What follows belongs to an exercise in optimizing a design on an open flow for small area; a production flow would make more cautious choices. At most, simulation tests tie the RTL to the original design; equivalence was not proved. Not every run is shown, and edits may drop behaviour that the tests do not exercise. Function not checked in runs 3 to 6, 10 and 22: the RTL went through the layout flow alone. No driver is modelled on the clock port, so clocking that relies on it looks cheaper here than on a real chip.

File: design/flow/run.sh
#!/bin/bash
# synth_recipe.tcl (not shown) runs the flow's synth.tcl, then flattens the netlist and writes it again
# the make line also repeats each setting of config.mk as NAME=value (left out here)
make -C /OpenROAD-flow-scripts/flow DESIGN_CONFIG=/design/flow/config.mk WORK_HOME=/design/flow/orfs CLKGATE_MAP_FILE= SYNTH_SCRIPT=/design/flow/synth_recipe.tcl finish
File: design/flow/config.mk
export PLATFORM = sky130hd
export DESIGN_NAME = tasks2do
export DESIGN_NICKNAME = tasks2do
export VERILOG_FILES = /design/flow/design.v
export SDC_FILE = /design/flow/constraint.sdc
export NUM_CORES = 4
export LEC_CHECK = 0
export CAP_MARGIN = 20
export CORE_MARGIN = 2
export CORE_UTILIZATION = 40
export SLEW_MARGIN = 20
File: design/flow/constraint.sdc
create_clock -name core_clock -period 10.0 [get_ports {clk8}]
set_input_delay 2.0000 -clock core_clock [delete_from_list [all_inputs] [get_ports {clk8}]]
set_output_delay 2.0000 -clock core_clock [all_outputs]
set_load 0.01 [all_outputs]
File: design/flow/design.v
module init_lites (
   input             clk8,
   input             reset8,
   input             frame_busy,
   input      [3:0]  cmd_inst,
   input      [27:0] cmd_data,
   input      [7:0]  sizeplus1,
   output reg        init_done,
   output reg [25:0] init_data,
   output reg        init_go
);
   localparam INITINIT  = 3'd0;
   localparam STARTINIT = 3'd1;
   localparam LOOPINIT  = 3'd2;
   localparam INCINIT   = 3'd3;
   localparam DONEINIT  = 3'd4;
   localparam ENDINIT   = 3'd5;
   reg [2:0] initsm;
   reg [5:0] low_addr;
   always @(posedge clk8) begin
      if (reset8) begin
         init_done <= 1'b0;
         init_data <= 26'd0;
         init_go   <= 1'b0;
         low_addr  <= 6'd0;
         initsm    <= INITINIT;
      end else begin
         case (initsm)
            INITINIT: begin
               init_done <= 1'b0;
               init_data <= 26'd0;
               init_go   <= 1'b0;
               low_addr  <= 6'd0;
               initsm    <= STARTINIT;  
            end
            STARTINIT: begin
               init_data <= {low_addr, 20'd0};
               init_go   <= 1'b1;
               if (frame_busy)
                  initsm <= LOOPINIT;
            end
            LOOPINIT: begin
               init_go <= 1'b0;
               if (!frame_busy && low_addr == sizeplus1[5:0])
                  initsm <= DONEINIT;
               else if (!frame_busy)  
                  initsm <= INCINIT;
            end
            INCINIT: begin
               low_addr <= low_addr + 6'd1;
               initsm   <= STARTINIT;
            end
            DONEINIT: begin
               init_done <= 1'b1;
               initsm    <= ENDINIT;
            end
            ENDINIT: begin  
               init_done <= 1'b0;
               init_data <= 26'd0;
               init_go   <= 1'b0;
               low_addr  <= 6'd0;
               if (cmd_inst == 4'h0)  
                  initsm <= INITINIT;
            end
            default:
               initsm <= INITINIT;
         endcase
      end
   end
endmodule
module pause (
   input             clk8,
   input             reset8,
   input             ce1,
   input      [3:0]  cmd_inst,
   input      [27:0] cmd_data,
   output reg        pause_done
);
   localparam INIT  = 2'd0;
   localparam DELAY = 2'd1;
   localparam START = 2'd2;
   localparam DONE  = 2'd3;
   reg [1:0]  pausesm;
   reg        cnt5en;
   reg        cnt5done;
   reg [8:0]  cnt5ms;
   reg [7:0]  cnt_main;
   reg        calc_randnum;
   reg [11:0] random;
   wire       feedback = ~(random[10] ^ random[9]);
   always @(posedge clk8) begin
      if (reset8) begin
         cnt_main     <= 8'h00;
         pause_done   <= 1'b0;
         cnt5en       <= 1'b0;
         calc_randnum <= 1'b0;
         pausesm      <= INIT;
      end else begin
         case (pausesm)
            INIT: begin
               pause_done <= 1'b0;
               if (cmd_inst == 4'h1) begin
                  pausesm <= DELAY;
                  if (cmd_data[27:20] == 8'h00) begin
                     cnt_main     <= {2'b00, random[5:0]};
                     calc_randnum <= 1'b1;
                  end else
                     cnt_main <= cmd_data[27:20];
               end
            end
            DELAY: begin
               calc_randnum <= 1'b0;
               if (cnt_main == 8'h00)
                  pausesm <= DONE;  
               else if (!cnt5done)
                  cnt5en <= 1'b1;
               else begin
                  cnt5en  <= 1'b0;
                  pausesm <= START;
               end
            end
            START: begin
               cnt_main <= cnt_main - 8'd1;
               pausesm  <= DELAY;  
            end
            DONE: begin
               pause_done <= 1'b1;
               pausesm    <= INIT;
            end
         endcase
      end
   end
   always @(posedge clk8) begin
      if (reset8) begin
         cnt5ms   <= 9'd0;
         cnt5done <= 1'b0;
      end else begin
         cnt5done <= 1'b0;
         if (ce1 && cnt5en) begin
            if (cnt5ms == 9'h1FF) begin
               cnt5ms   <= 9'd0;
               cnt5done <= 1'b1;
            end else
               cnt5ms <= cnt5ms + 9'd1;
         end
      end
   end
   always @(posedge clk8) begin
      if (reset8)
         random <= 12'h563;  
      else if (calc_randnum)
         random <= {random[10:0], feedback};
   end
endmodule
module star_sw (
   input            clk8,
   input            ce1,
   input            reset8,
   input            psh_butt,
   output     [1:0] disp_addr,
   output reg       chng_disp
);
   localparam INIT   = 2'd0;
   localparam S_HI   = 2'd1;
   localparam S_CHNG = 2'd2;
   localparam S_LO   = 2'd3;
   reg [1:0]  mainsm;
   reg        cnt_en;
   reg [1:0]  addr;
   reg        done_cnt;
   reg [14:0] low_cnt;
   assign disp_addr = addr;
   always @(posedge clk8) begin
      if (reset8) begin
         cnt_en    <= 1'b0;
         chng_disp <= 1'b0;
         addr      <= 2'b00;
         mainsm    <= INIT;
      end else begin
         case (mainsm)
            INIT: begin
               cnt_en    <= 1'b0;
               chng_disp <= 1'b0;
               if (psh_butt)
                  mainsm <= S_HI;
            end
            S_HI: begin
               if (psh_butt)
                  mainsm <= S_CHNG;
               else
                  mainsm <= INIT;
            end
            S_CHNG: begin
               addr      <= addr + 2'd1;
               chng_disp <= 1'b1;
               mainsm    <= S_LO;
            end
            S_LO: begin
               if (done_cnt)
                  mainsm <= INIT;
               cnt_en <= 1'b1;
            end
         endcase
      end
   end
   always @(posedge clk8) begin
      if (reset8) begin
         low_cnt  <= 15'd0;
         done_cnt <= 1'b0;
      end else begin
         if (cnt_en && !psh_butt) begin
            if (ce1)
               low_cnt <= low_cnt + 15'd1;
         end else
            low_cnt <= 15'd0;
         done_cnt <= low_cnt[14];
      end
   end
endmodule
module chase (
   input            clk8,
   input            reset8,
   input      [3:0] cmd_inst,
   input     [27:0] cmd_data,
   input            prog_busy,
   input            fading,
   output     [5:0] offset,
   output     [7:0] neo_size,
   output     [7:0] sizeplus1,
   output           chase_done
);
   localparam [7:0] TOTAL_LITES  = 8'd24;
   localparam [7:0] TOTAL_MINUS1 = 8'd23;
   localparam INIT  = 3'd0;
   localparam JUMP  = 3'd1;
   localparam START = 3'd2;
   localparam DONE  = 3'd3;
   localparam INITD = 3'd4;   
   reg [2:0] chasesm;
   reg       cnt_up;
   reg       cnt_clear;
   reg       pb_dly;          
   reg [7:0] count;
   reg [7:0] step;
   wire cnt_en = (chasesm == DONE);
   assign offset     = count[5:0];
   assign sizeplus1  = TOTAL_LITES;
   assign neo_size   = TOTAL_MINUS1;
   assign chase_done = (chasesm == INITD);
   always @(posedge clk8) begin
      if (reset8) begin
         cnt_up    <= 1'b1;
         cnt_clear <= 1'b1;
         chasesm   <= INIT;
      end else begin
         case (chasesm)
            INIT, INITD: begin
               cnt_up    <= cmd_data[12];
               cnt_clear <= cmd_data[13];
               chasesm   <= (cmd_inst == 4'h5) ? JUMP : INIT;
            end
            JUMP:    chasesm <= START;
            START:   chasesm <= DONE;
            DONE:    chasesm <= INITD;
            default: chasesm <= INIT;
         endcase
      end
   end
   always @(posedge clk8) begin
      if (!reset8 && (chasesm == INIT || chasesm == INITD))
         step <= cmd_data[27:20];
   end
   always @(posedge clk8)
      pb_dly <= prog_busy;
   wire [7:0] size = (step == 8'h00) ? 8'h01 : step;
   wire [7:0] leap = count + size;
   always @(posedge clk8) begin
      if (reset8 || prog_busy)
         count <= 8'h00;
      else if (cnt_en) begin
         if (cnt_clear || pb_dly)
            count <= 8'h00;
         else if (fading)
            count <= count;
         else if (cnt_up) begin
            if (leap > TOTAL_MINUS1)
               count <= leap - TOTAL_LITES;
            else
               count <= leap;
         end else begin
            if (count >= size)
               count <= count - size;
            else
               count <= TOTAL_LITES - leap;
         end
      end
   end
endmodule
module rainbow (
   input             clk8,
   input             reset8,
   input      [3:0]  cmd_inst,
   input      [27:0] cmd_data,
   input             prog_busy,
   output            rbow_en,
   output     [11:0] rbow_data,
   output            rbow_done
);
   localparam INIT  = 2'd0;
   localparam START = 2'd1;
   localparam DONE  = 2'd2;
   localparam INITD = 2'd3;   
   localparam [3:0] cnt_max = 4'hE;
   localparam [3:0] cnt_min = 4'h1;
   reg [1:0] rbowsm;
   reg       cnt_on;
   reg       main_en;
   reg       red_en, grn_en, blu_en;
   reg       red_en_lat, grn_en_lat, blu_en_lat;
   reg       red_cnt_up, grn_cnt_up, blu_cnt_up;
   reg [3:0] red_cnt, grn_cnt, blu_cnt;
   wire cnt_en = (rbowsm == DONE);
   assign rbow_en   = main_en;
   assign rbow_data = {blu_cnt, grn_cnt, red_cnt};
   assign rbow_done = (rbowsm == INITD);
   always @(posedge clk8 or posedge reset8) begin
      if (reset8) begin
         main_en   <= 1'b0;
         cnt_on    <= 1'b0;
         rbowsm    <= INIT;
      end else begin
         case (rbowsm)
            INIT, INITD: begin
               cnt_on <= cmd_data[12];
               rbowsm <= (cmd_inst == 4'hB) ? START : INIT;
               if (prog_busy)
                  main_en <= 1'b0;
            end
            START: begin
               main_en <= cnt_on;
               rbowsm  <= DONE;
            end
            default:
               rbowsm <= INITD;
         endcase
      end
   end
   always @(posedge clk8 or posedge reset8) begin
      if (reset8) begin
         red_cnt    <= 4'hF;
         red_cnt_up <= 1'b0;
         red_en_lat <= 1'b1;
         grn_en     <= 1'b1;
      end else if (!main_en || prog_busy) begin
         red_cnt    <= 4'hF;
         red_cnt_up <= 1'b0;
         red_en_lat <= 1'b1;
         grn_en     <= 1'b1;
      end else if (cnt_en && (red_en || red_en_lat)) begin
         if (red_cnt >= cnt_max)
            red_cnt_up <= 1'b0;
         else if (red_cnt <= cnt_min)
            red_cnt_up <= 1'b1;
         if (red_cnt_up)
            red_cnt <= red_cnt + 4'd1;
         else
            red_cnt <= red_cnt - 4'd1;
         if (red_en)
            red_en_lat <= 1'b1;
         else if (red_cnt == 4'h1 && !red_cnt_up)
            red_en_lat <= 1'b0;
         grn_en <= (red_cnt == cnt_max && red_cnt_up);
      end
   end
   always @(posedge clk8 or posedge reset8) begin
      if (reset8) begin
         grn_cnt    <= 4'h0;
         grn_cnt_up <= 1'b1;
         grn_en_lat <= 1'b0;
         blu_en     <= 1'b0;
      end else if (!main_en || prog_busy) begin
         grn_cnt    <= 4'h0;
         grn_cnt_up <= 1'b1;
         grn_en_lat <= 1'b0;
         blu_en     <= 1'b0;
      end else if (cnt_en && (grn_en || grn_en_lat)) begin
         if (grn_cnt >= cnt_max)
            grn_cnt_up <= 1'b0;
         else if (grn_cnt <= cnt_min)
            grn_cnt_up <= 1'b1;
         if (grn_cnt_up)
            grn_cnt <= grn_cnt + 4'd1;
         else
            grn_cnt <= grn_cnt - 4'd1;
         if (grn_en)
            grn_en_lat <= 1'b1;
         else if (grn_cnt == 4'h1 && !grn_cnt_up)
            grn_en_lat <= 1'b0;
         blu_en <= (grn_cnt == cnt_max && grn_cnt_up);
      end
   end
   always @(posedge clk8 or posedge reset8) begin
      if (reset8) begin
         blu_cnt    <= 4'h0;
         blu_cnt_up <= 1'b1;
         blu_en_lat <= 1'b0;
         red_en     <= 1'b0;
      end else if (!main_en || prog_busy) begin
         blu_cnt    <= 4'h0;
         blu_cnt_up <= 1'b1;
         blu_en_lat <= 1'b0;
         red_en     <= 1'b0;
      end else if (cnt_en && (blu_en || blu_en_lat)) begin
         if (blu_cnt >= cnt_max)
            blu_cnt_up <= 1'b0;
         else if (blu_cnt <= cnt_min)
            blu_cnt_up <= 1'b1;
         if (blu_cnt_up)
            blu_cnt <= blu_cnt + 4'd1;
         else
            blu_cnt <= blu_cnt - 4'd1;
         if (blu_en)
            blu_en_lat <= 1'b1;
         else if (blu_cnt == 4'h1 && !blu_cnt_up)
            blu_en_lat <= 1'b0;
         red_en <= (blu_cnt == cnt_max && blu_cnt_up);
      end
   end
endmodule
module fade (
   input             clk8,
   input             reset8,
   input      [3:0]  cmd_inst,
   input      [27:0] cmd_data,
   input             prog_busy,
   output reg        fading,
   output            fade_en,
   output     [7:0]  fade_data,
   output            fade_done
);
   localparam INIT  = 2'd0;
   localparam START = 2'd1;
   localparam DONE  = 2'd2;
   localparam INITD = 2'd3;   
   reg [1:0] fadesm;
   reg       cnt_on;
   reg       cnt_up;
   reg       cnt_updly;
   reg       main_en;
   reg [7:0] count;
   reg [1:0] cnt_by;
   reg [1:0] cnt_lolim;
   reg [1:0] cnt_uplim;
   reg [1:0] incr_c;      
   reg [1:0] min_c;       
   reg [1:0] up_c;        
   reg [1:0] maxup_c;     
   reg [1:0] lo_c;        
   reg [1:0] lel_c;       
   reg [1:0] lei_c;
   wire cnt_en = (fadesm == DONE);
   assign fade_done = (fadesm == INITD);
   assign fade_en   = main_en;
   assign fade_data = count;
   function [7:0] pow2;
      input [1:0] c;
      pow2 = 8'h01 << c;
   endfunction
   function [7:0] uplim_of;
      input [1:0] c;
      case (c)
         2'b00: uplim_of = 8'hC0;
         2'b01: uplim_of = 8'h80;
         2'b10: uplim_of = 8'h60;
         default: uplim_of = 8'h40;
      endcase
   endfunction
   function [7:0] lolim_of;
      input [1:0] c;
      case (c)
         2'b00: lolim_of = 8'h01;
         2'b01: lolim_of = 8'h04;
         2'b10: lolim_of = 8'h08;
         default: lolim_of = 8'h10;
      endcase
   endfunction
   wire [7:0] incr2    = pow2(incr_c);
   wire [7:0] cnt_min  = pow2(min_c);
   wire [7:0] cnt_max  = uplim_of(maxup_c) - cnt_min;
   wire [7:0] lolim    = lolim_of(lo_c);
   wire [7:0] loestlim = lolim_of(lel_c) - pow2(lei_c);
   always @(posedge clk8 or posedge reset8) begin
      if (reset8) begin
         main_en   <= 1'b0;
         cnt_on    <= 1'b0;
         fadesm    <= INIT;
         cnt_by    <= 2'b00;
         cnt_uplim <= 2'b00;
         cnt_lolim <= 2'b00;
      end else begin
         case (fadesm)
            INIT, INITD: begin
               cnt_on    <= cmd_data[12];
               cnt_by    <= cmd_data[21:20];
               cnt_uplim <= cmd_data[23:22];
               cnt_lolim <= cmd_data[25:24];
               fadesm    <= (cmd_inst == 4'h7) ? START : INIT;
               if (prog_busy)
                  main_en <= 1'b0;
            end
            START: begin
               main_en <= cnt_on;
               fadesm  <= DONE;
            end
            default:
               fadesm <= INITD;
         endcase
      end
   end
   always @(posedge clk8 or posedge reset8) begin
      if (reset8) begin
         count     <= 8'h00;
         cnt_up    <= 1'b1;
         cnt_updly <= 1'b1;
      end else begin
         cnt_updly <= cnt_up;
         if (!main_en || prog_busy || (incr_c != min_c)) begin
            count  <= 8'h00;
            cnt_up <= 1'b1;
         end else if (cnt_en) begin
            if (count >= cnt_max)
               cnt_up <= 1'b0;
            else if (count <= cnt_min || count <= lolim)
               cnt_up <= 1'b1;
            if (cnt_up)
               count <= count + incr2;
            else
               count <= count - incr2;
         end
      end
   end
   always @(posedge clk8 or posedge reset8) begin
      if (reset8)
         fading <= 1'b0;
      else
         fading <= !(!main_en || prog_busy || count == loestlim || (!cnt_updly && cnt_up));
   end
   always @(posedge clk8 or posedge reset8) begin
      if (reset8) begin
         up_c    <= 2'b00;
         incr_c  <= 2'b00;
         maxup_c <= 2'b00;
         min_c   <= 2'b00;
         lo_c    <= 2'b00;
      end else if (cnt_en) begin
         up_c    <= cnt_uplim;
         incr_c  <= cnt_by;
         maxup_c <= up_c;
         min_c   <= incr_c;
         lo_c    <= cnt_lolim;
      end
   end
   always @(posedge clk8 or posedge reset8) begin
      if (reset8) begin
         lel_c <= 2'b00;
         lei_c <= 2'b00;
      end else if (fade_done) begin
         lel_c <= lo_c;
         lei_c <= incr_c;
      end
   end
endmodule
module set_lites (
   input             clk8,
   input             reset8,
   input             frame_busy,
   input      [3:0]  cmd_inst,
   input      [27:0] cmd_data,
   input      [5:0]  offset,
   input      [7:0]  sizeplus1,
   input             fade_en,
   input      [7:0]  fade_data,
   input             fading,
   input             rbow_en,
   input      [11:0] rbow_data,
   output            set_done,
   output     [25:0] set_data,
   output reg        set_go
);
   localparam S_INIT    = 4'd0;
   localparam S_START   = 4'd1;
   localparam S_ADDRLIM = 4'd2;
   localparam S_NUM     = 4'd3;
   localparam S_DLY1    = 4'd4;
   localparam S_COLOR   = 4'd5;
   localparam S_DLY2    = 4'd6;
   localparam S_SEL     = 4'd7;
   localparam S_GO1     = 4'd8;   
   localparam S_GO      = 4'd9;
   localparam S_WAIT    = 4'd10;
   localparam S_END     = 4'd11;
   localparam P_INIT  = 2'd0;
   localparam P_WE    = 2'd1;
   localparam P_PAUSE = 2'd2;
   localparam P_MEM   = 2'd3;
   reg [3:0]  setsm;
   reg [5:0]  address;
   reg [6:0]  addrsum;
   reg [5:0]  rand_addr;
   reg [7:0]  briteness;
   reg [11:0] color_lat;
   reg        set_path;
   reg [11:0] color;
   reg        calc_randnum;
   reg        addr64;
   reg        col_done;
   reg        random_en;
   reg [11:0] random;
   reg [11:0] nx_color;
   wire       feedback = ~(random[10] ^ random[9]);
   reg [1:0]  palsm;
   reg [3:0]  pal_addr;
   reg [11:0] pal_color;
   reg        pal_done;
   reg [191:0] palette;
   wire go1 = (setsm == S_GO1);
   assign set_data[25:20] = addr64 ? rand_addr : addrsum[5:0];
   assign set_data[19:12] = fade_en ? fade_data : briteness;
   assign set_data[11:0]  = rbow_en ? rbow_data : (set_path ? color_lat : color);
   assign set_done = col_done | pal_done;
   always @(posedge clk8 or posedge reset8) begin
      if (reset8) begin
         col_done     <= 1'b0;
         set_go       <= 1'b0;
         address      <= 6'd0;
         briteness    <= 8'd0;
         color_lat    <= 12'd0;
         set_path     <= 1'b0;
         addrsum      <= 7'd0;
         calc_randnum <= 1'b0;
         addr64       <= 1'b0;
         setsm        <= S_INIT;
      end else begin
         case (setsm)
            S_INIT: begin
               col_done  <= 1'b0;
               set_go    <= 1'b0;
               addr64    <= cmd_data[26];
               address   <= cmd_data[25:20];
               briteness <= cmd_data[19:12];
               color_lat <= cmd_data[11:0];
               if (cmd_inst == 4'h3) begin
                  set_path <= 1'b0;
                  setsm    <= S_START;
               end else if (cmd_inst == 4'h4) begin
                  set_path <= 1'b1;
                  setsm    <= S_START;
               end
            end
            S_START: begin
               addrsum <= {1'b0, address} + {1'b0, offset};
               setsm   <= S_ADDRLIM;
            end
            S_ADDRLIM: begin
               if (!set_path && (color_lat[0] || addr64))
                  setsm <= S_NUM;
               else if (!set_path)
                  setsm <= S_SEL;
               else
                  setsm <= S_GO;
               if (addrsum >= 7'd24)
                  addrsum <= addrsum - 7'd24;
            end
            S_NUM: begin
               calc_randnum <= random_en;
               setsm <= S_DLY1;
            end
            S_DLY1: begin
               calc_randnum <= 1'b0;
               setsm        <= S_COLOR;
            end
            S_COLOR: setsm <= S_DLY2;
            S_DLY2:  setsm <= S_SEL;
            S_SEL:   setsm <= S_GO1;
            S_GO1, S_GO: begin
               set_go <= 1'b1;
               setsm  <= frame_busy ? S_WAIT : S_GO;
            end
            S_WAIT: begin
               set_go <= 1'b0;
               if (!frame_busy)
                  setsm <= S_END;
            end
            S_END: begin
               col_done <= 1'b1;
               setsm    <= S_INIT;
            end
            default:
               setsm <= S_INIT;
         endcase
      end
   end
   always @(posedge clk8 or posedge reset8) begin
      if (reset8)
         random_en <= 1'b1;
      else if (!fade_en)
         random_en <= 1'b1;
      else if (calc_randnum)
         random_en <= 1'b0;
      else
         random_en <= !fading;
   end
   always @(posedge clk8 or posedge reset8) begin
      if (reset8)
         random <= 12'h563;
      else if (calc_randnum)
         random <= {random[10:0], feedback};
   end
   always @(posedge clk8 or posedge reset8) begin
      if (reset8)
         nx_color <= 12'h37C;
      else if (setsm == S_COLOR)
         nx_color <= palette[random[3:0]*12 +: 12];
   end
   always @(posedge clk8 or posedge reset8) begin
      if (reset8)
         color <= 12'd0;
      else if (go1 && color_lat[0])
         color <= nx_color;
   end
   always @(posedge clk8 or posedge reset8) begin
      if (reset8)
         rand_addr <= 6'd0;
      else if (go1 && addr64) begin
         if (random[9:4] <= 6'd24)
            rand_addr <= random[9:4];
         else if (!random[6])
            rand_addr <= {3'b000, random[11:9]};
         else if (!random[5])
            rand_addr <= {3'b010, random[11:9]};
         else
            rand_addr <= {3'b001, random[11:9]};
      end
   end
   always @(posedge clk8 or posedge reset8) begin
      if (reset8) begin
         pal_done  <= 1'b0;
         pal_addr  <= 4'd0;
         pal_color <= 12'd0;
         palsm     <= P_INIT;
      end else begin
         case (palsm)
            P_INIT: begin
               pal_done  <= 1'b0;
               pal_addr  <= cmd_data[23:20];
               pal_color <= cmd_data[11:0];
               if (cmd_inst == 4'h9)
                  palsm <= P_WE;
            end
            P_WE:    palsm <= P_PAUSE;
            P_PAUSE: palsm <= P_MEM;
            P_MEM: begin
               pal_done <= 1'b1;
               palsm    <= P_INIT;
            end
         endcase
      end
   end
   localparam [191:0] PAL_INIT = {
      12'hF0C, 12'hF00, 12'h33F, 12'hCCC, 12'h0F0, 12'h0CF, 12'h03F, 12'h00F,
      12'hF0C, 12'hF00, 12'hCF0, 12'h3F0, 12'h0F0, 12'h0CF, 12'h03F, 12'h00F};
   genvar e;
   generate
      for (e = 0; e < 16; e = e + 1) begin : pal_entry
         wire        pal_ld = reset8 | (palsm == P_PAUSE && pal_addr == e);
         wire [11:0] pal_d  = reset8 ? PAL_INIT[e*12 +: 12] : pal_color;
         always @(posedge clk8)
            if (pal_ld)
               palette[e*12 +: 12] <= pal_d;
      end
   endgenerate
endmodule
module L2RnR2L(clk8,reset8,frame_busy,cmd_inst,cmd_data,neo_size,sizeplus1,
   l2r_data,l2r_done,l2r_go);
   input clk8;
   input reset8;
   input frame_busy;
   input [3:0] cmd_inst;
   input [27:0] cmd_data;
   input [7:0] neo_size;
   input [7:0] sizeplus1;
   output l2r_done;
   output [25:0] l2r_data;
   output l2r_go;
   localparam s_cmd   = 4'd0;   
   localparam s_start = 4'd1;
   localparam s_addr  = 4'd2;
   localparam s_lim   = 4'd3;
   localparam s_cmp   = 4'd4;
   localparam s_color = 4'd5;
   localparam s_go1   = 4'd6;   
   localparam s_go    = 4'd7;
   localparam s_busy1 = 4'd8;   
   localparam s_busy  = 4'd9;
   localparam s_done  = 4'd10;
   localparam s_cmd1  = 4'd11;  
   localparam i_init  = 3'd0;
   localparam i_start = 3'd1;
   localparam i_addr  = 3'd2;
   localparam i_loop  = 3'd3;
   localparam i_iter  = 3'd4;
   localparam i_next  = 3'd5;
   localparam i_pause = 3'd6;
   localparam c_init  = 3'd0;
   localparam c_num   = 3'd1;
   localparam c_color = 3'd2;
   localparam c_mix   = 3'd3;
   localparam c_wait1 = 3'd4;   
   localparam c_wait  = 3'd5;
   reg [3:0] mainsm;
   reg [2:0] num_lites;
   reg [7:0] brite;
   reg [4:0] address;
   reg [1:0] cmp;
   reg [2:0] iteraysm;
   reg       iteray_en;
   reg       iteray_done;
   reg [2:0] snap_lites;
   reg       snap_valid;
   reg [4:0] iteray;
   reg       iteray_up;
   reg [2:0]  colorsm;
   reg [11:0] random;
   reg [2:0]  nx_code;
   reg [2:0]  mixi_code;
   reg [2:0]  rl_code;
   reg [2:0]  mix_code;
   reg [4:0] d_addr;
   reg [7:0] d_brite;
   reg [1:0] d_cmp;
   reg [2:0] d_code;
   wire calc_lim  = (mainsm == s_cmp);
   wire sel_color = (mainsm == s_go1);
   wire calc_addr = (mainsm == s_cmd1);
   assign l2r_go   = (mainsm == s_go) | (mainsm == s_busy1);
   assign l2r_done = calc_addr;
   wire feedback = random[10] ~^ random[9];
   wire [4:0] inner_rite_lite = 5'd24 - {2'b00, snap_lites};
   wire [4:0] inner_rite_lim  = snap_valid ? (5'd23 - {2'b00, snap_lites}) : 5'd0;
   always @(posedge clk8 or posedge reset8) begin
      if (reset8) begin
         num_lites <= 3'b000;
         brite     <= 8'h08;
         mainsm    <= s_cmd;
      end else
         case (mainsm)
            s_cmd, s_cmd1: begin
               num_lites <= cmd_data[22:20];
               brite     <= cmd_data[19:12];
               mainsm    <= (cmd_inst == 4'h6) ? s_start : s_cmd;
            end
            s_start: mainsm <= s_addr;
            s_addr:  mainsm <= s_lim;
            s_lim:   mainsm <= s_cmp;
            s_cmp:   mainsm <= s_color;
            s_color: mainsm <= s_go1;
            s_go1, s_go:
               mainsm <= frame_busy ? s_busy1 : s_go;
            s_busy1, s_busy:
               mainsm <= frame_busy ? s_busy : s_done;
            s_done:  mainsm <= s_cmd1;
            default: mainsm <= s_cmd;
         endcase
   end
   always @(posedge clk8 or posedge reset8) begin
      if (reset8)
         address <= 5'b00000;
      else if (calc_addr)
         address <= (address == 5'd23) ? 5'b00000 : address + 1'b1;
   end
   wire [4:0] left_addr_hi = {2'b00, num_lites} + iteray;
   wire [4:0] rite_addr_lo = inner_rite_lim - iteray;
   wire [4:0] rite_addr_hi = 5'd23 - iteray;
   always @(posedge clk8 or posedge reset8) begin
      if (reset8)
         cmp <= 2'b00;
      else if (calc_lim)
         cmp <= {(address >= iteray) & (address <= left_addr_hi),
                 (address >= rite_addr_lo) & (address <= rite_addr_hi)};
   end
   always @(posedge clk8 or posedge reset8) begin
      if (reset8) begin
         snap_lites  <= 3'd0;
         snap_valid  <= 1'b0;
         iteray_en   <= 1'b0;
         iteray_done <= 1'b0;
         iteraysm    <= i_init;
      end else
         case (iteraysm)
            i_init: begin
               iteray_en   <= 1'b0;
               iteray_done <= 1'b0;
               if (sel_color)
                  iteraysm <= i_start;
            end
            i_start: begin
               snap_lites <= num_lites;
               snap_valid <= 1'b1;
               iteraysm   <= i_addr;
            end
            i_addr:
               if (address[4:3] == 2'b01)
                  iteraysm <= i_loop;
            i_loop:
               if (iteray_up == 1'b0 && iteray == 5'b00000)
                  iteraysm <= i_pause;
               else
                  iteraysm <= i_iter;
            i_iter: begin
               iteray_en <= 1'b1;
               iteraysm  <= i_next;
            end
            i_next: begin
               iteray_en <= 1'b0;
               if (address[4])
                  iteraysm <= i_addr;
            end
            i_pause: begin
               iteray_done <= 1'b1;
               if (address == 5'd23 && calc_addr)
                  iteraysm <= i_init;
            end
            default:
               iteraysm <= i_init;
         endcase
   end
   always @(posedge clk8 or posedge reset8) begin
      if (reset8) begin
         iteray    <= 5'b00000;
         iteray_up <= 1'b1;
      end else begin
         if (iteray_en && iteray == inner_rite_lite)
            iteray_up <= 1'b0;
         else if (iteray_done)
            iteray_up <= 1'b1;
         if (iteray_en) begin
            if (iteray_up && iteray < inner_rite_lite)
               iteray <= iteray + 1'b1;
            else
               iteray <= iteray - 1'b1;
         end
      end
   end
   always @(posedge clk8 or posedge reset8) begin
      if (reset8)
         colorsm <= c_init;
      else
         case (colorsm)
            c_init:  if (address[4]) colorsm <= c_num;
            c_num:   colorsm <= c_color;
            c_color: colorsm <= c_mix;
            c_mix:   colorsm <= c_wait1;
            c_wait1, c_wait:
               colorsm <= address[4] ? c_wait : c_init;
            default: colorsm <= c_init;
         endcase
   end
   always @(posedge clk8 or posedge reset8) begin
      if (reset8)
         random <= 12'h563;
      else if (colorsm == c_color)
         random <= {random[10:0], feedback};
   end
   always @(posedge clk8 or posedge reset8) begin
      if (reset8) begin
         nx_code   <= 3'b000;
         mixi_code <= 3'b000;
         rl_code   <= 3'b001;
         mix_code  <= 3'b001;
      end else begin
         if (colorsm == c_mix)
            nx_code <= {1'b1, random[11:10]};
         if (colorsm == c_wait1)
            mixi_code <= nx_code;
         if (iteray_done) begin
            rl_code  <= nx_code;
            mix_code <= mixi_code;
         end
      end
   end
   always @(posedge clk8 or posedge reset8) begin
      if (reset8) begin
         d_addr  <= 5'd0;
         d_brite <= 8'd0;
         d_cmp   <= 2'b00;
         d_code  <= 3'b000;
      end else if (sel_color) begin
         d_addr  <= address;
         d_brite <= brite;
         d_cmp   <= cmp;
         d_code  <= (cmp == 2'b11) ? mix_code : rl_code;
      end
   end
   reg [11:0] d_color;
   always @(*) begin
      d_color = 12'h000;
      case (d_cmp)
         2'b01:  
            case (d_code)
               3'b001:  d_color = 12'h0F0;
               3'b100, 3'b101: d_color = 12'h00F;
               3'b110:  d_color = 12'h80F;
               3'b111:  d_color = 12'h0F0;
               default: d_color = 12'h000;
            endcase
         2'b10:  
            case (d_code)
               3'b001:  d_color = 12'h00F;
               3'b100:  d_color = 12'h080;
               3'b101, 3'b111: d_color = 12'h800;
               3'b110:  d_color = 12'h08F;
               default: d_color = 12'h000;
            endcase
         2'b11:  
            case (d_code)
               3'b001:  d_color = 12'h0FF;
               3'b100:  d_color = 12'h08F;
               3'b101:  d_color = 12'h80F;
               3'b110:  d_color = 12'h88F;
               3'b111:  d_color = 12'h8F0;
               default: d_color = 12'h000;
            endcase
         default: d_color = 12'h000;
      endcase
   end
   wire [7:0] d_briter = d_brite + {1'b0, d_brite[7:1]};
   assign l2r_data = {1'b0, d_addr, (d_cmp == 2'b11) ? d_briter : d_brite, d_color};
endmodule
module tasks2do (
   input             clk8,
   input             reset8,
   input             ce1,
   input      [3:0]  cmd_inst,
   input      [27:0] cmd_data,
   input             timeout_done,
   input             prog_busy,
   input             frame_busy,
   input             neo_busy,
   input             disp_sel_n,
   output reg        frame_start,
   output reg [25:0] frame_data,
   output reg        shared_done,
   output     [7:0]  neo_size,
   output     [1:0]  disp_addr,
   output            chng_disp
);
   wire        init_done, init_go;
   wire [25:0] init_data;
   wire        set_done, set_go;
   wire [25:0] set_data;
   wire [5:0]  offset;
   wire        chase_done;
   wire        pause_done;
   wire        l2r_done, l2r_go;
   wire [25:0] l2r_data;
   wire        fading, fade_en, fade_done;
   wire [7:0]  fade_data;
   wire        rbow_en, rbow_done;
   wire [11:0] rbow_data;
   wire [7:0]  neo_size_int;
   wire [7:0]  sizeplus1;
   reg         f_start_int;
   reg  [7:0]  latch_start;
   wire dual_busy = frame_busy | neo_busy;
   wire psh_butt  = ~disp_sel_n;
   assign neo_size = neo_size_int;
   init_lites init_0 (
      .clk8(clk8), .reset8(reset8), .frame_busy(dual_busy),
      .cmd_inst(cmd_inst), .cmd_data(cmd_data), .sizeplus1(sizeplus1),
      .init_done(init_done), .init_data(init_data), .init_go(init_go));
   set_lites set_lites_0 (
      .clk8(clk8), .reset8(reset8), .frame_busy(dual_busy),
      .cmd_inst(cmd_inst), .cmd_data(cmd_data), .offset(offset),
      .sizeplus1(sizeplus1), .fade_en(fade_en), .fade_data(fade_data),
      .fading(fading), .rbow_en(rbow_en), .rbow_data(rbow_data),
      .set_done(set_done), .set_data(set_data), .set_go(set_go));
   chase chase_0 (
      .clk8(clk8), .reset8(reset8), .cmd_inst(cmd_inst), .cmd_data(cmd_data),
      .prog_busy(prog_busy), .fading(fading), .offset(offset),
      .neo_size(neo_size_int), .sizeplus1(sizeplus1), .chase_done(chase_done));
   pause pause_0 (
      .clk8(clk8), .reset8(reset8), .ce1(ce1), .cmd_inst(cmd_inst),
      .cmd_data(cmd_data), .pause_done(pause_done));
   L2RnR2L l2r_0 (
      .clk8(clk8), .reset8(reset8), .frame_busy(dual_busy),
      .cmd_inst(cmd_inst), .cmd_data(cmd_data), .neo_size(neo_size_int),
      .sizeplus1(sizeplus1), .l2r_done(l2r_done), .l2r_data(l2r_data),
      .l2r_go(l2r_go));
   fade fade_0 (
      .clk8(clk8), .reset8(reset8), .cmd_inst(cmd_inst), .cmd_data(cmd_data),
      .prog_busy(prog_busy), .fading(fading), .fade_en(fade_en),
      .fade_data(fade_data), .fade_done(fade_done));
   rainbow rainbow_0 (
      .clk8(clk8), .reset8(reset8), .cmd_inst(cmd_inst), .cmd_data(cmd_data),
      .prog_busy(prog_busy), .rbow_en(rbow_en), .rbow_data(rbow_data),
      .rbow_done(rbow_done));
   star_sw neo_sw_0 (
      .clk8(clk8), .ce1(ce1), .reset8(reset8), .psh_butt(psh_butt),
      .disp_addr(disp_addr), .chng_disp(chng_disp));
   always @(posedge clk8) begin
      if (reset8) begin
         frame_start <= 1'b0;
         f_start_int <= 1'b0;
         shared_done <= 1'b0;
         latch_start <= 8'd0;
      end else begin
         frame_start <= f_start_int;
         if (init_go || set_go || l2r_go) begin
            f_start_int <= 1'b1;
            latch_start <= {5'b00000, l2r_go, set_go, init_go};
         end else if (init_done || set_done || chase_done || pause_done ||
                      l2r_done || fade_done || timeout_done || rbow_done) begin
            shared_done <= 1'b1;
            latch_start <= 8'd0;
         end else begin
            f_start_int <= 1'b0;
            shared_done <= 1'b0;
         end
      end
   end
   always @(posedge clk8) begin
      if (reset8)
         frame_data <= 26'd0;
      else begin
         case (latch_start)
            8'b00000001: frame_data <= init_data;
            8'b00000010: frame_data <= set_data;
            8'b00000100: frame_data <= l2r_data;
            default:     frame_data <= 26'd0;
         endcase
      end
   end
endmodule
Fig. 1: run 1, placement by cell class
The bar under the picture is 100 µm long.
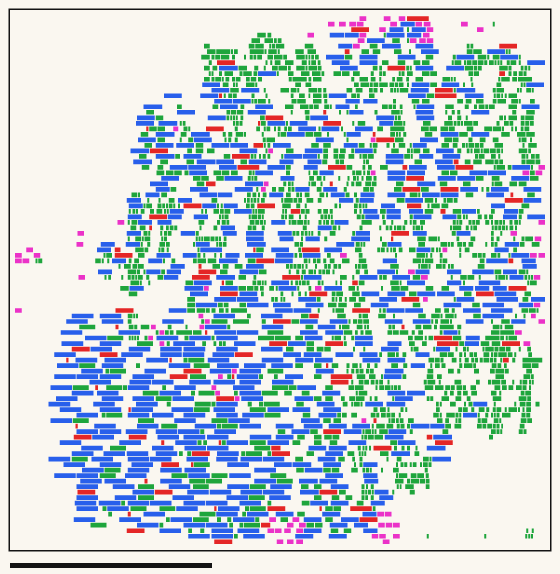
all other logic: in green, cells 1675, share of their area 42%. flip-flops: in blue, cells 565, share of their area 49%. clock drivers and dummy loads: in red, cells 114, share of their area 6.7%. other buffers and delay cells: in magenta, cells 92, share of their area 2.9%.

Fig. 2: run 1, port wiring
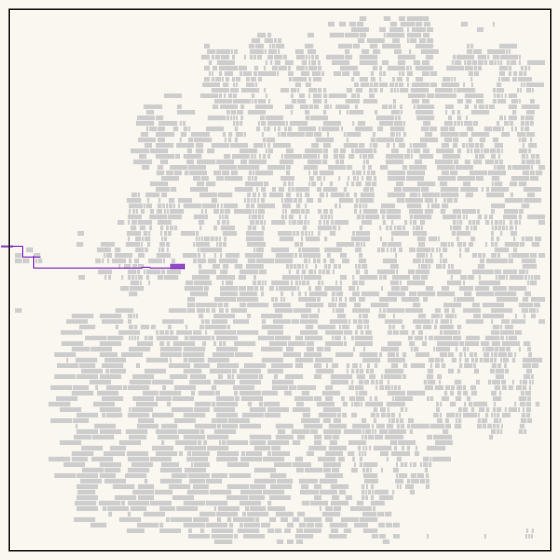
`frame_start`: in purple, direction output, edge left, end cells 1, buffers 1, wire 101 µm.

==> results.txt, run 1 <==
CP Class: in2reg
Fmax: 0.2269 GHz
Largest net degree at the start of global routing: 139
Wire length per cell: 19.58 µm
Register bit total from synthesis: 565
Crit start category: primary input
Core footprint: 68470 µm²
Die area: 71160 µm²
Total GRT Usage: 18.28%
Final GP Congestion: 0.8431
Worst-margin pin slew: 1.054 ns
Slew Viols, Final: 0
HPWL Detailed: 45790 µm
H-tree levels: 2
Status: timing/DRC/antenna clean
Final nets: 2574
Most flop-heavy register: set_lites_0.palette
Combinational family with the most area after synthesis: multiplexers
RSZ-0062 raised after global routing: no
Synthesized-area fraction occupied by and/or/nand/nor cells: 11.52%
WP buf/inv: 3
Clock sinks: 565
Asr flop ratio synth: 43.54%
Post-synthesis compound-gate area fraction: 9.971%
Largest registers: set_lites_0.palette x192, frame_data x26, neo_sw_0.low_cnt x15
First-pass GRT wire length: 102500 µm
Path category of the worst min-delay check: reg2reg
Post-CTS sizing: 0
Post-route setup TNS: 0 ns
Vias in the first global route: 18281
Crit path capture type: flip-flop
Util after Layout: 45.47%
Fin crit share: 44.08%
Commonest non-fill, non-tap cells in the layout: 212 x dfrtp_1, 200 x edfxtp_1, 164 x nor2_1
Critical-path top delay cell: buf_4
Yosys warns: 9
Die Height: 266.8 µm
Mux contribution to synthesized area: 13.24%
Clk root buf: clkbuf_16
Fraction of layout cells with a size suffix above 1: 17.25%
Mapped Area: 27620 µm²
Initial Util: 40.34%
Worst r2r path cells: 13
Vias/cell: 5.496
I/O pin total: 79
Cell family with most CP delay: buffers and inverters
Cell types occupying the most area after synthesis: edfxtp_1 22%, dfrtp_1 19%, dfxtp_1 8.6%, mux2_2 6.3%, ha_1 6.0%
Die X-Extent: 266.8 µm
Fig. 3: run 1, zoomed window
Region (185, 52) to (215, 82) µm. Cells in grey, sequential cells in the stronger grey; small squares are vias.
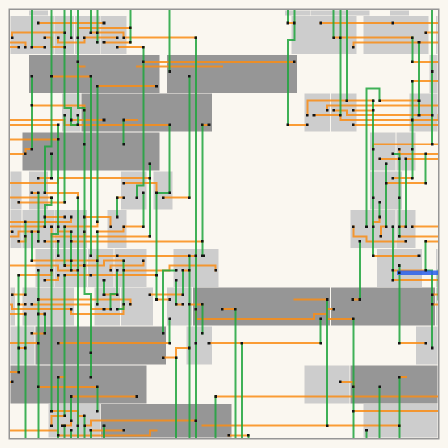
met2: in green. met1: in orange. met3: in blue.
44 logic cells have their middle in the window. Sequential cells in the window: 10. Most frequent: nor2_1 (6), dfrtp_1 (5). Netlist names of flops here include `rainbow_0.grn_cnt` (2).

run 1: cell usage after synthesis, types with 31 or more instances:
cell	n
nor3_1	43
a21oi_1	130
dfrtp_1	212
inv_1	97
xnor2_1	53
or2_2	33
ha_1	132
mux2_2	154
nor2b_1	65
mux2i_1	57
nor2_1	165
mux4_2	60
nand2b_1	31
clkbuf_1	98
nand2_1	151
dfxtp_1	119
o21ai_0	116
edfxtp_1	200
dfstp_2	34
run 1: worst paths after layout:
kind | startpoint | endpoint
max | reset8 | set_lites_0.palette[37]
min | fade_0.cnt_up | fade_0.cnt_updly
max reg2reg | chase_0.step[5] | chase_0.count[7]
min reg2reg | fade_0.cnt_up | fade_0.cnt_updly
max in group asynchronous | reset8 | l2r_0.random[2]
min in group asynchronous | reset8 | fade_0.fadesm[0]
run 1: metal layers:
metal	track usage [%]	part of all wire (%)
met1	24.73	45
met2	29.18	46
met3	3.912	6.1
met4	6.104	3.1
met5	0	0.064
run 1: cell type report:
class	count	area, µm²	area share, %
multi-input cells	1578	12180	39.12
clock buffers	76	1643	5.277
inverters	97	371.6	1.194
diodes	1	2.502	0.008039
flip-flops and latches	565	14590	46.87
well taps	882	1104	3.545
repair buffers	92	863.3	2.773
clock inverters	38	377.9	1.214
run 1: metrics by stage:
step / setup WS, ns / instances / hold slack, ns
6_report: 5.592 / 3329 / 0.4011
5_1_grt: 5.184 / 3328 / 0.4145
4_1_cts: 5.499 / 3328 / 0.4040
3_5_place_dp: 4.777 / 3214 / 0.3970
3_3_place_gp: 4.905 / 3214 / 0.3995
2_1_floorplan: 2.269 / 2366 / 0.3863
Fig. 4: run 1, finished layout with every layer on
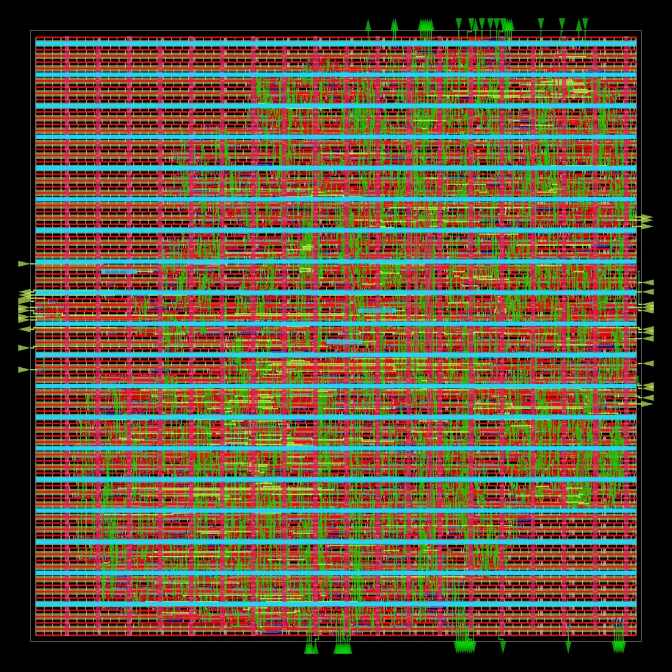

--- run 2 (diff from run 1) ---
--- a/design/flow/config.mk
+++ b/design/flow/config.mk
@@ -8,4 +8,6 @@
 export CAP_MARGIN = 20
 export CORE_MARGIN = 2
-export CORE_UTILIZATION = 40
+export CORE_UTILIZATION = 60
+export CTS_BUF_LIST = sky130_fd_sc_hd__clkbuf_4
+export CTS_CLUSTER_SIZE = 30
 export SLEW_MARGIN = 20
Fig. 5: run 2, finished layout with every layer on
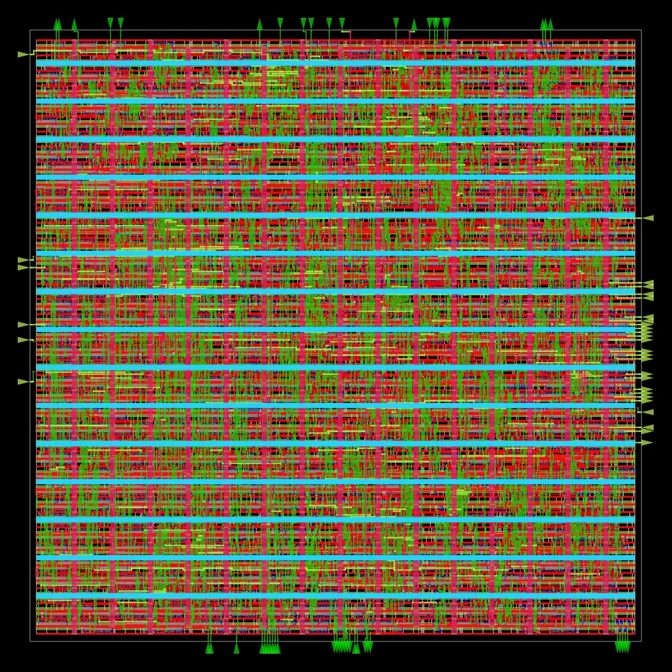
fin area: 30830 µm²
Die Height: 218.5 µm
die area: 47760 µm²
Die X-Extent: 218.5 µm

Fig. 6: run 2, zoomed window
Region (149, 40) to (179, 70) µm. Cells in grey, sequential cells in the stronger grey; small squares are vias.
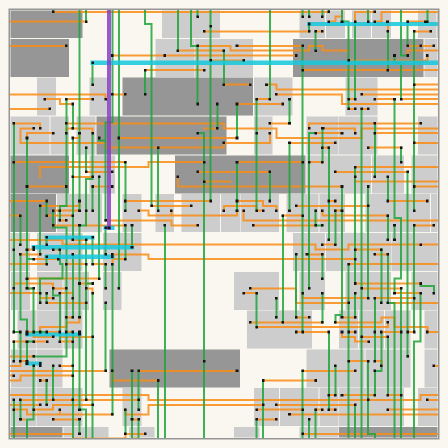
met2: in green. met4: in purple. met3: in cyan. met1: in orange.
69 logic cells have their middle in the window. Netlist names of flops here include `init_0.low_addr` (2), `l2r_0.cmp` (2). Sequential cells in the window: 7. Most frequent: nand2_1 (10), nor2_1 (7).

==> run 2 against run 1 <==
Still clean; fmax grew 12%; count of clock-buffer cells in the layout grew 161; sequential share of layout area grew 0.45 points; cell count shrank 4.0%; synthesized area is the same; die area shrank 33%; synthesized cell count is the same; sequential cell count is the same; setup slack gained 0.48 ns; core utilization grew 22 points; design area shrank 0.96%.
==> results.txt, run 2 <==
Fin crit share: 39.27%
GRT met1 Usage: 35.79%
Clk root buf: clkbuf_4
Cell family with most CP delay: buffers and inverters
Crit start category: flip-flop
Clock sinks: 565
Synth area leader: edfxtp_1
Multi-input gate area: 12210 µm²
Register bit total from synthesis: 565
Top cells by count, synth: 212 x dfrtp_1, 200 x edfxtp_1, 165 x nor2_1, 154 x mux2_2, 151 x nand2_1
Crit path capture type: output pin
Status: timing/DRC/antenna clean
Yosys warns: 9
Hold Vio Cnt, Final: 0
Final nets: 2659
Commonest non-fill, non-tap cells in the layout: 237 x clkbuf_4, 212 x dfrtp_1, 200 x edfxtp_1
Post-CTS sizing: 0
Most flop-heavy register: set_lites_0.palette
Top-count cell post-synth: dfrtp_1
Worst-path fanout max: 2
CTS tree: built
CP Class: reg2out
H-tree levels: 4
Cell types occupying the most area after synthesis: edfxtp_1 22%, dfrtp_1 19%, dfxtp_1 8.6%, mux2_2 6.3%, ha_1 6.0%
Total GRT Usage: 26.68%
Path category of the worst min-delay check: reg2reg
Largest registers: set_lites_0.palette x192, frame_data x26, neo_sw_0.low_cnt x15
Initial Util: 60.86%
WP buf/inv: 1
Slew Viols, Final: 0
Post-route setup TNS: 0 ns
Worst-margin pin slew: 1.111 ns
Largest net degree at the start of global routing: 74
Core footprint: 45380 µm²
Vias in the first global route: 18372
Fmax: 0.2546 GHz
RSZ-0062 raised after global routing: no
HPWL Detailed: 41440 µm
Top Usage Layer GRT: met2
Asr flop ratio synth: 43.54%
Vias/cell: 5.879
Final GP Congestion: 0.8421
Fraction of layout cells with a size suffix above 1: 22.32%
Grt met2 use: 42.72%
[run 2: kinds of logic after synthesis]
| kind of cell | count (synthesis) | share of synthesized area, % |
|---|---|---|
| compound gates | 439 | 9.972 |
| flops | 565 | 52.82 |
| fa+ha+maj | 140 | 6.560 |
| other cells | 2 | 0.02719 |
| buf+inv | 223 | 3.271 |
| simple gates | 638 | 11.52 |
| xor+xnor | 82 | 2.600 |
| mux | 271 | 13.24 |
[run 2: stage by stage]
| stage | setup slack (ns) | cells | instance area, µm² | hold WS (ns) | utilization, % |
|---|---|---|---|---|---|
| detailed placement | 5.267 | 2929 | 28760 | 0.4069 | 63.38 |
| CTS | 5.955 | 3193 | 30820 | 0.4195 | 67.91 |
| finish | 6.073 | 3196 | 30830 | 0.4222 | 67.94 |
| floorplan | 2.269 | 2366 | 27640 | 0.3863 | - |
| global route | 5.736 | 3196 | 30830 | 0.4324 | 67.94 |
| global placement | 5.308 | 2929 | 28760 | 0.4115 | 63.38 |
[run 2: layer usage]
layer	vias to the layer above	routed length (µm)
met5	-	0
met4	0	1650
met3	119	2893
met2	479	29490
met1	9289	27270
li1	8902	-
[run 2: area by class of cell]
cell class | instances | area share [%]
diodes | 2 | 0.01623
clock inverters | 27 | 0.9009
repair buffers | 90 | 2.751
well taps | 600 | 2.435
inverters | 97 | 1.205
multi-input cells | 1578 | 39.60
flip-flops and latches | 565 | 47.32
clock buffers | 237 | 5.771
[run 2: final timing paths]
kind | startpoint | endpoint | slack, ns | depth (start not counted)
worst max-delay path | shared_done | shared_done | 6.07 | 1
worst min-delay path | fade_0.cnt_up | fade_0.cnt_updly | 0.42 | 0
worst max register to register | chase_0.step[5] | chase_0.count[7] | 6.08 | 13
worst min register to register | fade_0.cnt_up | fade_0.cnt_updly | 0.42 | 0
max in group asynchronous | reset8 | l2r_0.iteray[3] | 6.48 | 4
min in group asynchronous | reset8 | set_lites_0.pal_addr[3] | 1.38 | 2
--- run 3 (diff from run 2) ---
--- a/design/flow/design.v
+++ b/design/flow/design.v
@@ -7,5 +7,5 @@
    input      [7:0]  sizeplus1,
    output reg        init_done,
-   output reg [25:0] init_data,
+   output     [25:0] init_data,
    output reg        init_go
 );
@@ -16,12 +16,12 @@
    localparam DONEINIT  = 3'd4;
    localparam ENDINIT   = 3'd5;
+   localparam STARTINC  = 3'd6;   
    reg [2:0] initsm;
-   reg [5:0] low_addr;
+   reg [5:0] addr;
+   assign init_data = {addr, 20'd0};
    always @(posedge clk8) begin
       if (reset8) begin
          init_done <= 1'b0;
-         init_data <= 26'd0;
          init_go   <= 1'b0;
-         low_addr  <= 6'd0;
          initsm    <= INITINIT;
       end else begin
@@ -29,36 +29,28 @@
             INITINIT: begin
                init_done <= 1'b0;
-               init_data <= 26'd0;
                init_go   <= 1'b0;
-               low_addr  <= 6'd0;
-               initsm    <= STARTINIT;  
+               initsm    <= STARTINIT;
             end
-            STARTINIT: begin
-               init_data <= {low_addr, 20'd0};
-               init_go   <= 1'b1;
-               if (frame_busy)
-                  initsm <= LOOPINIT;
+            STARTINIT, STARTINC: begin
+               init_go <= 1'b1;
+               initsm  <= frame_busy ? LOOPINIT : STARTINIT;
             end
             LOOPINIT: begin
                init_go <= 1'b0;
-               if (!frame_busy && low_addr == sizeplus1[5:0])
+               if (!frame_busy && addr == 6'd24)
                   initsm <= DONEINIT;
-               else if (!frame_busy)  
+               else if (!frame_busy)
                   initsm <= INCINIT;
             end
-            INCINIT: begin
-               low_addr <= low_addr + 6'd1;
-               initsm   <= STARTINIT;
-            end
+            INCINIT:
+               initsm <= STARTINC;
             DONEINIT: begin
                init_done <= 1'b1;
                initsm    <= ENDINIT;
             end
-            ENDINIT: begin  
+            ENDINIT: begin
                init_done <= 1'b0;
-               init_data <= 26'd0;
                init_go   <= 1'b0;
-               low_addr  <= 6'd0;
-               if (cmd_inst == 4'h0)  
+               if (cmd_inst == 4'h0)
                   initsm <= INITINIT;
             end
@@ -68,4 +60,10 @@
       end
    end
+   always @(posedge clk8) begin
+      if (initsm == INITINIT)
+         addr <= 6'd0;
+      else if (initsm == STARTINC)
+         addr <= addr + 6'd1;
+   end
 endmodule
 module pause (
@@ -91,5 +89,4 @@
    always @(posedge clk8) begin
       if (reset8) begin
-         cnt_main     <= 8'h00;
          pause_done   <= 1'b0;
          cnt5en       <= 1'b0;
@@ -102,9 +99,6 @@
                if (cmd_inst == 4'h1) begin
                   pausesm <= DELAY;
-                  if (cmd_data[27:20] == 8'h00) begin
-                     cnt_main     <= {2'b00, random[5:0]};
+                  if (cmd_data[27:20] == 8'h00)
                      calc_randnum <= 1'b1;
-                  end else
-                     cnt_main <= cmd_data[27:20];
                end
             end
@@ -120,8 +114,6 @@
                end
             end
-            START: begin
-               cnt_main <= cnt_main - 8'd1;
+            START:
                pausesm  <= DELAY;  
-            end
             DONE: begin
                pause_done <= 1'b1;
@@ -132,4 +124,10 @@
    end
    always @(posedge clk8) begin
+      if (pausesm == INIT)
+         cnt_main <= (cmd_data[27:20] == 8'h00) ? {2'b00, random[5:0]} : cmd_data[27:20];
+      else if (pausesm == START)
+         cnt_main <= cnt_main - 8'd1;
+   end
+   always @(posedge clk8) begin
       if (reset8) begin
          cnt5ms   <= 9'd0;
@@ -249,13 +247,9 @@
    assign chase_done = (chasesm == INITD);
    always @(posedge clk8) begin
-      if (reset8) begin
-         cnt_up    <= 1'b1;
-         cnt_clear <= 1'b1;
+      if (reset8)
          chasesm   <= INIT;
-      end else begin
+      else begin
          case (chasesm)
             INIT, INITD: begin
-               cnt_up    <= cmd_data[12];
-               cnt_clear <= cmd_data[13];
                chasesm   <= (cmd_inst == 4'h5) ? JUMP : INIT;
             end
@@ -268,6 +262,9 @@
    end
    always @(posedge clk8) begin
-      if (!reset8 && (chasesm == INIT || chasesm == INITD))
-         step <= cmd_data[27:20];
+      if (chasesm == INIT || chasesm == INITD) begin
+         step      <= cmd_data[27:20];
+         cnt_up    <= cmd_data[12];
+         cnt_clear <= cmd_data[13];
+      end
    end
    always @(posedge clk8)
@@ -327,10 +324,8 @@
       if (reset8) begin
          main_en   <= 1'b0;
-         cnt_on    <= 1'b0;
          rbowsm    <= INIT;
       end else begin
          case (rbowsm)
             INIT, INITD: begin
-               cnt_on <= cmd_data[12];
                rbowsm <= (cmd_inst == 4'hB) ? START : INIT;
                if (prog_busy)
@@ -346,4 +341,8 @@
       end
    end
+   always @(posedge clk8) begin
+      if (rbowsm == INIT || rbowsm == INITD)
+         cnt_on <= cmd_data[12];
+   end
    always @(posedge clk8 or posedge reset8) begin
       if (reset8) begin
@@ -493,16 +492,8 @@
       if (reset8) begin
          main_en   <= 1'b0;
-         cnt_on    <= 1'b0;
          fadesm    <= INIT;
-         cnt_by    <= 2'b00;
-         cnt_uplim <= 2'b00;
-         cnt_lolim <= 2'b00;
       end else begin
          case (fadesm)
             INIT, INITD: begin
-               cnt_on    <= cmd_data[12];
-               cnt_by    <= cmd_data[21:20];
-               cnt_uplim <= cmd_data[23:22];
-               cnt_lolim <= cmd_data[25:24];
                fadesm    <= (cmd_inst == 4'h7) ? START : INIT;
                if (prog_busy)
@@ -518,4 +509,12 @@
       end
    end
+   always @(posedge clk8) begin
+      if (fadesm == INIT || fadesm == INITD) begin
+         cnt_on    <= cmd_data[12];
+         cnt_by    <= cmd_data[21:20];
+         cnt_uplim <= cmd_data[23:22];
+         cnt_lolim <= cmd_data[25:24];
+      end
+   end
    always @(posedge clk8 or posedge reset8) begin
       if (reset8) begin
@@ -633,11 +632,5 @@
          col_done     <= 1'b0;
          set_go       <= 1'b0;
-         address      <= 6'd0;
-         briteness    <= 8'd0;
-         color_lat    <= 12'd0;
-         set_path     <= 1'b0;
-         addrsum      <= 7'd0;
          calc_randnum <= 1'b0;
-         addr64       <= 1'b0;
          setsm        <= S_INIT;
       end else begin
@@ -646,20 +639,9 @@
                col_done  <= 1'b0;
                set_go    <= 1'b0;
-               addr64    <= cmd_data[26];
-               address   <= cmd_data[25:20];
-               briteness <= cmd_data[19:12];
-               color_lat <= cmd_data[11:0];
-               if (cmd_inst == 4'h3) begin
-                  set_path <= 1'b0;
-                  setsm    <= S_START;
-               end else if (cmd_inst == 4'h4) begin
-                  set_path <= 1'b1;
-                  setsm    <= S_START;
-               end
-            end
-            S_START: begin
-               addrsum <= {1'b0, address} + {1'b0, offset};
-               setsm   <= S_ADDRLIM;
+               if (cmd_inst == 4'h3 || cmd_inst == 4'h4)
+                  setsm <= S_START;
             end
+            S_START:
+               setsm <= S_ADDRLIM;
             S_ADDRLIM: begin
                if (!set_path && (color_lat[0] || addr64))
@@ -669,6 +651,4 @@
                else
                   setsm <= S_GO;
-               if (addrsum >= 7'd24)
-                  addrsum <= addrsum - 7'd24;
             end
             S_NUM: begin
@@ -701,4 +681,17 @@
       end
    end
+   always @(posedge clk8) begin
+      if (setsm == S_INIT) begin
+         addr64    <= cmd_data[26];
+         address   <= cmd_data[25:20];
+         briteness <= cmd_data[19:12];
+         color_lat <= cmd_data[11:0];
+         set_path  <= (cmd_inst == 4'h4);
+      end
+      if (setsm == S_START)
+         addrsum <= {1'b0, address} + {1'b0, offset};
+      else if (setsm == S_ADDRLIM && addrsum >= 7'd24)
+         addrsum <= addrsum - 7'd24;
+   end
    always @(posedge clk8 or posedge reset8) begin
       if (reset8)
@@ -717,8 +710,6 @@
          random <= {random[10:0], feedback};
    end
-   always @(posedge clk8 or posedge reset8) begin
-      if (reset8)
-         nx_color <= 12'h37C;
-      else if (setsm == S_COLOR)
+   always @(posedge clk8) begin
+      if (setsm == S_COLOR)
          nx_color <= palette[random[3:0]*12 +: 12];
    end
@@ -746,6 +737,4 @@
       if (reset8) begin
          pal_done  <= 1'b0;
-         pal_addr  <= 4'd0;
-         pal_color <= 12'd0;
          palsm     <= P_INIT;
       end else begin
@@ -753,6 +742,4 @@
             P_INIT: begin
                pal_done  <= 1'b0;
-               pal_addr  <= cmd_data[23:20];
-               pal_color <= cmd_data[11:0];
                if (cmd_inst == 4'h9)
                   palsm <= P_WE;
@@ -767,4 +754,10 @@
       end
    end
+   always @(posedge clk8) begin
+      if (palsm == P_INIT) begin
+         pal_addr  <= cmd_data[23:20];
+         pal_color <= cmd_data[11:0];
+      end
+   end
    localparam [191:0] PAL_INIT = {
       12'hF0C, 12'hF00, 12'h33F, 12'hCCC, 12'h0F0, 12'h0CF, 12'h03F, 12'h00F,
@@ -832,8 +825,5 @@
    reg [2:0]  colorsm;
    reg [11:0] random;
-   reg [2:0]  nx_code;
-   reg [2:0]  mixi_code;
-   reg [2:0]  rl_code;
-   reg [2:0]  mix_code;
+   reg [2:0]  col_code;
    reg [4:0] d_addr;
    reg [7:0] d_brite;
@@ -849,15 +839,10 @@
    wire [4:0] inner_rite_lim  = snap_valid ? (5'd23 - {2'b00, snap_lites}) : 5'd0;
    always @(posedge clk8 or posedge reset8) begin
-      if (reset8) begin
-         num_lites <= 3'b000;
-         brite     <= 8'h08;
-         mainsm    <= s_cmd;
-      end else
+      if (reset8)
+         mainsm <= s_cmd;
+      else
          case (mainsm)
-            s_cmd, s_cmd1: begin
-               num_lites <= cmd_data[22:20];
-               brite     <= cmd_data[19:12];
-               mainsm    <= (cmd_inst == 4'h6) ? s_start : s_cmd;
-            end
+            s_cmd, s_cmd1:
+               mainsm <= (cmd_inst == 4'h6) ? s_start : s_cmd;
             s_start: mainsm <= s_addr;
             s_addr:  mainsm <= s_lim;
@@ -873,4 +858,10 @@
          endcase
    end
+   always @(posedge clk8) begin
+      if (mainsm == s_cmd || mainsm == s_cmd1) begin
+         num_lites <= cmd_data[22:20];
+         brite     <= cmd_data[19:12];
+      end
+   end
    always @(posedge clk8 or posedge reset8) begin
       if (reset8)
@@ -882,8 +873,6 @@
    wire [4:0] rite_addr_lo = inner_rite_lim - iteray;
    wire [4:0] rite_addr_hi = 5'd23 - iteray;
-   always @(posedge clk8 or posedge reset8) begin
-      if (reset8)
-         cmp <= 2'b00;
-      else if (calc_lim)
+   always @(posedge clk8) begin
+      if (calc_lim)
          cmp <= {(address >= iteray) & (address <= left_addr_hi),
                  (address >= rite_addr_lo) & (address <= rite_addr_hi)};
@@ -891,5 +880,4 @@
    always @(posedge clk8 or posedge reset8) begin
       if (reset8) begin
-         snap_lites  <= 3'd0;
          snap_valid  <= 1'b0;
          iteray_en   <= 1'b0;
@@ -905,5 +893,4 @@
             end
             i_start: begin
-               snap_lites <= num_lites;
                snap_valid <= 1'b1;
                iteraysm   <= i_addr;
@@ -935,4 +922,8 @@
          endcase
    end
+   always @(posedge clk8) begin
+      if (iteraysm == i_start)
+         snap_lites <= num_lites;
+   end
    always @(posedge clk8 or posedge reset8) begin
       if (reset8) begin
@@ -973,31 +964,15 @@
    end
    always @(posedge clk8 or posedge reset8) begin
-      if (reset8) begin
-         nx_code   <= 3'b000;
-         mixi_code <= 3'b000;
-         rl_code   <= 3'b001;
-         mix_code  <= 3'b001;
-      end else begin
-         if (colorsm == c_mix)
-            nx_code <= {1'b1, random[11:10]};
-         if (colorsm == c_wait1)
-            mixi_code <= nx_code;
-         if (iteray_done) begin
-            rl_code  <= nx_code;
-            mix_code <= mixi_code;
-         end
-      end
+      if (reset8)
+         col_code <= 3'b001;
+      else if (iteray_done)
+         col_code <= {1'b1, random[11:10]};
    end
-   always @(posedge clk8 or posedge reset8) begin
-      if (reset8) begin
-         d_addr  <= 5'd0;
-         d_brite <= 8'd0;
-         d_cmp   <= 2'b00;
-         d_code  <= 3'b000;
-      end else if (sel_color) begin
+   always @(posedge clk8) begin
+      if (sel_color) begin
          d_addr  <= address;
          d_brite <= brite;
          d_cmp   <= cmp;
-         d_code  <= (cmp == 2'b11) ? mix_code : rl_code;
+         d_code  <= col_code;
       end
    end
@@ -1071,5 +1046,5 @@
    wire [7:0]  sizeplus1;
    reg         f_start_int;
-   reg  [7:0]  latch_start;
+   reg  [1:0]  latch_sel;    
    wire dual_busy = frame_busy | neo_busy;
    wire psh_butt  = ~disp_sel_n;
@@ -1113,14 +1088,16 @@
          f_start_int <= 1'b0;
          shared_done <= 1'b0;
-         latch_start <= 8'd0;
+         latch_sel   <= 2'd0;
       end else begin
          frame_start <= f_start_int;
          if (init_go || set_go || l2r_go) begin
             f_start_int <= 1'b1;
-            latch_start <= {5'b00000, l2r_go, set_go, init_go};
+            latch_sel   <= (init_go & ~set_go & ~l2r_go) ? 2'd1 :
+                           (set_go & ~init_go & ~l2r_go) ? 2'd2 :
+                           (l2r_go & ~init_go & ~set_go) ? 2'd3 : 2'd0;
          end else if (init_done || set_done || chase_done || pause_done ||
                       l2r_done || fade_done || timeout_done || rbow_done) begin
             shared_done <= 1'b1;
-            latch_start <= 8'd0;
+            latch_sel   <= 2'd0;
          end else begin
             f_start_int <= 1'b0;
@@ -1133,9 +1110,9 @@
          frame_data <= 26'd0;
       else begin
-         case (latch_start)
-            8'b00000001: frame_data <= init_data;
-            8'b00000010: frame_data <= set_data;
-            8'b00000100: frame_data <= l2r_data;
-            default:     frame_data <= 26'd0;
+         case (latch_sel)
+            2'd1:    frame_data <= init_data;
+            2'd2:    frame_data <= set_data;
+            2'd3:    frame_data <= l2r_data;
+            default: frame_data <= 26'd0;
          endcase
       end
--- a/design/flow/config.mk
+++ b/design/flow/config.mk
@@ -9,5 +9,6 @@
 export CORE_MARGIN = 2
 export CORE_UTILIZATION = 60
-export CTS_BUF_LIST = sky130_fd_sc_hd__clkbuf_4
-export CTS_CLUSTER_SIZE = 30
+export CTS_BUF_LIST = sky130_fd_sc_hd__clkbuf_16
+export CTS_CLUSTER_DIAMETER = 60
+export CTS_CLUSTER_SIZE = 18
 export SLEW_MARGIN = 20
Fig. 7: run 3, cells by drive strength
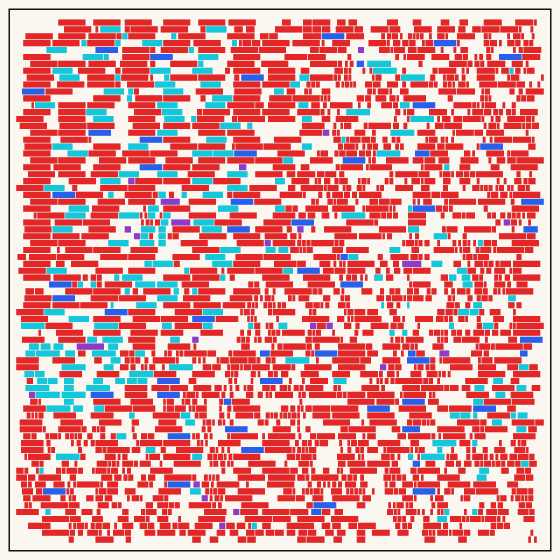
drive 6 and up: in blue, cells 54, share 2.4%, most used clkbuf_16. drive 3 to 4: in purple, cells 23, share 1.0%, most used buf_4. drive 1 or less: in red, cells 1911, share 87%, most used edfxtp_1. drive 2: in cyan, cells 220, share 10%, most used mux4_2.

Fig. 8: run 3, placement by cell class
The bar under the picture is 50 µm long.
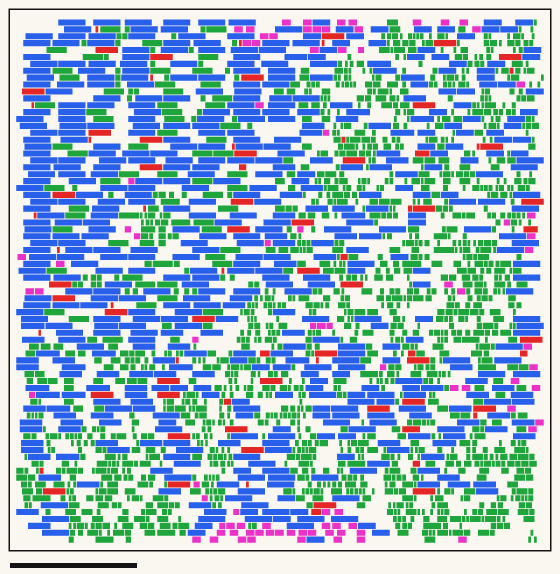
clock drivers and dummy loads: in red, cells 76, share of their area 4.6%. other buffers and delay cells: in magenta, cells 86, share of their area 2.9%. flip-flops: in blue, cells 549, share of their area 53%. all other logic: in green, cells 1497, share of their area 39%.

==> run 3 against run 2 <==
Wire length shrank 6.3%; clock skew down 0.029 ns; synthesized area decreased by 5.1%; count of clock-buffer cells in the layout is 194 lower; fmax rose by 5.5%; global-route usage shrank 0.33 points; first-iteration DRC count is 1.1% lower; highest routed layer unchanged.
==> results.txt, run 3 <==
Asr flop ratio synth: 24.04%
Cell types occupying the most area after synthesis: edfxtp_1 36%, dfrtp_1 10%, dfxtp_1 7.8%, ha_1 6.3%, mux4_2 5.2%
CP Class: reg2reg
Filler cell count: 3184
Vias/cell: 5.951
Cell Count, Final, Fillers Out: 2794
Fin crit share: 37.23%
FF-to-FF Start: chase_0.step[2]
Slew Viols, Final: 0
Critical path origin: chase_0.step[2]
Top-count cell post-synth: edfxtp_1
Yosys warns: 9
Fmax: 0.2686 GHz
Synth area leader: edfxtp_1
Worst-margin pin slew: 1.105 ns
Path category of the worst min-delay check: reg2reg
Via count: 16627
Total GRT Usage: 26.36%
Post-CTS sizing: 0
DP Cell Count: 2716
Post-route setup TNS: 0 ns
Fraction of layout cells with a size suffix above 1: 13.45%
Worst-path fanout max: 7
Status: timing/DRC/antenna clean
Crit path capture type: flip-flop
Initial Util: 60.85%
Die X-Extent: 213.0 µm
Hold Vio Cnt, Final: 0
First-pass GRT wire length: 90960 µm
Core footprint: 43080 µm²
Wire length per cell: 20.57 µm
DR iter-0 viols: 1525
Clock sinks: 549
RSZ-0062 raised after global routing: no
Largest registers: set_lites_0.palette x192, frame_data x26, neo_sw_0.low_cnt x15
I/O pin total: 79
Crit start category: flip-flop
Hold Crit Start: fade_0.cnt_up
Vias in the first global route: 16205
Largest net degree at the start of global routing: 76
Synth top area share: 36.09%
Final nets: 2355
HPWL Detailed: 40720 µm
Yosys cell types: 93
Clk root buf: clkbuf_16
Die Height: 213.0 µm
Most flop-heavy register: set_lites_0.palette
CTS tree: built
Top cells by count, synth: 315 x edfxtp_1, 167 x nor2_1, 142 x nand2_1, 135 x a21oi_1, 132 x ha_1
Die area: 45370 µm²
run 3: metal layers:
metal	track usage (%)	part of all wire, %	vias up
met5	0	0	-
met1	38.51	45	8185
li1	-	-	7864
met3	3.353	5.9	77
met4	8.560	2.8	0
met2	41.35	46	501
run 3: cells by family (layout without fill, tap and decap cells):
logic type | Yosys count | in the layout | share of synthesized area [%]
other cells | 2 | 9 | 0.02865
fa+ha+maj | 140 | 140 | 6.912
buf+inv | 194 | 255 | 2.964
mux | 172 | 172 | 9.715
simple gates | 609 | 609 | 11.68
flops | 549 | 549 | 56.60
xor+xnor | 89 | 89 | 3.027
compound gates | 386 | 386 | 9.070
run 3: cell type report:
cell class / instances / area, µm² / area share (%)
repair buffers: 86 / 818.3 / 2.846
well taps: 585 / 732.0 / 2.546
flip-flops and latches: 549 / 14840 / 51.61
inverters: 93 / 354.1 / 1.232
clock buffers: 43 / 1076 / 3.743
clock inverters: 33 / 216.5 / 0.7529
diodes: 1 / 2.502 / 0.008704
multi-input cells: 1404 / 10710 / 37.26
run 3: final timing paths:
check                                        to  slack, ns  cells after the start
max in group asynchronous      l2r_0.snap_valid       7.23                      3
min reg2reg                    fade_0.cnt_updly       0.42                      0
min                            fade_0.cnt_updly       0.42                      0
max                            chase_0.count[7]       6.28                     13
min in group asynchronous  set_lites_0.color[6]       1.53                      2
max reg2reg                    chase_0.count[7]       6.28                     13
run 3: critical path: stages, from the launching register on:
cell      delay [ns]
edfxtp_1        0.43
nor4_1          0.42
a41o_1          0.27
ha_1            0.20
fa_1            0.25
nand2b_1        0.11
a21oi_1         0.17
xnor2_1         0.29
ha_1            0.39
a21boi_0        0.22
nor4_2          0.33
xnor3_1         0.27
o221ai_2        0.18
a22oi_2         0.10
run 3: per-stage QoR:
step	cell area, µm²	hold WS (ns)	setup slack [ns]	utilization [%]
6_report	28750	0.4182	6.277	66.74
5_1_grt	28750	0.4295	6.013	66.74
4_1_cts	28740	0.4178	6.253	66.72
3_5_place_dp	27450	0.4074	5.754	63.72
3_3_place_gp	27400	0.4026	5.725	63.60
2_1_floorplan	26230	0.3863	1.568	-
--- run 4 (diff from run 3) ---
--- a/design/flow/config.mk
+++ b/design/flow/config.mk
@@ -10,5 +10,5 @@
 export CORE_UTILIZATION = 60
 export CTS_BUF_LIST = sky130_fd_sc_hd__clkbuf_16
-export CTS_CLUSTER_DIAMETER = 60
-export CTS_CLUSTER_SIZE = 18
+export CTS_CLUSTER_DIAMETER = 80
+export CTS_CLUSTER_SIZE = 25
 export SLEW_MARGIN = 20
Fig. 9: run 4, placement by cell class
The bar under the picture is 50 µm long.
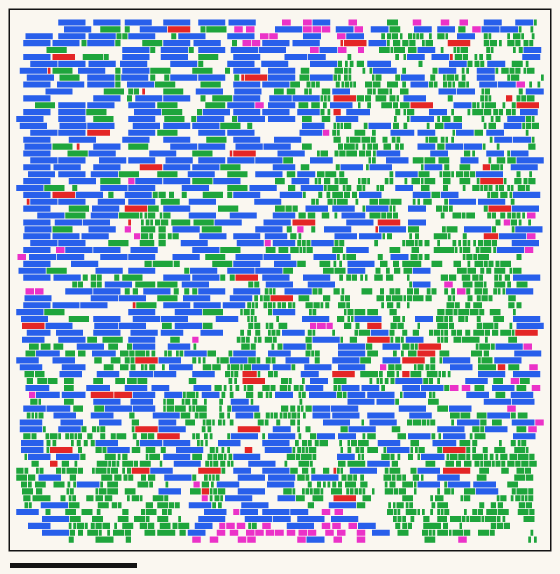
flip-flops: in blue, cells 549, share of their area 53%. other buffers and delay cells: in magenta, cells 86, share of their area 2.9%. clock drivers and dummy loads: in red, cells 62, share of their area 4.1%. all other logic: in green, cells 1497, share of their area 40%.

Fig. 10: run 4, finished layout with every layer on
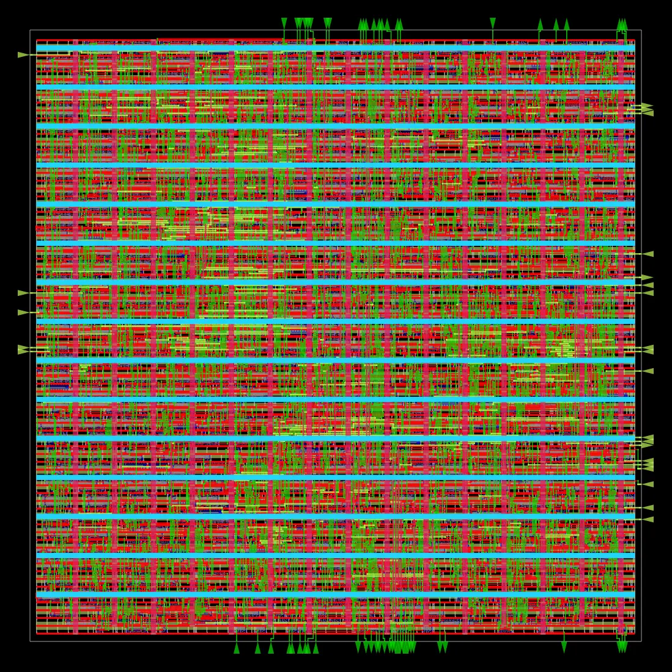
Die X-Extent: 213.0 µm
fin area: 28580 µm²

==> run 4 against run 3 <==
Still clean on timing, DRC and antenna; critical path depth unchanged; worst hold slack improved by 0.0037 ns; synthesized area unchanged; critical endpoint is now chase_0.count[5].
==> results.txt, run 4 <==
Largest net degree at the start of global routing: 76
Synth Area in XOR/XNOR: 3.027%
Asr flop ratio synth: 24.04%
Slew Viols, Final: 0
Hold Crit Start: fade_0.cnt_up
Fmax: 0.2657 GHz
Mapped Area: 26210 µm²
Fin crit share: 37.63%
Crit start category: flip-flop
Status: timing/DRC/antenna clean
Register bit total from synthesis: 549
Clk root buf: clkbuf_16
Cell types occupying the most area after synthesis: edfxtp_1 36%, dfrtp_1 10%, dfxtp_1 7.8%, ha_1 6.3%, mux4_2 5.2%
Top-count cell post-synth: edfxtp_1
Fraction of layout cells with a size suffix above 1: 13.08%
Crit path cell chain: nor4_1, a41o_1, ha_1, nor3b_2, nor3_2, xnor2_1, inv_2, ha_1, a21boi_0, xnor2_1, o21ai_2, xnor2_1, a221o_1
Most flop-heavy register: set_lites_0.palette
Synth area leader: edfxtp_1
Top cells by count, synth: 315 x edfxtp_1, 167 x nor2_1, 142 x nand2_1, 135 x a21oi_1, 132 x ha_1
RSZ-0062 raised after global routing: no
Cell Count, Final, Fillers Out: 2779
H-tree levels: 2
Synth Area in Adders: 6.912%
Die area: 45370 µm²
Post-route setup TNS: 0 ns
I/O pin total: 79
Worst-margin pin slew: 1.102 ns
Synth top area share: 36.09%
Path category of the worst min-delay check: reg2reg
Critical-path top delay cell: edfxtp_1
Mux contribution to synthesized area: 9.715%
Hold Slack: 0.4220 ns
Combinational family with the most area after synthesis: simple AND/OR/NAND/NOR gates
DR iter-0 viols: 1561
Critical path origin: chase_0.step[2]
CTS tree: built
Worst-path fanout max: 6
Total GRT Usage: 26.31%
Worst path max stage delay: 0.44 ns
Post-synthesis compound-gate area fraction: 9.070%
Most frequent CP cell: xnor2_1
[run 4: cell counts after synthesis]
Identical to the previous run, type by type.
[run 4: area by class of cell]
type                       instances  area share (%)
timing repair buffer              86           2.863
tap                              585           2.561
sequential                       549           51.91
clock inverter                    27          0.8842
multi-input combinational       1404           37.47
clock buffer                      35           3.064
inverter                          93           1.239
[run 4: cell families (layout without fill, tap and decap cells)]
kind of cell,Yosys count,in the layout
simple gates,609,609
flops,549,549
compound gates,386,386
buf+inv,194,241
mux,172,172
fa+ha+maj,140,140
xor+xnor,89,89
other cells,2,8
[run 4: worst max-delay path, delay by kind of cell, from the launching register on]
kind	cells	cell delay, ns
AOI/OAI and AO/OA	4	1.05
and+or+nand+nor	3	0.84
xor gates and xnor gates	3	0.70
adders and majority gates	2	0.49
DFF	1	0.44
buffers and inverters	1	0.12
[run 4: through the flow]
stage	util, %	setup slack [ns]	area [µm²]
finish	66.36	6.237	28580
global route	66.36	5.998	28580
CTS	66.34	6.242	28580
detailed placement	63.72	5.754	27450
global placement	63.60	5.725	27400
floorplan	-	1.568	26230
[run 4: worst paths after layout]
path                                         to  slack [ns]  cells after the start
hold reg to reg                fade_0.cnt_updly        0.42                      0
setup reg to reg               chase_0.count[5]        6.24                     13
hold / removal                 fade_0.cnt_updly        0.42                      0
min in group asynchronous  set_lites_0.color[0]        1.54                      2
max in group asynchronous       l2r_0.iteray[1]        7.22                      3
setup / recovery               chase_0.count[5]        6.24                     13
[run 4: layer usage]
| metal | part of all wire, % | global-route usage (%) | routed length (µm) |
|---|---|---|---|
| met1 | 45 | 38.38 | 26090 |
| met2 | 46 | 41.22 | 26490 |
| met3 | 5.9 | 3.986 | 3418 |
| met4 | 2.8 | 7.741 | 1631 |
| met5 | 0 | 0 | 0 |
--- run 5 (diff from run 4) ---
--- a/design/flow/design.v
+++ b/design/flow/design.v
@@ -157,5 +157,5 @@
    input            psh_butt,
    output     [1:0] disp_addr,
-   output reg       chng_disp
+   output           chng_disp
 );
    localparam INIT   = 2'd0;
@@ -169,8 +169,8 @@
    reg [14:0] low_cnt;
    assign disp_addr = addr;
+   assign chng_disp = (mainsm == S_LO) | (mainsm == INIT & cnt_en);
    always @(posedge clk8) begin
       if (reset8) begin
          cnt_en    <= 1'b0;
-         chng_disp <= 1'b0;
          addr      <= 2'b00;
          mainsm    <= INIT;
@@ -179,5 +179,4 @@
             INIT: begin
                cnt_en    <= 1'b0;
-               chng_disp <= 1'b0;
                if (psh_butt)
                   mainsm <= S_HI;
@@ -191,5 +190,4 @@
             S_CHNG: begin
                addr      <= addr + 2'd1;
-               chng_disp <= 1'b1;
                mainsm    <= S_LO;
             end
@@ -308,18 +306,19 @@
    localparam DONE  = 2'd2;
    localparam INITD = 2'd3;   
-   localparam [3:0] cnt_max = 4'hE;
-   localparam [3:0] cnt_min = 4'h1;
    reg [1:0] rbowsm;
    reg       cnt_on;
    reg       main_en;
-   reg       red_en, grn_en, blu_en;
-   reg       red_en_lat, grn_en_lat, blu_en_lat;
-   reg       red_cnt_up, grn_cnt_up, blu_cnt_up;
-   reg [3:0] red_cnt, grn_cnt, blu_cnt;
+   reg [1:0] phase;
+   reg [3:0] stp;
    wire cnt_en = (rbowsm == DONE);
+   wire [3:0] up = stp;
+   wire [3:0] dn = ~stp;
+   wire [3:0] red_cnt = (phase == 2'd0) ? dn : (phase == 2'd2) ? up : 4'h0;
+   wire [3:0] grn_cnt = (phase == 2'd0) ? up : (phase == 2'd1) ? dn : 4'h0;
+   wire [3:0] blu_cnt = (phase == 2'd1) ? up : (phase == 2'd2) ? dn : 4'h0;
    assign rbow_en   = main_en;
    assign rbow_data = {blu_cnt, grn_cnt, red_cnt};
    assign rbow_done = (rbowsm == INITD);
-   always @(posedge clk8 or posedge reset8) begin
+   always @(posedge clk8) begin
       if (reset8) begin
          main_en   <= 1'b0;
@@ -345,83 +344,14 @@
          cnt_on <= cmd_data[12];
    end
-   always @(posedge clk8 or posedge reset8) begin
-      if (reset8) begin
-         red_cnt    <= 4'hF;
-         red_cnt_up <= 1'b0;
-         red_en_lat <= 1'b1;
-         grn_en     <= 1'b1;
-      end else if (!main_en || prog_busy) begin
-         red_cnt    <= 4'hF;
-         red_cnt_up <= 1'b0;
-         red_en_lat <= 1'b1;
-         grn_en     <= 1'b1;
-      end else if (cnt_en && (red_en || red_en_lat)) begin
-         if (red_cnt >= cnt_max)
-            red_cnt_up <= 1'b0;
-         else if (red_cnt <= cnt_min)
-            red_cnt_up <= 1'b1;
-         if (red_cnt_up)
-            red_cnt <= red_cnt + 4'd1;
-         else
-            red_cnt <= red_cnt - 4'd1;
-         if (red_en)
-            red_en_lat <= 1'b1;
-         else if (red_cnt == 4'h1 && !red_cnt_up)
-            red_en_lat <= 1'b0;
-         grn_en <= (red_cnt == cnt_max && red_cnt_up);
-      end
-   end
-   always @(posedge clk8 or posedge reset8) begin
-      if (reset8) begin
-         grn_cnt    <= 4'h0;
-         grn_cnt_up <= 1'b1;
-         grn_en_lat <= 1'b0;
-         blu_en     <= 1'b0;
-      end else if (!main_en || prog_busy) begin
-         grn_cnt    <= 4'h0;
-         grn_cnt_up <= 1'b1;
-         grn_en_lat <= 1'b0;
-         blu_en     <= 1'b0;
-      end else if (cnt_en && (grn_en || grn_en_lat)) begin
-         if (grn_cnt >= cnt_max)
-            grn_cnt_up <= 1'b0;
-         else if (grn_cnt <= cnt_min)
-            grn_cnt_up <= 1'b1;
-         if (grn_cnt_up)
-            grn_cnt <= grn_cnt + 4'd1;
-         else
-            grn_cnt <= grn_cnt - 4'd1;
-         if (grn_en)
-            grn_en_lat <= 1'b1;
-         else if (grn_cnt == 4'h1 && !grn_cnt_up)
-            grn_en_lat <= 1'b0;
-         blu_en <= (grn_cnt == cnt_max && grn_cnt_up);
-      end
-   end
-   always @(posedge clk8 or posedge reset8) begin
-      if (reset8) begin
-         blu_cnt    <= 4'h0;
-         blu_cnt_up <= 1'b1;
-         blu_en_lat <= 1'b0;
-         red_en     <= 1'b0;
-      end else if (!main_en || prog_busy) begin
-         blu_cnt    <= 4'h0;
-         blu_cnt_up <= 1'b1;
-         blu_en_lat <= 1'b0;
-         red_en     <= 1'b0;
-      end else if (cnt_en && (blu_en || blu_en_lat)) begin
-         if (blu_cnt >= cnt_max)
-            blu_cnt_up <= 1'b0;
-         else if (blu_cnt <= cnt_min)
-            blu_cnt_up <= 1'b1;
-         if (blu_cnt_up)
-            blu_cnt <= blu_cnt + 4'd1;
-         else
-            blu_cnt <= blu_cnt - 4'd1;
-         if (blu_en)
-            blu_en_lat <= 1'b1;
-         else if (blu_cnt == 4'h1 && !blu_cnt_up)
-            blu_en_lat <= 1'b0;
-         red_en <= (blu_cnt == cnt_max && blu_cnt_up);
+   always @(posedge clk8) begin
+      if (reset8 || !main_en || prog_busy) begin
+         phase <= 2'd0;
+         stp   <= 4'd0;
+      end else if (cnt_en) begin
+         if (stp == 4'd14) begin
+            stp   <= 4'd0;
+            phase <= (phase == 2'd2) ? 2'd0 : phase + 2'd1;
+         end else
+            stp <= stp + 4'd1;
       end
    end
@@ -489,5 +419,5 @@
    wire [7:0] lolim    = lolim_of(lo_c);
    wire [7:0] loestlim = lolim_of(lel_c) - pow2(lei_c);
-   always @(posedge clk8 or posedge reset8) begin
+   always @(posedge clk8) begin
       if (reset8) begin
          main_en   <= 1'b0;
@@ -517,5 +447,5 @@
       end
    end
-   always @(posedge clk8 or posedge reset8) begin
+   always @(posedge clk8) begin
       if (reset8) begin
          count     <= 8'h00;
@@ -539,5 +469,5 @@
       end
    end
-   always @(posedge clk8 or posedge reset8) begin
+   always @(posedge clk8) begin
       if (reset8)
          fading <= 1'b0;
@@ -545,5 +475,5 @@
          fading <= !(!main_en || prog_busy || count == loestlim || (!cnt_updly && cnt_up));
    end
-   always @(posedge clk8 or posedge reset8) begin
+   always @(posedge clk8) begin
       if (reset8) begin
          up_c    <= 2'b00;
@@ -560,5 +490,5 @@
       end
    end
-   always @(posedge clk8 or posedge reset8) begin
+   always @(posedge clk8) begin
       if (reset8) begin
          lel_c <= 2'b00;
@@ -604,5 +534,4 @@
    localparam P_MEM   = 2'd3;
    reg [3:0]  setsm;
-   reg [5:0]  address;
    reg [6:0]  addrsum;
    reg [5:0]  rand_addr;
@@ -628,5 +557,5 @@
    assign set_data[11:0]  = rbow_en ? rbow_data : (set_path ? color_lat : color);
    assign set_done = col_done | pal_done;
-   always @(posedge clk8 or posedge reset8) begin
+   always @(posedge clk8) begin
       if (reset8) begin
          col_done     <= 1'b0;
@@ -684,15 +613,16 @@
       if (setsm == S_INIT) begin
          addr64    <= cmd_data[26];
-         address   <= cmd_data[25:20];
          briteness <= cmd_data[19:12];
          color_lat <= cmd_data[11:0];
          set_path  <= (cmd_inst == 4'h4);
       end
-      if (setsm == S_START)
-         addrsum <= {1'b0, address} + {1'b0, offset};
+      if (setsm == S_INIT)
+         addrsum <= {1'b0, cmd_data[25:20]};
+      else if (setsm == S_START)
+         addrsum <= addrsum + {1'b0, offset};
       else if (setsm == S_ADDRLIM && addrsum >= 7'd24)
          addrsum <= addrsum - 7'd24;
    end
-   always @(posedge clk8 or posedge reset8) begin
+   always @(posedge clk8) begin
       if (reset8)
          random_en <= 1'b1;
@@ -704,5 +634,5 @@
          random_en <= !fading;
    end
-   always @(posedge clk8 or posedge reset8) begin
+   always @(posedge clk8) begin
       if (reset8)
          random <= 12'h563;
@@ -714,5 +644,5 @@
          nx_color <= palette[random[3:0]*12 +: 12];
    end
-   always @(posedge clk8 or posedge reset8) begin
+   always @(posedge clk8) begin
       if (reset8)
          color <= 12'd0;
@@ -720,5 +650,5 @@
          color <= nx_color;
    end
-   always @(posedge clk8 or posedge reset8) begin
+   always @(posedge clk8) begin
       if (reset8)
          rand_addr <= 6'd0;
@@ -734,5 +664,5 @@
       end
    end
-   always @(posedge clk8 or posedge reset8) begin
+   always @(posedge clk8) begin
       if (reset8) begin
          pal_done  <= 1'b0;
@@ -826,7 +756,4 @@
    reg [11:0] random;
    reg [2:0]  col_code;
-   reg [4:0] d_addr;
-   reg [7:0] d_brite;
-   reg [1:0] d_cmp;
    reg [2:0] d_code;
    wire calc_lim  = (mainsm == s_cmp);
@@ -838,5 +765,5 @@
    wire [4:0] inner_rite_lite = 5'd24 - {2'b00, snap_lites};
    wire [4:0] inner_rite_lim  = snap_valid ? (5'd23 - {2'b00, snap_lites}) : 5'd0;
-   always @(posedge clk8 or posedge reset8) begin
+   always @(posedge clk8) begin
       if (reset8)
          mainsm <= s_cmd;
@@ -864,5 +791,5 @@
       end
    end
-   always @(posedge clk8 or posedge reset8) begin
+   always @(posedge clk8) begin
       if (reset8)
          address <= 5'b00000;
@@ -878,5 +805,5 @@
                  (address >= rite_addr_lo) & (address <= rite_addr_hi)};
    end
-   always @(posedge clk8 or posedge reset8) begin
+   always @(posedge clk8) begin
       if (reset8) begin
          snap_valid  <= 1'b0;
@@ -926,5 +853,5 @@
          snap_lites <= num_lites;
    end
-   always @(posedge clk8 or posedge reset8) begin
+   always @(posedge clk8) begin
       if (reset8) begin
          iteray    <= 5'b00000;
@@ -943,5 +870,5 @@
       end
    end
-   always @(posedge clk8 or posedge reset8) begin
+   always @(posedge clk8) begin
       if (reset8)
          colorsm <= c_init;
@@ -957,5 +884,5 @@
          endcase
    end
-   always @(posedge clk8 or posedge reset8) begin
+   always @(posedge clk8) begin
       if (reset8)
          random <= 12'h563;
@@ -963,52 +890,44 @@
          random <= {random[10:0], feedback};
    end
-   always @(posedge clk8 or posedge reset8) begin
+   always @(posedge clk8) begin
       if (reset8)
-         col_code <= 3'b001;
+         col_code <= 3'b000;
       else if (iteray_done)
          col_code <= {1'b1, random[11:10]};
    end
    always @(posedge clk8) begin
-      if (sel_color) begin
-         d_addr  <= address;
-         d_brite <= brite;
-         d_cmp   <= cmp;
-         d_code  <= col_code;
-      end
+      if (sel_color)
+         d_code <= col_code;
    end
    reg [11:0] d_color;
    always @(*) begin
-      d_color = 12'h000;
-      case (d_cmp)
+      case (cmp)
          2'b01:  
-            case (d_code)
-               3'b001:  d_color = 12'h0F0;
+            casez (d_code)
+               3'b0??:  d_color = 12'h0F0;
                3'b100, 3'b101: d_color = 12'h00F;
                3'b110:  d_color = 12'h80F;
-               3'b111:  d_color = 12'h0F0;
-               default: d_color = 12'h000;
+               default: d_color = 12'h0F0;
             endcase
          2'b10:  
-            case (d_code)
-               3'b001:  d_color = 12'h00F;
+            casez (d_code)
+               3'b0??:  d_color = 12'h00F;
                3'b100:  d_color = 12'h080;
-               3'b101, 3'b111: d_color = 12'h800;
                3'b110:  d_color = 12'h08F;
-               default: d_color = 12'h000;
+               default: d_color = 12'h800;
             endcase
          2'b11:  
-            case (d_code)
-               3'b001:  d_color = 12'h0FF;
+            casez (d_code)
+               3'b0??:  d_color = 12'h0FF;
                3'b100:  d_color = 12'h08F;
                3'b101:  d_color = 12'h80F;
                3'b110:  d_color = 12'h88F;
-               3'b111:  d_color = 12'h8F0;
-               default: d_color = 12'h000;
+               default: d_color = 12'h8F0;
             endcase
          default: d_color = 12'h000;
       endcase
    end
-   wire [7:0] d_briter = d_brite + {1'b0, d_brite[7:1]};
-   assign l2r_data = {1'b0, d_addr, (d_cmp == 2'b11) ? d_briter : d_brite, d_color};
+   wire [7:0] briter = brite + {1'b0, brite[7:1]};
+   assign l2r_data = {1'b0, address, (cmp == 2'b11) ? briter : brite, d_color};
 endmodule
 module tasks2do (
--- a/design/flow/config.mk
+++ b/design/flow/config.mk
@@ -8,7 +8,7 @@
 export CAP_MARGIN = 20
 export CORE_MARGIN = 2
-export CORE_UTILIZATION = 60
+export CORE_UTILIZATION = 70
 export CTS_BUF_LIST = sky130_fd_sc_hd__clkbuf_16
-export CTS_CLUSTER_DIAMETER = 80
-export CTS_CLUSTER_SIZE = 25
+export CTS_CLUSTER_DIAMETER = 100
+export CTS_CLUSTER_SIZE = 28
 export SLEW_MARGIN = 20
==> run 5 against run 4 <==
Still clean on timing, DRC and antenna; first-iteration DRC count decreased by 4.0%; critical path depth decreased by 9; sequential share of layout area decreased by 1.4 points; clock skew decreased by 0.017 ns; critical path type is now reg2out.
==> results.txt, run 5 <==
FF-to-FF Start: chase_0.step[1]
CTS tree: built
Slew Viols, Final: 0
ANT cells: 0
Commonest non-fill, non-tap cells in the layout: 293 x edfxtp_1, 217 x dfxtp_1, 206 x nor2_1
HPWL Detailed: 38130 µm
Sequential cell area: 13190 µm²
Fin area: 26090 µm²
Fraction of layout cells with a size suffix above 1: 8.569%
Most flop-heavy register: set_lites_0.palette
Vias/cell: 6.231
Crit start category: flip-flop
Final GP Congestion: 0.8854
Wire length on met1: 23160 µm
Setup WS post-layout: 6.001 ns
Yosys warns: 9
Hold Crit Start: set_lites_0.color[10]
Reg2Reg Setup Slack: 6.25 ns
Die Height: 190.8 µm
Synth area leader: edfxtp_1
Area after DPL: 25440 µm²
Status: timing/DRC/antenna clean
Mapped Area: 24430 µm²
Top cells by count, synth: 293 x edfxtp_1, 219 x dfxtp_1, 207 x nor2_1, 167 x nand2_1, 145 x a21oi_1
WHS Endpoint: set_lites_0.color[10]
First-pass GRT wire length: 85690 µm
Worst path max stage delay: 0.48 ns
Clk root buf: clkbuf_16
## run 5: cell types whose count changed in the layout (fill, tap and decap cells not counted), moves of 30 or more
cell     previous run  this run
dfrtp_1           107         0
dfxtp_1           102       217
mux2_2             59         7
mux2i_1            53        87
nor2_1            167       206
o21ai_0            89        59
## run 5: worst register-to-register path, cell delays in order (launching register included)
cell and delay (ns):
edfxtp_1 0.46, inv_1 0.13, a41o_1 0.28, ha_1 0.22, fa_1 0.46, nand2b_2 0.14, a21oi_1 0.08, o21ai_0 0.34
nand2_1 0.17, ha_1 0.25, a21boi_0 0.35, a211oi_1 0.10, o31ai_1 0.30, xor2_1 0.21, o221ai_1 0.15
## run 5: final cells by class
type	count	share of cell area (%)
flip-flops and latches	512	50.54
multi-input cells	1433	40.30
repair buffers	91	3.294
well taps	455	2.182
clock buffers	22	2.110
inverters	83	1.194
clock inverters	18	0.3740
## run 5: metrics by stage
stage / hold slack (ns)
final: 0.4558
after global routing: 0.4738
after CTS: 0.4567
after detailed placement: 0.4289
after global placement: 0.4208
after floorplan: 0.4076
## run 5: routing by layer
metal	global-route usage (%)	vias to the layer above
met4	7.573	0
met1	43.00	7890
met3	3.220	90
met2	50.14	610
li1	-	7699
met5	0	-
## run 5: how the worst max path moves through the flow
| stage | from | to | cells after the start |
|---|---|---|---|
| 2_1_floorplan | reset8 | set_lites_0.palette[120] | 4 |
| 3_3_place_gp | reset8 | set_lites_0.palette[173] | 4 |
| 3_5_place_dp | reset8 | set_lites_0.palette[173] | 4 |
| 4_1_cts | neo_sw_0.mainsm[0] | chng_disp | 4 |
| 5_1_grt | neo_sw_0.mainsm[0] | chng_disp | 4 |
| 6_report | neo_sw_0.mainsm[0] | chng_disp | 4 |
## run 5: cell families after synthesis
logic type | Yosys count | share of synthesized area (%)
simple gates | 675 | 13.32
fa+ha+maj | 129 | 6.852
mux | 154 | 9.417
xor+xnor | 88 | 3.185
other cells | 2 | 0.03074
buf+inv | 198 | 3.262
flops | 512 | 53.95
compound gates | 379 | 9.975
Fig. 11: run 5, placement by cell class
The bar under the picture is 50 µm long.
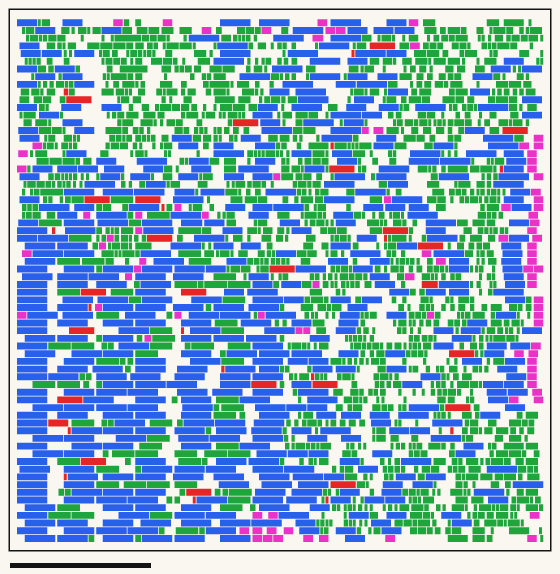
other buffers and delay cells: in magenta, cells 91, share of their area 3.4%. all other logic: in green, cells 1516, share of their area 42%. clock drivers and dummy loads: in red, cells 40, share of their area 2.5%. flip-flops: in blue, cells 512, share of their area 52%.

Fig. 12: run 5, finished layout with every layer on
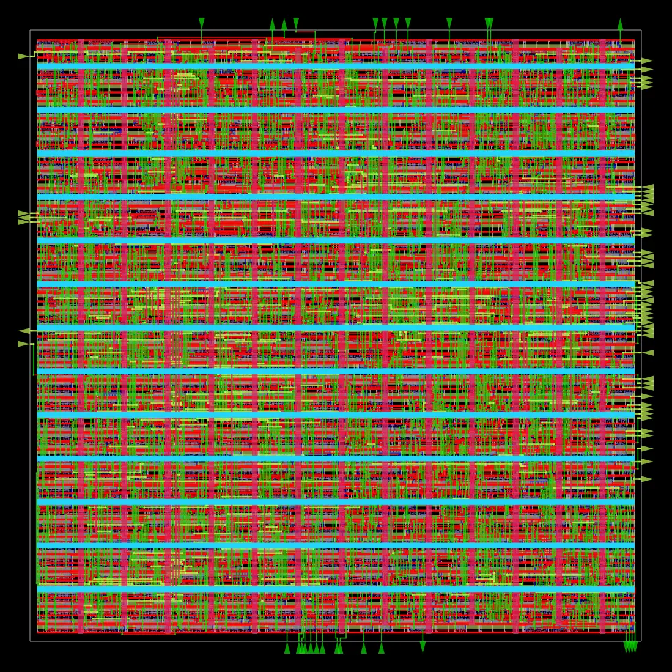
I/O pin total: 79
Cell Count, Final, Fillers Out: 2614

Fig. 13: run 5, port wiring
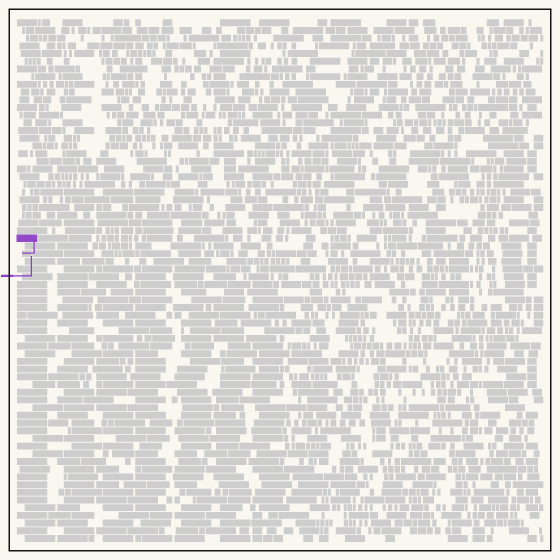

--- run 6 (diff from run 5) ---
--- a/design/flow/config.mk
+++ b/design/flow/config.mk
@@ -11,4 +11,4 @@
 export CTS_BUF_LIST = sky130_fd_sc_hd__clkbuf_16
 export CTS_CLUSTER_DIAMETER = 100
-export CTS_CLUSTER_SIZE = 28
+export CTS_CLUSTER_SIZE = 26
 export SLEW_MARGIN = 20
Fig. 14: run 6, port wiring
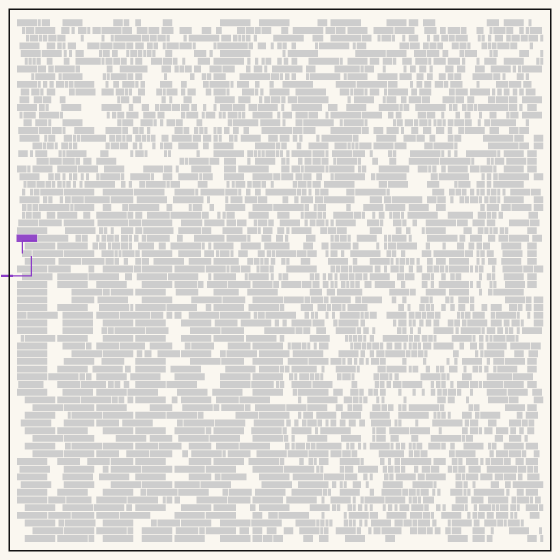
`frame_start`: in purple, direction output, edge left, end cells 1, buffers 1, wire 23.6 µm.

==> run 6 against run 5 <==
Via count grew 0.33%; synthesized cell count unchanged; register-to-register slack is essentially flat; setup slack improved by 0.0013 ns; fmax is essentially flat; die area is the same; core utilization up 0.062 points; cell count is essentially flat; count of clock-buffer cells in the layout increased by 1; sequential share of layout area barely moved; critical path type unchanged.
==> results.txt, run 6 <==
HPWL Detailed: 38130 µm
I/O pin total: 79
Fraction of layout cells with a size suffix above 1: 8.611%
Synthesized-area fraction occupied by and/or/nand/nor cells: 13.32%
Fin crit share: 39.97%
Total GRT Usage: 30.43%
Crit path capture type: output pin
Final GP Congestion: 0.8854
Largest registers: set_lites_0.palette x192, frame_data x26, neo_sw_0.low_cnt x15
WHS Endpoint: l2r_0.d_code[2]
Core footprint: 34460 µm²
Worst r2r path cells: 14
Wire length per cell: 20.90 µm
CTS tree: built
Synth Area in Adders: 6.852%
Crit start category: flip-flop
Worst hold path depth: 0
Commonest non-fill, non-tap cells in the layout: 293 x edfxtp_1, 217 x dfxtp_1, 206 x nor2_1
Fmax: 0.2502 GHz
Cell types occupying the most area after synthesis: edfxtp_1 36%, dfxtp_1 18%, ha_1 6.2%, mux4_2 5.5%, mux2i_1 3.6%
Top-count cell post-synth: edfxtp_1
First-pass GRT wire length: 85890 µm
Post-CTS sizing: 0
Reg2Reg Setup Slack: 6.25 ns
Clk root buf: clkbuf_16
Die area: 36420 µm²
Fin area: 26110 µm²
Synth top area share: 36.01%
Util after Layout: 75.78%
Worst-margin pin slew: 1.130 ns
Largest net degree at the start of global routing: 84
Die X-Extent: 190.8 µm
Status: timing/DRC/antenna clean
Via count: 16343
Post-route setup TNS: 0 ns
Vias/cell: 6.247
Most flop-heavy register: set_lites_0.palette
Area after DPL: 25440 µm²
Final nets: 2313
Clock sinks: 512
Hold Vio Cnt, Final: 0
Vias in the first global route: 15737
Synth area leader: edfxtp_1
Path category of the worst min-delay check: reg2reg
Initial Util: 70.91%
CP Class: reg2out
Asr flop ratio synth: 0%
RSZ-0062 raised after global routing: no
Reg2Reg Capture Point: chase_0.count[5]
Yosys warns: 9
Post-synthesis compound-gate area fraction: 9.975%
Combinational family with the most area after synthesis: simple AND/OR/NAND/NOR gates
Fig. 15: run 6, placement by cell class
The bar under the picture is 50 µm long.
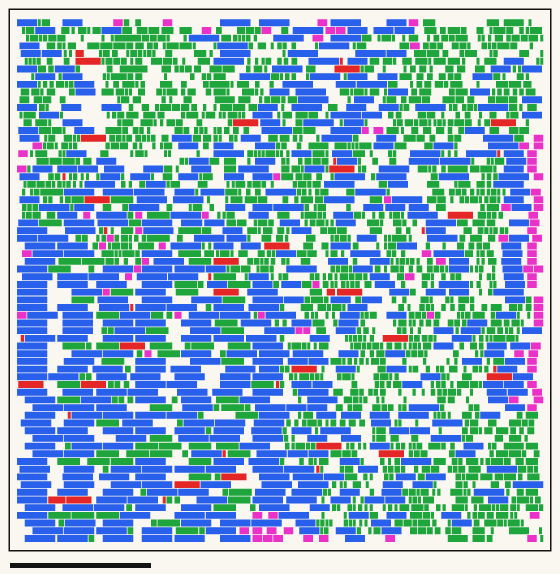
flip-flops: in blue, cells 512, share of their area 52%. other buffers and delay cells: in magenta, cells 91, share of their area 3.4%. clock drivers and dummy loads: in red, cells 41, share of their area 2.6%. all other logic: in green, cells 1516, share of their area 42%.

run 6: cell types whose count changed in the layout (fill, tap and decap cells not counted), sizes merged:
cell and change:
inv +1, bufinv +1, diode +1, clkbuf +1
clkinv -2
run 6: cell families after synthesis:
| group | after synthesis |
|---|---|
| flops | 512 |
| other cells | 2 |
| fa+ha+maj | 129 |
| buf+inv | 198 |
| simple gates | 675 |
| xor+xnor | 88 |
| mux | 154 |
| compound gates | 379 |
run 6: metal layers:
layer | part of all wire, % | vias to the layer above | wire, µm | GRT usage [%]
li1 | - | 7709 | - | -
met2 | 48 | 637 | 26150 | 50.21
met1 | 42 | 7898 | 23010 | 42.23
met3 | 6.9 | 97 | 3766 | 4.049
met4 | 3.2 | 2 | 1726 | 9.690
met5 | 0.024 | - | 13 | 0
run 6: worst max-delay path: stages (launching register included):
cell             delay [ns]
dfxtp_1                0.44
inv_1                  0.11
ha_1                   0.22
a21o_1                 0.17
clkdlybuf4s50_1        0.48
run 6: how the worst max path moves through the flow:
stage / from / endpoint / slack [ns] / cells past startpoint
4_1_cts: neo_sw_0.mainsm[0] / chng_disp / 5.98 / 4
6_report: neo_sw_0.mainsm[0] / chng_disp / 6.00 / 4
3_3_place_gp: reset8 / set_lites_0.palette[173] / 5.62 / 4
3_5_place_dp: reset8 / set_lites_0.palette[173] / 5.65 / 4
2_1_floorplan: reset8 / set_lites_0.palette[120] / 6.47 / 4
5_1_grt: neo_sw_0.mainsm[0] / chng_disp / 5.89 / 4
run 6: through the flow:
step / instances / hold slack [ns] / setup slack (ns)
floorplan: 2143 / 0.4076 / 6.473
global route: 2615 / 0.4745 / 5.889
global placement: 2574 / 0.4208 / 5.623
CTS: 2615 / 0.4537 / 5.982
detailed placement: 2574 / 0.4289 / 5.646
finish: 2616 / 0.4512 / 6.003
run 6: cell type report:
type                       instances  area (µm²)
clock inverter                    18       91.34
sequential                       512       13190
timing repair buffer              91       859.6
fill                            2280        8344
inverter                          83       311.5
antenna                            1       2.502
multi-input combinational       1433       10520
clock buffer                      23       575.6
tap                              455       569.3
Fig. 16: run 6, zoomed window
Region (128, 33) to (158, 63) µm. Cells in grey, sequential cells in the stronger grey; small squares are vias.
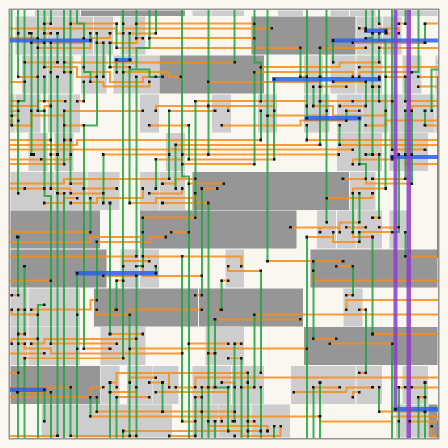

--- run 7 (diff from run 6) ---
--- a/design/flow/design.v
+++ b/design/flow/design.v
@@ -270,4 +270,6 @@
    wire [7:0] size = (step == 8'h00) ? 8'h01 : step;
    wire [7:0] leap = count + size;
+   wire [7:0] lm24 = leap - TOTAL_LITES;                   
+   wire [8:0] diff = {1'b0, count} - {1'b0, size};         
    always @(posedge clk8) begin
       if (reset8 || prog_busy)
@@ -278,15 +280,8 @@
          else if (fading)
             count <= count;
-         else if (cnt_up) begin
-            if (leap > TOTAL_MINUS1)
-               count <= leap - TOTAL_LITES;
-            else
-               count <= leap;
-         end else begin
-            if (count >= size)
-               count <= count - size;
-            else
-               count <= TOTAL_LITES - leap;
-         end
+         else if (cnt_up)
+            count <= (leap > TOTAL_MINUS1) ? lm24 : leap;
+         else
+            count <= diff[8] ? 8'h00 - lm24 : diff[7:0];    
       end
    end
@@ -387,5 +382,4 @@
    reg [1:0] lo_c;        
    reg [1:0] lel_c;       
-   reg [1:0] lei_c;
    wire cnt_en = (fadesm == DONE);
    assign fade_done = (fadesm == INITD);
@@ -418,5 +412,5 @@
    wire [7:0] cnt_max  = uplim_of(maxup_c) - cnt_min;
    wire [7:0] lolim    = lolim_of(lo_c);
-   wire [7:0] loestlim = lolim_of(lel_c) - pow2(lei_c);
+   wire [7:0] loestlim = lolim_of(lel_c) - (fade_done ? cnt_min : incr2);
    always @(posedge clk8) begin
       if (reset8) begin
@@ -491,11 +485,8 @@
    end
    always @(posedge clk8) begin
-      if (reset8) begin
+      if (reset8)
          lel_c <= 2'b00;
-         lei_c <= 2'b00;
-      end else if (fade_done) begin
+      else if (fade_done)
          lel_c <= lo_c;
-         lei_c <= incr_c;
-      end
    end
 endmodule
@@ -735,10 +726,4 @@
    localparam i_next  = 3'd5;
    localparam i_pause = 3'd6;
-   localparam c_init  = 3'd0;
-   localparam c_num   = 3'd1;
-   localparam c_color = 3'd2;
-   localparam c_mix   = 3'd3;
-   localparam c_wait1 = 3'd4;   
-   localparam c_wait  = 3'd5;
    reg [3:0] mainsm;
    reg [2:0] num_lites;
@@ -753,5 +738,4 @@
    reg [4:0] iteray;
    reg       iteray_up;
-   reg [2:0]  colorsm;
    reg [11:0] random;
    reg [2:0]  col_code;
@@ -872,20 +856,6 @@
    always @(posedge clk8) begin
       if (reset8)
-         colorsm <= c_init;
-      else
-         case (colorsm)
-            c_init:  if (address[4]) colorsm <= c_num;
-            c_num:   colorsm <= c_color;
-            c_color: colorsm <= c_mix;
-            c_mix:   colorsm <= c_wait1;
-            c_wait1, c_wait:
-               colorsm <= address[4] ? c_wait : c_init;
-            default: colorsm <= c_init;
-         endcase
-   end
-   always @(posedge clk8) begin
-      if (reset8)
          random <= 12'h563;
-      else if (colorsm == c_color)
+      else if (calc_addr && address == 5'd15)
          random <= {random[10:0], feedback};
    end
--- a/design/flow/config.mk
+++ b/design/flow/config.mk
@@ -11,4 +11,4 @@
 export CTS_BUF_LIST = sky130_fd_sc_hd__clkbuf_16
 export CTS_CLUSTER_DIAMETER = 100
-export CTS_CLUSTER_SIZE = 26
+export CTS_CLUSTER_SIZE = 28
 export SLEW_MARGIN = 20
Fig. 17: run 7, zoomed window
Region (128, 33) to (158, 63) µm. Cells in grey, sequential cells in the stronger grey; small squares are vias.
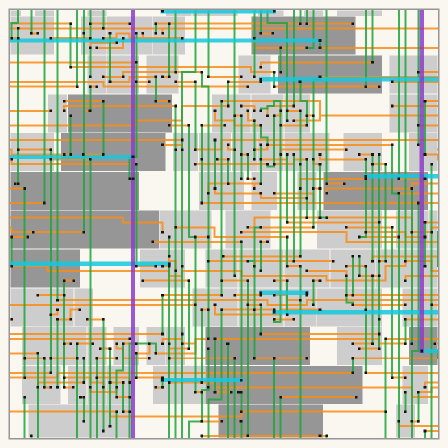
met1: in orange. met2: in green. met3: in cyan. met4: in purple.
Sequential cells in the window: 10. 66 logic cells have their middle in the window. Netlist names of flops here include `chase_0.chasesm` (2), `fade_0.count` (2). Most frequent: ha_1 (9), dfxtp_1 (7), xnor2_1 (6).

Fig. 18: run 7, cells by drive strength
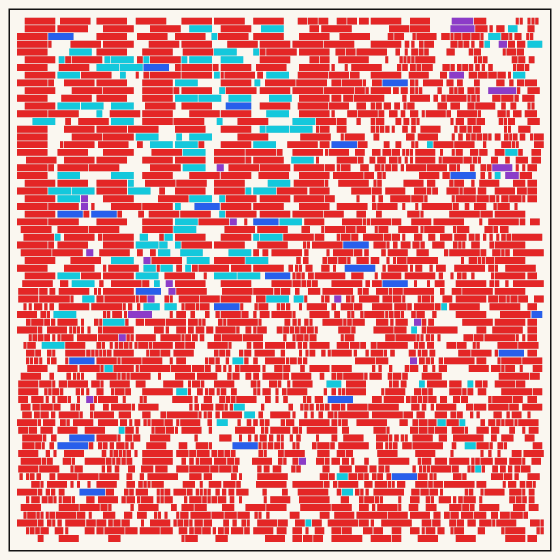
drive 6 and up: in blue, cells 25, share 1.2%, most used clkbuf_16. drive 2: in cyan, cells 122, share 5.7%, most used mux4_2. drive 1 or less: in red, cells 1962, share 92%, most used edfxtp_1. drive 3 to 4: in purple, cells 23, share 1.1%, most used buf_4.

==> run 7 against run 6 <==
Critical path type unchanged; critical path depth stayed put; sequential share of layout area hardly changed; worst hold slack worse by 0.013 ns; non-clock buffer count is 6 lower; highest routed layer is now met4; register-to-register slack worse by 0.11 ns; synthesized area is 0.63% lower; critical endpoint unchanged.
==> results.txt, run 7 <==
Status: timing/DRC/antenna clean
Initial Util: 70.63%
Hold Crit Start: l2r_0.random[8]
First-pass GRT wire length: 84640 µm
Crit path capture type: output pin
Final nets: 2286
I/O pin total: 79
H-tree levels: 1
Reg2Reg Setup Slack: 6.14 ns
Fraction of layout cells with a size suffix above 1: 7.974%
Synth top area share: 36.24%
Fin area: 25930 µm²
Reg2Reg Capture Point: chase_0.count[4]
Final GP Congestion: 0.8612
Worst r2r path cells: 14
Most flop-heavy register: set_lites_0.palette
CP Class: reg2out
Die X-Extent: 190.2 µm
Fin crit share: 39.90%
Worst-path fanout max: 6
Worst path max stage delay: 0.47 ns
Top cells by count, synth: 293 x edfxtp_1, 230 x nor2_1, 214 x dfxtp_1, 154 x nand2_1, 130 x a21oi_1
Vias/cell: 6.227
Synth area leader: edfxtp_1
Mapped Area: 24280 µm²
Core footprint: 34370 µm²
FF-to-FF Start: chase_0.step[3]
Clock sinks: 507
Commonest non-fill, non-tap cells in the layout: 293 x edfxtp_1, 228 x nor2_1, 212 x dfxtp_1
Cell types occupying the most area after synthesis: edfxtp_1 36%, dfxtp_1 18%, ha_1 6.3%, mux4_2 5.6%, mux2i_1 4.0%
Setup WS post-layout: 6.010 ns
Cell Count, Final, Fillers Out: 2588
Yosys warns: 9
Util after Layout: 75.43%
Worst-margin pin slew: 1.017 ns
Hold Vio Cnt, Final: 0
Cell family with most CP delay: buffers and inverters
CTS tree: built
Clk root buf: clkbuf_16
Largest registers: set_lites_0.palette x192, frame_data x26, neo_sw_0.low_cnt x15
Asr flop ratio synth: 0%
DP Cell Count: 2547
Post-route setup TNS: 0 ns
Fmax: 0.2507 GHz
Crit path cell chain: inv_1, ha_1, a21o_1, clkdlybuf4s50_1
Post-CTS sizing: 0
Yosys cell types: 78
Post-Place Worst Slack: 5.613 ns
Via count: 16116
Slew Viols, Final: 0
Crit start category: flip-flop
WHS Endpoint: l2r_0.random[9]
Critical-path top delay cell: clkdlybuf4s50_1
HPWL Detailed: 38810 µm
Vias in the first global route: 15298
Largest net degree at the start of global routing: 98
DR iter-0 viols: 1437
Die Height: 190.2 µm
[run 7: worst reg2reg max path: stages (launching register included)]
cell and delay, ns:
edfxtp_1 0.45, nor4_1 0.33, a41o_1 0.25, ha_1 0.19, fa_1 0.30, nand2b_1 0.09, a21oi_1 0.32, xor2_1 0.37
inv_1 0.11, ha_1 0.34, nor3_1 0.32, nor2_1 0.12, a211o_1 0.29, a21boi_0 0.17, a311oi_1 0.07
[run 7: per-stage QoR]
stage | hold WS [ns]
after floorplan | 0.4076
after global routing | 0.4643
after CTS | 0.4357
final | 0.4384
after detailed placement | 0.4236
after global placement | 0.4222
[run 7: how the worst max path moves through the flow]
stage	startpoint	to	slack, ns	cells after the start
after floorplan	reset8	set_lites_0.palette[48]	6.49	5
after global placement	reset8	set_lites_0.palette[166]	5.75	4
after detailed placement	reset8	set_lites_0.palette[116]	5.61	4
after CTS	neo_sw_0.mainsm[0]	chng_disp	5.99	4
after global routing	chase_0.step[2]	chase_0.count[4]	5.80	14
final	neo_sw_0.mainsm[0]	chng_disp	6.01	4
[run 7: area by class of cell]
type | instances | area [µm²]
repair buffers | 85 | 814.5
flip-flops and latches | 507 | 13090
multi-input cells | 1428 | 10510
clock buffers | 22 | 550.5
fillers | 2329 | 8447
inverters | 72 | 270.3
clock inverters | 18 | 120.1
well taps | 455 | 569.3
diodes | 1 | 2.502
[run 7: metal layers]
layer	up-vias	global-route usage [%]	share of wire, %
met5	-	0	0
met4	0	7.782	2.4
met3	86	3.312	7.1
met2	552	50.97	48
met1	7876	42.85	42
li1	7602	-	-
[run 7: cells by family (layout without fill, tap and decap cells)]
group / after synthesis / count (layout) / synth area share [%]
adders and majority gates: 130 / 130 / 6.947
AOI/OAI and AO/OA: 360 / 360 / 9.318
buffers and inverters: 189 / 197 / 3.180
DFF: 507 / 507 / 53.89
and+or+nand+nor: 671 / 671 / 13.30
xor gates and xnor gates: 95 / 95 / 3.427
other: 2 / 9 / 0.03093
muxes: 164 / 164 / 9.910
--- run 8 (diff from run 7) ---
==> design/flow/flow/run.sh (new file) <==
#!/bin/bash
# Layout: the standard flow (standard.sh), with two changes passed to
# ORFS through its own variables: the port buffers are buf_1 cells, and the
# clock tree uses clkbuf_16 cells on clusters of up to 28 flip-flops without
# dummy loads.  The whole output goes to standard.log here; ORFS keeps each
# step's log under orfs/logs.
set -euo pipefail
export BUFFER_PORTS_ARGS="-buffer_cell sky130_fd_sc_hd__buf_1"
export CTS_ARGS="-sink_clustering_enable -repair_clock_nets -sink_clustering_size 28 -sink_clustering_max_diameter 100 -buf_list sky130_fd_sc_hd__clkbuf_16 -dont_use_dummy_load"
bash standard.sh > standard.log 2>&1
==> design/flow/standard.sh (new file) <==
#!/bin/bash
# synth_recipe.tcl (not shown) runs the flow's synth.tcl, then flattens the netlist and writes it again
# the make line also repeats each setting of config.mk as NAME=value (left out here)
make -C /OpenROAD-flow-scripts/flow DESIGN_CONFIG=/design/flow/config.mk WORK_HOME=/design/flow/orfs CLKGATE_MAP_FILE= SYNTH_SCRIPT=/design/flow/synth_recipe.tcl "${@:-finish}"
--- a/design/flow/config.mk
+++ b/design/flow/config.mk
@@ -9,6 +9,3 @@
 export CORE_MARGIN = 2
 export CORE_UTILIZATION = 70
-export CTS_BUF_LIST = sky130_fd_sc_hd__clkbuf_16
-export CTS_CLUSTER_DIAMETER = 100
-export CTS_CLUSTER_SIZE = 28
 export SLEW_MARGIN = 20
removed: design/flow/run.sh
==> run 8 against run 7 <==
Synthesized cell count is the same; clock skew is 0.0041 ns higher; sequential share of layout area is 1.1 points higher; cell count down 0.54%; largest cell class unchanged; non-clock buffer count is 5 higher; worst hold slack gained 0.0074 ns; synthesized area stayed put; highest routed layer unchanged; count of clock-buffer cells in the layout unchanged; sequential cell count unchanged; critical path type is now reg2reg; still clean; via count increased by 0.30%.
==> results.txt, run 8 <==
Top cells by count, synth: 293 x edfxtp_1, 230 x nor2_1, 214 x dfxtp_1, 154 x nand2_1, 130 x a21oi_1
Setup WS post-layout: 6.282 ns
Crit path cell chain: nor4_1, a41o_1, ha_1, fa_1, nand2b_1, a21oi_1, xor2_1, inv_1, ha_1, nor3_1, nor2_1, a211o_1, a21boi_0, a311oi_1
Worst-margin pin slew: 1.045 ns
Clk root buf: clkbuf_16
Most frequent CP cell: ha_1
Most flop-heavy register: set_lites_0.palette
Post-route setup TNS: 0 ns
Final GP Congestion: 0.9274
Crit path capture type: flip-flop
Synth area leader: edfxtp_1
Yosys cell types: 78
Initial Util: 70.63%
Clock sinks: 507
Critical-path top delay cell: edfxtp_1
ANT cells: 0
Slew Viols, Final: 0
Die Height: 190.2 µm
Post-Place Worst Slack: 5.931 ns
Hold Vio Cnt, Final: 0
Status: timing/DRC/antenna clean
Post-CTS sizing: 0
Vias/cell: 6.280
CTS tree: built
Final nets: 2291
Path category of the worst min-delay check: reg2reg
run 8: cells by family (layout without fill, tap and decap cells):
kind of cell | count (synthesis) | in the layout | share of synthesized area, %
AOI/OAI and AO/OA | 360 | 360 | 9.318
other | 2 | 8 | 0.03093
xor gates and xnor gates | 95 | 95 | 3.427
muxes | 164 | 164 | 9.910
and+or+nand+nor | 671 | 671 | 13.30
adders and majority gates | 130 | 130 | 6.947
buffers and inverters | 189 | 184 | 3.180
DFF | 507 | 507 | 53.89
run 8: metal layers:
| layer | vias up | wire length (µm) | track usage, % |
|---|---|---|---|
| li1 | 7610 | - | - |
| met3 | 98 | 4107 | 3.257 |
| met5 | - | 0 | 0 |
| met4 | 0 | 1549 | 9.094 |
| met1 | 7855 | 23330 | 43.29 |
| met2 | 601 | 26150 | 50.13 |
run 8: per-stage QoR:
step | utilization [%] | cell area, µm² | std cells | hold WS, ns
2_1_floorplan | - | 24300 | 2124 | 0.4076
3_3_place_gp | 72.24 | 24830 | 2552 | 0.4195
3_5_place_dp | 72.24 | 24830 | 2552 | 0.4160
4_1_cts | 73.84 | 25380 | 2574 | 0.4457
5_1_grt | 73.88 | 25390 | 2574 | 0.4690
6_report | 73.88 | 25390 | 2574 | 0.4458
run 8: layout make-up:
cell class	instances	area, µm²
clock buffer	22	550.5
timing repair buffer	90	416.7
inverter	72	270.3
tap	455	569.3
sequential	507	13090
fill	2367	8979
multi-input combinational	1428	10500
run 8: worst paths after layout:
check | start | depth (start not counted) | endpoint
max | chase_0.step[3] | 14 | chase_0.count[4]
min | l2r_0.col_code[0] | 0 | l2r_0.d_code[0]
max reg2reg | chase_0.step[3] | 14 | chase_0.count[4]
min reg2reg | l2r_0.col_code[0] | 0 | l2r_0.d_code[0]
Fig. 19: run 8, placement by cell class
The bar under the picture is 50 µm long.
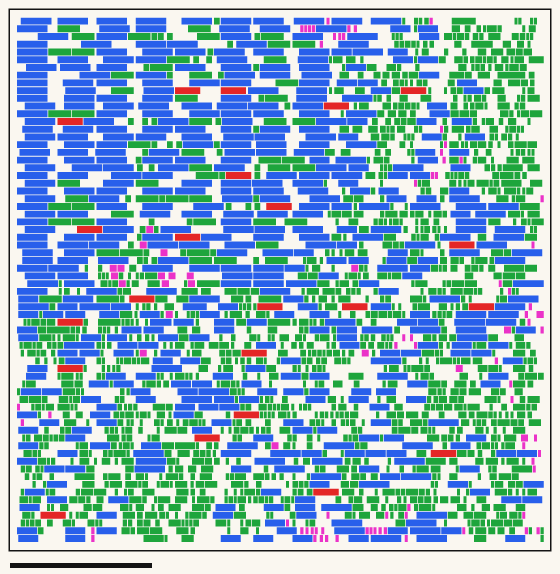
cells driving clock nets: in red, cells 22, share of their area 2.2%. all other logic: in green, cells 1500, share of their area 43%. flip-flops: in blue, cells 507, share of their area 53%. other buffers and delay cells: in magenta, cells 90, share of their area 1.7%.

Fig. 20: run 8, port wiring
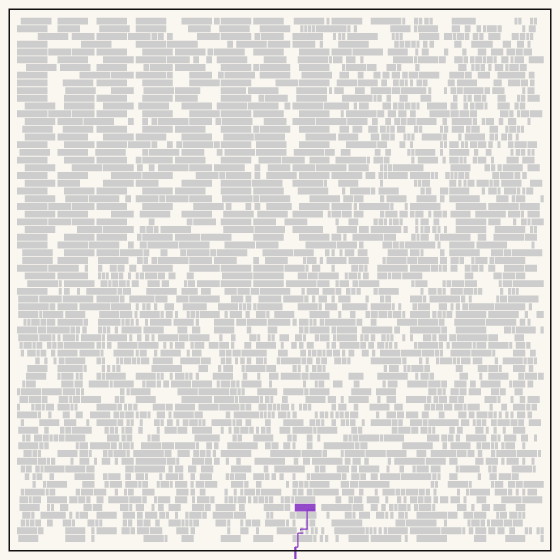
`frame_start`: in purple, direction output, edge bottom, end cells 1, buffers 1, wire 20.6 µm.

--- run 9 (diff from run 8) ---
--- a/design/flow/design.v
+++ b/design/flow/design.v
@@ -536,5 +536,4 @@
    reg        random_en;
    reg [11:0] random;
-   reg [11:0] nx_color;
    wire       feedback = ~(random[10] ^ random[9]);
    reg [1:0]  palsm;
@@ -632,12 +631,8 @@
    end
    always @(posedge clk8) begin
-      if (setsm == S_COLOR)
-         nx_color <= palette[random[3:0]*12 +: 12];
-   end
-   always @(posedge clk8) begin
       if (reset8)
          color <= 12'd0;
-      else if (go1 && color_lat[0])
-         color <= nx_color;
+      else if (setsm == S_COLOR && color_lat[0])
+         color <= palette[random[3:0]*12 +: 12];
    end
    always @(posedge clk8) begin
@@ -740,5 +735,4 @@
    reg [11:0] random;
    reg [2:0]  col_code;
-   reg [2:0] d_code;
    wire calc_lim  = (mainsm == s_cmp);
    wire sel_color = (mainsm == s_go1);
@@ -860,19 +854,17 @@
          random <= {random[10:0], feedback};
    end
+   wire hold_col = (mainsm == s_go) | (mainsm == s_busy1) | (mainsm == s_busy) |
+                   (mainsm == s_done) | (mainsm == s_cmd1);
    always @(posedge clk8) begin
       if (reset8)
          col_code <= 3'b000;
-      else if (iteray_done)
+      else if (iteray_done && !hold_col)
          col_code <= {1'b1, random[11:10]};
    end
-   always @(posedge clk8) begin
-      if (sel_color)
-         d_code <= col_code;
-   end
    reg [11:0] d_color;
    always @(*) begin
       case (cmp)
          2'b01:  
-            casez (d_code)
+            casez (col_code)
                3'b0??:  d_color = 12'h0F0;
                3'b100, 3'b101: d_color = 12'h00F;
@@ -881,5 +873,5 @@
             endcase
          2'b10:  
-            casez (d_code)
+            casez (col_code)
                3'b0??:  d_color = 12'h00F;
                3'b100:  d_color = 12'h080;
@@ -888,5 +880,5 @@
             endcase
          2'b11:  
-            casez (d_code)
+            casez (col_code)
                3'b0??:  d_color = 12'h0FF;
                3'b100:  d_color = 12'h08F;
==> run 9 against run 8 <==
Sequential cell count shrank 15; sequential share of layout area shrank 0.99 points; core utilization increased by 0.32 points; design area fell by 1.5%; synthesized area fell by 0.83%; non-clock buffer count fell by 12; die area decreased by 0.81%; via count decreased by 1.3%; critical endpoint is now chase_0.count[6].
==> results.txt, run 9 <==
Status: timing/DRC/antenna clean
Path category of the worst min-delay check: reg2reg
RSZ-0062 raised after global routing: no
Hold Vio Cnt, Final: 0
First-pass GRT wire length: 82520 µm
Post-CTS sizing: 0
Fin crit share: 41.08%
Asr flop ratio synth: 0%
Synth area leader: edfxtp_1
Fmax: 0.2434 GHz
Worst path max stage delay: 0.44 ns
Worst-margin pin slew: 1.128 ns
Synth Area in Adders: 7.005%
Post-synthesis compound-gate area fraction: 9.603%
Top cells by count, synth: 278 x edfxtp_1, 233 x nor2_1, 214 x dfxtp_1, 153 x nand2_1, 137 x a21oi_1
Post-route setup TNS: 0 ns
Hold Slack: 0.4614 ns
DR iter-0 viols: 1279
Via count: 15946
Register bit total from synthesis: 492
Vias/cell: 6.229
Commonest non-fill, non-tap cells in the layout: 278 x edfxtp_1, 232 x nor2_1, 211 x dfxtp_1
Mux contribution to synthesized area: 9.905%
H-tree levels: 1
Combinational family with the most area after synthesis: simple AND/OR/NAND/NOR gates
Synthesized-area fraction occupied by and/or/nand/nor cells: 14.13%
Largest net degree at the start of global routing: 67
Final nets: 2283
Fraction of layout cells with a size suffix above 1: 7.816%
Yosys cell types: 97
Clk root buf: clkbuf_16
run 9: tightest hold or removal path, cell delays in order, from the launching register on:
cell and delay [ns]:
dfxtp_1 0.33, nand2_1 0.05, a21oi_1 0.05
run 9: kinds of logic after synthesis:
group	count (synthesis)
buf+inv	191
simple gates	693
other cells	2
compound gates	358
xor+xnor	96
fa+ha+maj	130
mux	162
flops	492
run 9: metrics by stage:
step / instance area, µm² / utilization, % / std cells / worst slack (ns)
floorplan: 24100 / - / 2130 / 6.456
global placement: 24470 / 72.61 / 2538 / 5.880
detailed placement: 24470 / 72.61 / 2538 / 5.865
CTS: 24990 / 74.17 / 2559 / 5.940
global route: 25000 / 74.20 / 2560 / 5.561
finish: 25000 / 74.20 / 2560 / 5.892
run 9: layout make-up:
class,instances,area (µm²),area share [%]
Sequential cell,492,12640,50.55
Multi-Input combinational cell,1447,10680,42.70
Tap cell,448,560.5,2.242
Clock buffer,21,525.5,2.102
Timing Repair Buffer,78,326.6,1.306
Inverter,73,274.0,1.096
Antenna cell,1,2.502,0.01001
run 9: path summary, 6_finish.rpt:
kind,from,to,slack [ns],cells past startpoint
setup / recovery,chase_0.step[2],chase_0.count[6],5.89,15
setup reg to reg,chase_0.step[2],chase_0.count[6],5.89,15
hold / removal,l2r_0.random[1],l2r_0.random[2],0.46,2
hold reg to reg,l2r_0.random[1],l2r_0.random[2],0.46,2
run 9: routing by layer:
metal	up-vias	routed length, µm	GRT usage [%]
met5	-	0	0
met3	87	3551	3.225
met1	7696	21790	40.17
met4	0	1391	8.229
li1	7594	-	-
met2	569	25600	50.32
Fig. 21: run 9, zoomed window
Region (127, 32) to (157, 62) µm. Cells in grey, sequential cells in the stronger grey; small squares are vias.
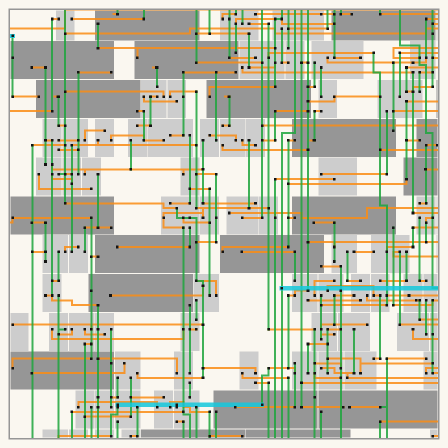
met1: in orange. met3: in cyan. met2: in green.
Sequential cells in the window: 15. Netlist names of flops here include `l2r_0.random` (8), `l2r_0.col_code` (2). Most frequent: nand2_1 (24), dfxtp_1 (14), a21oi_1 (9). 75 logic cells have their middle in the window.

Fig. 22: run 9, finished layout with every layer on
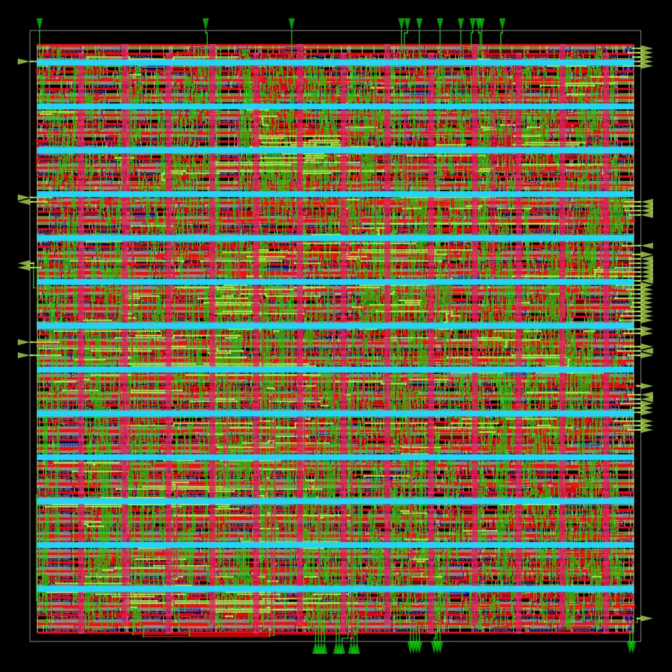
Cell Count, Final, Fillers Out: 2560
Util after Layout: 74.20%
post-detailed-routing wire length: 52330 µm
Die X-Extent: 189.5 µm
Row Count: 67

--- run 10 (diff from run 9) ---
--- a/design/flow/design.v
+++ b/design/flow/design.v
@@ -854,10 +854,8 @@
          random <= {random[10:0], feedback};
    end
-   wire hold_col = (mainsm == s_go) | (mainsm == s_busy1) | (mainsm == s_busy) |
-                   (mainsm == s_done) | (mainsm == s_cmd1);
    always @(posedge clk8) begin
       if (reset8)
          col_code <= 3'b000;
-      else if (iteray_done && !hold_col)
+      else if (iteray_done)
          col_code <= {1'b1, random[11:10]};
    end
@@ -966,10 +964,8 @@
    always @(posedge clk8) begin
       if (reset8) begin
-         frame_start <= 1'b0;
          f_start_int <= 1'b0;
          shared_done <= 1'b0;
          latch_sel   <= 2'd0;
       end else begin
-         frame_start <= f_start_int;
          if (init_go || set_go || l2r_go) begin
             f_start_int <= 1'b1;
@@ -988,14 +984,11 @@
    end
    always @(posedge clk8) begin
-      if (reset8)
-         frame_data <= 26'd0;
-      else begin
-         case (latch_sel)
-            2'd1:    frame_data <= init_data;
-            2'd2:    frame_data <= set_data;
-            2'd3:    frame_data <= l2r_data;
-            default: frame_data <= 26'd0;
-         endcase
-      end
+      frame_start <= f_start_int;
+      case (latch_sel)
+         2'd1:    frame_data <= init_data;
+         2'd2:    frame_data <= set_data;
+         2'd3:    frame_data <= l2r_data;
+         default: frame_data <= 26'd0;
+      endcase
    end
 endmodule
--- a/design/flow/config.mk
+++ b/design/flow/config.mk
@@ -8,4 +8,4 @@
 export CAP_MARGIN = 20
 export CORE_MARGIN = 2
-export CORE_UTILIZATION = 70
+export CORE_UTILIZATION = 80
 export SLEW_MARGIN = 20
Fig. 23: run 10, finished layout with every layer on
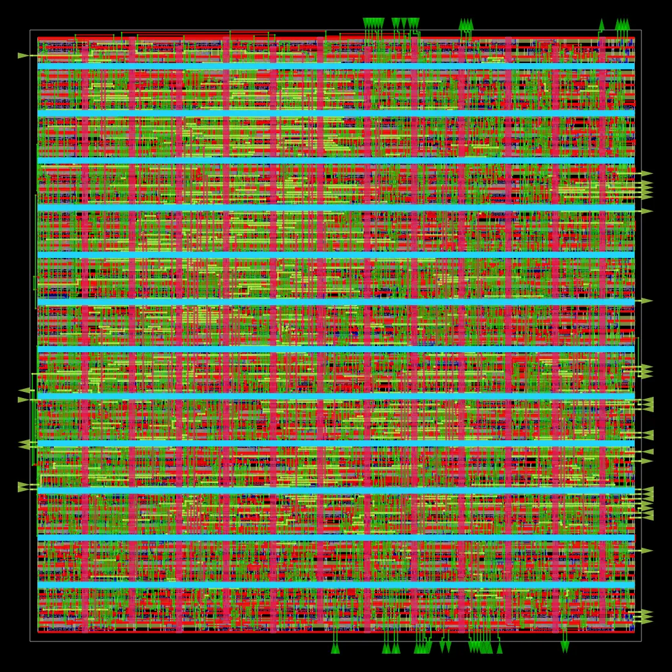
Cell Count, Final, Fillers Out: 2458
Util after Layout: 83.70%

==> run 10 against run 9 <==
Cell count down 4.0%; register-to-register slack better by 0.36 ns; synthesized area down 1.3%; critical endpoint is now neo_sw_0.low_cnt[12]; sequential share of layout area up 0.67 points; critical path depth down 10; setup slack worse by 0.097 ns; non-clock buffer count up 2; worst hold slack worse by 0.090 ns; still clean.
==> results.txt, run 10 <==
H-tree levels: 1
Reg2Reg Setup Slack: 6.25 ns
Via count: 16571
Worst hold path depth: 0
Critical-path top delay cell: buf_4
Fraction of layout cells with a size suffix above 1: 7.562%
Status: timing/DRC/antenna clean
Core footprint: 29480 µm²
Fin crit share: 42.05%
Crit path capture type: flip-flop
Initial Util: 80.62%
Post-CTS sizing: 0
Slew Viols, Final: 0
Synth area leader: edfxtp_1
Most flop-heavy register: set_lites_0.palette
Worst r2r path cells: 14
Yosys cell types: 81
Crit path cell chain: clkbuf_4, buf_4, buf_4, nand3b_1, nor2_1
Largest net degree at the start of global routing: 90
Yosys warns: 9
Worst path max stage delay: 0.80 ns
HPWL Detailed: 41370 µm
Row Count: 63
FF-to-FF Start: chase_0.step[6]
Clock sinks: 492
Hold Crit Start: f_start_int
DR iter-0 viols: 1996
WHS Endpoint: frame_start
Mapped Area: 23770 µm²
Wire length per cell: 24.07 µm
CTS tree: built
CP Class: in2reg
Vias in the first global route: 15914
Die area: 31100 µm²
RSZ-0062 raised after global routing: no
Crit start category: primary input
Fmax: 0.2378 GHz
Die Height: 176.4 µm
Total GRT Usage: 38.46%
Most frequent CP cell: buf_4
Fig. 24: run 10, zoomed window
Region (117, 29) to (147, 59) µm. Cells in grey, sequential cells in the stronger grey; small squares are vias.
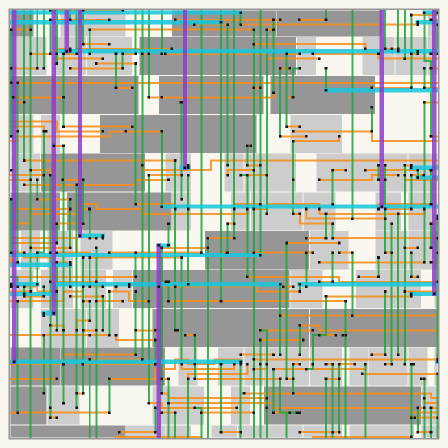
met1: in orange. met3: in cyan. met2: in green. met4: in purple.
64 logic cells have their middle in the window. Netlist names of flops here include `fade_0.incr_c` (2), `frame_data` (2), `l2r_0.brite` (2). Sequential cells in the window: 15. Most frequent: dfxtp_1 (8), nor2b_1 (7), edfxtp_1 (7).

-- run 10: cell types whose count changed in the layout (fill, tap and decap cells not counted), sizes merged, moves of 10 or more --
cell   delta
nand2    -31
a21oi    -13
nand3    -14
o21ai    +10
nor2     -14
a31o     +11
mux2i    -11
a211o    +10
-- run 10: critical path: cells and delay by family --
| kind | cells | cell delay, ns |
|---|---|---|
| buffers and inverters | 3 | 1.91 |
| and+or+nand+nor | 2 | 0.66 |
-- run 10: logic make-up after synthesis --
logic type	count (synthesis)	synth area share [%]
multiplexers	149	9.460
AO/OA/AOI/OAI	374	10.24
AND/OR/NAND/NOR	636	13.07
other	2	0.03160
buffers and inverters	196	3.374
XOR/XNOR	97	3.574
flip-flops	492	53.15
adder cells (fa/ha/maj)	130	7.096
-- run 10: how the worst max path moves through the flow --
| stage | end | from | depth (start not counted) |
|---|---|---|---|
| 5_1_grt | neo_sw_0.low_cnt[12] | reset8 | 5 |
| 2_1_floorplan | set_lites_0.palette[108] | reset8 | 4 |
| 6_report | neo_sw_0.low_cnt[12] | reset8 | 5 |
| 3_5_place_dp | neo_sw_0.low_cnt[12] | reset8 | 5 |
| 4_1_cts | neo_sw_0.low_cnt[12] | reset8 | 5 |
| 3_3_place_gp | neo_sw_0.low_cnt[14] | reset8 | 5 |
-- run 10: layer usage --
metal / vias up / wire (µm) / global-route usage [%]
li1: 7441 / - / -
met1: 8002 / 21660 / 49.55
met2: 947 / 28960 / 65.49
met3: 181 / 5474 / 5.685
met4: 0 / 3080 / 16.80
met5: - / 0 / 0
-- run 10: through the flow --
step                      cell area, µm²  utilization (%)  hold slack (ns)  worst slack, ns
final                              24680            83.70           0.3715            5.795
after global routing               24660            83.66           0.3676            5.613
after CTS                          24650            83.60           0.3658            5.873
after detailed placement           24120            81.82           0.3501            5.310
after global placement             24090            81.72           0.3437            5.363
after floorplan                    23790                -           0.3314            6.492
-- run 10: final cells by class --
| type | instances | area [µm²] |
|---|---|---|
| tap | 390 | 488.0 |
| timing repair buffer | 80 | 354.1 |
| inverter | 76 | 285.3 |
| sequential | 492 | 12640 |
| fill | 1584 | 4805 |
| multi-input combinational | 1394 | 10370 |
| antenna | 5 | 12.51 |
| clock buffer | 21 | 525.5 |
--- run 11 (diff from run 10) ---
--- a/design/flow/design.v
+++ b/design/flow/design.v
@@ -84,5 +84,4 @@
    reg [8:0]  cnt5ms;
    reg [7:0]  cnt_main;
-   reg        calc_randnum;
    reg [11:0] random;
    wire       feedback = ~(random[10] ^ random[9]);
@@ -91,5 +90,4 @@
          pause_done   <= 1'b0;
          cnt5en       <= 1'b0;
-         calc_randnum <= 1'b0;
          pausesm      <= INIT;
       end else begin
@@ -97,12 +95,8 @@
             INIT: begin
                pause_done <= 1'b0;
-               if (cmd_inst == 4'h1) begin
+               if (cmd_inst == 4'h1)
                   pausesm <= DELAY;
-                  if (cmd_data[27:20] == 8'h00)
-                     calc_randnum <= 1'b1;
-               end
             end
             DELAY: begin
-               calc_randnum <= 1'b0;
                if (cnt_main == 8'h00)
                   pausesm <= DONE;  
@@ -134,12 +128,7 @@
          cnt5done <= 1'b0;
       end else begin
-         cnt5done <= 1'b0;
-         if (ce1 && cnt5en) begin
-            if (cnt5ms == 9'h1FF) begin
-               cnt5ms   <= 9'd0;
-               cnt5done <= 1'b1;
-            end else
-               cnt5ms <= cnt5ms + 9'd1;
-         end
+         cnt5done <= ce1 && cnt5en && (cnt5ms == 9'h1FF);
+         if (ce1 && cnt5en)
+            cnt5ms <= cnt5ms + 9'd1;    
       end
    end
@@ -147,5 +136,5 @@
       if (reset8)
          random <= 12'h563;  
-      else if (calc_randnum)
+      else if (pausesm == INIT && cmd_inst == 4'h1 && cmd_data[27:20] == 8'h00)
          random <= {random[10:0], feedback};
    end
@@ -531,8 +520,6 @@
    reg        set_path;
    reg [11:0] color;
-   reg        calc_randnum;
    reg        addr64;
    reg        col_done;
-   reg        random_en;
    reg [11:0] random;
    wire       feedback = ~(random[10] ^ random[9]);
@@ -551,5 +538,4 @@
          col_done     <= 1'b0;
          set_go       <= 1'b0;
-         calc_randnum <= 1'b0;
          setsm        <= S_INIT;
       end else begin
@@ -571,12 +557,6 @@
                   setsm <= S_GO;
             end
-            S_NUM: begin
-               calc_randnum <= random_en;
-               setsm <= S_DLY1;
-            end
-            S_DLY1: begin
-               calc_randnum <= 1'b0;
-               setsm        <= S_COLOR;
-            end
+            S_NUM:   setsm <= S_DLY1;
+            S_DLY1:  setsm <= S_COLOR;
             S_COLOR: setsm <= S_DLY2;
             S_DLY2:  setsm <= S_SEL;
@@ -616,16 +596,7 @@
    always @(posedge clk8) begin
       if (reset8)
-         random_en <= 1'b1;
-      else if (!fade_en)
-         random_en <= 1'b1;
-      else if (calc_randnum)
-         random_en <= 1'b0;
-      else
-         random_en <= !fading;
-   end
-   always @(posedge clk8) begin
-      if (reset8)
          random <= 12'h563;
-      else if (calc_randnum)
+      else if (setsm == S_ADDRLIM && !set_path && (color_lat[0] || addr64) &&
+               !(fade_en && fading))
          random <= {random[10:0], feedback};
    end
--- a/design/flow/config.mk
+++ b/design/flow/config.mk
@@ -8,4 +8,4 @@
 export CAP_MARGIN = 20
 export CORE_MARGIN = 2
-export CORE_UTILIZATION = 80
+export CORE_UTILIZATION = 70
 export SLEW_MARGIN = 20
Fig. 25: run 11, placement by cell class
The bar under the picture is 50 µm long.
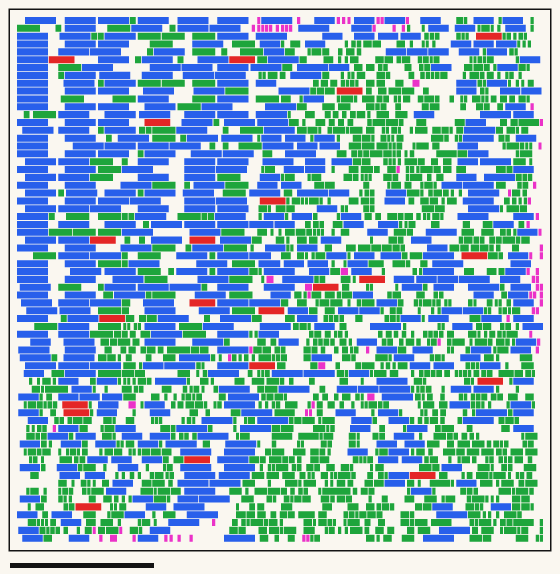
other buffers and delay cells: in magenta, cells 77, share of their area 1.3%. all other logic: in green, cells 1447, share of their area 44%. cells driving clock nets: in red, cells 21, share of their area 2.2%. flip-flops: in blue, cells 489, share of their area 53%.

==> run 11 against run 10 <==
Count of clock-buffer cells in the layout unchanged; core utilization shrank 10 points; still clean; synthesized area down 1.1%; fmax grew 4.2%; global-route usage fell by 8.2 points; synthesized cell count decreased by 1.8%.
==> results.txt, run 11 <==
Status: timing/DRC/antenna clean
Max Root-Sink Buffers: 3
Vias in the first global route: 14804
Worst hold path depth: 0
First-pass GRT wire length: 82280 µm
Reg2Reg Capture Point: chase_0.count[6]
Fmax: 0.2477 GHz
WP buf/inv: 2
Post-Place Worst Slack: 5.435 ns
Met2 wire length: 25610 µm
Register bit total from synthesis: 489
Worst-margin pin slew: 1.001 ns
CTS tree: built
Hold Vio Cnt, Final: 0
Hold Crit Start: f_start_int
Post-route setup TNS: 0 ns
Critical-path top delay cell: buf_4
DP Cell Count: 2461
Worst r2r path cells: 14
Cell Count, Final, Fillers Out: 2484
Yosys warns: 9
Length of routed met3 wiring: 3466 µm
Top Layer Used: met5
Total GRT Usage: 30.22%
Cell types occupying the most area after synthesis: edfxtp_1 36%, dfxtp_1 18%, ha_1 6.5%, mux4_2 5.7%, mux2i_1 3.7%
Worst path max stage delay: 0.73 ns
FF-to-FF Start: chase_0.step[1]
Row Count: 67
WHS Endpoint: frame_start
Largest registers: set_lites_0.palette x192, frame_data x26, neo_sw_0.low_cnt x15
Crit path cell chain: clkbuf_4, buf_4, nor2_1, nand4_1, a211oi_1, a31o_2
Top-count cell post-synth: edfxtp_1
Vias/cell: 6.241
Wire length per cell: 21.15 µm
DR iter-0 viols: 1391
Final GP Congestion: 0.8930
Most flop-heavy register: set_lites_0.palette
Wire length on met1: 21550 µm
Path category of the worst min-delay check: reg2reg
CP Class: in2reg
Crit start category: primary input
HPWL Detailed: 36480 µm
Final nets: 2206
Initial Util: 70.62%
H-tree levels: 1
Clk root buf: clkbuf_16
Mapped Area: 23500 µm²
Clock sinks: 489
RSZ-0062 raised after global routing: no
Post-CTS sizing: 0
Synth top area share: 35.52%
Yosys cell types: 82
Util after Layout: 73.65%
Fin crit share: 40.37%
Fig. 26: run 11, finished layout with every layer on
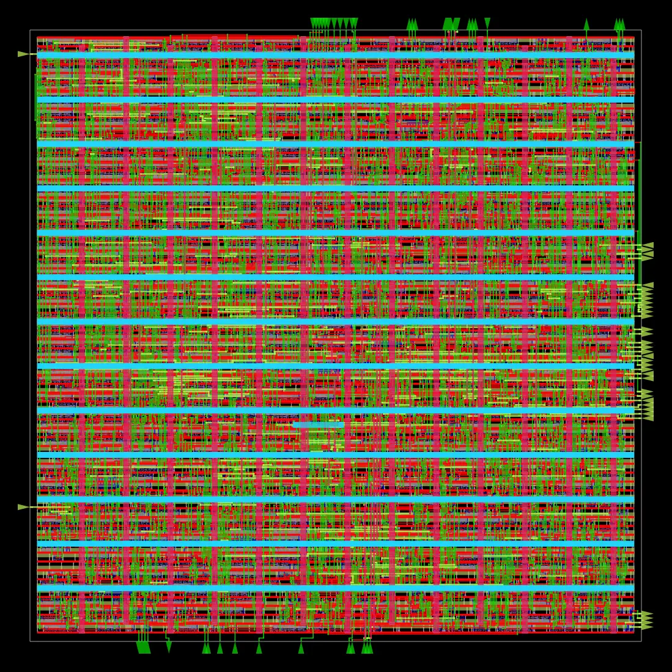
post-detailed-routing wire length: 52550 µm
die area: 35060 µm²
Die X-Extent: 187.2 µm

==> run 11: worst max-delay path by stage <==
| stage | end | startpoint | slack, ns |
|---|---|---|---|
| after CTS | fade_0.count[7] | reset8 | 5.99 |
| final | fade_0.count[7] | reset8 | 5.96 |
| after floorplan | pause_0.random[10] | cmd_data[25] | 6.26 |
| after global routing | fade_0.count[7] | reset8 | 5.83 |
| after global placement | fade_0.count[7] | reset8 | 5.47 |
| after detailed placement | fade_0.count[7] | reset8 | 5.43 |
==> run 11: cell families (layout without fill, tap and decap cells) <==
| logic type | count (synthesis) | in the layout | share of synthesized area (%) |
|---|---|---|---|
| AND/OR/NAND/NOR | 611 | 611 | 12.64 |
| other | 2 | 10 | 0.03195 |
| adder cells (fa/ha/maj) | 130 | 130 | 7.176 |
| buffers and inverters | 194 | 183 | 3.295 |
| AO/OA/AOI/OAI | 366 | 366 | 10.10 |
| XOR/XNOR | 96 | 96 | 3.609 |
| flip-flops | 489 | 489 | 53.49 |
| multiplexers | 151 | 151 | 9.652 |
==> run 11: through the flow <==
step                instance area, µm²  hold WS, ns
detailed placement               23960       0.3551
global route                     24510       0.3818
finish                           24510       0.3663
CTS                              24490       0.3704
floorplan                        23530       0.3314
global placement                 23960       0.3497
==> run 11: routing by layer <==
metal,global-route usage [%],vias up
met5,0,-
met4,10.50,2
met3,3.565,89
met2,50.81,506
met1,41.20,7570
li1,-,7335
==> run 11: area by class of cell <==
type / instances / area [µm²]
sequential: 489 / 12580
multi-input combinational: 1362 / 10200
fill: 2299 / 8770
tap: 448 / 560.5
clock buffer: 21 / 525.5
timing repair buffer: 77 / 319.1
inverter: 85 / 319.1
antenna: 2 / 5.005
--- run 12 (diff from run 11) ---
==> design/flow/flow/run.sh (replaced) <==
#!/bin/bash
# Layout: the standard flow (standard.sh) with three changes:
#  - synthesis maps the logic with the ABC script flow/area.abc (area-oriented
#    mapping) instead of ORFS's speed script; everything else in the
#    synthesis script, and so every register, is unchanged;
#  - the port buffers are buf_1 cells;
#  - the clock tree uses clkbuf_16 cells on clusters of up to 28 flip-flops,
#    without dummy loads.
# The whole output goes to standard.log here; ORFS keeps each step's log
# under orfs/logs.
set -euo pipefail
here=$(pwd)
# the synthesis script: synth_recipe.tcl with ABC's script replaced
{
   head -n 1 synth_recipe.tcl
   echo "proc abc {args} { set i [lsearch \$args -script]; lset args [expr {\$i+1}] $here/flow/area.abc; yosys abc {*}\$args }"
   tail -n +2 synth_recipe.tcl
} > area_synth.tcl
sed "s|$here/synth_recipe.tcl|$here/area_synth.tcl|g" standard.sh > area_standard.sh
grep -q area_synth.tcl area_standard.sh
export BUFFER_PORTS_ARGS="-buffer_cell sky130_fd_sc_hd__buf_1"
export CTS_ARGS="-sink_clustering_enable -repair_clock_nets -sink_clustering_size 28 -sink_clustering_max_diameter 100 -buf_list sky130_fd_sc_hd__clkbuf_16 -dont_use_dummy_load"
bash area_standard.sh > standard.log 2>&1
==> design/flow/flow/area.abc (new file) <==
strash
dch
amap
strash
dch
amap
strash
dch
amap
topo
Fig. 27: run 12, zoomed window
Region (122, 31) to (152, 61) µm. Cells in grey, sequential cells in the stronger grey; small squares are vias.
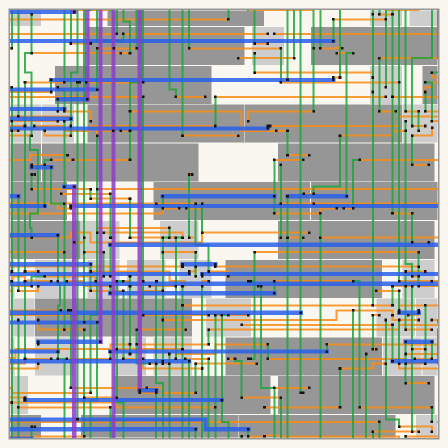
met2: in green. met3: in blue. met1: in orange. met4: in purple.
Netlist names of flops here include `set_lites_0.palette` (17). Sequential cells in the window: 17. 39 logic cells have their middle in the window. Most frequent: edfxtp_1 (17), a22oi_1 (10), o22ai_1 (9).

==> run 12 against run 11 <==
Setup slack lost 0.27 ns; first-iteration DRC count increased by 45%; sequential share of layout area up 2.0 points; register-to-register slack got worse by 0.56 ns; count of clock-buffer cells in the layout is the same; core utilization up 1.5 points; cell count is 4.1% higher; global-route usage up 2.1 points; sequential cell count stayed put; critical endpoint is now chase_0.count[6].
==> results.txt, run 12 <==
RSZ-0062 raised after global routing: no
Synth area leader: edfxtp_1
Crit path cell chain: nor4_1, a41o_1, ha_1, clkinv_1, fa_1, a21oi_1, o21ai_0, nand2_1, nand2b_1, a21oi_1, clkinv_1, a21oi_1, nor2_1, nor2_1, clkinv_1, a211oi_1, nor3_1, a31oi_1, nor2_1, a21oi_1, nor2_1
H-tree levels: 1
Clk root buf: clkbuf_16
Top cells by count, synth: 296 x nor2_1, 278 x edfxtp_1, 217 x clkinv_1, 211 x dfxtp_1, 146 x a22oi_1
Hold Slack: 0.3631 ns
Fmax: 0.2323 GHz
I/O pin total: 79
Wire length per cell: 21.03 µm
Post-route setup TNS: 0 ns
Top-count cell post-synth: nor2_1
Synth top area share: 37.60%
Fraction of layout cells with a size suffix above 1: 2.701%
Die X-Extent: 182.1 µm
Final nets: 2356
Largest registers: set_lites_0.palette x192, frame_data x26, neo_sw_0.low_cnt x15
Path category of the worst min-delay check: reg2reg
Clock sinks: 489
Via count: 17048
Critical-path top delay cell: edfxtp_1
Max Root-Sink Buffers: 3
Status: timing/DRC/antenna clean
Fin crit share: 43.04%
Setup WS post-layout: 5.696 ns
Cell types occupying the most area after synthesis: edfxtp_1 38%, dfxtp_1 19%, ha_1 6.9%, nor2_1 5.0%, a22oi_1 4.9%
Total GRT Usage: 32.36%
Worst path max stage delay: 0.48 ns
Vias in the first global route: 15714
Worst-path fanout max: 8
HPWL Detailed: 38070 µm
Crit path capture type: flip-flop
Post-detailed-routing wire length: 54400 µm
Yosys cell types: 54
Core footprint: 31390 µm²
Yosys warns: 9
Register bit total from synthesis: 489
First-pass GRT wire length: 84090 µm
CTS tree: built
Asr flop ratio synth: 0%
Largest net degree at the start of global routing: 96
Row Count: 65
Slew Viols, Final: 0
Die Height: 182.1 µm
Crit start category: flip-flop
Mapped Area: 22200 µm²
Commonest non-fill, non-tap cells in the layout: 295 x nor2_1, 278 x edfxtp_1, 216 x clkinv_1
Most flop-heavy register: set_lites_0.palette
Initial Util: 70.72%
Reg2Reg Setup Slack: 5.70 ns
Hold Vio Cnt, Final: 0
Post-CTS sizing: 0
Fig. 28: run 12, placement by cell class
The bar under the picture is 50 µm long.
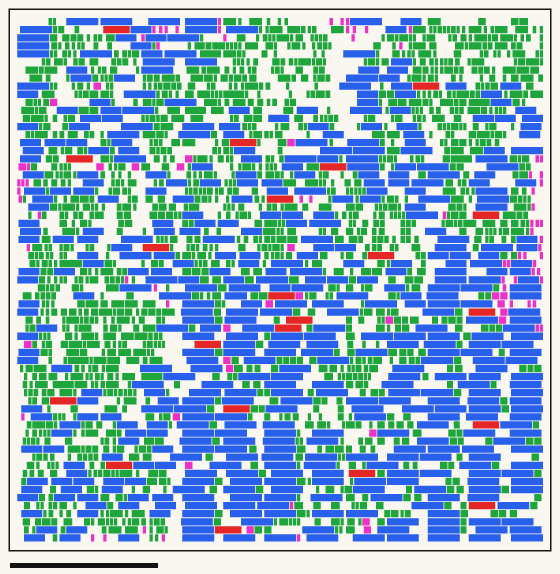
other buffers and delay cells: in magenta, cells 96, share of their area 2.0%. flip-flops: in blue, cells 489, share of their area 54%. all other logic: in green, cells 1578, share of their area 41%. cells driving clock nets: in red, cells 21, share of their area 2.3%.

## run 12: critical path: cells and delay by family (launching register included)
kind	cells	cell delay, ns
compound gates	8	1.44
buf+inv	3	0.56
simple gates	8	1.13
flops	1	0.48
fa+ha+maj	2	0.57
## run 12: cell families (layout without fill, tap and decap cells)
logic type                 Yosys count  count (layout)  synth area share (%)
adders and majority gates          130             130                 7.597
xor gates and xnor gates             1               1               0.03946
DFF                                489             489                 56.63
and+or+nand+nor                    563             563                 11.01
buffers and inverters              253             334                 4.413
AOI/OAI and AO/OA                  659             659                 20.28
other                                2               9               0.03383
## run 12: area by class of cell
cell class / count / area, µm²
diodes: 1 / 2.502
clock buffers: 21 / 525.5
fillers: 2189 / 7797
inverters: 217 / 814.5
multi-input cells: 1361 / 8715
flip-flops and latches: 489 / 12570
well taps: 402 / 503.0
repair buffers: 96 / 461.7
## run 12: worst paths after layout
kind | start | endpoint | depth (start not counted)
setup reg to reg | chase_0.step[6] | chase_0.count[6] | 21
setup / recovery | chase_0.step[6] | chase_0.count[6] | 21
hold / removal | f_start_int | frame_start | 0
hold reg to reg | f_start_int | frame_start | 0
## run 12: metrics by stage
step / std cells / instance area, µm² / utilization [%]
3_5_place_dp: 2562 / 23020 / 73.32
6_report: 2587 / 23600 / 75.16
4_1_cts: 2583 / 23540 / 75.00
2_1_floorplan: 2103 / 22220 / -
3_3_place_gp: 2562 / 23020 / 73.32
5_1_grt: 2586 / 23590 / 75.15
## run 12: metal layers
layer  share of wire (%)  wire, µm  GRT usage (%)  vias up
met3                 9.1      4965          4.630      111
met4                 3.4      1876          10.81        2
met5               0.024        13              0        -
met1                  43     23260          47.09     8056
li1                    -         -              -     8031
met2                  45     24290          50.61      848
--- run 13 (diff from run 12) ---
--- a/design/flow/design.v
+++ b/design/flow/design.v
@@ -159,32 +159,26 @@
    assign disp_addr = addr;
    assign chng_disp = (mainsm == S_LO) | (mainsm == INIT & cnt_en);
+   reg [1:0] mainsm_nx;
+   always @(*) begin
+      case (mainsm)
+         INIT:    mainsm_nx = psh_butt ? S_HI : INIT;
+         S_HI:    mainsm_nx = psh_butt ? S_CHNG : INIT;
+         S_CHNG:  mainsm_nx = S_LO;
+         default: mainsm_nx = done_cnt ? INIT : S_LO;
+      endcase
+   end
    always @(posedge clk8) begin
       if (reset8) begin
-         cnt_en    <= 1'b0;
-         addr      <= 2'b00;
-         mainsm    <= INIT;
+         cnt_en <= 1'b0;
+         addr   <= 2'b00;
+         mainsm <= INIT;
       end else begin
-         case (mainsm)
-            INIT: begin
-               cnt_en    <= 1'b0;
-               if (psh_butt)
-                  mainsm <= S_HI;
-            end
-            S_HI: begin
-               if (psh_butt)
-                  mainsm <= S_CHNG;
-               else
-                  mainsm <= INIT;
-            end
-            S_CHNG: begin
-               addr      <= addr + 2'd1;
-               mainsm    <= S_LO;
-            end
-            S_LO: begin
-               if (done_cnt)
-                  mainsm <= INIT;
-               cnt_en <= 1'b1;
-            end
-         endcase
+         mainsm <= mainsm_nx;
+         if (mainsm == INIT)
+            cnt_en <= 1'b0;
+         else if (mainsm == S_LO)
+            cnt_en <= 1'b1;
+         if (mainsm == S_CHNG)
+            addr <= addr + 2'd1;
       end
    end
@@ -514,5 +508,6 @@
    localparam P_MEM   = 2'd3;
    reg [3:0]  setsm;
-   reg [6:0]  addrsum;
+   reg [5:0]  addrsum;
+   wire [6:0] addr_off = {1'b0, addrsum} + {1'b0, offset};
    reg [5:0]  rand_addr;
    reg [7:0]  briteness;
@@ -530,5 +525,5 @@
    reg [191:0] palette;
    wire go1 = (setsm == S_GO1);
-   assign set_data[25:20] = addr64 ? rand_addr : addrsum[5:0];
+   assign set_data[25:20] = addr64 ? rand_addr : addrsum;
    assign set_data[19:12] = fade_en ? fade_data : briteness;
    assign set_data[11:0]  = rbow_en ? rbow_data : (set_path ? color_lat : color);
@@ -588,9 +583,7 @@
       end
       if (setsm == S_INIT)
-         addrsum <= {1'b0, cmd_data[25:20]};
+         addrsum <= cmd_data[25:20];
       else if (setsm == S_START)
-         addrsum <= addrsum + {1'b0, offset};
-      else if (setsm == S_ADDRLIM && addrsum >= 7'd24)
-         addrsum <= addrsum - 7'd24;
+         addrsum <= (addr_off >= 7'd24) ? addr_off[5:0] - 6'd24 : addr_off[5:0];
    end
    always @(posedge clk8) begin
--- a/design/flow/flow/run.sh
+++ b/design/flow/flow/run.sh
@@ -1,7 +1,9 @@
 #!/bin/bash
-# Layout: the standard flow (standard.sh) with three changes:
-#  - synthesis maps the logic with the ABC script flow/area.abc (area-oriented
-#    mapping) instead of ORFS's speed script; everything else in the
-#    synthesis script, and so every register, is unchanged;
+# Layout: the standard flow (standard.sh) with these changes:
+#  - synthesis maps the logic with the ABC script flow/area.abc (area-only
+#    standard-cell mapping, repeated) instead of ORFS's speed script, and
+#    leaves adders to that mapping instead of ORFS's half/full-adder cell
+#    map (ADDER_MAP_FILE empty); the rest of the synthesis script is
+#    unchanged, and it gives the same registers, by name and cell type;
 #  - the port buffers are buf_1 cells;
 #  - the clock tree uses clkbuf_16 cells on clusters of up to 28 flip-flops,
@@ -19,4 +21,5 @@
 sed "s|$here/synth_recipe.tcl|$here/area_synth.tcl|g" standard.sh > area_standard.sh
 grep -q area_synth.tcl area_standard.sh
+export ADDER_MAP_FILE=
 export BUFFER_PORTS_ARGS="-buffer_cell sky130_fd_sc_hd__buf_1"
 export CTS_ARGS="-sink_clustering_enable -repair_clock_nets -sink_clustering_size 28 -sink_clustering_max_diameter 100 -buf_list sky130_fd_sc_hd__clkbuf_16 -dont_use_dummy_load"
==> design/flow/flow/area.abc (replaced) <==
strash
dch
amap -m -F 2 -A 8
strash
dch
amap -m -F 2 -A 8
strash
dch
amap -m -F 2 -A 8
strash
dch
amap -m -F 2 -A 8
strash
dch
amap -m -F 2 -A 8
topo
Fig. 29: run 13, cells by drive strength
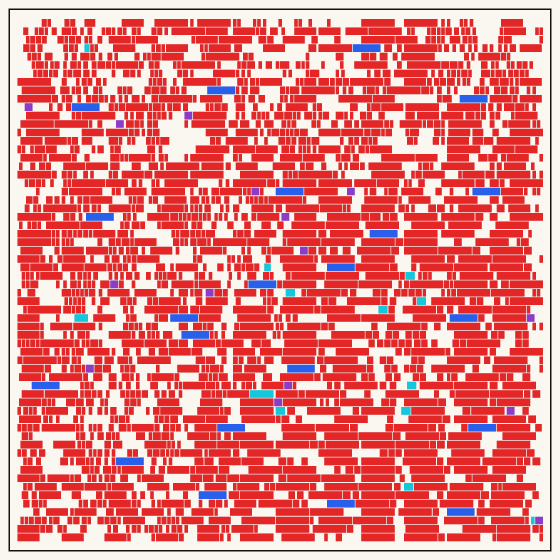
drive 3 to 4: in purple, cells 15, share 0.74%, most used buf_4. drive 6 and up: in blue, cells 21, share 1.0%, most used clkbuf_16. drive 1 or less: in red, cells 1987, share 98%, most used nor2_1. drive 2: in cyan, cells 13, share 0.64%, most used o21ai_2.

Fig. 30: run 13, zoomed window
Region (116, 29) to (146, 59) µm. Cells in grey, sequential cells in the stronger grey; small squares are vias.
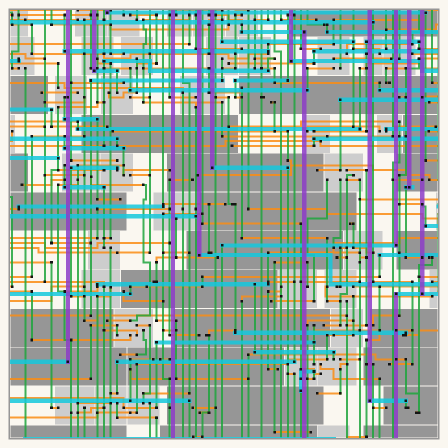
met3: in cyan. met1: in orange. met4: in purple. met2: in green.
Most frequent: o22ai_1 (21), edfxtp_1 (13), a22oi_1 (8). 48 logic cells have their middle in the window. Netlist names of flops here include `set_lites_0.palette` (13). Sequential cells in the window: 13.

==> run 13 against run 12 <==
Cell count decreased by 6.5%; count of clock-buffer cells in the layout did not move; fmax is 3.8% lower; still clean on timing, DRC and antenna; synthesized cell count fell by 6.7%; sequential share of layout area grew 4.9 points.
==> results.txt, run 13 <==
Status: timing/DRC/antenna clean
Max Root-Sink Buffers: 3
Top cells by count, synth: 288 x nor2_1, 278 x edfxtp_1, 211 x o22ai_1, 210 x dfxtp_1, 200 x clkinv_1
Cell Count, Final, Fillers Out: 2420
I/O pin total: 79
Reg2Reg Capture Point: chase_0.count[3]
Slew Viols, Final: 0
Die Height: 174.1 µm
Total GRT Usage: 34.43%
Vias/cell: 6.702
Register bit total from synthesis: 488
DR iter-0 viols: 2258
Path category of the worst min-delay check: reg2reg
Worst r2r path cells: 23
Die area: 30320 µm²
Reg2Reg Setup Slack: 5.53 ns
Filler cell count: 1995
FF-to-FF Start: chase_0.step[4]
Top-count cell post-synth: nor2_1
CTS tree: built
Clk root buf: clkbuf_16
Commonest non-fill, non-tap cells in the layout: 287 x nor2_1, 278 x edfxtp_1, 211 x o22ai_1
RSZ-0062 raised after global routing: no
Most flop-heavy register: set_lites_0.palette
Worst-path fanout max: 6
Largest net degree at the start of global routing: 99
H-tree levels: 1
Fraction of layout cells with a size suffix above 1: 2.407%
Synth top area share: 41.20%
Multi-input gate area: 6870 µm²
Post-route setup TNS: 0 ns
Core footprint: 28630 µm²
Yosys warns: 9
Util after Layout: 75.31%
Final nets: 2078
Post-CTS sizing: 0
Crit start category: flip-flop
Die X-Extent: 174.1 µm
Cell family with most CP delay: compound AO/OA/AOI/OAI gates
Critical path origin: chase_0.step[4]
Critical-path top delay cell: nor3_1
Vias in the first global route: 14627
run 13: cell types whose count changed in the layout (fill, tap and decap cells not counted), sizes merged, moves of 16 or more:
cell    change
a211oi     -30
a22oi      -61
clkinv     -17
ha        -122
o21ai      +82
o22ai     +122
o32ai      -22
or2        -16
run 13: worst min-delay path by stage:
stage / cells after the start / slack, ns / endpoint / from
floorplan: 0 / 0.33 / frame_start / f_start_int
global route: 0 / 0.37 / frame_start / f_start_int
finish: 0 / 0.37 / frame_start / f_start_int
detailed placement: 0 / 0.35 / frame_start / f_start_int
global placement: 0 / 0.35 / frame_start / f_start_int
CTS: 0 / 0.37 / frame_start / f_start_int
run 13: through the flow:
step	cell area (µm²)	worst slack (ns)	hold WS, ns
after floorplan	20290	4.747	0.3314
after global placement	20990	5.200	0.3542
after detailed placement	20990	5.107	0.3486
after CTS	21510	5.617	0.3681
after global routing	21560	4.937	0.3748
final	21560	5.527	0.3663
run 13: cell families (layout without fill, tap and decap cells):
kind of cell,Yosys count,after routing,share of synthesized area [%]
AO/OA/AOI/OAI,728,728,22.98
XOR/XNOR,1,1,0.04323
buffers and inverters,232,306,4.446
flip-flops,488,488,61.95
other,2,8,0.03706
AND/OR/NAND/NOR,505,505,10.55
run 13: cell type report:
cell class                 instances  area share [%]
sequential                       488           58.23
multi-input combinational       1242           31.87
inverter                         200           3.483
clock buffer                      21           2.438
tap                              384           2.229
timing repair buffer              85           1.747
run 13: per-layer routing:
| metal | routed length [µm] | global-route usage (%) | up-vias |
|---|---|---|---|
| met5 | 0 | 0 | - |
| met4 | 1913 | 10.96 | 0 |
| met3 | 4690 | 4.418 | 110 |
| met2 | 25680 | 57.90 | 847 |
| met1 | 20540 | 47.13 | 7662 |
| li1 | - | - | 7601 |
--- run 14 (diff from run 13) ---
--- a/design/flow/design.v
+++ b/design/flow/design.v
@@ -489,5 +489,5 @@
    output            set_done,
    output     [25:0] set_data,
-   output reg        set_go
+   output            set_go
 );
    localparam S_INIT    = 4'd0;
@@ -501,6 +501,8 @@
    localparam S_GO1     = 4'd8;   
    localparam S_GO      = 4'd9;
-   localparam S_WAIT    = 4'd10;
-   localparam S_END     = 4'd11;
+   localparam S_WAIT1   = 4'd10;  
+   localparam S_WAIT    = 4'd11;
+   localparam S_END     = 4'd12;
+   localparam S_INITD   = 4'd13;  
    localparam P_INIT  = 2'd0;
    localparam P_WE    = 2'd1;
@@ -516,5 +518,4 @@
    reg [11:0] color;
    reg        addr64;
-   reg        col_done;
    reg [11:0] random;
    wire       feedback = ~(random[10] ^ random[9]);
@@ -528,18 +529,15 @@
    assign set_data[19:12] = fade_en ? fade_data : briteness;
    assign set_data[11:0]  = rbow_en ? rbow_data : (set_path ? color_lat : color);
+   wire in_init = (setsm == S_INIT) | (setsm == S_INITD);
+   assign set_go   = (setsm == S_GO) | (setsm == S_WAIT1);
+   wire   col_done = (setsm == S_INITD);
    assign set_done = col_done | pal_done;
    always @(posedge clk8) begin
-      if (reset8) begin
-         col_done     <= 1'b0;
-         set_go       <= 1'b0;
-         setsm        <= S_INIT;
-      end else begin
+      if (reset8)
+         setsm <= S_INIT;
+      else begin
          case (setsm)
-            S_INIT: begin
-               col_done  <= 1'b0;
-               set_go    <= 1'b0;
-               if (cmd_inst == 4'h3 || cmd_inst == 4'h4)
-                  setsm <= S_START;
-            end
+            S_INIT, S_INITD:
+               setsm <= (cmd_inst == 4'h3 || cmd_inst == 4'h4) ? S_START : S_INIT;
             S_START:
                setsm <= S_ADDRLIM;
@@ -550,5 +548,5 @@
                   setsm <= S_SEL;
                else
-                  setsm <= S_GO;
+                  setsm <= S_GO1;
             end
             S_NUM:   setsm <= S_DLY1;
@@ -557,24 +555,15 @@
             S_DLY2:  setsm <= S_SEL;
             S_SEL:   setsm <= S_GO1;
-            S_GO1, S_GO: begin
-               set_go <= 1'b1;
-               setsm  <= frame_busy ? S_WAIT : S_GO;
-            end
-            S_WAIT: begin
-               set_go <= 1'b0;
-               if (!frame_busy)
-                  setsm <= S_END;
-            end
-            S_END: begin
-               col_done <= 1'b1;
-               setsm    <= S_INIT;
-            end
-            default:
-               setsm <= S_INIT;
+            S_GO1, S_GO:
+               setsm <= frame_busy ? S_WAIT1 : S_GO;
+            S_WAIT1, S_WAIT:
+               setsm <= frame_busy ? S_WAIT : S_END;
+            S_END:   setsm <= S_INITD;
+            default: setsm <= S_INIT;
          endcase
       end
    end
    always @(posedge clk8) begin
-      if (setsm == S_INIT) begin
+      if (in_init) begin
          addr64    <= cmd_data[26];
          briteness <= cmd_data[19:12];
@@ -582,5 +571,5 @@
          set_path  <= (cmd_inst == 4'h4);
       end
-      if (setsm == S_INIT)
+      if (in_init)
          addrsum <= cmd_data[25:20];
       else if (setsm == S_START)
@@ -603,5 +592,5 @@
       if (reset8)
          rand_addr <= 6'd0;
-      else if (go1 && addr64) begin
+      else if (go1 && addr64 && !set_path) begin
          if (random[9:4] <= 6'd24)
             rand_addr <= random[9:4];
@@ -678,11 +667,14 @@
    localparam s_done  = 4'd10;
    localparam s_cmd1  = 4'd11;  
-   localparam i_init  = 3'd0;
-   localparam i_start = 3'd1;
-   localparam i_addr  = 3'd2;
-   localparam i_loop  = 3'd3;
-   localparam i_iter  = 3'd4;
-   localparam i_next  = 3'd5;
-   localparam i_pause = 3'd6;
+   localparam i_init   = 4'd0;
+   localparam i_start  = 4'd1;
+   localparam i_addr   = 4'd2;
+   localparam i_loop   = 4'd3;
+   localparam i_iter   = 4'd4;
+   localparam i_next1  = 4'd5;   
+   localparam i_next   = 4'd6;
+   localparam i_pause1 = 4'd7;   
+   localparam i_pause  = 4'd8;   
+   localparam i_init1  = 4'd9;   
    reg [3:0] mainsm;
    reg [2:0] num_lites;
@@ -690,7 +682,5 @@
    reg [4:0] address;
    reg [1:0] cmp;
-   reg [2:0] iteraysm;
-   reg       iteray_en;
-   reg       iteray_done;
+   reg [3:0] iteraysm;
    reg [2:0] snap_lites;
    reg       snap_valid;
@@ -747,18 +737,14 @@
                  (address >= rite_addr_lo) & (address <= rite_addr_hi)};
    end
+   wire iteray_en   = (iteraysm == i_next1);
+   wire iteray_done = (iteraysm == i_pause) | (iteraysm == i_init1);
    always @(posedge clk8) begin
       if (reset8) begin
-         snap_valid  <= 1'b0;
-         iteray_en   <= 1'b0;
-         iteray_done <= 1'b0;
-         iteraysm    <= i_init;
+         snap_valid <= 1'b0;
+         iteraysm   <= i_init;
       end else
          case (iteraysm)
-            i_init: begin
-               iteray_en   <= 1'b0;
-               iteray_done <= 1'b0;
-               if (sel_color)
-                  iteraysm <= i_start;
-            end
+            i_init, i_init1:
+               iteraysm <= sel_color ? i_start : i_init;
             i_start: begin
                snap_valid <= 1'b1;
@@ -769,22 +755,11 @@
                   iteraysm <= i_loop;
             i_loop:
-               if (iteray_up == 1'b0 && iteray == 5'b00000)
-                  iteraysm <= i_pause;
-               else
-                  iteraysm <= i_iter;
-            i_iter: begin
-               iteray_en <= 1'b1;
-               iteraysm  <= i_next;
-            end
-            i_next: begin
-               iteray_en <= 1'b0;
-               if (address[4])
-                  iteraysm <= i_addr;
-            end
-            i_pause: begin
-               iteray_done <= 1'b1;
-               if (address == 5'd23 && calc_addr)
-                  iteraysm <= i_init;
-            end
+               iteraysm <= (iteray_up == 1'b0 && iteray == 5'b00000) ? i_pause1 : i_iter;
+            i_iter:
+               iteraysm <= i_next1;
+            i_next1, i_next:
+               iteraysm <= address[4] ? i_addr : i_next;
+            i_pause1, i_pause:
+               iteraysm <= (address == 5'd23 && calc_addr) ? i_init1 : i_pause;
             default:
                iteraysm <= i_init;
--- a/design/flow/flow/run.sh
+++ b/design/flow/flow/run.sh
@@ -23,4 +23,4 @@
 export ADDER_MAP_FILE=
 export BUFFER_PORTS_ARGS="-buffer_cell sky130_fd_sc_hd__buf_1"
-export CTS_ARGS="-sink_clustering_enable -repair_clock_nets -sink_clustering_size 28 -sink_clustering_max_diameter 100 -buf_list sky130_fd_sc_hd__clkbuf_16 -dont_use_dummy_load"
+export CTS_ARGS="-sink_clustering_enable -repair_clock_nets -sink_clustering_size 14 -sink_clustering_max_diameter 60 -buf_list sky130_fd_sc_hd__clkbuf_8 -dont_use_dummy_load"
 bash area_standard.sh > standard.log 2>&1
==> run 14 against run 13 <==
Still clean on timing, DRC and antenna; highest routed layer unchanged; register-to-register slack improved by 0.57 ns; critical endpoint is now set_lites_0.palette[140]; sequential share of layout area decreased by 0.053 points.
==> results.txt, run 14 <==
Status: timing/DRC/antenna clean
Most flop-heavy register: set_lites_0.palette
Total GRT Usage: 34.34%
Crit start category: primary input
Fmax: 0.2424 GHz
Vias/cell: 6.674
Post-Synthesis Cells: 1922
I/O pin total: 79
RSZ-0062 raised after global routing: no
Fraction of layout cells with a size suffix above 1: 3.603%
Path category of the worst min-delay check: reg2reg
Synth area leader: edfxtp_1
CP Class: in2reg
First-pass GRT wire length: 80350 µm
Max Root-Sink Buffers: 3
Top-count cell post-synth: edfxtp_1
Initial antenna violation count: 1
Vias in the first global route: 14945
Yosys warns: 9
Util after Layout: 75.42%
Reg2Reg Setup Slack: 6.10 ns
Slew Viols, Final: 0
Die Height: 173.4 µm
Largest registers: set_lites_0.palette x192, frame_data x26, neo_sw_0.low_cnt x15
Initial Util: 70.59%
Hold Vio Cnt, Final: 0
Register bit total from synthesis: 485
Core footprint: 28470 µm²
Crit path capture type: flip-flop
HPWL Detailed: 36690 µm
Mapped Area: 20100 µm²
Port bufs: 70
Post-CTS sizing: 0
Largest net degree at the start of global routing: 86
H-tree levels: 2
Worst-path fanout max: 47
Final GP Congestion: 0.9447
Synth top area share: 41.54%
Top cells by count, synth: 278 x edfxtp_1, 263 x nor2_1, 207 x clkinv_1, 207 x dfxtp_1, 194 x o22ai_1
Clock sinks: 485
Wire length per cell: 21.83 µm
Clk root buf: clkbuf_8
Asr flop ratio synth: 0%
CTS tree: built
Post-route setup TNS: 0 ns
Yosys cell types: 47
Commonest non-fill, non-tap cells in the layout: 278 x edfxtp_1, 262 x nor2_1, 206 x clkinv_1, 206 x dfxtp_1, 194 x o22ai_1
Final nets: 2068
Fin crit share: 41.26%
Die X-Extent: 173.4 µm
DR iter-0 viols: 1876
Worst-margin pin slew: 1.140 ns
Cell types occupying the most area after synthesis: edfxtp_1 42%, dfxtp_1 21%, o22ai_1 6.0%, nor2_1 4.9%, clkinv_1 3.9%
-- run 14: cells by family (layout without fill, tap and decap cells) --
family	after synthesis	after routing	share of synthesized area [%]
XOR/XNOR	2	2	0.08718
AND/OR/NAND/NOR	489	489	10.40
buffers and inverters	239	337	4.613
flip-flops	485	485	62.16
other	2	9	0.03737
AO/OA/AOI/OAI	705	705	22.70
-- run 14: critical path, cell delays in order --
cell and delay (ns):
clkbuf_4 0.47, clkinv_1 0.61, buf_4 0.50, o21ai_1 0.68
-- run 14: metal layers --
layer | part of all wire, % | vias to the layer above | GRT usage [%]
met4 | 5.2 | 0 | 15.93
met2 | 47 | 844 | 56.67
li1 | - | 7518 | -
met1 | 39 | 7570 | 45.26
met3 | 8.5 | 160 | 5.307
met5 | 0 | - | 0
-- run 14: through the flow --
step                      hold WS, ns  cells  worst slack, ns  cell area [µm²]
after detailed placement       0.3733   2366            5.360            20850
after global routing           0.3796   2410            5.623            21470
after global placement         0.3860   2366            5.458            20850
final                          0.3821   2411            5.874            21470
after floorplan                0.3326   1928            4.748            20120
after CTS                      0.3777   2408            5.984            21420
-- run 14: final timing paths --
kind,to,start,cells past startpoint
hold / removal,frame_start,f_start_int,0
setup / recovery,set_lites_0.palette[140],reset8,4
hold reg to reg,frame_start,f_start_int,0
setup reg to reg,chase_0.count[4],chase_0.step[4],21
-- run 14: layout make-up --
| cell class | count | area (µm²) |
|---|---|---|
| sequential | 485 | 12490 |
| inverter | 207 | 777.0 |
| timing repair buffer | 88 | 399.1 |
| fill | 1983 | 6997 |
| multi-input combinational | 1204 | 6743 |
| antenna | 1 | 2.502 |
| clock buffer | 42 | 578.1 |
| tap | 384 | 480.5 |
Fig. 31: run 14, finished layout with every layer on
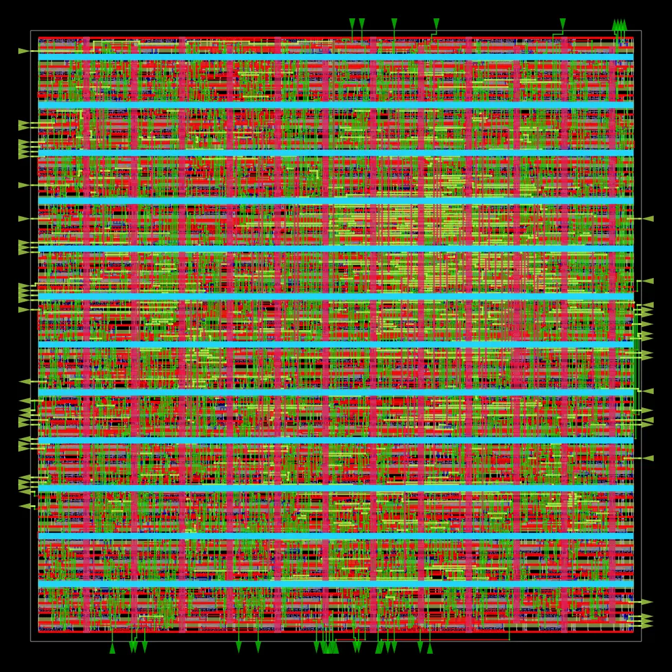
Row Count: 62
post-detailed-routing wire length: 52630 µm
die area: 30080 µm²

Fig. 32: run 14, port wiring
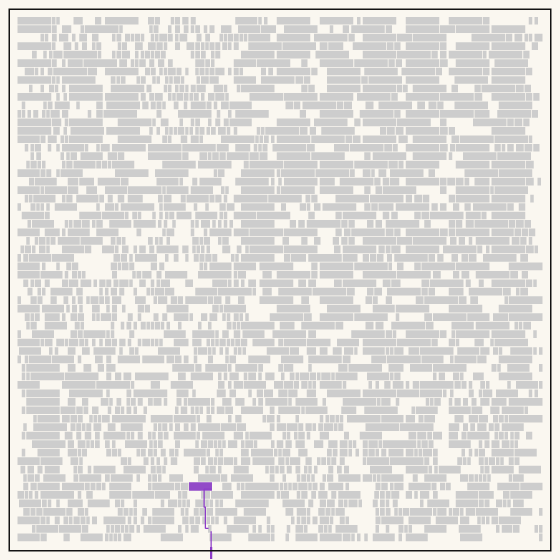
`frame_start`: in purple, direction output, edge bottom, end cells 1, buffers 1, wire 21.9 µm.

--- run 15 (diff from run 14) ---
--- a/design/flow/flow/run.sh
+++ b/design/flow/flow/run.sh
@@ -23,4 +23,4 @@
 export ADDER_MAP_FILE=
 export BUFFER_PORTS_ARGS="-buffer_cell sky130_fd_sc_hd__buf_1"
-export CTS_ARGS="-sink_clustering_enable -repair_clock_nets -sink_clustering_size 14 -sink_clustering_max_diameter 60 -buf_list sky130_fd_sc_hd__clkbuf_8 -dont_use_dummy_load"
+export CTS_ARGS="-sink_clustering_enable -repair_clock_nets -sink_clustering_size 28 -sink_clustering_max_diameter 100 -buf_list sky130_fd_sc_hd__clkbuf_16 -dont_use_dummy_load"
 bash area_standard.sh > standard.log 2>&1
Fig. 33: run 15, zoomed window
Region (115, 28) to (145, 58) µm. Cells in grey, sequential cells in the stronger grey; small squares are vias.
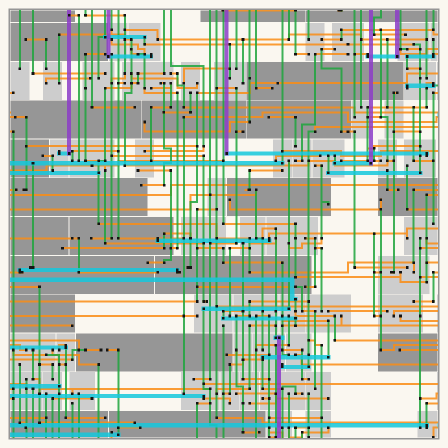
met3: in cyan. met1: in orange. met2: in green. met4: in purple.
Netlist names of flops here include `set_lites_0.color` (6), `set_lites_0.color_lat` (4), `l2r_0.address` (2). 65 logic cells have their middle in the window. Sequential cells in the window: 16. Most frequent: nor2_1 (9), o22ai_1 (9), dfxtp_1 (9).

Fig. 34: run 15, placement by cell class
The bar under the picture is 50 µm long.
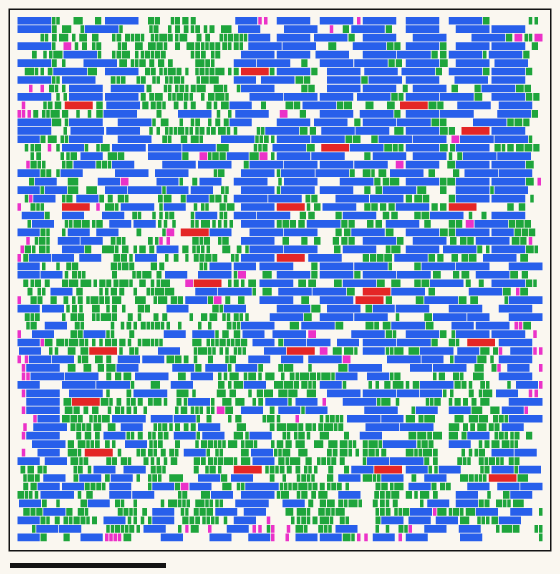
all other logic: in green, cells 1411, share of their area 36%. other buffers and delay cells: in magenta, cells 88, share of their area 1.9%. flip-flops: in blue, cells 485, share of their area 60%. cells driving clock nets: in red, cells 21, share of their area 2.5%.

==> run 15 against run 14 <==
Design area shrank 0.23%; via count shrank 0.65%; sequential cell count is the same; setup slack gained 0.014 ns; synthesized area is the same; cell count shrank 0.87%; critical endpoint is now set_lites_0.palette[142].
==> results.txt, run 15 <==
Synth Area in XOR/XNOR: 0.08716%
Crit path cell chain: clkbuf_4, clkinv_1, buf_4, o21ai_1
Cell Count, Final, Fillers Out: 2390
Largest registers: set_lites_0.palette x192, frame_data x26, neo_sw_0.low_cnt x15
Clk root buf: clkbuf_16
H-tree levels: 1
Post-CTS sizing: 0
Final nets: 2047
Die Height: 173.4 µm
Vias in the first global route: 14788
Synthesized-area fraction occupied by and/or/nand/nor cells: 10.40%
First-pass GRT wire length: 79720 µm
Die X-Extent: 173.4 µm
Crit start category: primary input
Status: timing/DRC/antenna clean
Combinational family with the most area after synthesis: compound AO/OA/AOI/OAI gates
HPWL Detailed: 36690 µm
Fraction of layout cells with a size suffix above 1: 2.594%
Worst-margin pin slew: 1.106 ns
Final GP Congestion: 0.9447
Via count: 15987
Yosys warns: 9
DP Cell Count: 2366
Path category of the worst min-delay check: reg2reg
FF-to-FF Start: chase_0.step[4]
Most flop-heavy register: set_lites_0.palette
Mapped Area: 20100 µm²
Post-synthesis compound-gate area fraction: 22.70%
Worst-path fanout max: 47
Fin area: 21420 µm²
DR iter-0 viols: 2004
Critical-path top delay cell: o21ai_1
Cell types occupying the most area after synthesis: edfxtp_1 42%, dfxtp_1 21%, o22ai_1 6.0%, nor2_1 4.9%, clkinv_1 3.9%
Post-route setup TNS: 0 ns
I/O pin total: 79
Wire length per cell: 21.77 µm
Port bufs: 70
Critical path origin: reset8
Slew Viols, Final: 0
Yosys cell types: 47
Initial antenna violation count: 1
RSZ-0062 raised after global routing: no
Worst r2r path cells: 21
==> run 15: cell types whose count changed in the layout (fill, tap and decap cells not counted), sizes merged <==
| cell | previous run | this run |
|---|---|---|
| buf | 87 | 86 |
| clkbuf | 43 | 23 |
==> run 15: metrics by stage <==
stage / util, % / setup slack (ns) / hold slack [ns]
2_1_floorplan: - / 4.748 / 0.3326
3_3_place_gp: 73.22 / 5.458 / 0.3860
3_5_place_dp: 73.22 / 5.360 / 0.3733
4_1_cts: 75.06 / 5.959 / 0.3855
5_1_grt: 75.24 / 5.628 / 0.3908
6_report: 75.25 / 5.888 / 0.3920
==> run 15: cell families after synthesis <==
| group | after synthesis |
|---|---|
| buffers and inverters | 239 |
| AO/OA/AOI/OAI | 705 |
| other | 2 |
| XOR/XNOR | 2 |
| AND/OR/NAND/NOR | 489 |
| flip-flops | 485 |
==> run 15: cell type report <==
class | instances | area [µm²]
well taps | 384 | 480.5
clock buffers | 21 | 525.5
diodes | 1 | 2.502
inverters | 207 | 777.0
repair buffers | 88 | 401.6
flip-flops and latches | 485 | 12490
fillers | 1987 | 7047
multi-input cells | 1204 | 6743
==> run 15: layer usage <==
metal	vias to the layer above	track usage, %	share of wire [%]
li1	7479	-	-
met1	7557	44.82	39
met2	809	56.52	48
met3	142	4.934	8.7
met4	0	15.29	5.1
met5	-	0	0
==> run 15: how the worst min path moves through the flow <==
| stage | to | depth (start not counted) | startpoint | slack [ns] |
|---|---|---|---|---|
| after floorplan | frame_start | 0 | f_start_int | 0.33 |
| after global placement | frame_start | 0 | f_start_int | 0.39 |
| after detailed placement | frame_start | 0 | f_start_int | 0.37 |
| after CTS | frame_start | 0 | f_start_int | 0.39 |
| after global routing | frame_start | 0 | f_start_int | 0.39 |
| final | frame_start | 0 | f_start_int | 0.39 |
--- run 16 (diff from run 15) ---
--- a/design/flow/config.mk
+++ b/design/flow/config.mk
@@ -6,6 +6,6 @@
 export NUM_CORES = 4
 export LEC_CHECK = 0
-export CAP_MARGIN = 20
+export CAP_MARGIN = 10
 export CORE_MARGIN = 2
 export CORE_UTILIZATION = 70
-export SLEW_MARGIN = 20
+export SLEW_MARGIN = 10
Fig. 35: run 16, finished layout with every layer on
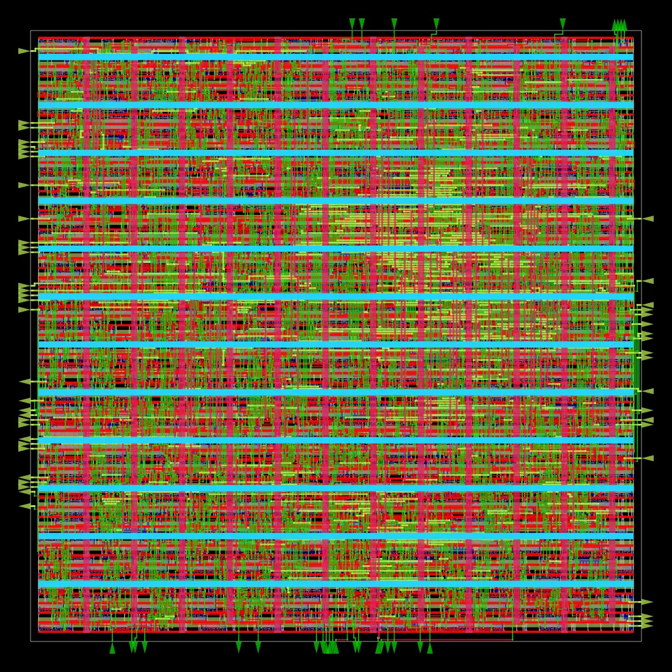
Cell Count, Final, Fillers Out: 2388
Die Height: 173.4 µm
Die X-Extent: 173.4 µm

==> run 16 against run 15 <==
Still clean; setup slack lost 0.073 ns; sequential cell count unchanged; worst hold slack worse by 0.00072 ns; critical path depth unchanged; clock skew up 0.00098 ns; count of clock-buffer cells in the layout unchanged; register-to-register slack hardly changed; design area decreased by 0.23%; fmax shrank 1.8%; highest routed layer unchanged.
==> results.txt, run 16 <==
First-pass GRT wire length: 79720 µm
DP Cell Count: 2366
Initial antenna violation count: 1
Reg2Reg Capture Point: chase_0.count[4]
Path category of the worst min-delay check: reg2reg
Mapped Area: 20100 µm²
Core footprint: 28470 µm²
Post-CTS sizing: 0
Worst hold path depth: 0
DR iter-0 viols: 1946
Vias in the first global route: 14788
Worst r2r path cells: 21
Crit path cell chain: clkbuf_4, clkinv_1, buf_4, o21ai_1
Top cells by count, synth: 278 x edfxtp_1, 263 x nor2_1, 207 x clkinv_1, 207 x dfxtp_1, 194 x o22ai_1
Post-route setup TNS: 0 ns
Register bit total from synthesis: 485
Util after Layout: 75.07%
Crit start category: primary input
Largest registers: set_lites_0.palette x192, frame_data x26, neo_sw_0.low_cnt x15
FF-to-FF Start: chase_0.step[4]
Fraction of layout cells with a size suffix above 1: 2.097%
I/O pin total: 79
Slew Viols, Final: 0
Synth area leader: edfxtp_1
Cell family with most CP delay: buffers and inverters
WP buf/inv: 3
Wire length per cell: 21.77 µm
Fmax: 0.2389 GHz
Critical path origin: reset8
Hold Vio Cnt, Final: 0
Max Root-Sink Buffers: 3
Final GP Congestion: 0.9447
Vias/cell: 6.687
Fin crit share: 41.85%
Largest net degree at the start of global routing: 86
Fin area: 21370 µm²
H-tree levels: 1
Post-detailed-routing wire length: 51990 µm
Setup WS post-layout: 5.815 ns
Die area: 30080 µm²
Post-Place Worst Slack: 5.360 ns
Final nets: 2045
WHS Endpoint: frame_start
Yosys warns: 9
RSZ-0062 raised after global routing: no
Initial Util: 70.59%
Status: timing/DRC/antenna clean
Port bufs: 70
CTS tree: built
Fig. 36: run 16, cells by drive strength
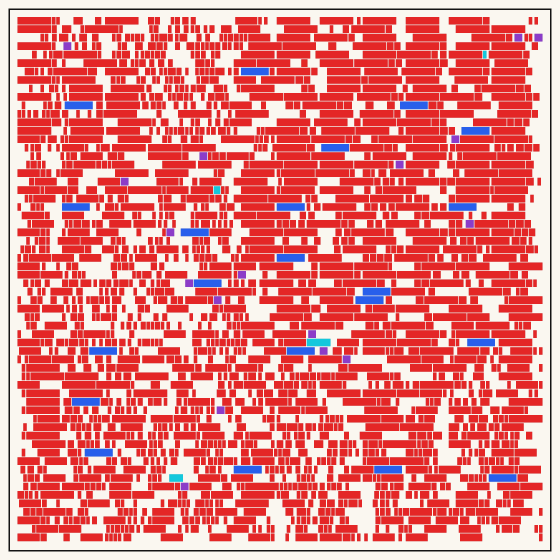
drive 1 or less: in red, cells 1961, share 98%, most used edfxtp_1. drive 6 and up: in blue, cells 21, share 1.0%, most used clkbuf_16. drive 3 to 4: in purple, cells 17, share 0.85%, most used buf_4. drive 2: in cyan, cells 4, share 0.20%.

[run 16: cell counts after synthesis]
Identical to the previous run, type by type.
[run 16: how the worst max path moves through the flow]
stage,slack [ns],end,depth (start not counted)
3_5_place_dp,5.36,set_lites_0.palette[86],4
6_report,5.81,set_lites_0.palette[68],4
5_1_grt,5.63,chase_0.count[6],22
3_3_place_gp,5.46,set_lites_0.palette[95],4
2_1_floorplan,4.75,set_lites_0.color[0],7
4_1_cts,5.96,set_lites_0.palette[87],4
[run 16: per-layer routing]
metal / wire [µm] / track usage, %
met3: 4408 / 4.934
met1: 20200 / 44.82
met5: 0 / 0
met2: 24660 / 56.52
met4: 2727 / 15.29
[run 16: cell families after synthesis]
kind of cell    share of synthesized area (%)
compound gates                          22.70
simple gates                            10.40
flops                                   62.16
buf+inv                                 4.613
xor+xnor                              0.08718
other cells                           0.03737
[run 16: layout make-up]
cell class	count	area (µm²)
Multi-Input combinational cell	1204	6708
Inverter	207	777.0
Fill cell	1991	7097
Timing Repair Buffer	86	386.6
Clock buffer	21	525.5
Antenna cell	1	2.502
Tap cell	384	480.5
Sequential cell	485	12490
--- run 17 (diff from run 16) ---
--- a/design/flow/flow/run.sh
+++ b/design/flow/flow/run.sh
@@ -23,4 +23,4 @@
 export ADDER_MAP_FILE=
 export BUFFER_PORTS_ARGS="-buffer_cell sky130_fd_sc_hd__buf_1"
-export CTS_ARGS="-sink_clustering_enable -repair_clock_nets -sink_clustering_size 28 -sink_clustering_max_diameter 100 -buf_list sky130_fd_sc_hd__clkbuf_16 -dont_use_dummy_load"
+export CTS_ARGS="-sink_clustering_enable -repair_clock_nets -sink_clustering_size 32 -sink_clustering_max_diameter 100 -buf_list sky130_fd_sc_hd__clkbuf_16 -dont_use_dummy_load"
 bash area_standard.sh > standard.log 2>&1
--- a/design/flow/config.mk
+++ b/design/flow/config.mk
@@ -6,6 +6,6 @@
 export NUM_CORES = 4
 export LEC_CHECK = 0
-export CAP_MARGIN = 10
+export CAP_MARGIN = 20
 export CORE_MARGIN = 2
 export CORE_UTILIZATION = 70
-export SLEW_MARGIN = 10
+export SLEW_MARGIN = 20
Fig. 37: run 17, port wiring
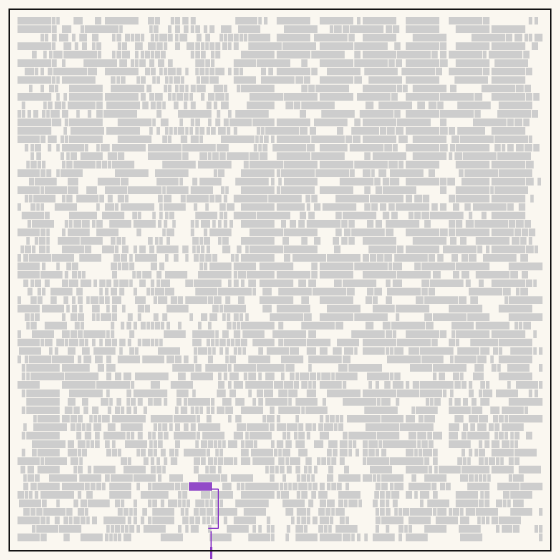
`frame_start`: in purple, direction output, edge bottom, end cells 1, buffers 1, wire 23.7 µm.

==> run 17 against run 16 <==
Sequential cell count did not move; sequential share of layout area barely moved; count of clock-buffer cells in the layout fell by 2; clock skew rose by 0.021 ns; global-route usage fell by 0.12 points; synthesized cell count did not move; core utilization barely moved; register-to-register slack improved by 0.03 ns; wire length fell by 0.38%; highest routed layer unchanged.
==> results.txt, run 17 <==
Status: timing/DRC/antenna clean
Slew Viols, Final: 0
Largest registers: set_lites_0.palette x192, frame_data x26, neo_sw_0.low_cnt x15
Die area: 30080 µm²
Post-Synthesis Cells: 1922
Register bit total from synthesis: 485
CP Class: in2reg
First-pass GRT wire length: 79440 µm
Path category of the worst min-delay check: reg2reg
Synth Area in Adders: 0%
M3 GR Usage: 4.978%
Largest net degree at the start of global routing: 86
Crit path capture type: flip-flop
Most flop-heavy register: set_lites_0.palette
Crit start category: primary input
Fin crit share: 41.18%
Post-CTS sizing: 0
Asr flop ratio synth: 0%
Max Root-Sink Buffers: 3
Top Usage Layer GRT: met2
Post-route setup TNS: 0 ns
Hold Vio Cnt, Final: 0
Fraction of layout cells with a size suffix above 1: 2.496%
Cell types occupying the most area after synthesis: edfxtp_1 42%, dfxtp_1 21%, o22ai_1 6.0%, nor2_1 4.9%, clkinv_1 3.9%
Synth Area in XOR/XNOR: 0.08716%
HPWL Detailed: 36690 µm
Clock sinks: 485
Sequential cell area: 12490 µm²
H-tree levels: 1
RSZ-0062 raised after global routing: no
Wire length per cell: 21.69 µm
Mux contribution to synthesized area: 0%
Filler cell count: 2007
Vias in the first global route: 14738
Commonest non-fill, non-tap cells in the layout: 278 x edfxtp_1, 262 x nor2_1, 206 x clkinv_1, 206 x dfxtp_1, 194 x o22ai_1
Reg2Reg Setup Slack: 6.12 ns
Port bufs: 70
Synth top area share: 41.54%
Final GP Congestion: 0.9447
Row Count: 62
I/O pin total: 79
Top-count cell post-synth: edfxtp_1
Core footprint: 28470 µm²
Top cells by count, synth: 278 x edfxtp_1, 263 x nor2_1, 207 x clkinv_1, 207 x dfxtp_1, 194 x o22ai_1
Fmax: 0.2428 GHz
Yosys cell types: 47
Vias/cell: 6.669
Synthesized-area fraction occupied by and/or/nand/nor cells: 10.40%
Yosys warns: 9
Final nets: 2045
Multi-input gate area: 6743 µm²
Worst-margin pin slew: 1.139 ns
Fig. 38: run 17, finished layout with every layer on
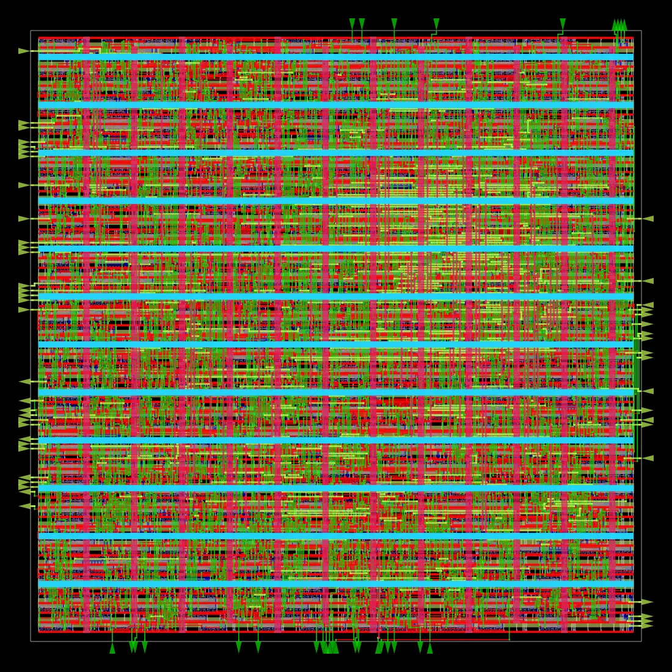
Util after Layout: 75.06%
fin area: 21370 µm²
post-detailed-routing wire length: 51790 µm

## run 17: worst paths after layout
path / to / cells after the start / from
min reg2reg: frame_start / 0 / f_start_int
max: set_lites_0.palette[142] / 4 / reset8
min: frame_start / 0 / f_start_int
max reg2reg: chase_0.count[4] / 21 / chase_0.step[4]
## run 17: cell type report
type                    count  share of cell area, %
flip-flops and latches    485                  58.46
well taps                 384                  2.248
repair buffers             88                  1.868
multi-input cells        1204                  31.55
inverters                 207                  3.636
diodes                      1                0.01171
clock buffers              19                  2.225
## run 17: per-layer routing
metal / vias up / routed length (µm)
met5: - / 0
met4: 0 / 2480
met3: 126 / 4431
met1: 7545 / 20110
met2: 776 / 24780
li1: 7479 / -
## run 17: stage by stage
step	cell area, µm²	instances	hold WS, ns	setup WS, ns
2_1_floorplan	20120	1928	0.3326	4.748
3_3_place_gp	20850	2366	0.3860	5.458
3_5_place_dp	20850	2366	0.3733	5.360
4_1_cts	21320	2385	0.4075	5.952
5_1_grt	21370	2387	0.4051	5.621
6_report	21370	2388	0.4211	5.882
## run 17: logic make-up after synthesis
logic type | after synthesis
AOI/OAI and AO/OA | 705
and+or+nand+nor | 489
DFF | 485
buffers and inverters | 239
xor gates and xnor gates | 2
other | 2
## run 17: critical path, stage by stage
cell      delay, ns
clkbuf_4       0.46
clkinv_1       0.59
buf_4          0.49
o21ai_1        0.69
Fig. 39: run 17, zoomed window
Region (115, 28) to (145, 58) µm. Cells in grey, sequential cells in the stronger grey; small squares are vias.
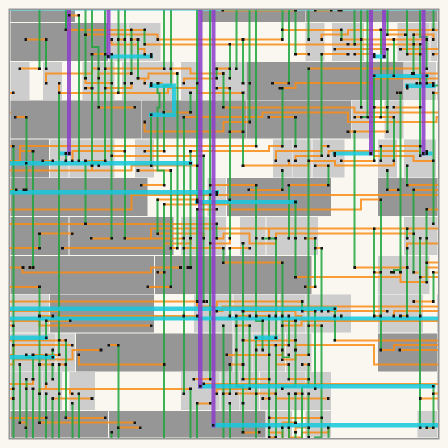

--- run 18 (diff from run 17) ---
--- a/design/flow/flow/run.sh
+++ b/design/flow/flow/run.sh
@@ -7,5 +7,5 @@
 #    unchanged, and it gives the same registers, by name and cell type;
 #  - the port buffers are buf_1 cells;
-#  - the clock tree uses clkbuf_16 cells on clusters of up to 28 flip-flops,
+#  - the clock tree uses clkbuf_16 cells on clusters of up to 32 flip-flops,
 #    without dummy loads.
 # The whole output goes to standard.log here; ORFS keeps each step's log
--- a/design/flow/config.mk
+++ b/design/flow/config.mk
@@ -6,6 +6,7 @@
 export NUM_CORES = 4
 export LEC_CHECK = 0
-export CAP_MARGIN = 20
+export CAP_MARGIN = 10
 export CORE_MARGIN = 2
 export CORE_UTILIZATION = 70
-export SLEW_MARGIN = 20
+export GPL_TIMING_DRIVEN = 0
+export SLEW_MARGIN = 10
Fig. 40: run 18, zoomed window
Region (115, 28) to (145, 58) µm. Cells in grey, sequential cells in the stronger grey; small squares are vias.
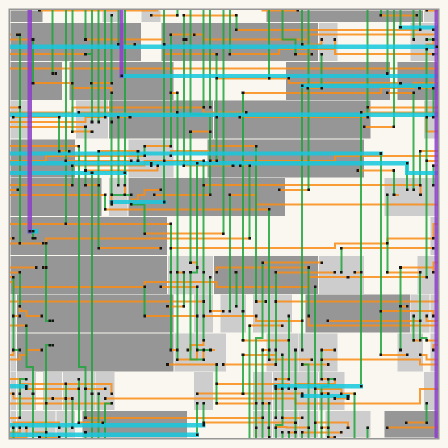
met4: in purple. met2: in green. met1: in orange. met3: in cyan.
Most frequent: edfxtp_1 (9), dfxtp_1 (8). Netlist names of flops here include `set_lites_0.color_lat` (5), `set_lites_0.color` (4), `rainbow_0.stp` (2). 49 logic cells have their middle in the window. Sequential cells in the window: 17.

==> run 18 against run 17 <==
Global-route usage down 1.1 points; fmax up 2.0%; synthesized cell count unchanged; largest cell class unchanged.
==> results.txt, run 18 <==
Post-Synthesis Cells: 1922
Die X-Extent: 173.4 µm
Fraction of layout cells with a size suffix above 1: 3.629%
Worst-margin pin slew: 1.187 ns
Top cells by count, synth: 278 x edfxtp_1, 263 x nor2_1, 207 x clkinv_1, 207 x dfxtp_1, 194 x o22ai_1
Hold Vio Cnt, Final: 0
Largest net degree at the start of global routing: 99
Worst hold path depth: 0
Total GRT Usage: 32.82%
M3 GR Usage: 3.531%
Crit path capture type: flip-flop
Final GP Congestion: 0.9262
Reg2Reg Capture Point: chase_0.count[6]
I/O pin total: 79
Slew Viols, Final: 0
Mapped Area: 20100 µm²
Asr flop ratio synth: 0%
Top-count cell post-synth: edfxtp_1
Cell types occupying the most area after synthesis: edfxtp_1 42%, dfxtp_1 21%, o22ai_1 6.0%, nor2_1 4.9%, clkinv_1 3.9%
FF-to-FF Start: chase_0.step[4]
RSZ-0062 raised after global routing: no
Clk root buf: clkbuf_16
Hold Slack: 0.3702 ns
Status: timing/DRC/antenna clean
CTS tree: built
Fmax: 0.2477 GHz
Final nets: 2081
Worst-path fanout max: 8
Die Height: 173.4 µm
DP Cell Count: 2404
First-pass GRT wire length: 78320 µm
Register bit total from synthesis: 485
Fin crit share: 40.37%
CP Class: reg2reg
Top Layer Used: met4
Synth top area share: 41.54%
Met2 wire length: 24180 µm
Length of routed met3 wiring: 4053 µm
Largest registers: set_lites_0.palette x192, frame_data x26, neo_sw_0.low_cnt x15
Vias/cell: 6.633
Most flop-heavy register: set_lites_0.palette
Fig. 41: run 18, port wiring
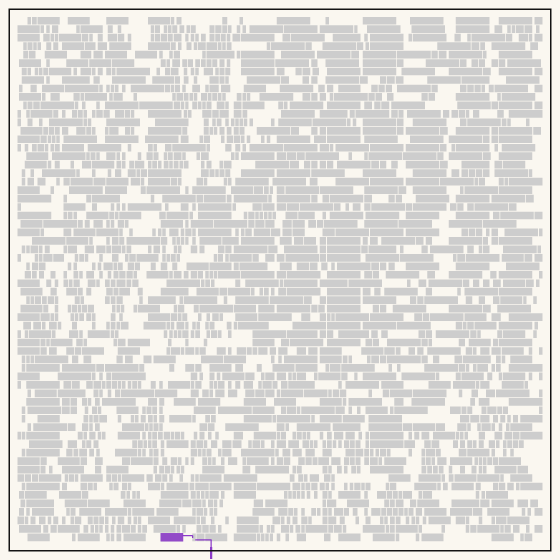
`frame_start`: in purple, direction output, edge bottom, end cells 1, buffers 1, wire 11.8 µm.

[run 18: cell counts after synthesis]
No cell type changed its count.
[run 18: metrics by stage]
| step | cell area [µm²] | TNS (ns) | utilization [%] |
|---|---|---|---|
| floorplan | 20120 | 0 | - |
| global placement | 20860 | -587.57 | 73.28 |
| detailed placement | 21280 | 0 | 74.74 |
| CTS | 21750 | 0 | 76.41 |
| global route | 21760 | 0 | 76.42 |
| finish | 21760 | 0 | 76.42 |
[run 18: layout make-up]
type / count / area, µm² / area share [%]
sequential: 485 / 12500 / 57.44
buffer: 32 / 150.1 / 0.6901
inverter: 207 / 784.5 / 3.606
multi-input combinational: 1204 / 6770 / 31.12
tap: 384 / 480.5 / 2.208
clock buffer: 19 / 475.5 / 2.185
timing repair buffer: 92 / 598.1 / 2.749
[run 18: worst max-delay path by stage]
stage,to,start,depth (start not counted),slack [ns]
6_report,chase_0.count[6],chase_0.step[4],22,5.96
5_1_grt,chase_0.count[4],chase_0.step[1],21,5.48
4_1_cts,chase_0.count[6],chase_0.step[4],22,6.11
3_5_place_dp,pause_0.random[2],cmd_data[22],8,5.73
3_3_place_gp,set_lites_0.palette[176],reset8,3,-2.36
2_1_floorplan,set_lites_0.color[0],set_lites_0.random[0],7,4.75
[run 18: worst max-delay path, cell delays in order, from the launching register on]
cell	delay (ns)
edfxtp_1	0.46
nor3_1	0.24
a31oi_1	0.19
nor2_1	0.20
o22ai_1	0.13
nand2_1	0.11
o21ai_0	0.12
nand2_1	0.11
o21ai_0	0.10
nand2_1	0.09
o21ai_0	0.13
a22oi_1	0.27
o21ai_0	0.12
o21ai_0	0.14
nand2_1	0.08
o21ai_0	0.37
clkinv_1	0.37
nor3_1	0.25
a21oi_1	0.06
o32a_1	0.16
nor2_1	0.12
a21oi_1	0.05
nor2_1	0.08
[run 18: logic make-up after synthesis]
group           count (synthesis)  synth area share, %
other cells                     2              0.03737
buf+inv                       239                4.613
simple gates                  489                10.40
compound gates                705                22.70
flops                         485                62.16
xor+xnor                        2              0.08718
--- run 19 (diff from run 18) ---
--- a/design/flow/config.mk
+++ b/design/flow/config.mk
@@ -9,4 +9,3 @@
 export CORE_MARGIN = 2
 export CORE_UTILIZATION = 70
-export GPL_TIMING_DRIVEN = 0
 export SLEW_MARGIN = 10
Fig. 42: run 19, zoomed window
Region (115, 28) to (145, 58) µm. Cells in grey, sequential cells in the stronger grey; small squares are vias.
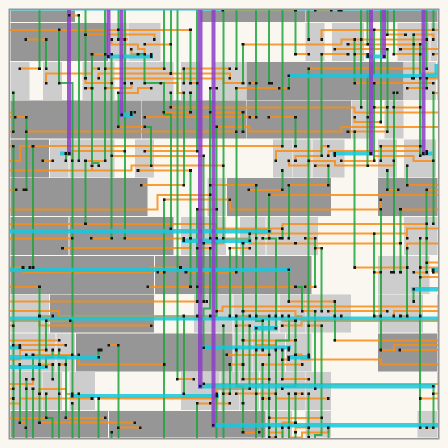
met1: in orange. met4: in purple. met2: in green. met3: in cyan.
Most frequent: nor2_1 (9), o22ai_1 (9), dfxtp_1 (9). Sequential cells in the window: 16. 65 logic cells have their middle in the window. Netlist names of flops here include `set_lites_0.color` (6), `set_lites_0.color_lat` (4), `l2r_0.address` (2).

Fig. 43: run 19, port wiring
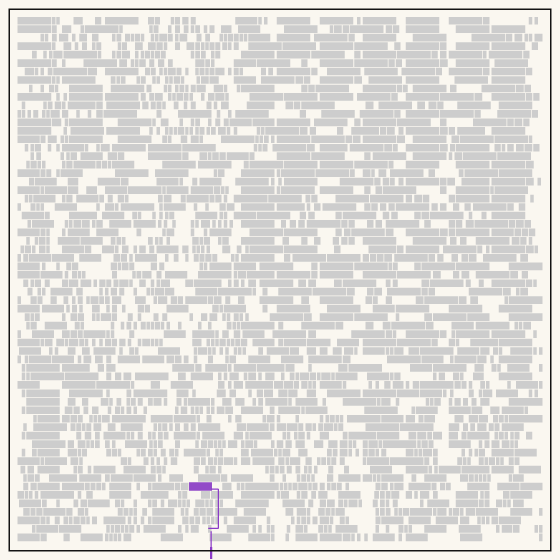
`frame_start`: in purple, direction output, edge bottom, end cells 1, buffers 1, wire 23.7 µm.

==> run 19 against run 18 <==
Clock skew rose by 0.0026 ns; fmax fell by 2.0%; cell count decreased by 1.6%; die area did not move; critical path depth shrank 18; largest cell class unchanged; sequential share of layout area increased by 1.2 points; critical endpoint is now set_lites_0.palette[71].
==> results.txt, run 19 <==
H-tree levels: 1
DR iter-0 viols: 2062
Vias/cell: 6.641
Clk root buf: clkbuf_16
First-pass GRT wire length: 79440 µm
Commonest non-fill, non-tap cells in the layout: 278 x edfxtp_1, 262 x nor2_1, 206 x clkinv_1, 206 x dfxtp_1, 194 x o22ai_1
Synth top area share: 41.54%
Yosys warns: 9
Fmax: 0.2428 GHz
Final GP Congestion: 0.9447
Die X-Extent: 173.4 µm
Row Count: 62
I/O pin total: 79
CTS tree: built
Post-CTS sizing: 0
CP Class: in2reg
Post-Synthesis Cells: 1922
Final nets: 2043
Synth area leader: edfxtp_1
Most flop-heavy register: set_lites_0.palette
Clock sinks: 485
Worst-path fanout max: 47
Max Root-Sink Buffers: 3
Status: timing/DRC/antenna clean
run 19: cell counts after synthesis:
Identical to the previous run, type by type.
run 19: path summary, 6_finish.rpt:
| check | from | end | slack, ns | cells past startpoint |
|---|---|---|---|---|
| min | f_start_int | frame_start | 0.42 | 0 |
| min reg2reg | f_start_int | frame_start | 0.42 | 0 |
| max | reset8 | set_lites_0.palette[71] | 5.88 | 4 |
| max reg2reg | chase_0.step[4] | chase_0.count[4] | 6.10 | 21 |
run 19: per-layer routing:
metal	share of wire, %	GRT usage, %	wire length [µm]
met5	0	0	0
met2	48	56.18	24720
met3	8.3	4.978	4322
met4	5.0	15.01	2592
met1	39	44.85	20360
run 19: logic make-up (layout without fill, tap and decap cells):
logic type	Yosys count	in the layout	share of synthesized area (%)
compound gates	705	705	22.70
simple gates	489	489	10.40
flops	485	485	62.16
buf+inv	239	312	4.613
other cells	2	8	0.03737
xor+xnor	2	2	0.08718
run 19: cell type report:
cell class              instances  area, µm²  area share [%]
flip-flops and latches        485      12490           58.60
multi-input cells            1204       6708           31.46
inverters                     207      777.0           3.644
well taps                     384      480.5           2.254
clock buffers                  19      475.5           2.230
repair buffers                 86      386.6           1.813
run 19: critical path, stage by stage:
cell,delay (ns)
clkbuf_4,0.46
clkinv_1,0.58
buf_4,0.47
o21ai_1,0.74
run 19: stage by stage:
step / util [%] / cell area [µm²] / hold WS [ns] / setup WS, ns
floorplan: - / 20120 / 0.3326 / 4.748
CTS: 74.89 / 21320 / 0.4075 / 5.952
global placement: 73.22 / 20850 / 0.3860 / 5.458
finish: 74.89 / 21320 / 0.4157 / 5.882
detailed placement: 73.22 / 20850 / 0.3733 / 5.360
global route: 74.89 / 21320 / 0.4051 / 5.621
--- run 20 (diff from run 19) ---
--- a/design/flow/config.mk
+++ b/design/flow/config.mk
@@ -8,4 +8,4 @@
 export CAP_MARGIN = 10
 export CORE_MARGIN = 2
-export CORE_UTILIZATION = 70
+export CORE_UTILIZATION = 60
 export SLEW_MARGIN = 10
Fig. 44: run 20, port wiring
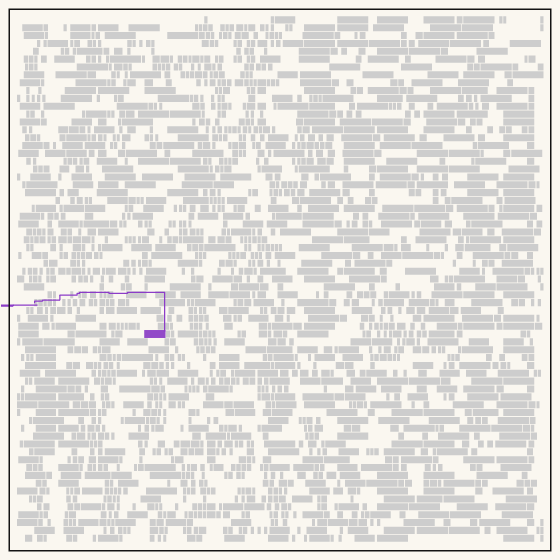
`frame_start`: in purple, direction output, edge left, end cells 1, buffers 1, wire 72.2 µm.

Fig. 45: run 20, placement by cell class
The bar under the picture is 50 µm long.
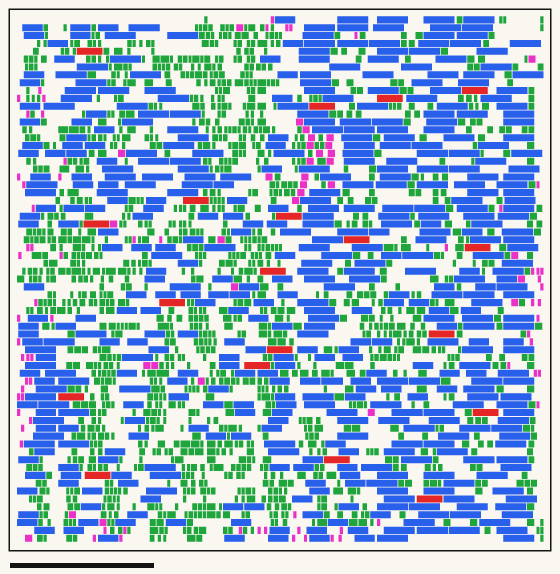
cells driving clock nets: in red, cells 19, share of their area 2.3%. all other logic: in green, cells 1411, share of their area 36%. other buffers and delay cells: in magenta, cells 101, share of their area 2.4%. flip-flops: in blue, cells 485, share of their area 60%.

==> run 20 against run 19 <==
Die area is 16% higher; core utilization is 10 points lower; fmax is 0.56% lower; worst hold slack worse by 0.050 ns; largest cell class unchanged; wire length is 1.9% lower; highest routed layer is now met5; synthesized cell count stayed put; first-iteration DRC count is 33% lower; critical path type unchanged.
==> results.txt, run 20 <==
Fraction of layout cells with a size suffix above 1: 2.827%
Hold Vio Cnt, Final: 0
Row Count: 67
Util after Layout: 64.65%
Post-CTS sizing: 0
Asr flop ratio synth: 0%
Most flop-heavy register: set_lites_0.palette
Vias in the first global route: 14539
ANT cells: 0
RSZ-0062 raised after global routing: no
CTS tree: built
HPWL Detailed: 34190 µm
Status: timing/DRC/antenna clean
Synth top area share: 41.54%
I/O pin total: 79
Post-detailed-routing wire length: 51040 µm
Worst-margin pin slew: 1.125 ns
Top cells by count, synth: 278 x edfxtp_1, 263 x nor2_1, 207 x clkinv_1, 207 x dfxtp_1, 194 x o22ai_1
Die area: 34970 µm²
Post-route setup TNS: 0 ns
First-pass GRT wire length: 79320 µm
Core footprint: 33280 µm²
Clock sinks: 485
Crit path capture type: flip-flop
Synth area leader: edfxtp_1
Worst-path fanout max: 56
Port bufs: 70
Yosys warns: 9
Slew Viols, Final: 0
Die Height: 187.0 µm
Clk root buf: clkbuf_16
==> run 20: layout make-up <==
class	count	area (µm²)	share of cell area, %
sequential	485	12490	58.06
multi-input combinational	1204	6711	31.19
inverter	207	777.0	3.611
tap	448	560.5	2.605
timing repair buffer	101	499.2	2.320
clock buffer	19	475.5	2.210
==> run 20: kinds of logic (layout without fill, tap and decap cells) <==
kind of cell,Yosys count,in the layout,synth area share (%)
AOI/OAI and AO/OA,705,705,22.70
xor gates and xnor gates,2,2,0.08718
and+or+nand+nor,489,489,10.40
other,2,8,0.03737
DFF,485,485,62.16
buffers and inverters,239,327,4.613
==> run 20: path summary, 6_finish.rpt <==
| check | start | end | slack [ns] |
|---|---|---|---|
| worst max-delay path | reset8 | rainbow_0.stp[1] | 5.86 |
| worst min-delay path | f_start_int | frame_start | 0.37 |
| worst max register to register | chase_0.step[6] | chase_0.count[4] | 6.15 |
| worst min register to register | f_start_int | frame_start | 0.37 |
==> run 20: critical path, stage by stage <==
cell      delay (ns)
clkbuf_4        0.32
buf_4           0.52
buf_4           0.63
or2_0           0.71
nor3_1          0.15
o21ai_0         0.13
nor2_1          0.06
==> run 20: layer usage <==
metal	part of all wire [%]	vias up	track usage, %
met3	6.0	97	2.589
met2	48	564	48.57
met4	3.6	2	10.23
li1	-	7492	-
met5	0.024	-	0
met1	42	7430	39.56
==> run 20: stage by stage <==
stage	hold WS, ns	std cells	area (µm²)
floorplan	0.3326	1928	20120
CTS	0.3686	2464	21520
detailed placement	0.3457	2445	21040
global placement	0.3461	2445	21040
finish	0.3656	2464	21520
global route	0.3809	2464	21520
--- run 21 (diff from run 20) ---
--- a/design/flow/config.mk
+++ b/design/flow/config.mk
@@ -8,4 +8,4 @@
 export CAP_MARGIN = 10
 export CORE_MARGIN = 2
-export CORE_UTILIZATION = 60
+export CORE_UTILIZATION = 78
 export SLEW_MARGIN = 10
Fig. 46: run 21, finished layout with every layer on
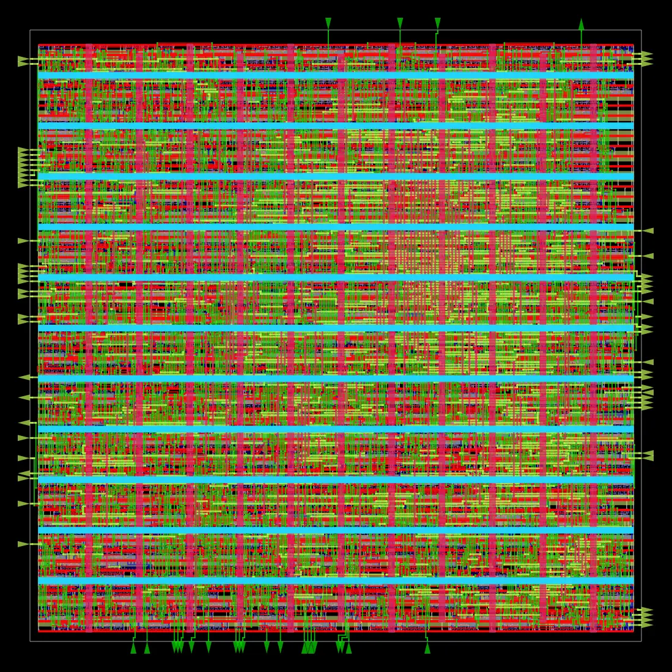
Cell Count, Final, Fillers Out: 2327
Die Height: 164.5 µm
Util after Layout: 84.04%
fin area: 21220 µm²

Fig. 47: run 21, zoomed window
Region (108, 26) to (138, 56) µm. Cells in grey, sequential cells in the stronger grey; small squares are vias.
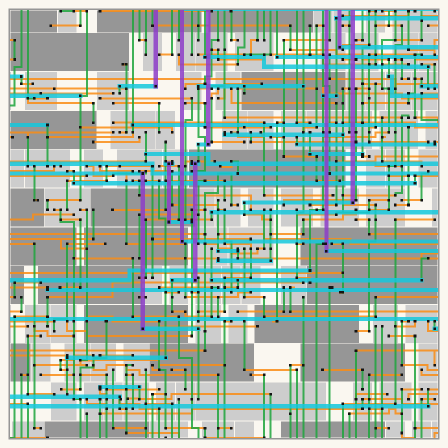
met3: in cyan. met4: in purple. met2: in green. met1: in orange.
Most frequent: clkinv_1 (13), nor2_1 (13), dfxtp_1 (12). Sequential cells in the window: 16. Netlist names of flops here include `l2r_0.col_code` (3), `set_lites_0.color` (3), `l2r_0.cmp` (2). 86 logic cells have their middle in the window.

==> run 21 against run 20 <==
Critical path type unchanged; cell count is 5.6% lower; fmax up 0.84%; design area down 1.4%; still clean on timing, DRC and antenna; critical endpoint is now rainbow_0.stp[0]; die area down 23%.
==> results.txt, run 21 <==
WHS Endpoint: frame_start
Crit path cell chain: clkbuf_4, buf_4, or2_0, nor3_1, o21ai_0, nor2_1
Clock sinks: 485
Largest net degree at the start of global routing: 101
Register bit total from synthesis: 485
Post-Place Worst Slack: 5.396 ns
Critical-path top delay cell: or2_0
Hold Slack: 0.3963 ns
Sequential cell area: 12490 µm²
Cell types occupying the most area after synthesis: edfxtp_1 42%, dfxtp_1 21%, o22ai_1 6.0%, nor2_1 4.9%, clkinv_1 3.9%
Post-Synthesis Cells: 1922
Row Count: 58
Crit start category: primary input
Worst-margin pin slew: 1.295 ns
Status: timing/DRC/antenna clean
Filler cell count: 1358
ANT cells: 0
Initial antenna violation count: 0
Area after DPL: 20750 µm²
Yosys cell types: 47
Post-detailed-routing wire length: 55190 µm
Slew Viols, Final: 0
FF-to-FF Start: chase_0.step[1]
DR iter-0 viols: 3129
Post-CTS sizing: 0
CP Class: in2reg
Core footprint: 25250 µm²
Wire length per cell: 23.72 µm
Yosys warns: 9
Die area: 27070 µm²
Crit path capture type: flip-flop
[run 21: cell families (layout without fill, tap and decap cells)]
kind of cell	Yosys count	in the layout	synth area share, %
compound gates	705	705	22.70
simple gates	489	489	10.40
flops	485	485	62.16
buf+inv	239	308	4.613
other cells	2	8	0.03737
xor+xnor	2	2	0.08718
[run 21: area by class of cell]
class | instances | share of cell area [%]
repair buffers | 82 | 1.680
inverters | 207 | 3.661
clock buffers | 19 | 2.240
flip-flops and latches | 485 | 58.87
well taps | 330 | 1.946
multi-input cells | 1204 | 31.61
[run 21: worst max path at each step]
| stage | endpoint | startpoint | depth (start not counted) | slack [ns] |
|---|---|---|---|---|
| 5_1_grt | chase_0.count[7] | chase_0.step[1] | 22 | 5.46 |
| 6_report | rainbow_0.stp[0] | reset8 | 6 | 5.89 |
| 2_1_floorplan | set_lites_0.color[0] | set_lites_0.random[0] | 7 | 4.75 |
| 3_3_place_gp | rainbow_0.stp[0] | reset8 | 6 | 5.53 |
| 4_1_cts | rainbow_0.stp[0] | reset8 | 6 | 5.96 |
| 3_5_place_dp | rainbow_0.stp[0] | reset8 | 6 | 5.40 |
[run 21: stage by stage]
stage                     cells
final                      2327
after global routing       2327
after CTS                  2327
after detailed placement   2308
after global placement     2308
after floorplan            1928
[run 21: metal layers]
metal  global-route usage [%]  share of wire [%]
met5                        0                  0
met4                    19.29                5.8
met3                    7.258                 13
met2                    65.25                 46
met1                    53.74                 36
[run 21: worst max-delay path, delay by kind of cell]
family                 cells  cell delay (ns)
AOI/OAI and AO/OA          1             0.17
and+or+nand+nor            3             1.13
buffers and inverters      2             1.20
## Run 22: large edit since run 21, in outline
design/flow/design.v: 933 -> 1514 lines; modules unchanged: 0
  init_lites: edited, 68 -> 70 lines
  pause: edited, 73 -> 84 lines
  star_sw: edited, 57 -> 65 lines
  chase: edited, 73 -> 106 lines
  rainbow: edited, 65 -> 139 lines
  fade: edited, 139 -> 151 lines
  set_lites: edited, 169 -> 243 lines
  L2RnR2L: edited, 187 -> 551 lines
  tasks2do: edited, 102 -> 105 lines
==> module fade as of run 22 <==
module fade (
   input             clk8,
   input             reset8,
   input      [3:0]  cmd_inst,
   input      [27:0] cmd_data,
   input             prog_busy,
   output reg        fading,
   output            fade_en,
   output     [7:0]  fade_data,
   output reg        fade_done
);
   localparam INIT  = 2'd0;
   localparam START = 2'd1;
   localparam DONE  = 2'd2;
   reg [1:0] fadesm;
   reg       cnt_on;
   reg       cnt_up;
   reg       cnt_updly;
   reg       cnt_en;
   reg       cnt_dly;
   reg       main_en;
   reg [7:0] count;
   reg [1:0] cnt_by;
   reg [1:0] cnt_lolim;
   reg [1:0] cnt_uplim;
   reg [7:0] incr2;
   reg [7:0] loestlim;
   reg [7:0] lolim;
   reg [7:0] uplim;
   reg [7:0] cnt_max;
   reg [7:0] cnt_min;
   assign fade_en   = main_en;
   assign fade_data = count;
   always @(posedge clk8 or posedge reset8) begin
      if (reset8) begin
         cnt_en    <= 1'b0;
         main_en   <= 1'b0;
         cnt_on    <= 1'b0;
         fade_done <= 1'b0;
         fadesm    <= INIT;
         cnt_by    <= 2'b00;
         cnt_uplim <= 2'b00;
         cnt_lolim <= 2'b00;
      end else begin
         case (fadesm)
            INIT: begin
               fade_done <= 1'b0;
               cnt_on    <= cmd_data[12];
               cnt_by    <= cmd_data[21:20];
               cnt_uplim <= cmd_data[23:22];
               cnt_lolim <= cmd_data[25:24];
               if (cmd_inst == 4'h7)
                  fadesm <= START;
               if (prog_busy)
                  main_en <= 1'b0;
            end
            START: begin
               main_en <= cnt_on;
               cnt_en  <= 1'b1;
               fadesm  <= DONE;
            end
            DONE: begin
               cnt_en    <= 1'b0;
               fade_done <= 1'b1;
               fadesm    <= INIT;
            end
            default:
               fadesm <= INIT;
         endcase
      end
   end
   always @(posedge clk8 or posedge reset8) begin
      if (reset8) begin
         count     <= 8'h00;
         cnt_up    <= 1'b1;
         cnt_updly <= 1'b1;
      end else begin
         cnt_updly <= cnt_up;
         if (!main_en || prog_busy || (incr2 != cnt_min)) begin
            count  <= 8'h00;
            cnt_up <= 1'b1;
         end else if (cnt_en) begin
            if (count >= cnt_max)
               cnt_up <= 1'b0;
            else if (count <= cnt_min || count <= lolim)
               cnt_up <= 1'b1;
            if (cnt_up)
               count <= count + incr2;
            else
               count <= count - incr2;
         end
      end
   end
   always @(posedge clk8 or posedge reset8) begin
      if (reset8)
         fading <= 1'b0;
      else if (!main_en || prog_busy || count == loestlim || (!cnt_updly && cnt_up))
         fading <= 1'b0;
      else
         fading <= 1'b1;
   end
   always @(posedge clk8 or posedge reset8) begin
      if (reset8)
         uplim <= 8'hC0;
      else if (cnt_en) begin
         case (cnt_uplim)
            2'b00: uplim <= 8'hC0;
            2'b01: uplim <= 8'h80;
            2'b10: uplim <= 8'h60;
            2'b11: uplim <= 8'h40;
         endcase
      end
   end
   always @(posedge clk8 or posedge reset8) begin
      if (reset8) begin
         incr2   <= 8'h01;
         cnt_max <= 8'hBF;
         cnt_min <= 8'h01;
      end else if (cnt_en) begin
         case (cnt_by)
            2'b00: incr2 <= 8'h01;
            2'b01: incr2 <= 8'h02;
            2'b10: incr2 <= 8'h04;
            2'b11: incr2 <= 8'h08;
         endcase
         cnt_max <= uplim - incr2;
         cnt_min <= incr2;
      end
   end
   always @(posedge clk8 or posedge reset8) begin
      if (reset8) begin
         lolim    <= 8'h01;
         loestlim <= 8'h00;
      end else begin
         if (cnt_en) begin
            case (cnt_lolim)
               2'b00: lolim <= 8'h01;
               2'b01: lolim <= 8'h04;
               2'b10: lolim <= 8'h08;
               2'b11: lolim <= 8'h10;
            endcase
         end
         if (cnt_dly)
            loestlim <= lolim - incr2;
      end
   end
   always @(posedge clk8) begin
      if (!reset8)
         cnt_dly <= cnt_en;
   end
endmodule
==> module init_lites as of run 22 <==
module init_lites (
   input             clk8,
   input             reset8,
   input             frame_busy,
   input      [3:0]  cmd_inst,
   input      [27:0] cmd_data,
   input      [7:0]  sizeplus1,
   output reg        init_done,
   output reg [25:0] init_data,
   output reg        init_go
);
   localparam INITINIT  = 3'd0;
   localparam STARTINIT = 3'd1;
   localparam LOOPINIT  = 3'd2;
   localparam INCINIT   = 3'd3;
   localparam DONEINIT  = 3'd4;
   localparam ENDINIT   = 3'd5;
   reg [2:0] initsm;
   reg [5:0] low_addr;
   always @(posedge clk8) begin
      if (reset8) begin
         init_done <= 1'b0;
         init_data <= 26'd0;
         init_go   <= 1'b0;
         low_addr  <= 6'd0;
         initsm    <= INITINIT;
      end else begin
         case (initsm)
            INITINIT: begin
               init_done <= 1'b0;
               init_data <= 26'd0;
               init_go   <= 1'b0;
               low_addr  <= 6'd0;
               initsm    <= STARTINIT;  
            end
            STARTINIT: begin
               init_data <= {low_addr, 20'd0};
               init_go   <= 1'b1;
               if (frame_busy)
                  initsm <= LOOPINIT;
            end
            LOOPINIT: begin
               init_go <= 1'b0;
               if (!frame_busy && low_addr == sizeplus1[5:0])
                  initsm <= DONEINIT;
               else if (!frame_busy)  
                  initsm <= INCINIT;
            end
            INCINIT: begin
               low_addr <= low_addr + 6'd1;
               initsm   <= STARTINIT;
            end
            DONEINIT: begin
               init_done <= 1'b1;
               initsm    <= ENDINIT;
            end
            ENDINIT: begin  
               init_done <= 1'b0;
               init_data <= 26'd0;
               init_go   <= 1'b0;
               low_addr  <= 6'd0;
               if (cmd_inst == 4'h0)  
                  initsm <= INITINIT;
            end
            default:
               initsm <= INITINIT;
         endcase
      end
   end
endmodule
==> module star_sw as of run 22 <==
module star_sw (
   input            clk8,
   input            ce1,
   input            reset8,
   input            psh_butt,
   output     [1:0] disp_addr,
   output reg       chng_disp
);
   localparam INIT   = 2'd0;
   localparam S_HI   = 2'd1;
   localparam S_CHNG = 2'd2;
   localparam S_LO   = 2'd3;
   reg [1:0]  mainsm;
   reg        cnt_en;
   reg [1:0]  addr;
   reg        done_cnt;
   reg [14:0] low_cnt;
   assign disp_addr = addr;
   always @(posedge clk8) begin
      if (reset8) begin
         cnt_en    <= 1'b0;
         chng_disp <= 1'b0;
         addr      <= 2'b00;
         mainsm    <= INIT;
      end else begin
         case (mainsm)
            INIT: begin
               cnt_en    <= 1'b0;
               chng_disp <= 1'b0;
               if (psh_butt)
                  mainsm <= S_HI;
            end
            S_HI: begin
               if (psh_butt)
                  mainsm <= S_CHNG;
               else
                  mainsm <= INIT;
            end
            S_CHNG: begin
               addr      <= addr + 2'd1;
               chng_disp <= 1'b1;
               mainsm    <= S_LO;
            end
            S_LO: begin
               if (done_cnt)
                  mainsm <= INIT;
               cnt_en <= 1'b1;
            end
         endcase
      end
   end
   always @(posedge clk8) begin
      if (reset8) begin
         low_cnt  <= 15'd0;
         done_cnt <= 1'b0;
      end else begin
         if (cnt_en && !psh_butt) begin
            if (ce1)
               low_cnt <= low_cnt + 15'd1;
         end else
            low_cnt <= 15'd0;
         done_cnt <= low_cnt[14];
      end
   end
endmodule
==> design/flow/run.sh (new file) <==
#!/bin/bash
# synth_recipe.tcl (not shown) runs the flow's synth.tcl, then flattens the netlist and writes it again
# the make line also repeats each setting of config.mk as NAME=value (left out here)
make -C /OpenROAD-flow-scripts/flow DESIGN_CONFIG=/design/flow/config.mk WORK_HOME=/design/flow/orfs CLKGATE_MAP_FILE= SYNTH_SCRIPT=/design/flow/synth_recipe.tcl finish
--- a/design/flow/config.mk
+++ b/design/flow/config.mk
@@ -6,6 +6,6 @@
 export NUM_CORES = 4
 export LEC_CHECK = 0
-export CAP_MARGIN = 10
+export CAP_MARGIN = 20
 export CORE_MARGIN = 2
-export CORE_UTILIZATION = 78
-export SLEW_MARGIN = 10
+export CORE_UTILIZATION = 40
+export SLEW_MARGIN = 20
removed: design/flow/flow/run.sh
removed: design/flow/flow/area.abc
removed: design/flow/standard.sh
Fig. 48: run 22, port wiring
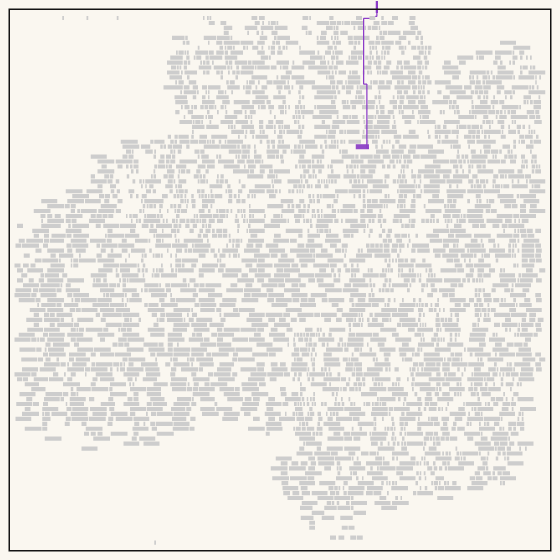
`frame_start`: in purple, direction output, edge top, end cells 1, buffers 1, wire 81.6 µm.

==> run 22 against run 21 <==
Wire length is 70% higher; non-clock buffer count increased by 15; global-route usage is 19 points lower; critical path type is now reg2reg; design area rose by 82%; critical path depth up 5; via count up 50%; register-to-register slack got worse by 1.4 ns; synthesized area up 71%; highest routed layer is now met5; worst hold slack improved by 0.035 ns.
==> results.txt, run 22 <==
Crit start category: flip-flop
Top Usage Layer GRT: met2
Status: timing/DRC/antenna clean
Most flop-heavy register: set_lites_0.palette
Yosys warns: 9
H-tree levels: 3
Top cells by count, synth: 396 x dfrtp_1, 288 x nor2_1, 264 x nand2_1, 191 x a21oi_1, 171 x inv_1
Fin crit share: 55.05%
RSZ-0062 raised after global routing: no
CP Capture Point: set_lites_0.palette[175]
Grt met2 use: 32.97%
Synth top area share: 28.89%
Critical path origin: set_lites_0.pal_addr[0]
Register bit total from synthesis: 678
DR iter-0 viols: 2106
Post-route setup TNS: 0 ns
Total GRT Usage: 21.08%
Fraction of layout cells with a size suffix above 1: 16.24%
M3 GR Usage: 4.045%
Fmax: 0.1817 GHz
Clk root buf: clkbuf_16
Yosys cell types: 96
Reg2Reg Capture Point: set_lites_0.palette[175]
First-pass GRT wire length: 146500 µm
Core footprint: 85010 µm²
Fig. 49: run 22, finished layout with every layer on
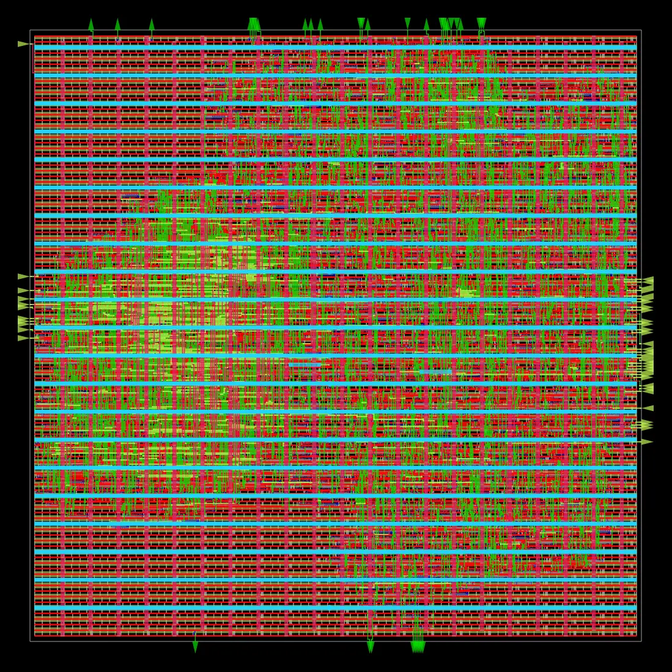
Cell Count, Final, Fillers Out: 4458
post-detailed-routing wire length: 93640 µm
fin area: 38700 µm²
Die X-Extent: 296.8 µm

==> run 22: worst min path at each step <==
stage,from,end,slack [ns],depth (start not counted)
6_report,fade_0.cnt_up,fade_0.cnt_updly,0.43,0
4_1_cts,fade_0.cnt_up,fade_0.cnt_updly,0.43,0
3_5_place_dp,fade_0.cnt_up,fade_0.cnt_updly,0.42,0
2_1_floorplan,fade_0.cnt_up,fade_0.cnt_updly,0.35,0
3_3_place_gp,fade_0.cnt_up,fade_0.cnt_updly,0.42,0
5_1_grt,fade_0.cnt_up,fade_0.cnt_updly,0.44,0
==> run 22: critical path, cell delays in order, from the launching register on <==
cell and delay [ns]:
dfrtp_1 0.32, buf_4 0.40, inv_1 0.34, ha_1 0.75, nor3b_1 0.91, o211a_1 0.26
ha_1 0.39, nor2_1 0.25, o2111ai_1 0.40, nor2_1 0.84, nand2_1 0.25, a22o_1 0.24
==> run 22: layer usage <==
metal / part of all wire [%] / routed length [µm] / vias up
met1: 44 / 41330 / 12409
met2: 45 / 42390 / 808
li1: - / - / 11710
met4: 4.0 / 3758 / 4
met5: 0.029 / 27 / -
met3: 6.5 / 6128 / 233
==> run 22: through the flow <==
| stage | util, % | worst slack, ns | cells |
|---|---|---|---|
| floorplan | - | 2.640 | 3256 |
| global placement | 42.35 | 4.623 | 4316 |
| detailed placement | 42.35 | 4.602 | 4316 |
| CTS | 45.49 | 4.577 | 4456 |
| global route | 45.51 | 4.033 | 4457 |
| finish | 45.52 | 4.495 | 4458 |
==> run 22: logic make-up after synthesis <==
group	count (synthesis)	share of synthesized area, %
xor gates and xnor gates	95	2.470
adders and majority gates	159	5.998
other	2	0.02190
DFF	678	48.12
AOI/OAI and AO/OA	785	15.91
muxes	298	11.40
buffers and inverters	351	4.028
and+or+nand+nor	882	12.05
==> run 22: layout make-up <==
type / count / share of cell area [%]
tap: 1144 / 3.699
sequential: 678 / 42.66
multi-input combinational: 2227 / 42.67
timing repair buffer: 97 / 2.383
inverter: 171 / 1.678
clock inverter: 35 / 1.293
clock buffer: 105 / 5.613
antenna: 1 / 0.006467

==> gallery <==
Port wiring.
image #1
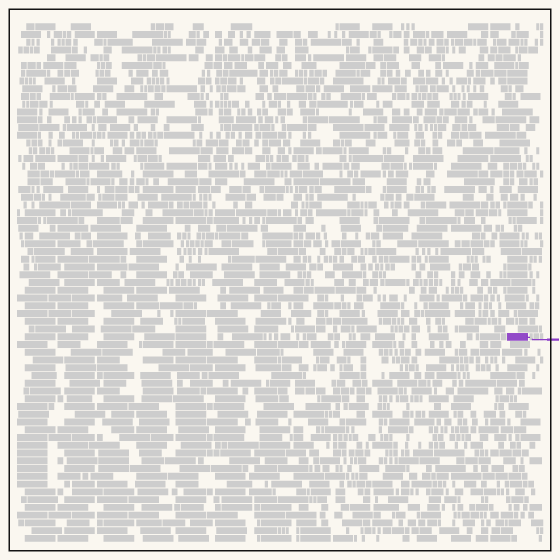
image #2
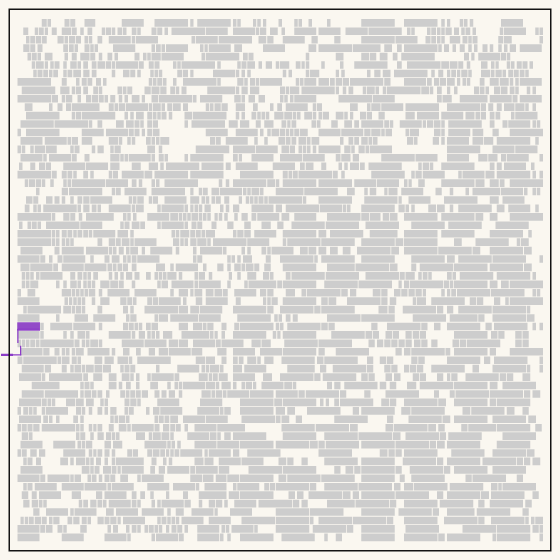
image #3
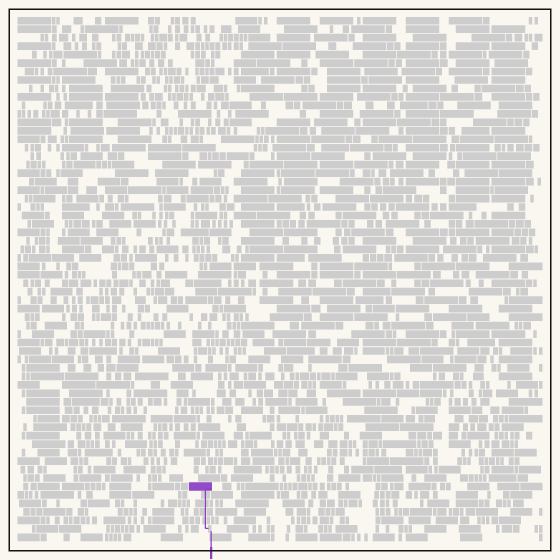
image #4
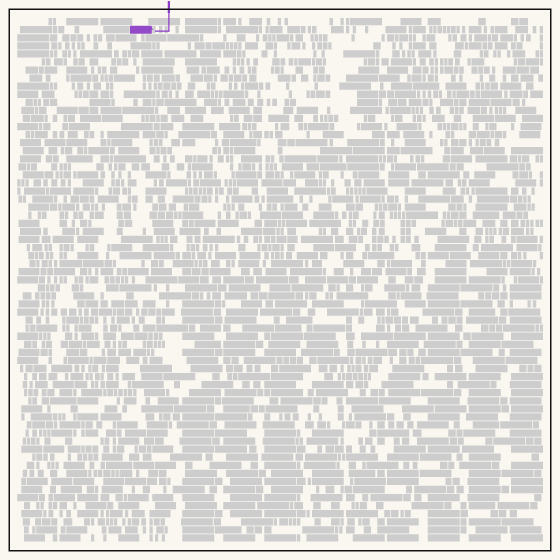
image #5
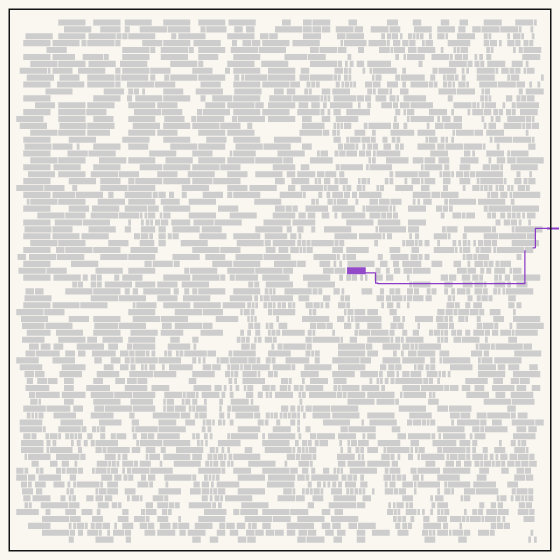
image #6
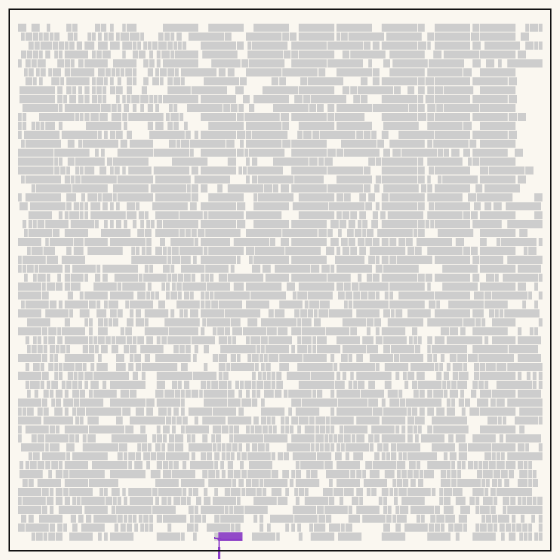
Image #2 comes from run 13.
Image #5 comes from run 4.
Image #6 comes from run 21.
Image #3 comes from run 16.
Image #1 comes from run 9.
Image #4 comes from run 12.


==> screenshots <==
Placement by cell class.
The bar under the picture is 50 µm long.
Plate I
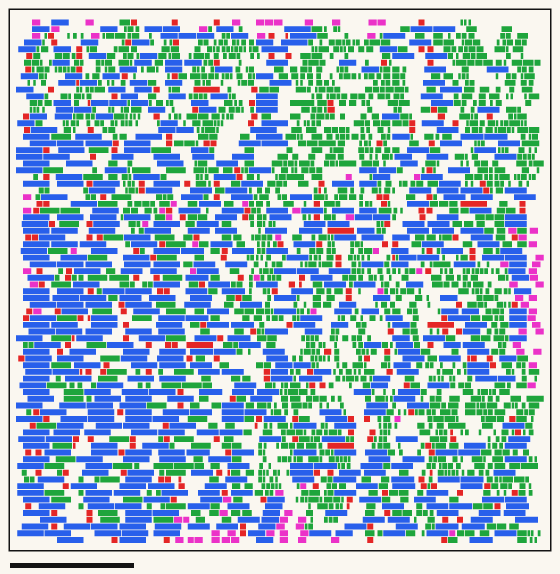
Plate II
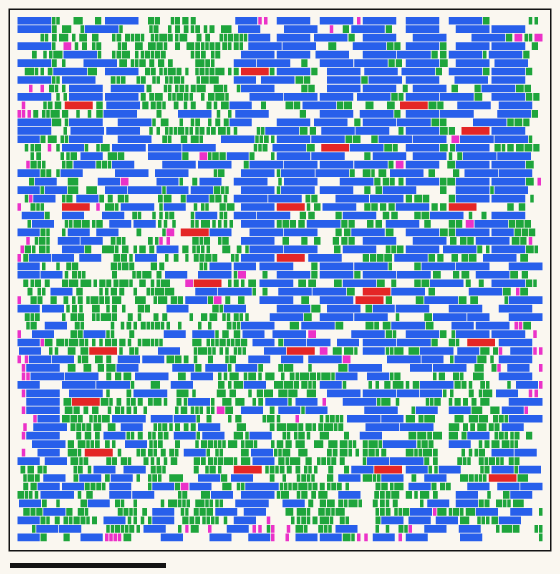
Plate III
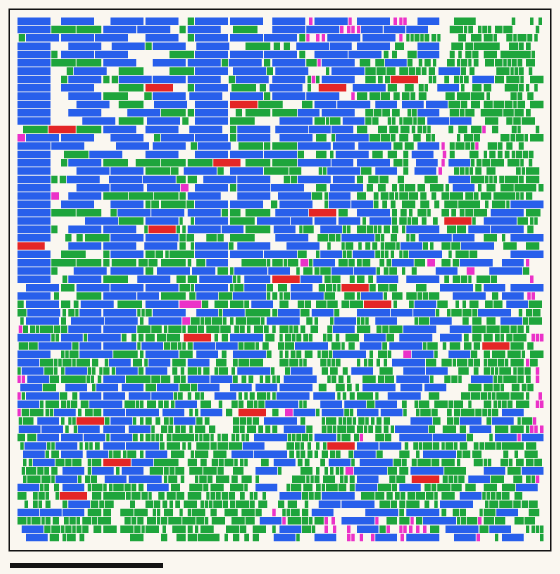
Plate IV
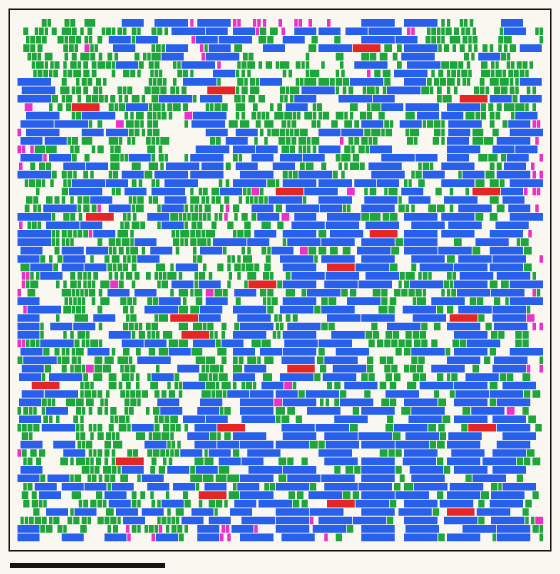
Plate V
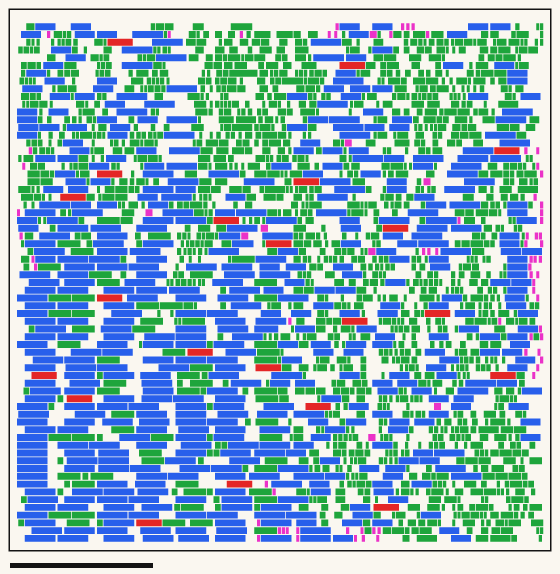
Plate VI
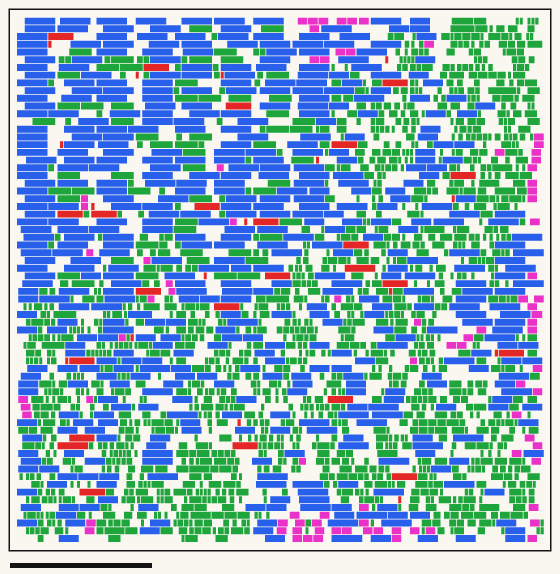
run 2: Plate I
run 13: Plate IV
run 7: Plate VI
run 10: Plate III
run 9: Plate V
run 16: Plate II

Key to Plate IV:
flip-flops: in blue, cells 488, share of their area 60%. other buffers and delay cells: in magenta, cells 85, share of their area 1.8%. all other logic: in green, cells 1442, share of their area 36%. cells driving clock nets: in red, cells 21, share of their area 2.5%.

## port drivers added, routing unchanged
How much do the figures lean on ideal ports? The routed layouts below were timed once more, with nothing changed but the port constraints. Step 1 (the two cells are an assumption about what drives the block):
set clk [get_ports {clk8}]
set_driving_cell -lib_cell sky130_fd_sc_hd__clkbuf_16 $clk
set_driving_cell -lib_cell sky130_fd_sc_hd__buf_2 [delete_from_list [all_inputs] $clk]
Step 2 moves the port delays by t, midway between the first and last clock arrival at a register: inputs arrive t later, outputs are due t later. That takes back most of the time a late clock gives input paths. Three values: no drivers, after step 1, after step 2; two values: the first two.
run | t (ns) | slack for setup (ns) | latest minus earliest clock arrival (ns) | worst register clock-pin slew, ns | worst data-port slew with drivers (ns)
run 1 | 0.689 | 5.592 / 5.629 / 4.940 | 0.060 / 0.060 | 0.07 / 0.07 | 0.16
run 2 | 1.006 | 6.073 / 6.016 / 5.254 | 0.054 / 0.054 | 0.07 / 0.07 | 0.09
run 3 | 0.645 | 6.277 / 6.277 / 5.727 | 0.025 / 0.026 | 0.08 / 0.08 | 0.12
run 4 | 0.627 | 6.237 / 6.237 / 5.699 | 0.049 / 0.048 | 0.10 / 0.10 | 0.11
run 5 | 0.619 | 6.001 / 5.944 / 5.578 | 0.021 / 0.020 | 0.11 / 0.11 | 0.07
run 6 | 0.614 | 6.003 / 5.947 / 5.618 | 0.016 / 0.016 | 0.11 / 0.11 | 0.06
run 7 | 0.625 | 6.010 / 5.954 / 5.692 | 0.034 / 0.034 | 0.11 / 0.11 | 0.05
run 8 | 0.599 | 6.282 / 6.282 / 5.911 | 0.045 / 0.045 | 0.11 / 0.11 | 0.07
run 9 | 0.593 | 5.892 / 5.892 / 5.834 | 0.055 / 0.055 | 0.11 / 0.11 | 0.10
run 10 | 0.600 | 5.795 / 5.734 / 5.134 | 0.043 / 0.044 | 0.11 / 0.11 | 0.11
run 11 | 0.603 | 5.963 / 5.999 / 5.396 | 0.042 / 0.042 | 0.11 / 0.11 | 0.16
run 12 | 0.587 | 5.696 / 5.696 / 5.352 | 0.048 / 0.047 | 0.11 / 0.11 | 0.07
run 13 | 0.585 | 5.527 / 5.527 / 5.086 | 0.072 / 0.073 | 0.11 / 0.11 | 0.07
run 14 | 0.609 | 5.874 / 5.868 / 5.259 | 0.065 / 0.065 | 0.10 / 0.10 | 0.06
run 15 | 0.578 | 5.888 / 5.881 / 5.303 | 0.054 / 0.054 | 0.11 / 0.11 | 0.07
run 16 | 0.576 | 5.815 / 5.808 / 5.232 | 0.055 / 0.055 | 0.11 / 0.11 | 0.07
run 17 | 0.559 | 5.882 / 5.875 / 5.315 | 0.087 / 0.087 | 0.12 / 0.12 | 0.07
run 18 | 0.563 | 5.963 / 5.963 / 5.700 | 0.072 / 0.072 | 0.12 / 0.12 | 0.07
run 19 | 0.562 | 5.882 / 5.878 / 5.316 | 0.088 / 0.088 | 0.12 / 0.12 | 0.06
run 20 | 0.572 | 5.859 / 5.887 / 5.316 | 0.049 / 0.049 | 0.12 / 0.12 | 0.07
run 21 | 0.565 | 5.893 / 5.892 / 5.327 | 0.075 / 0.075 | 0.12 / 0.12 | 0.07
run 22 | 0.688 | 4.495 / 4.495 / 4.495 | 0.032 / 0.031 | 0.07 / 0.07 | 0.11
After both steps setup and hold are still met in every run listed. For run 2, which loses most, drivers alone change the setup slack by -0.057 ns; drivers and shift together by -0.819 ns.
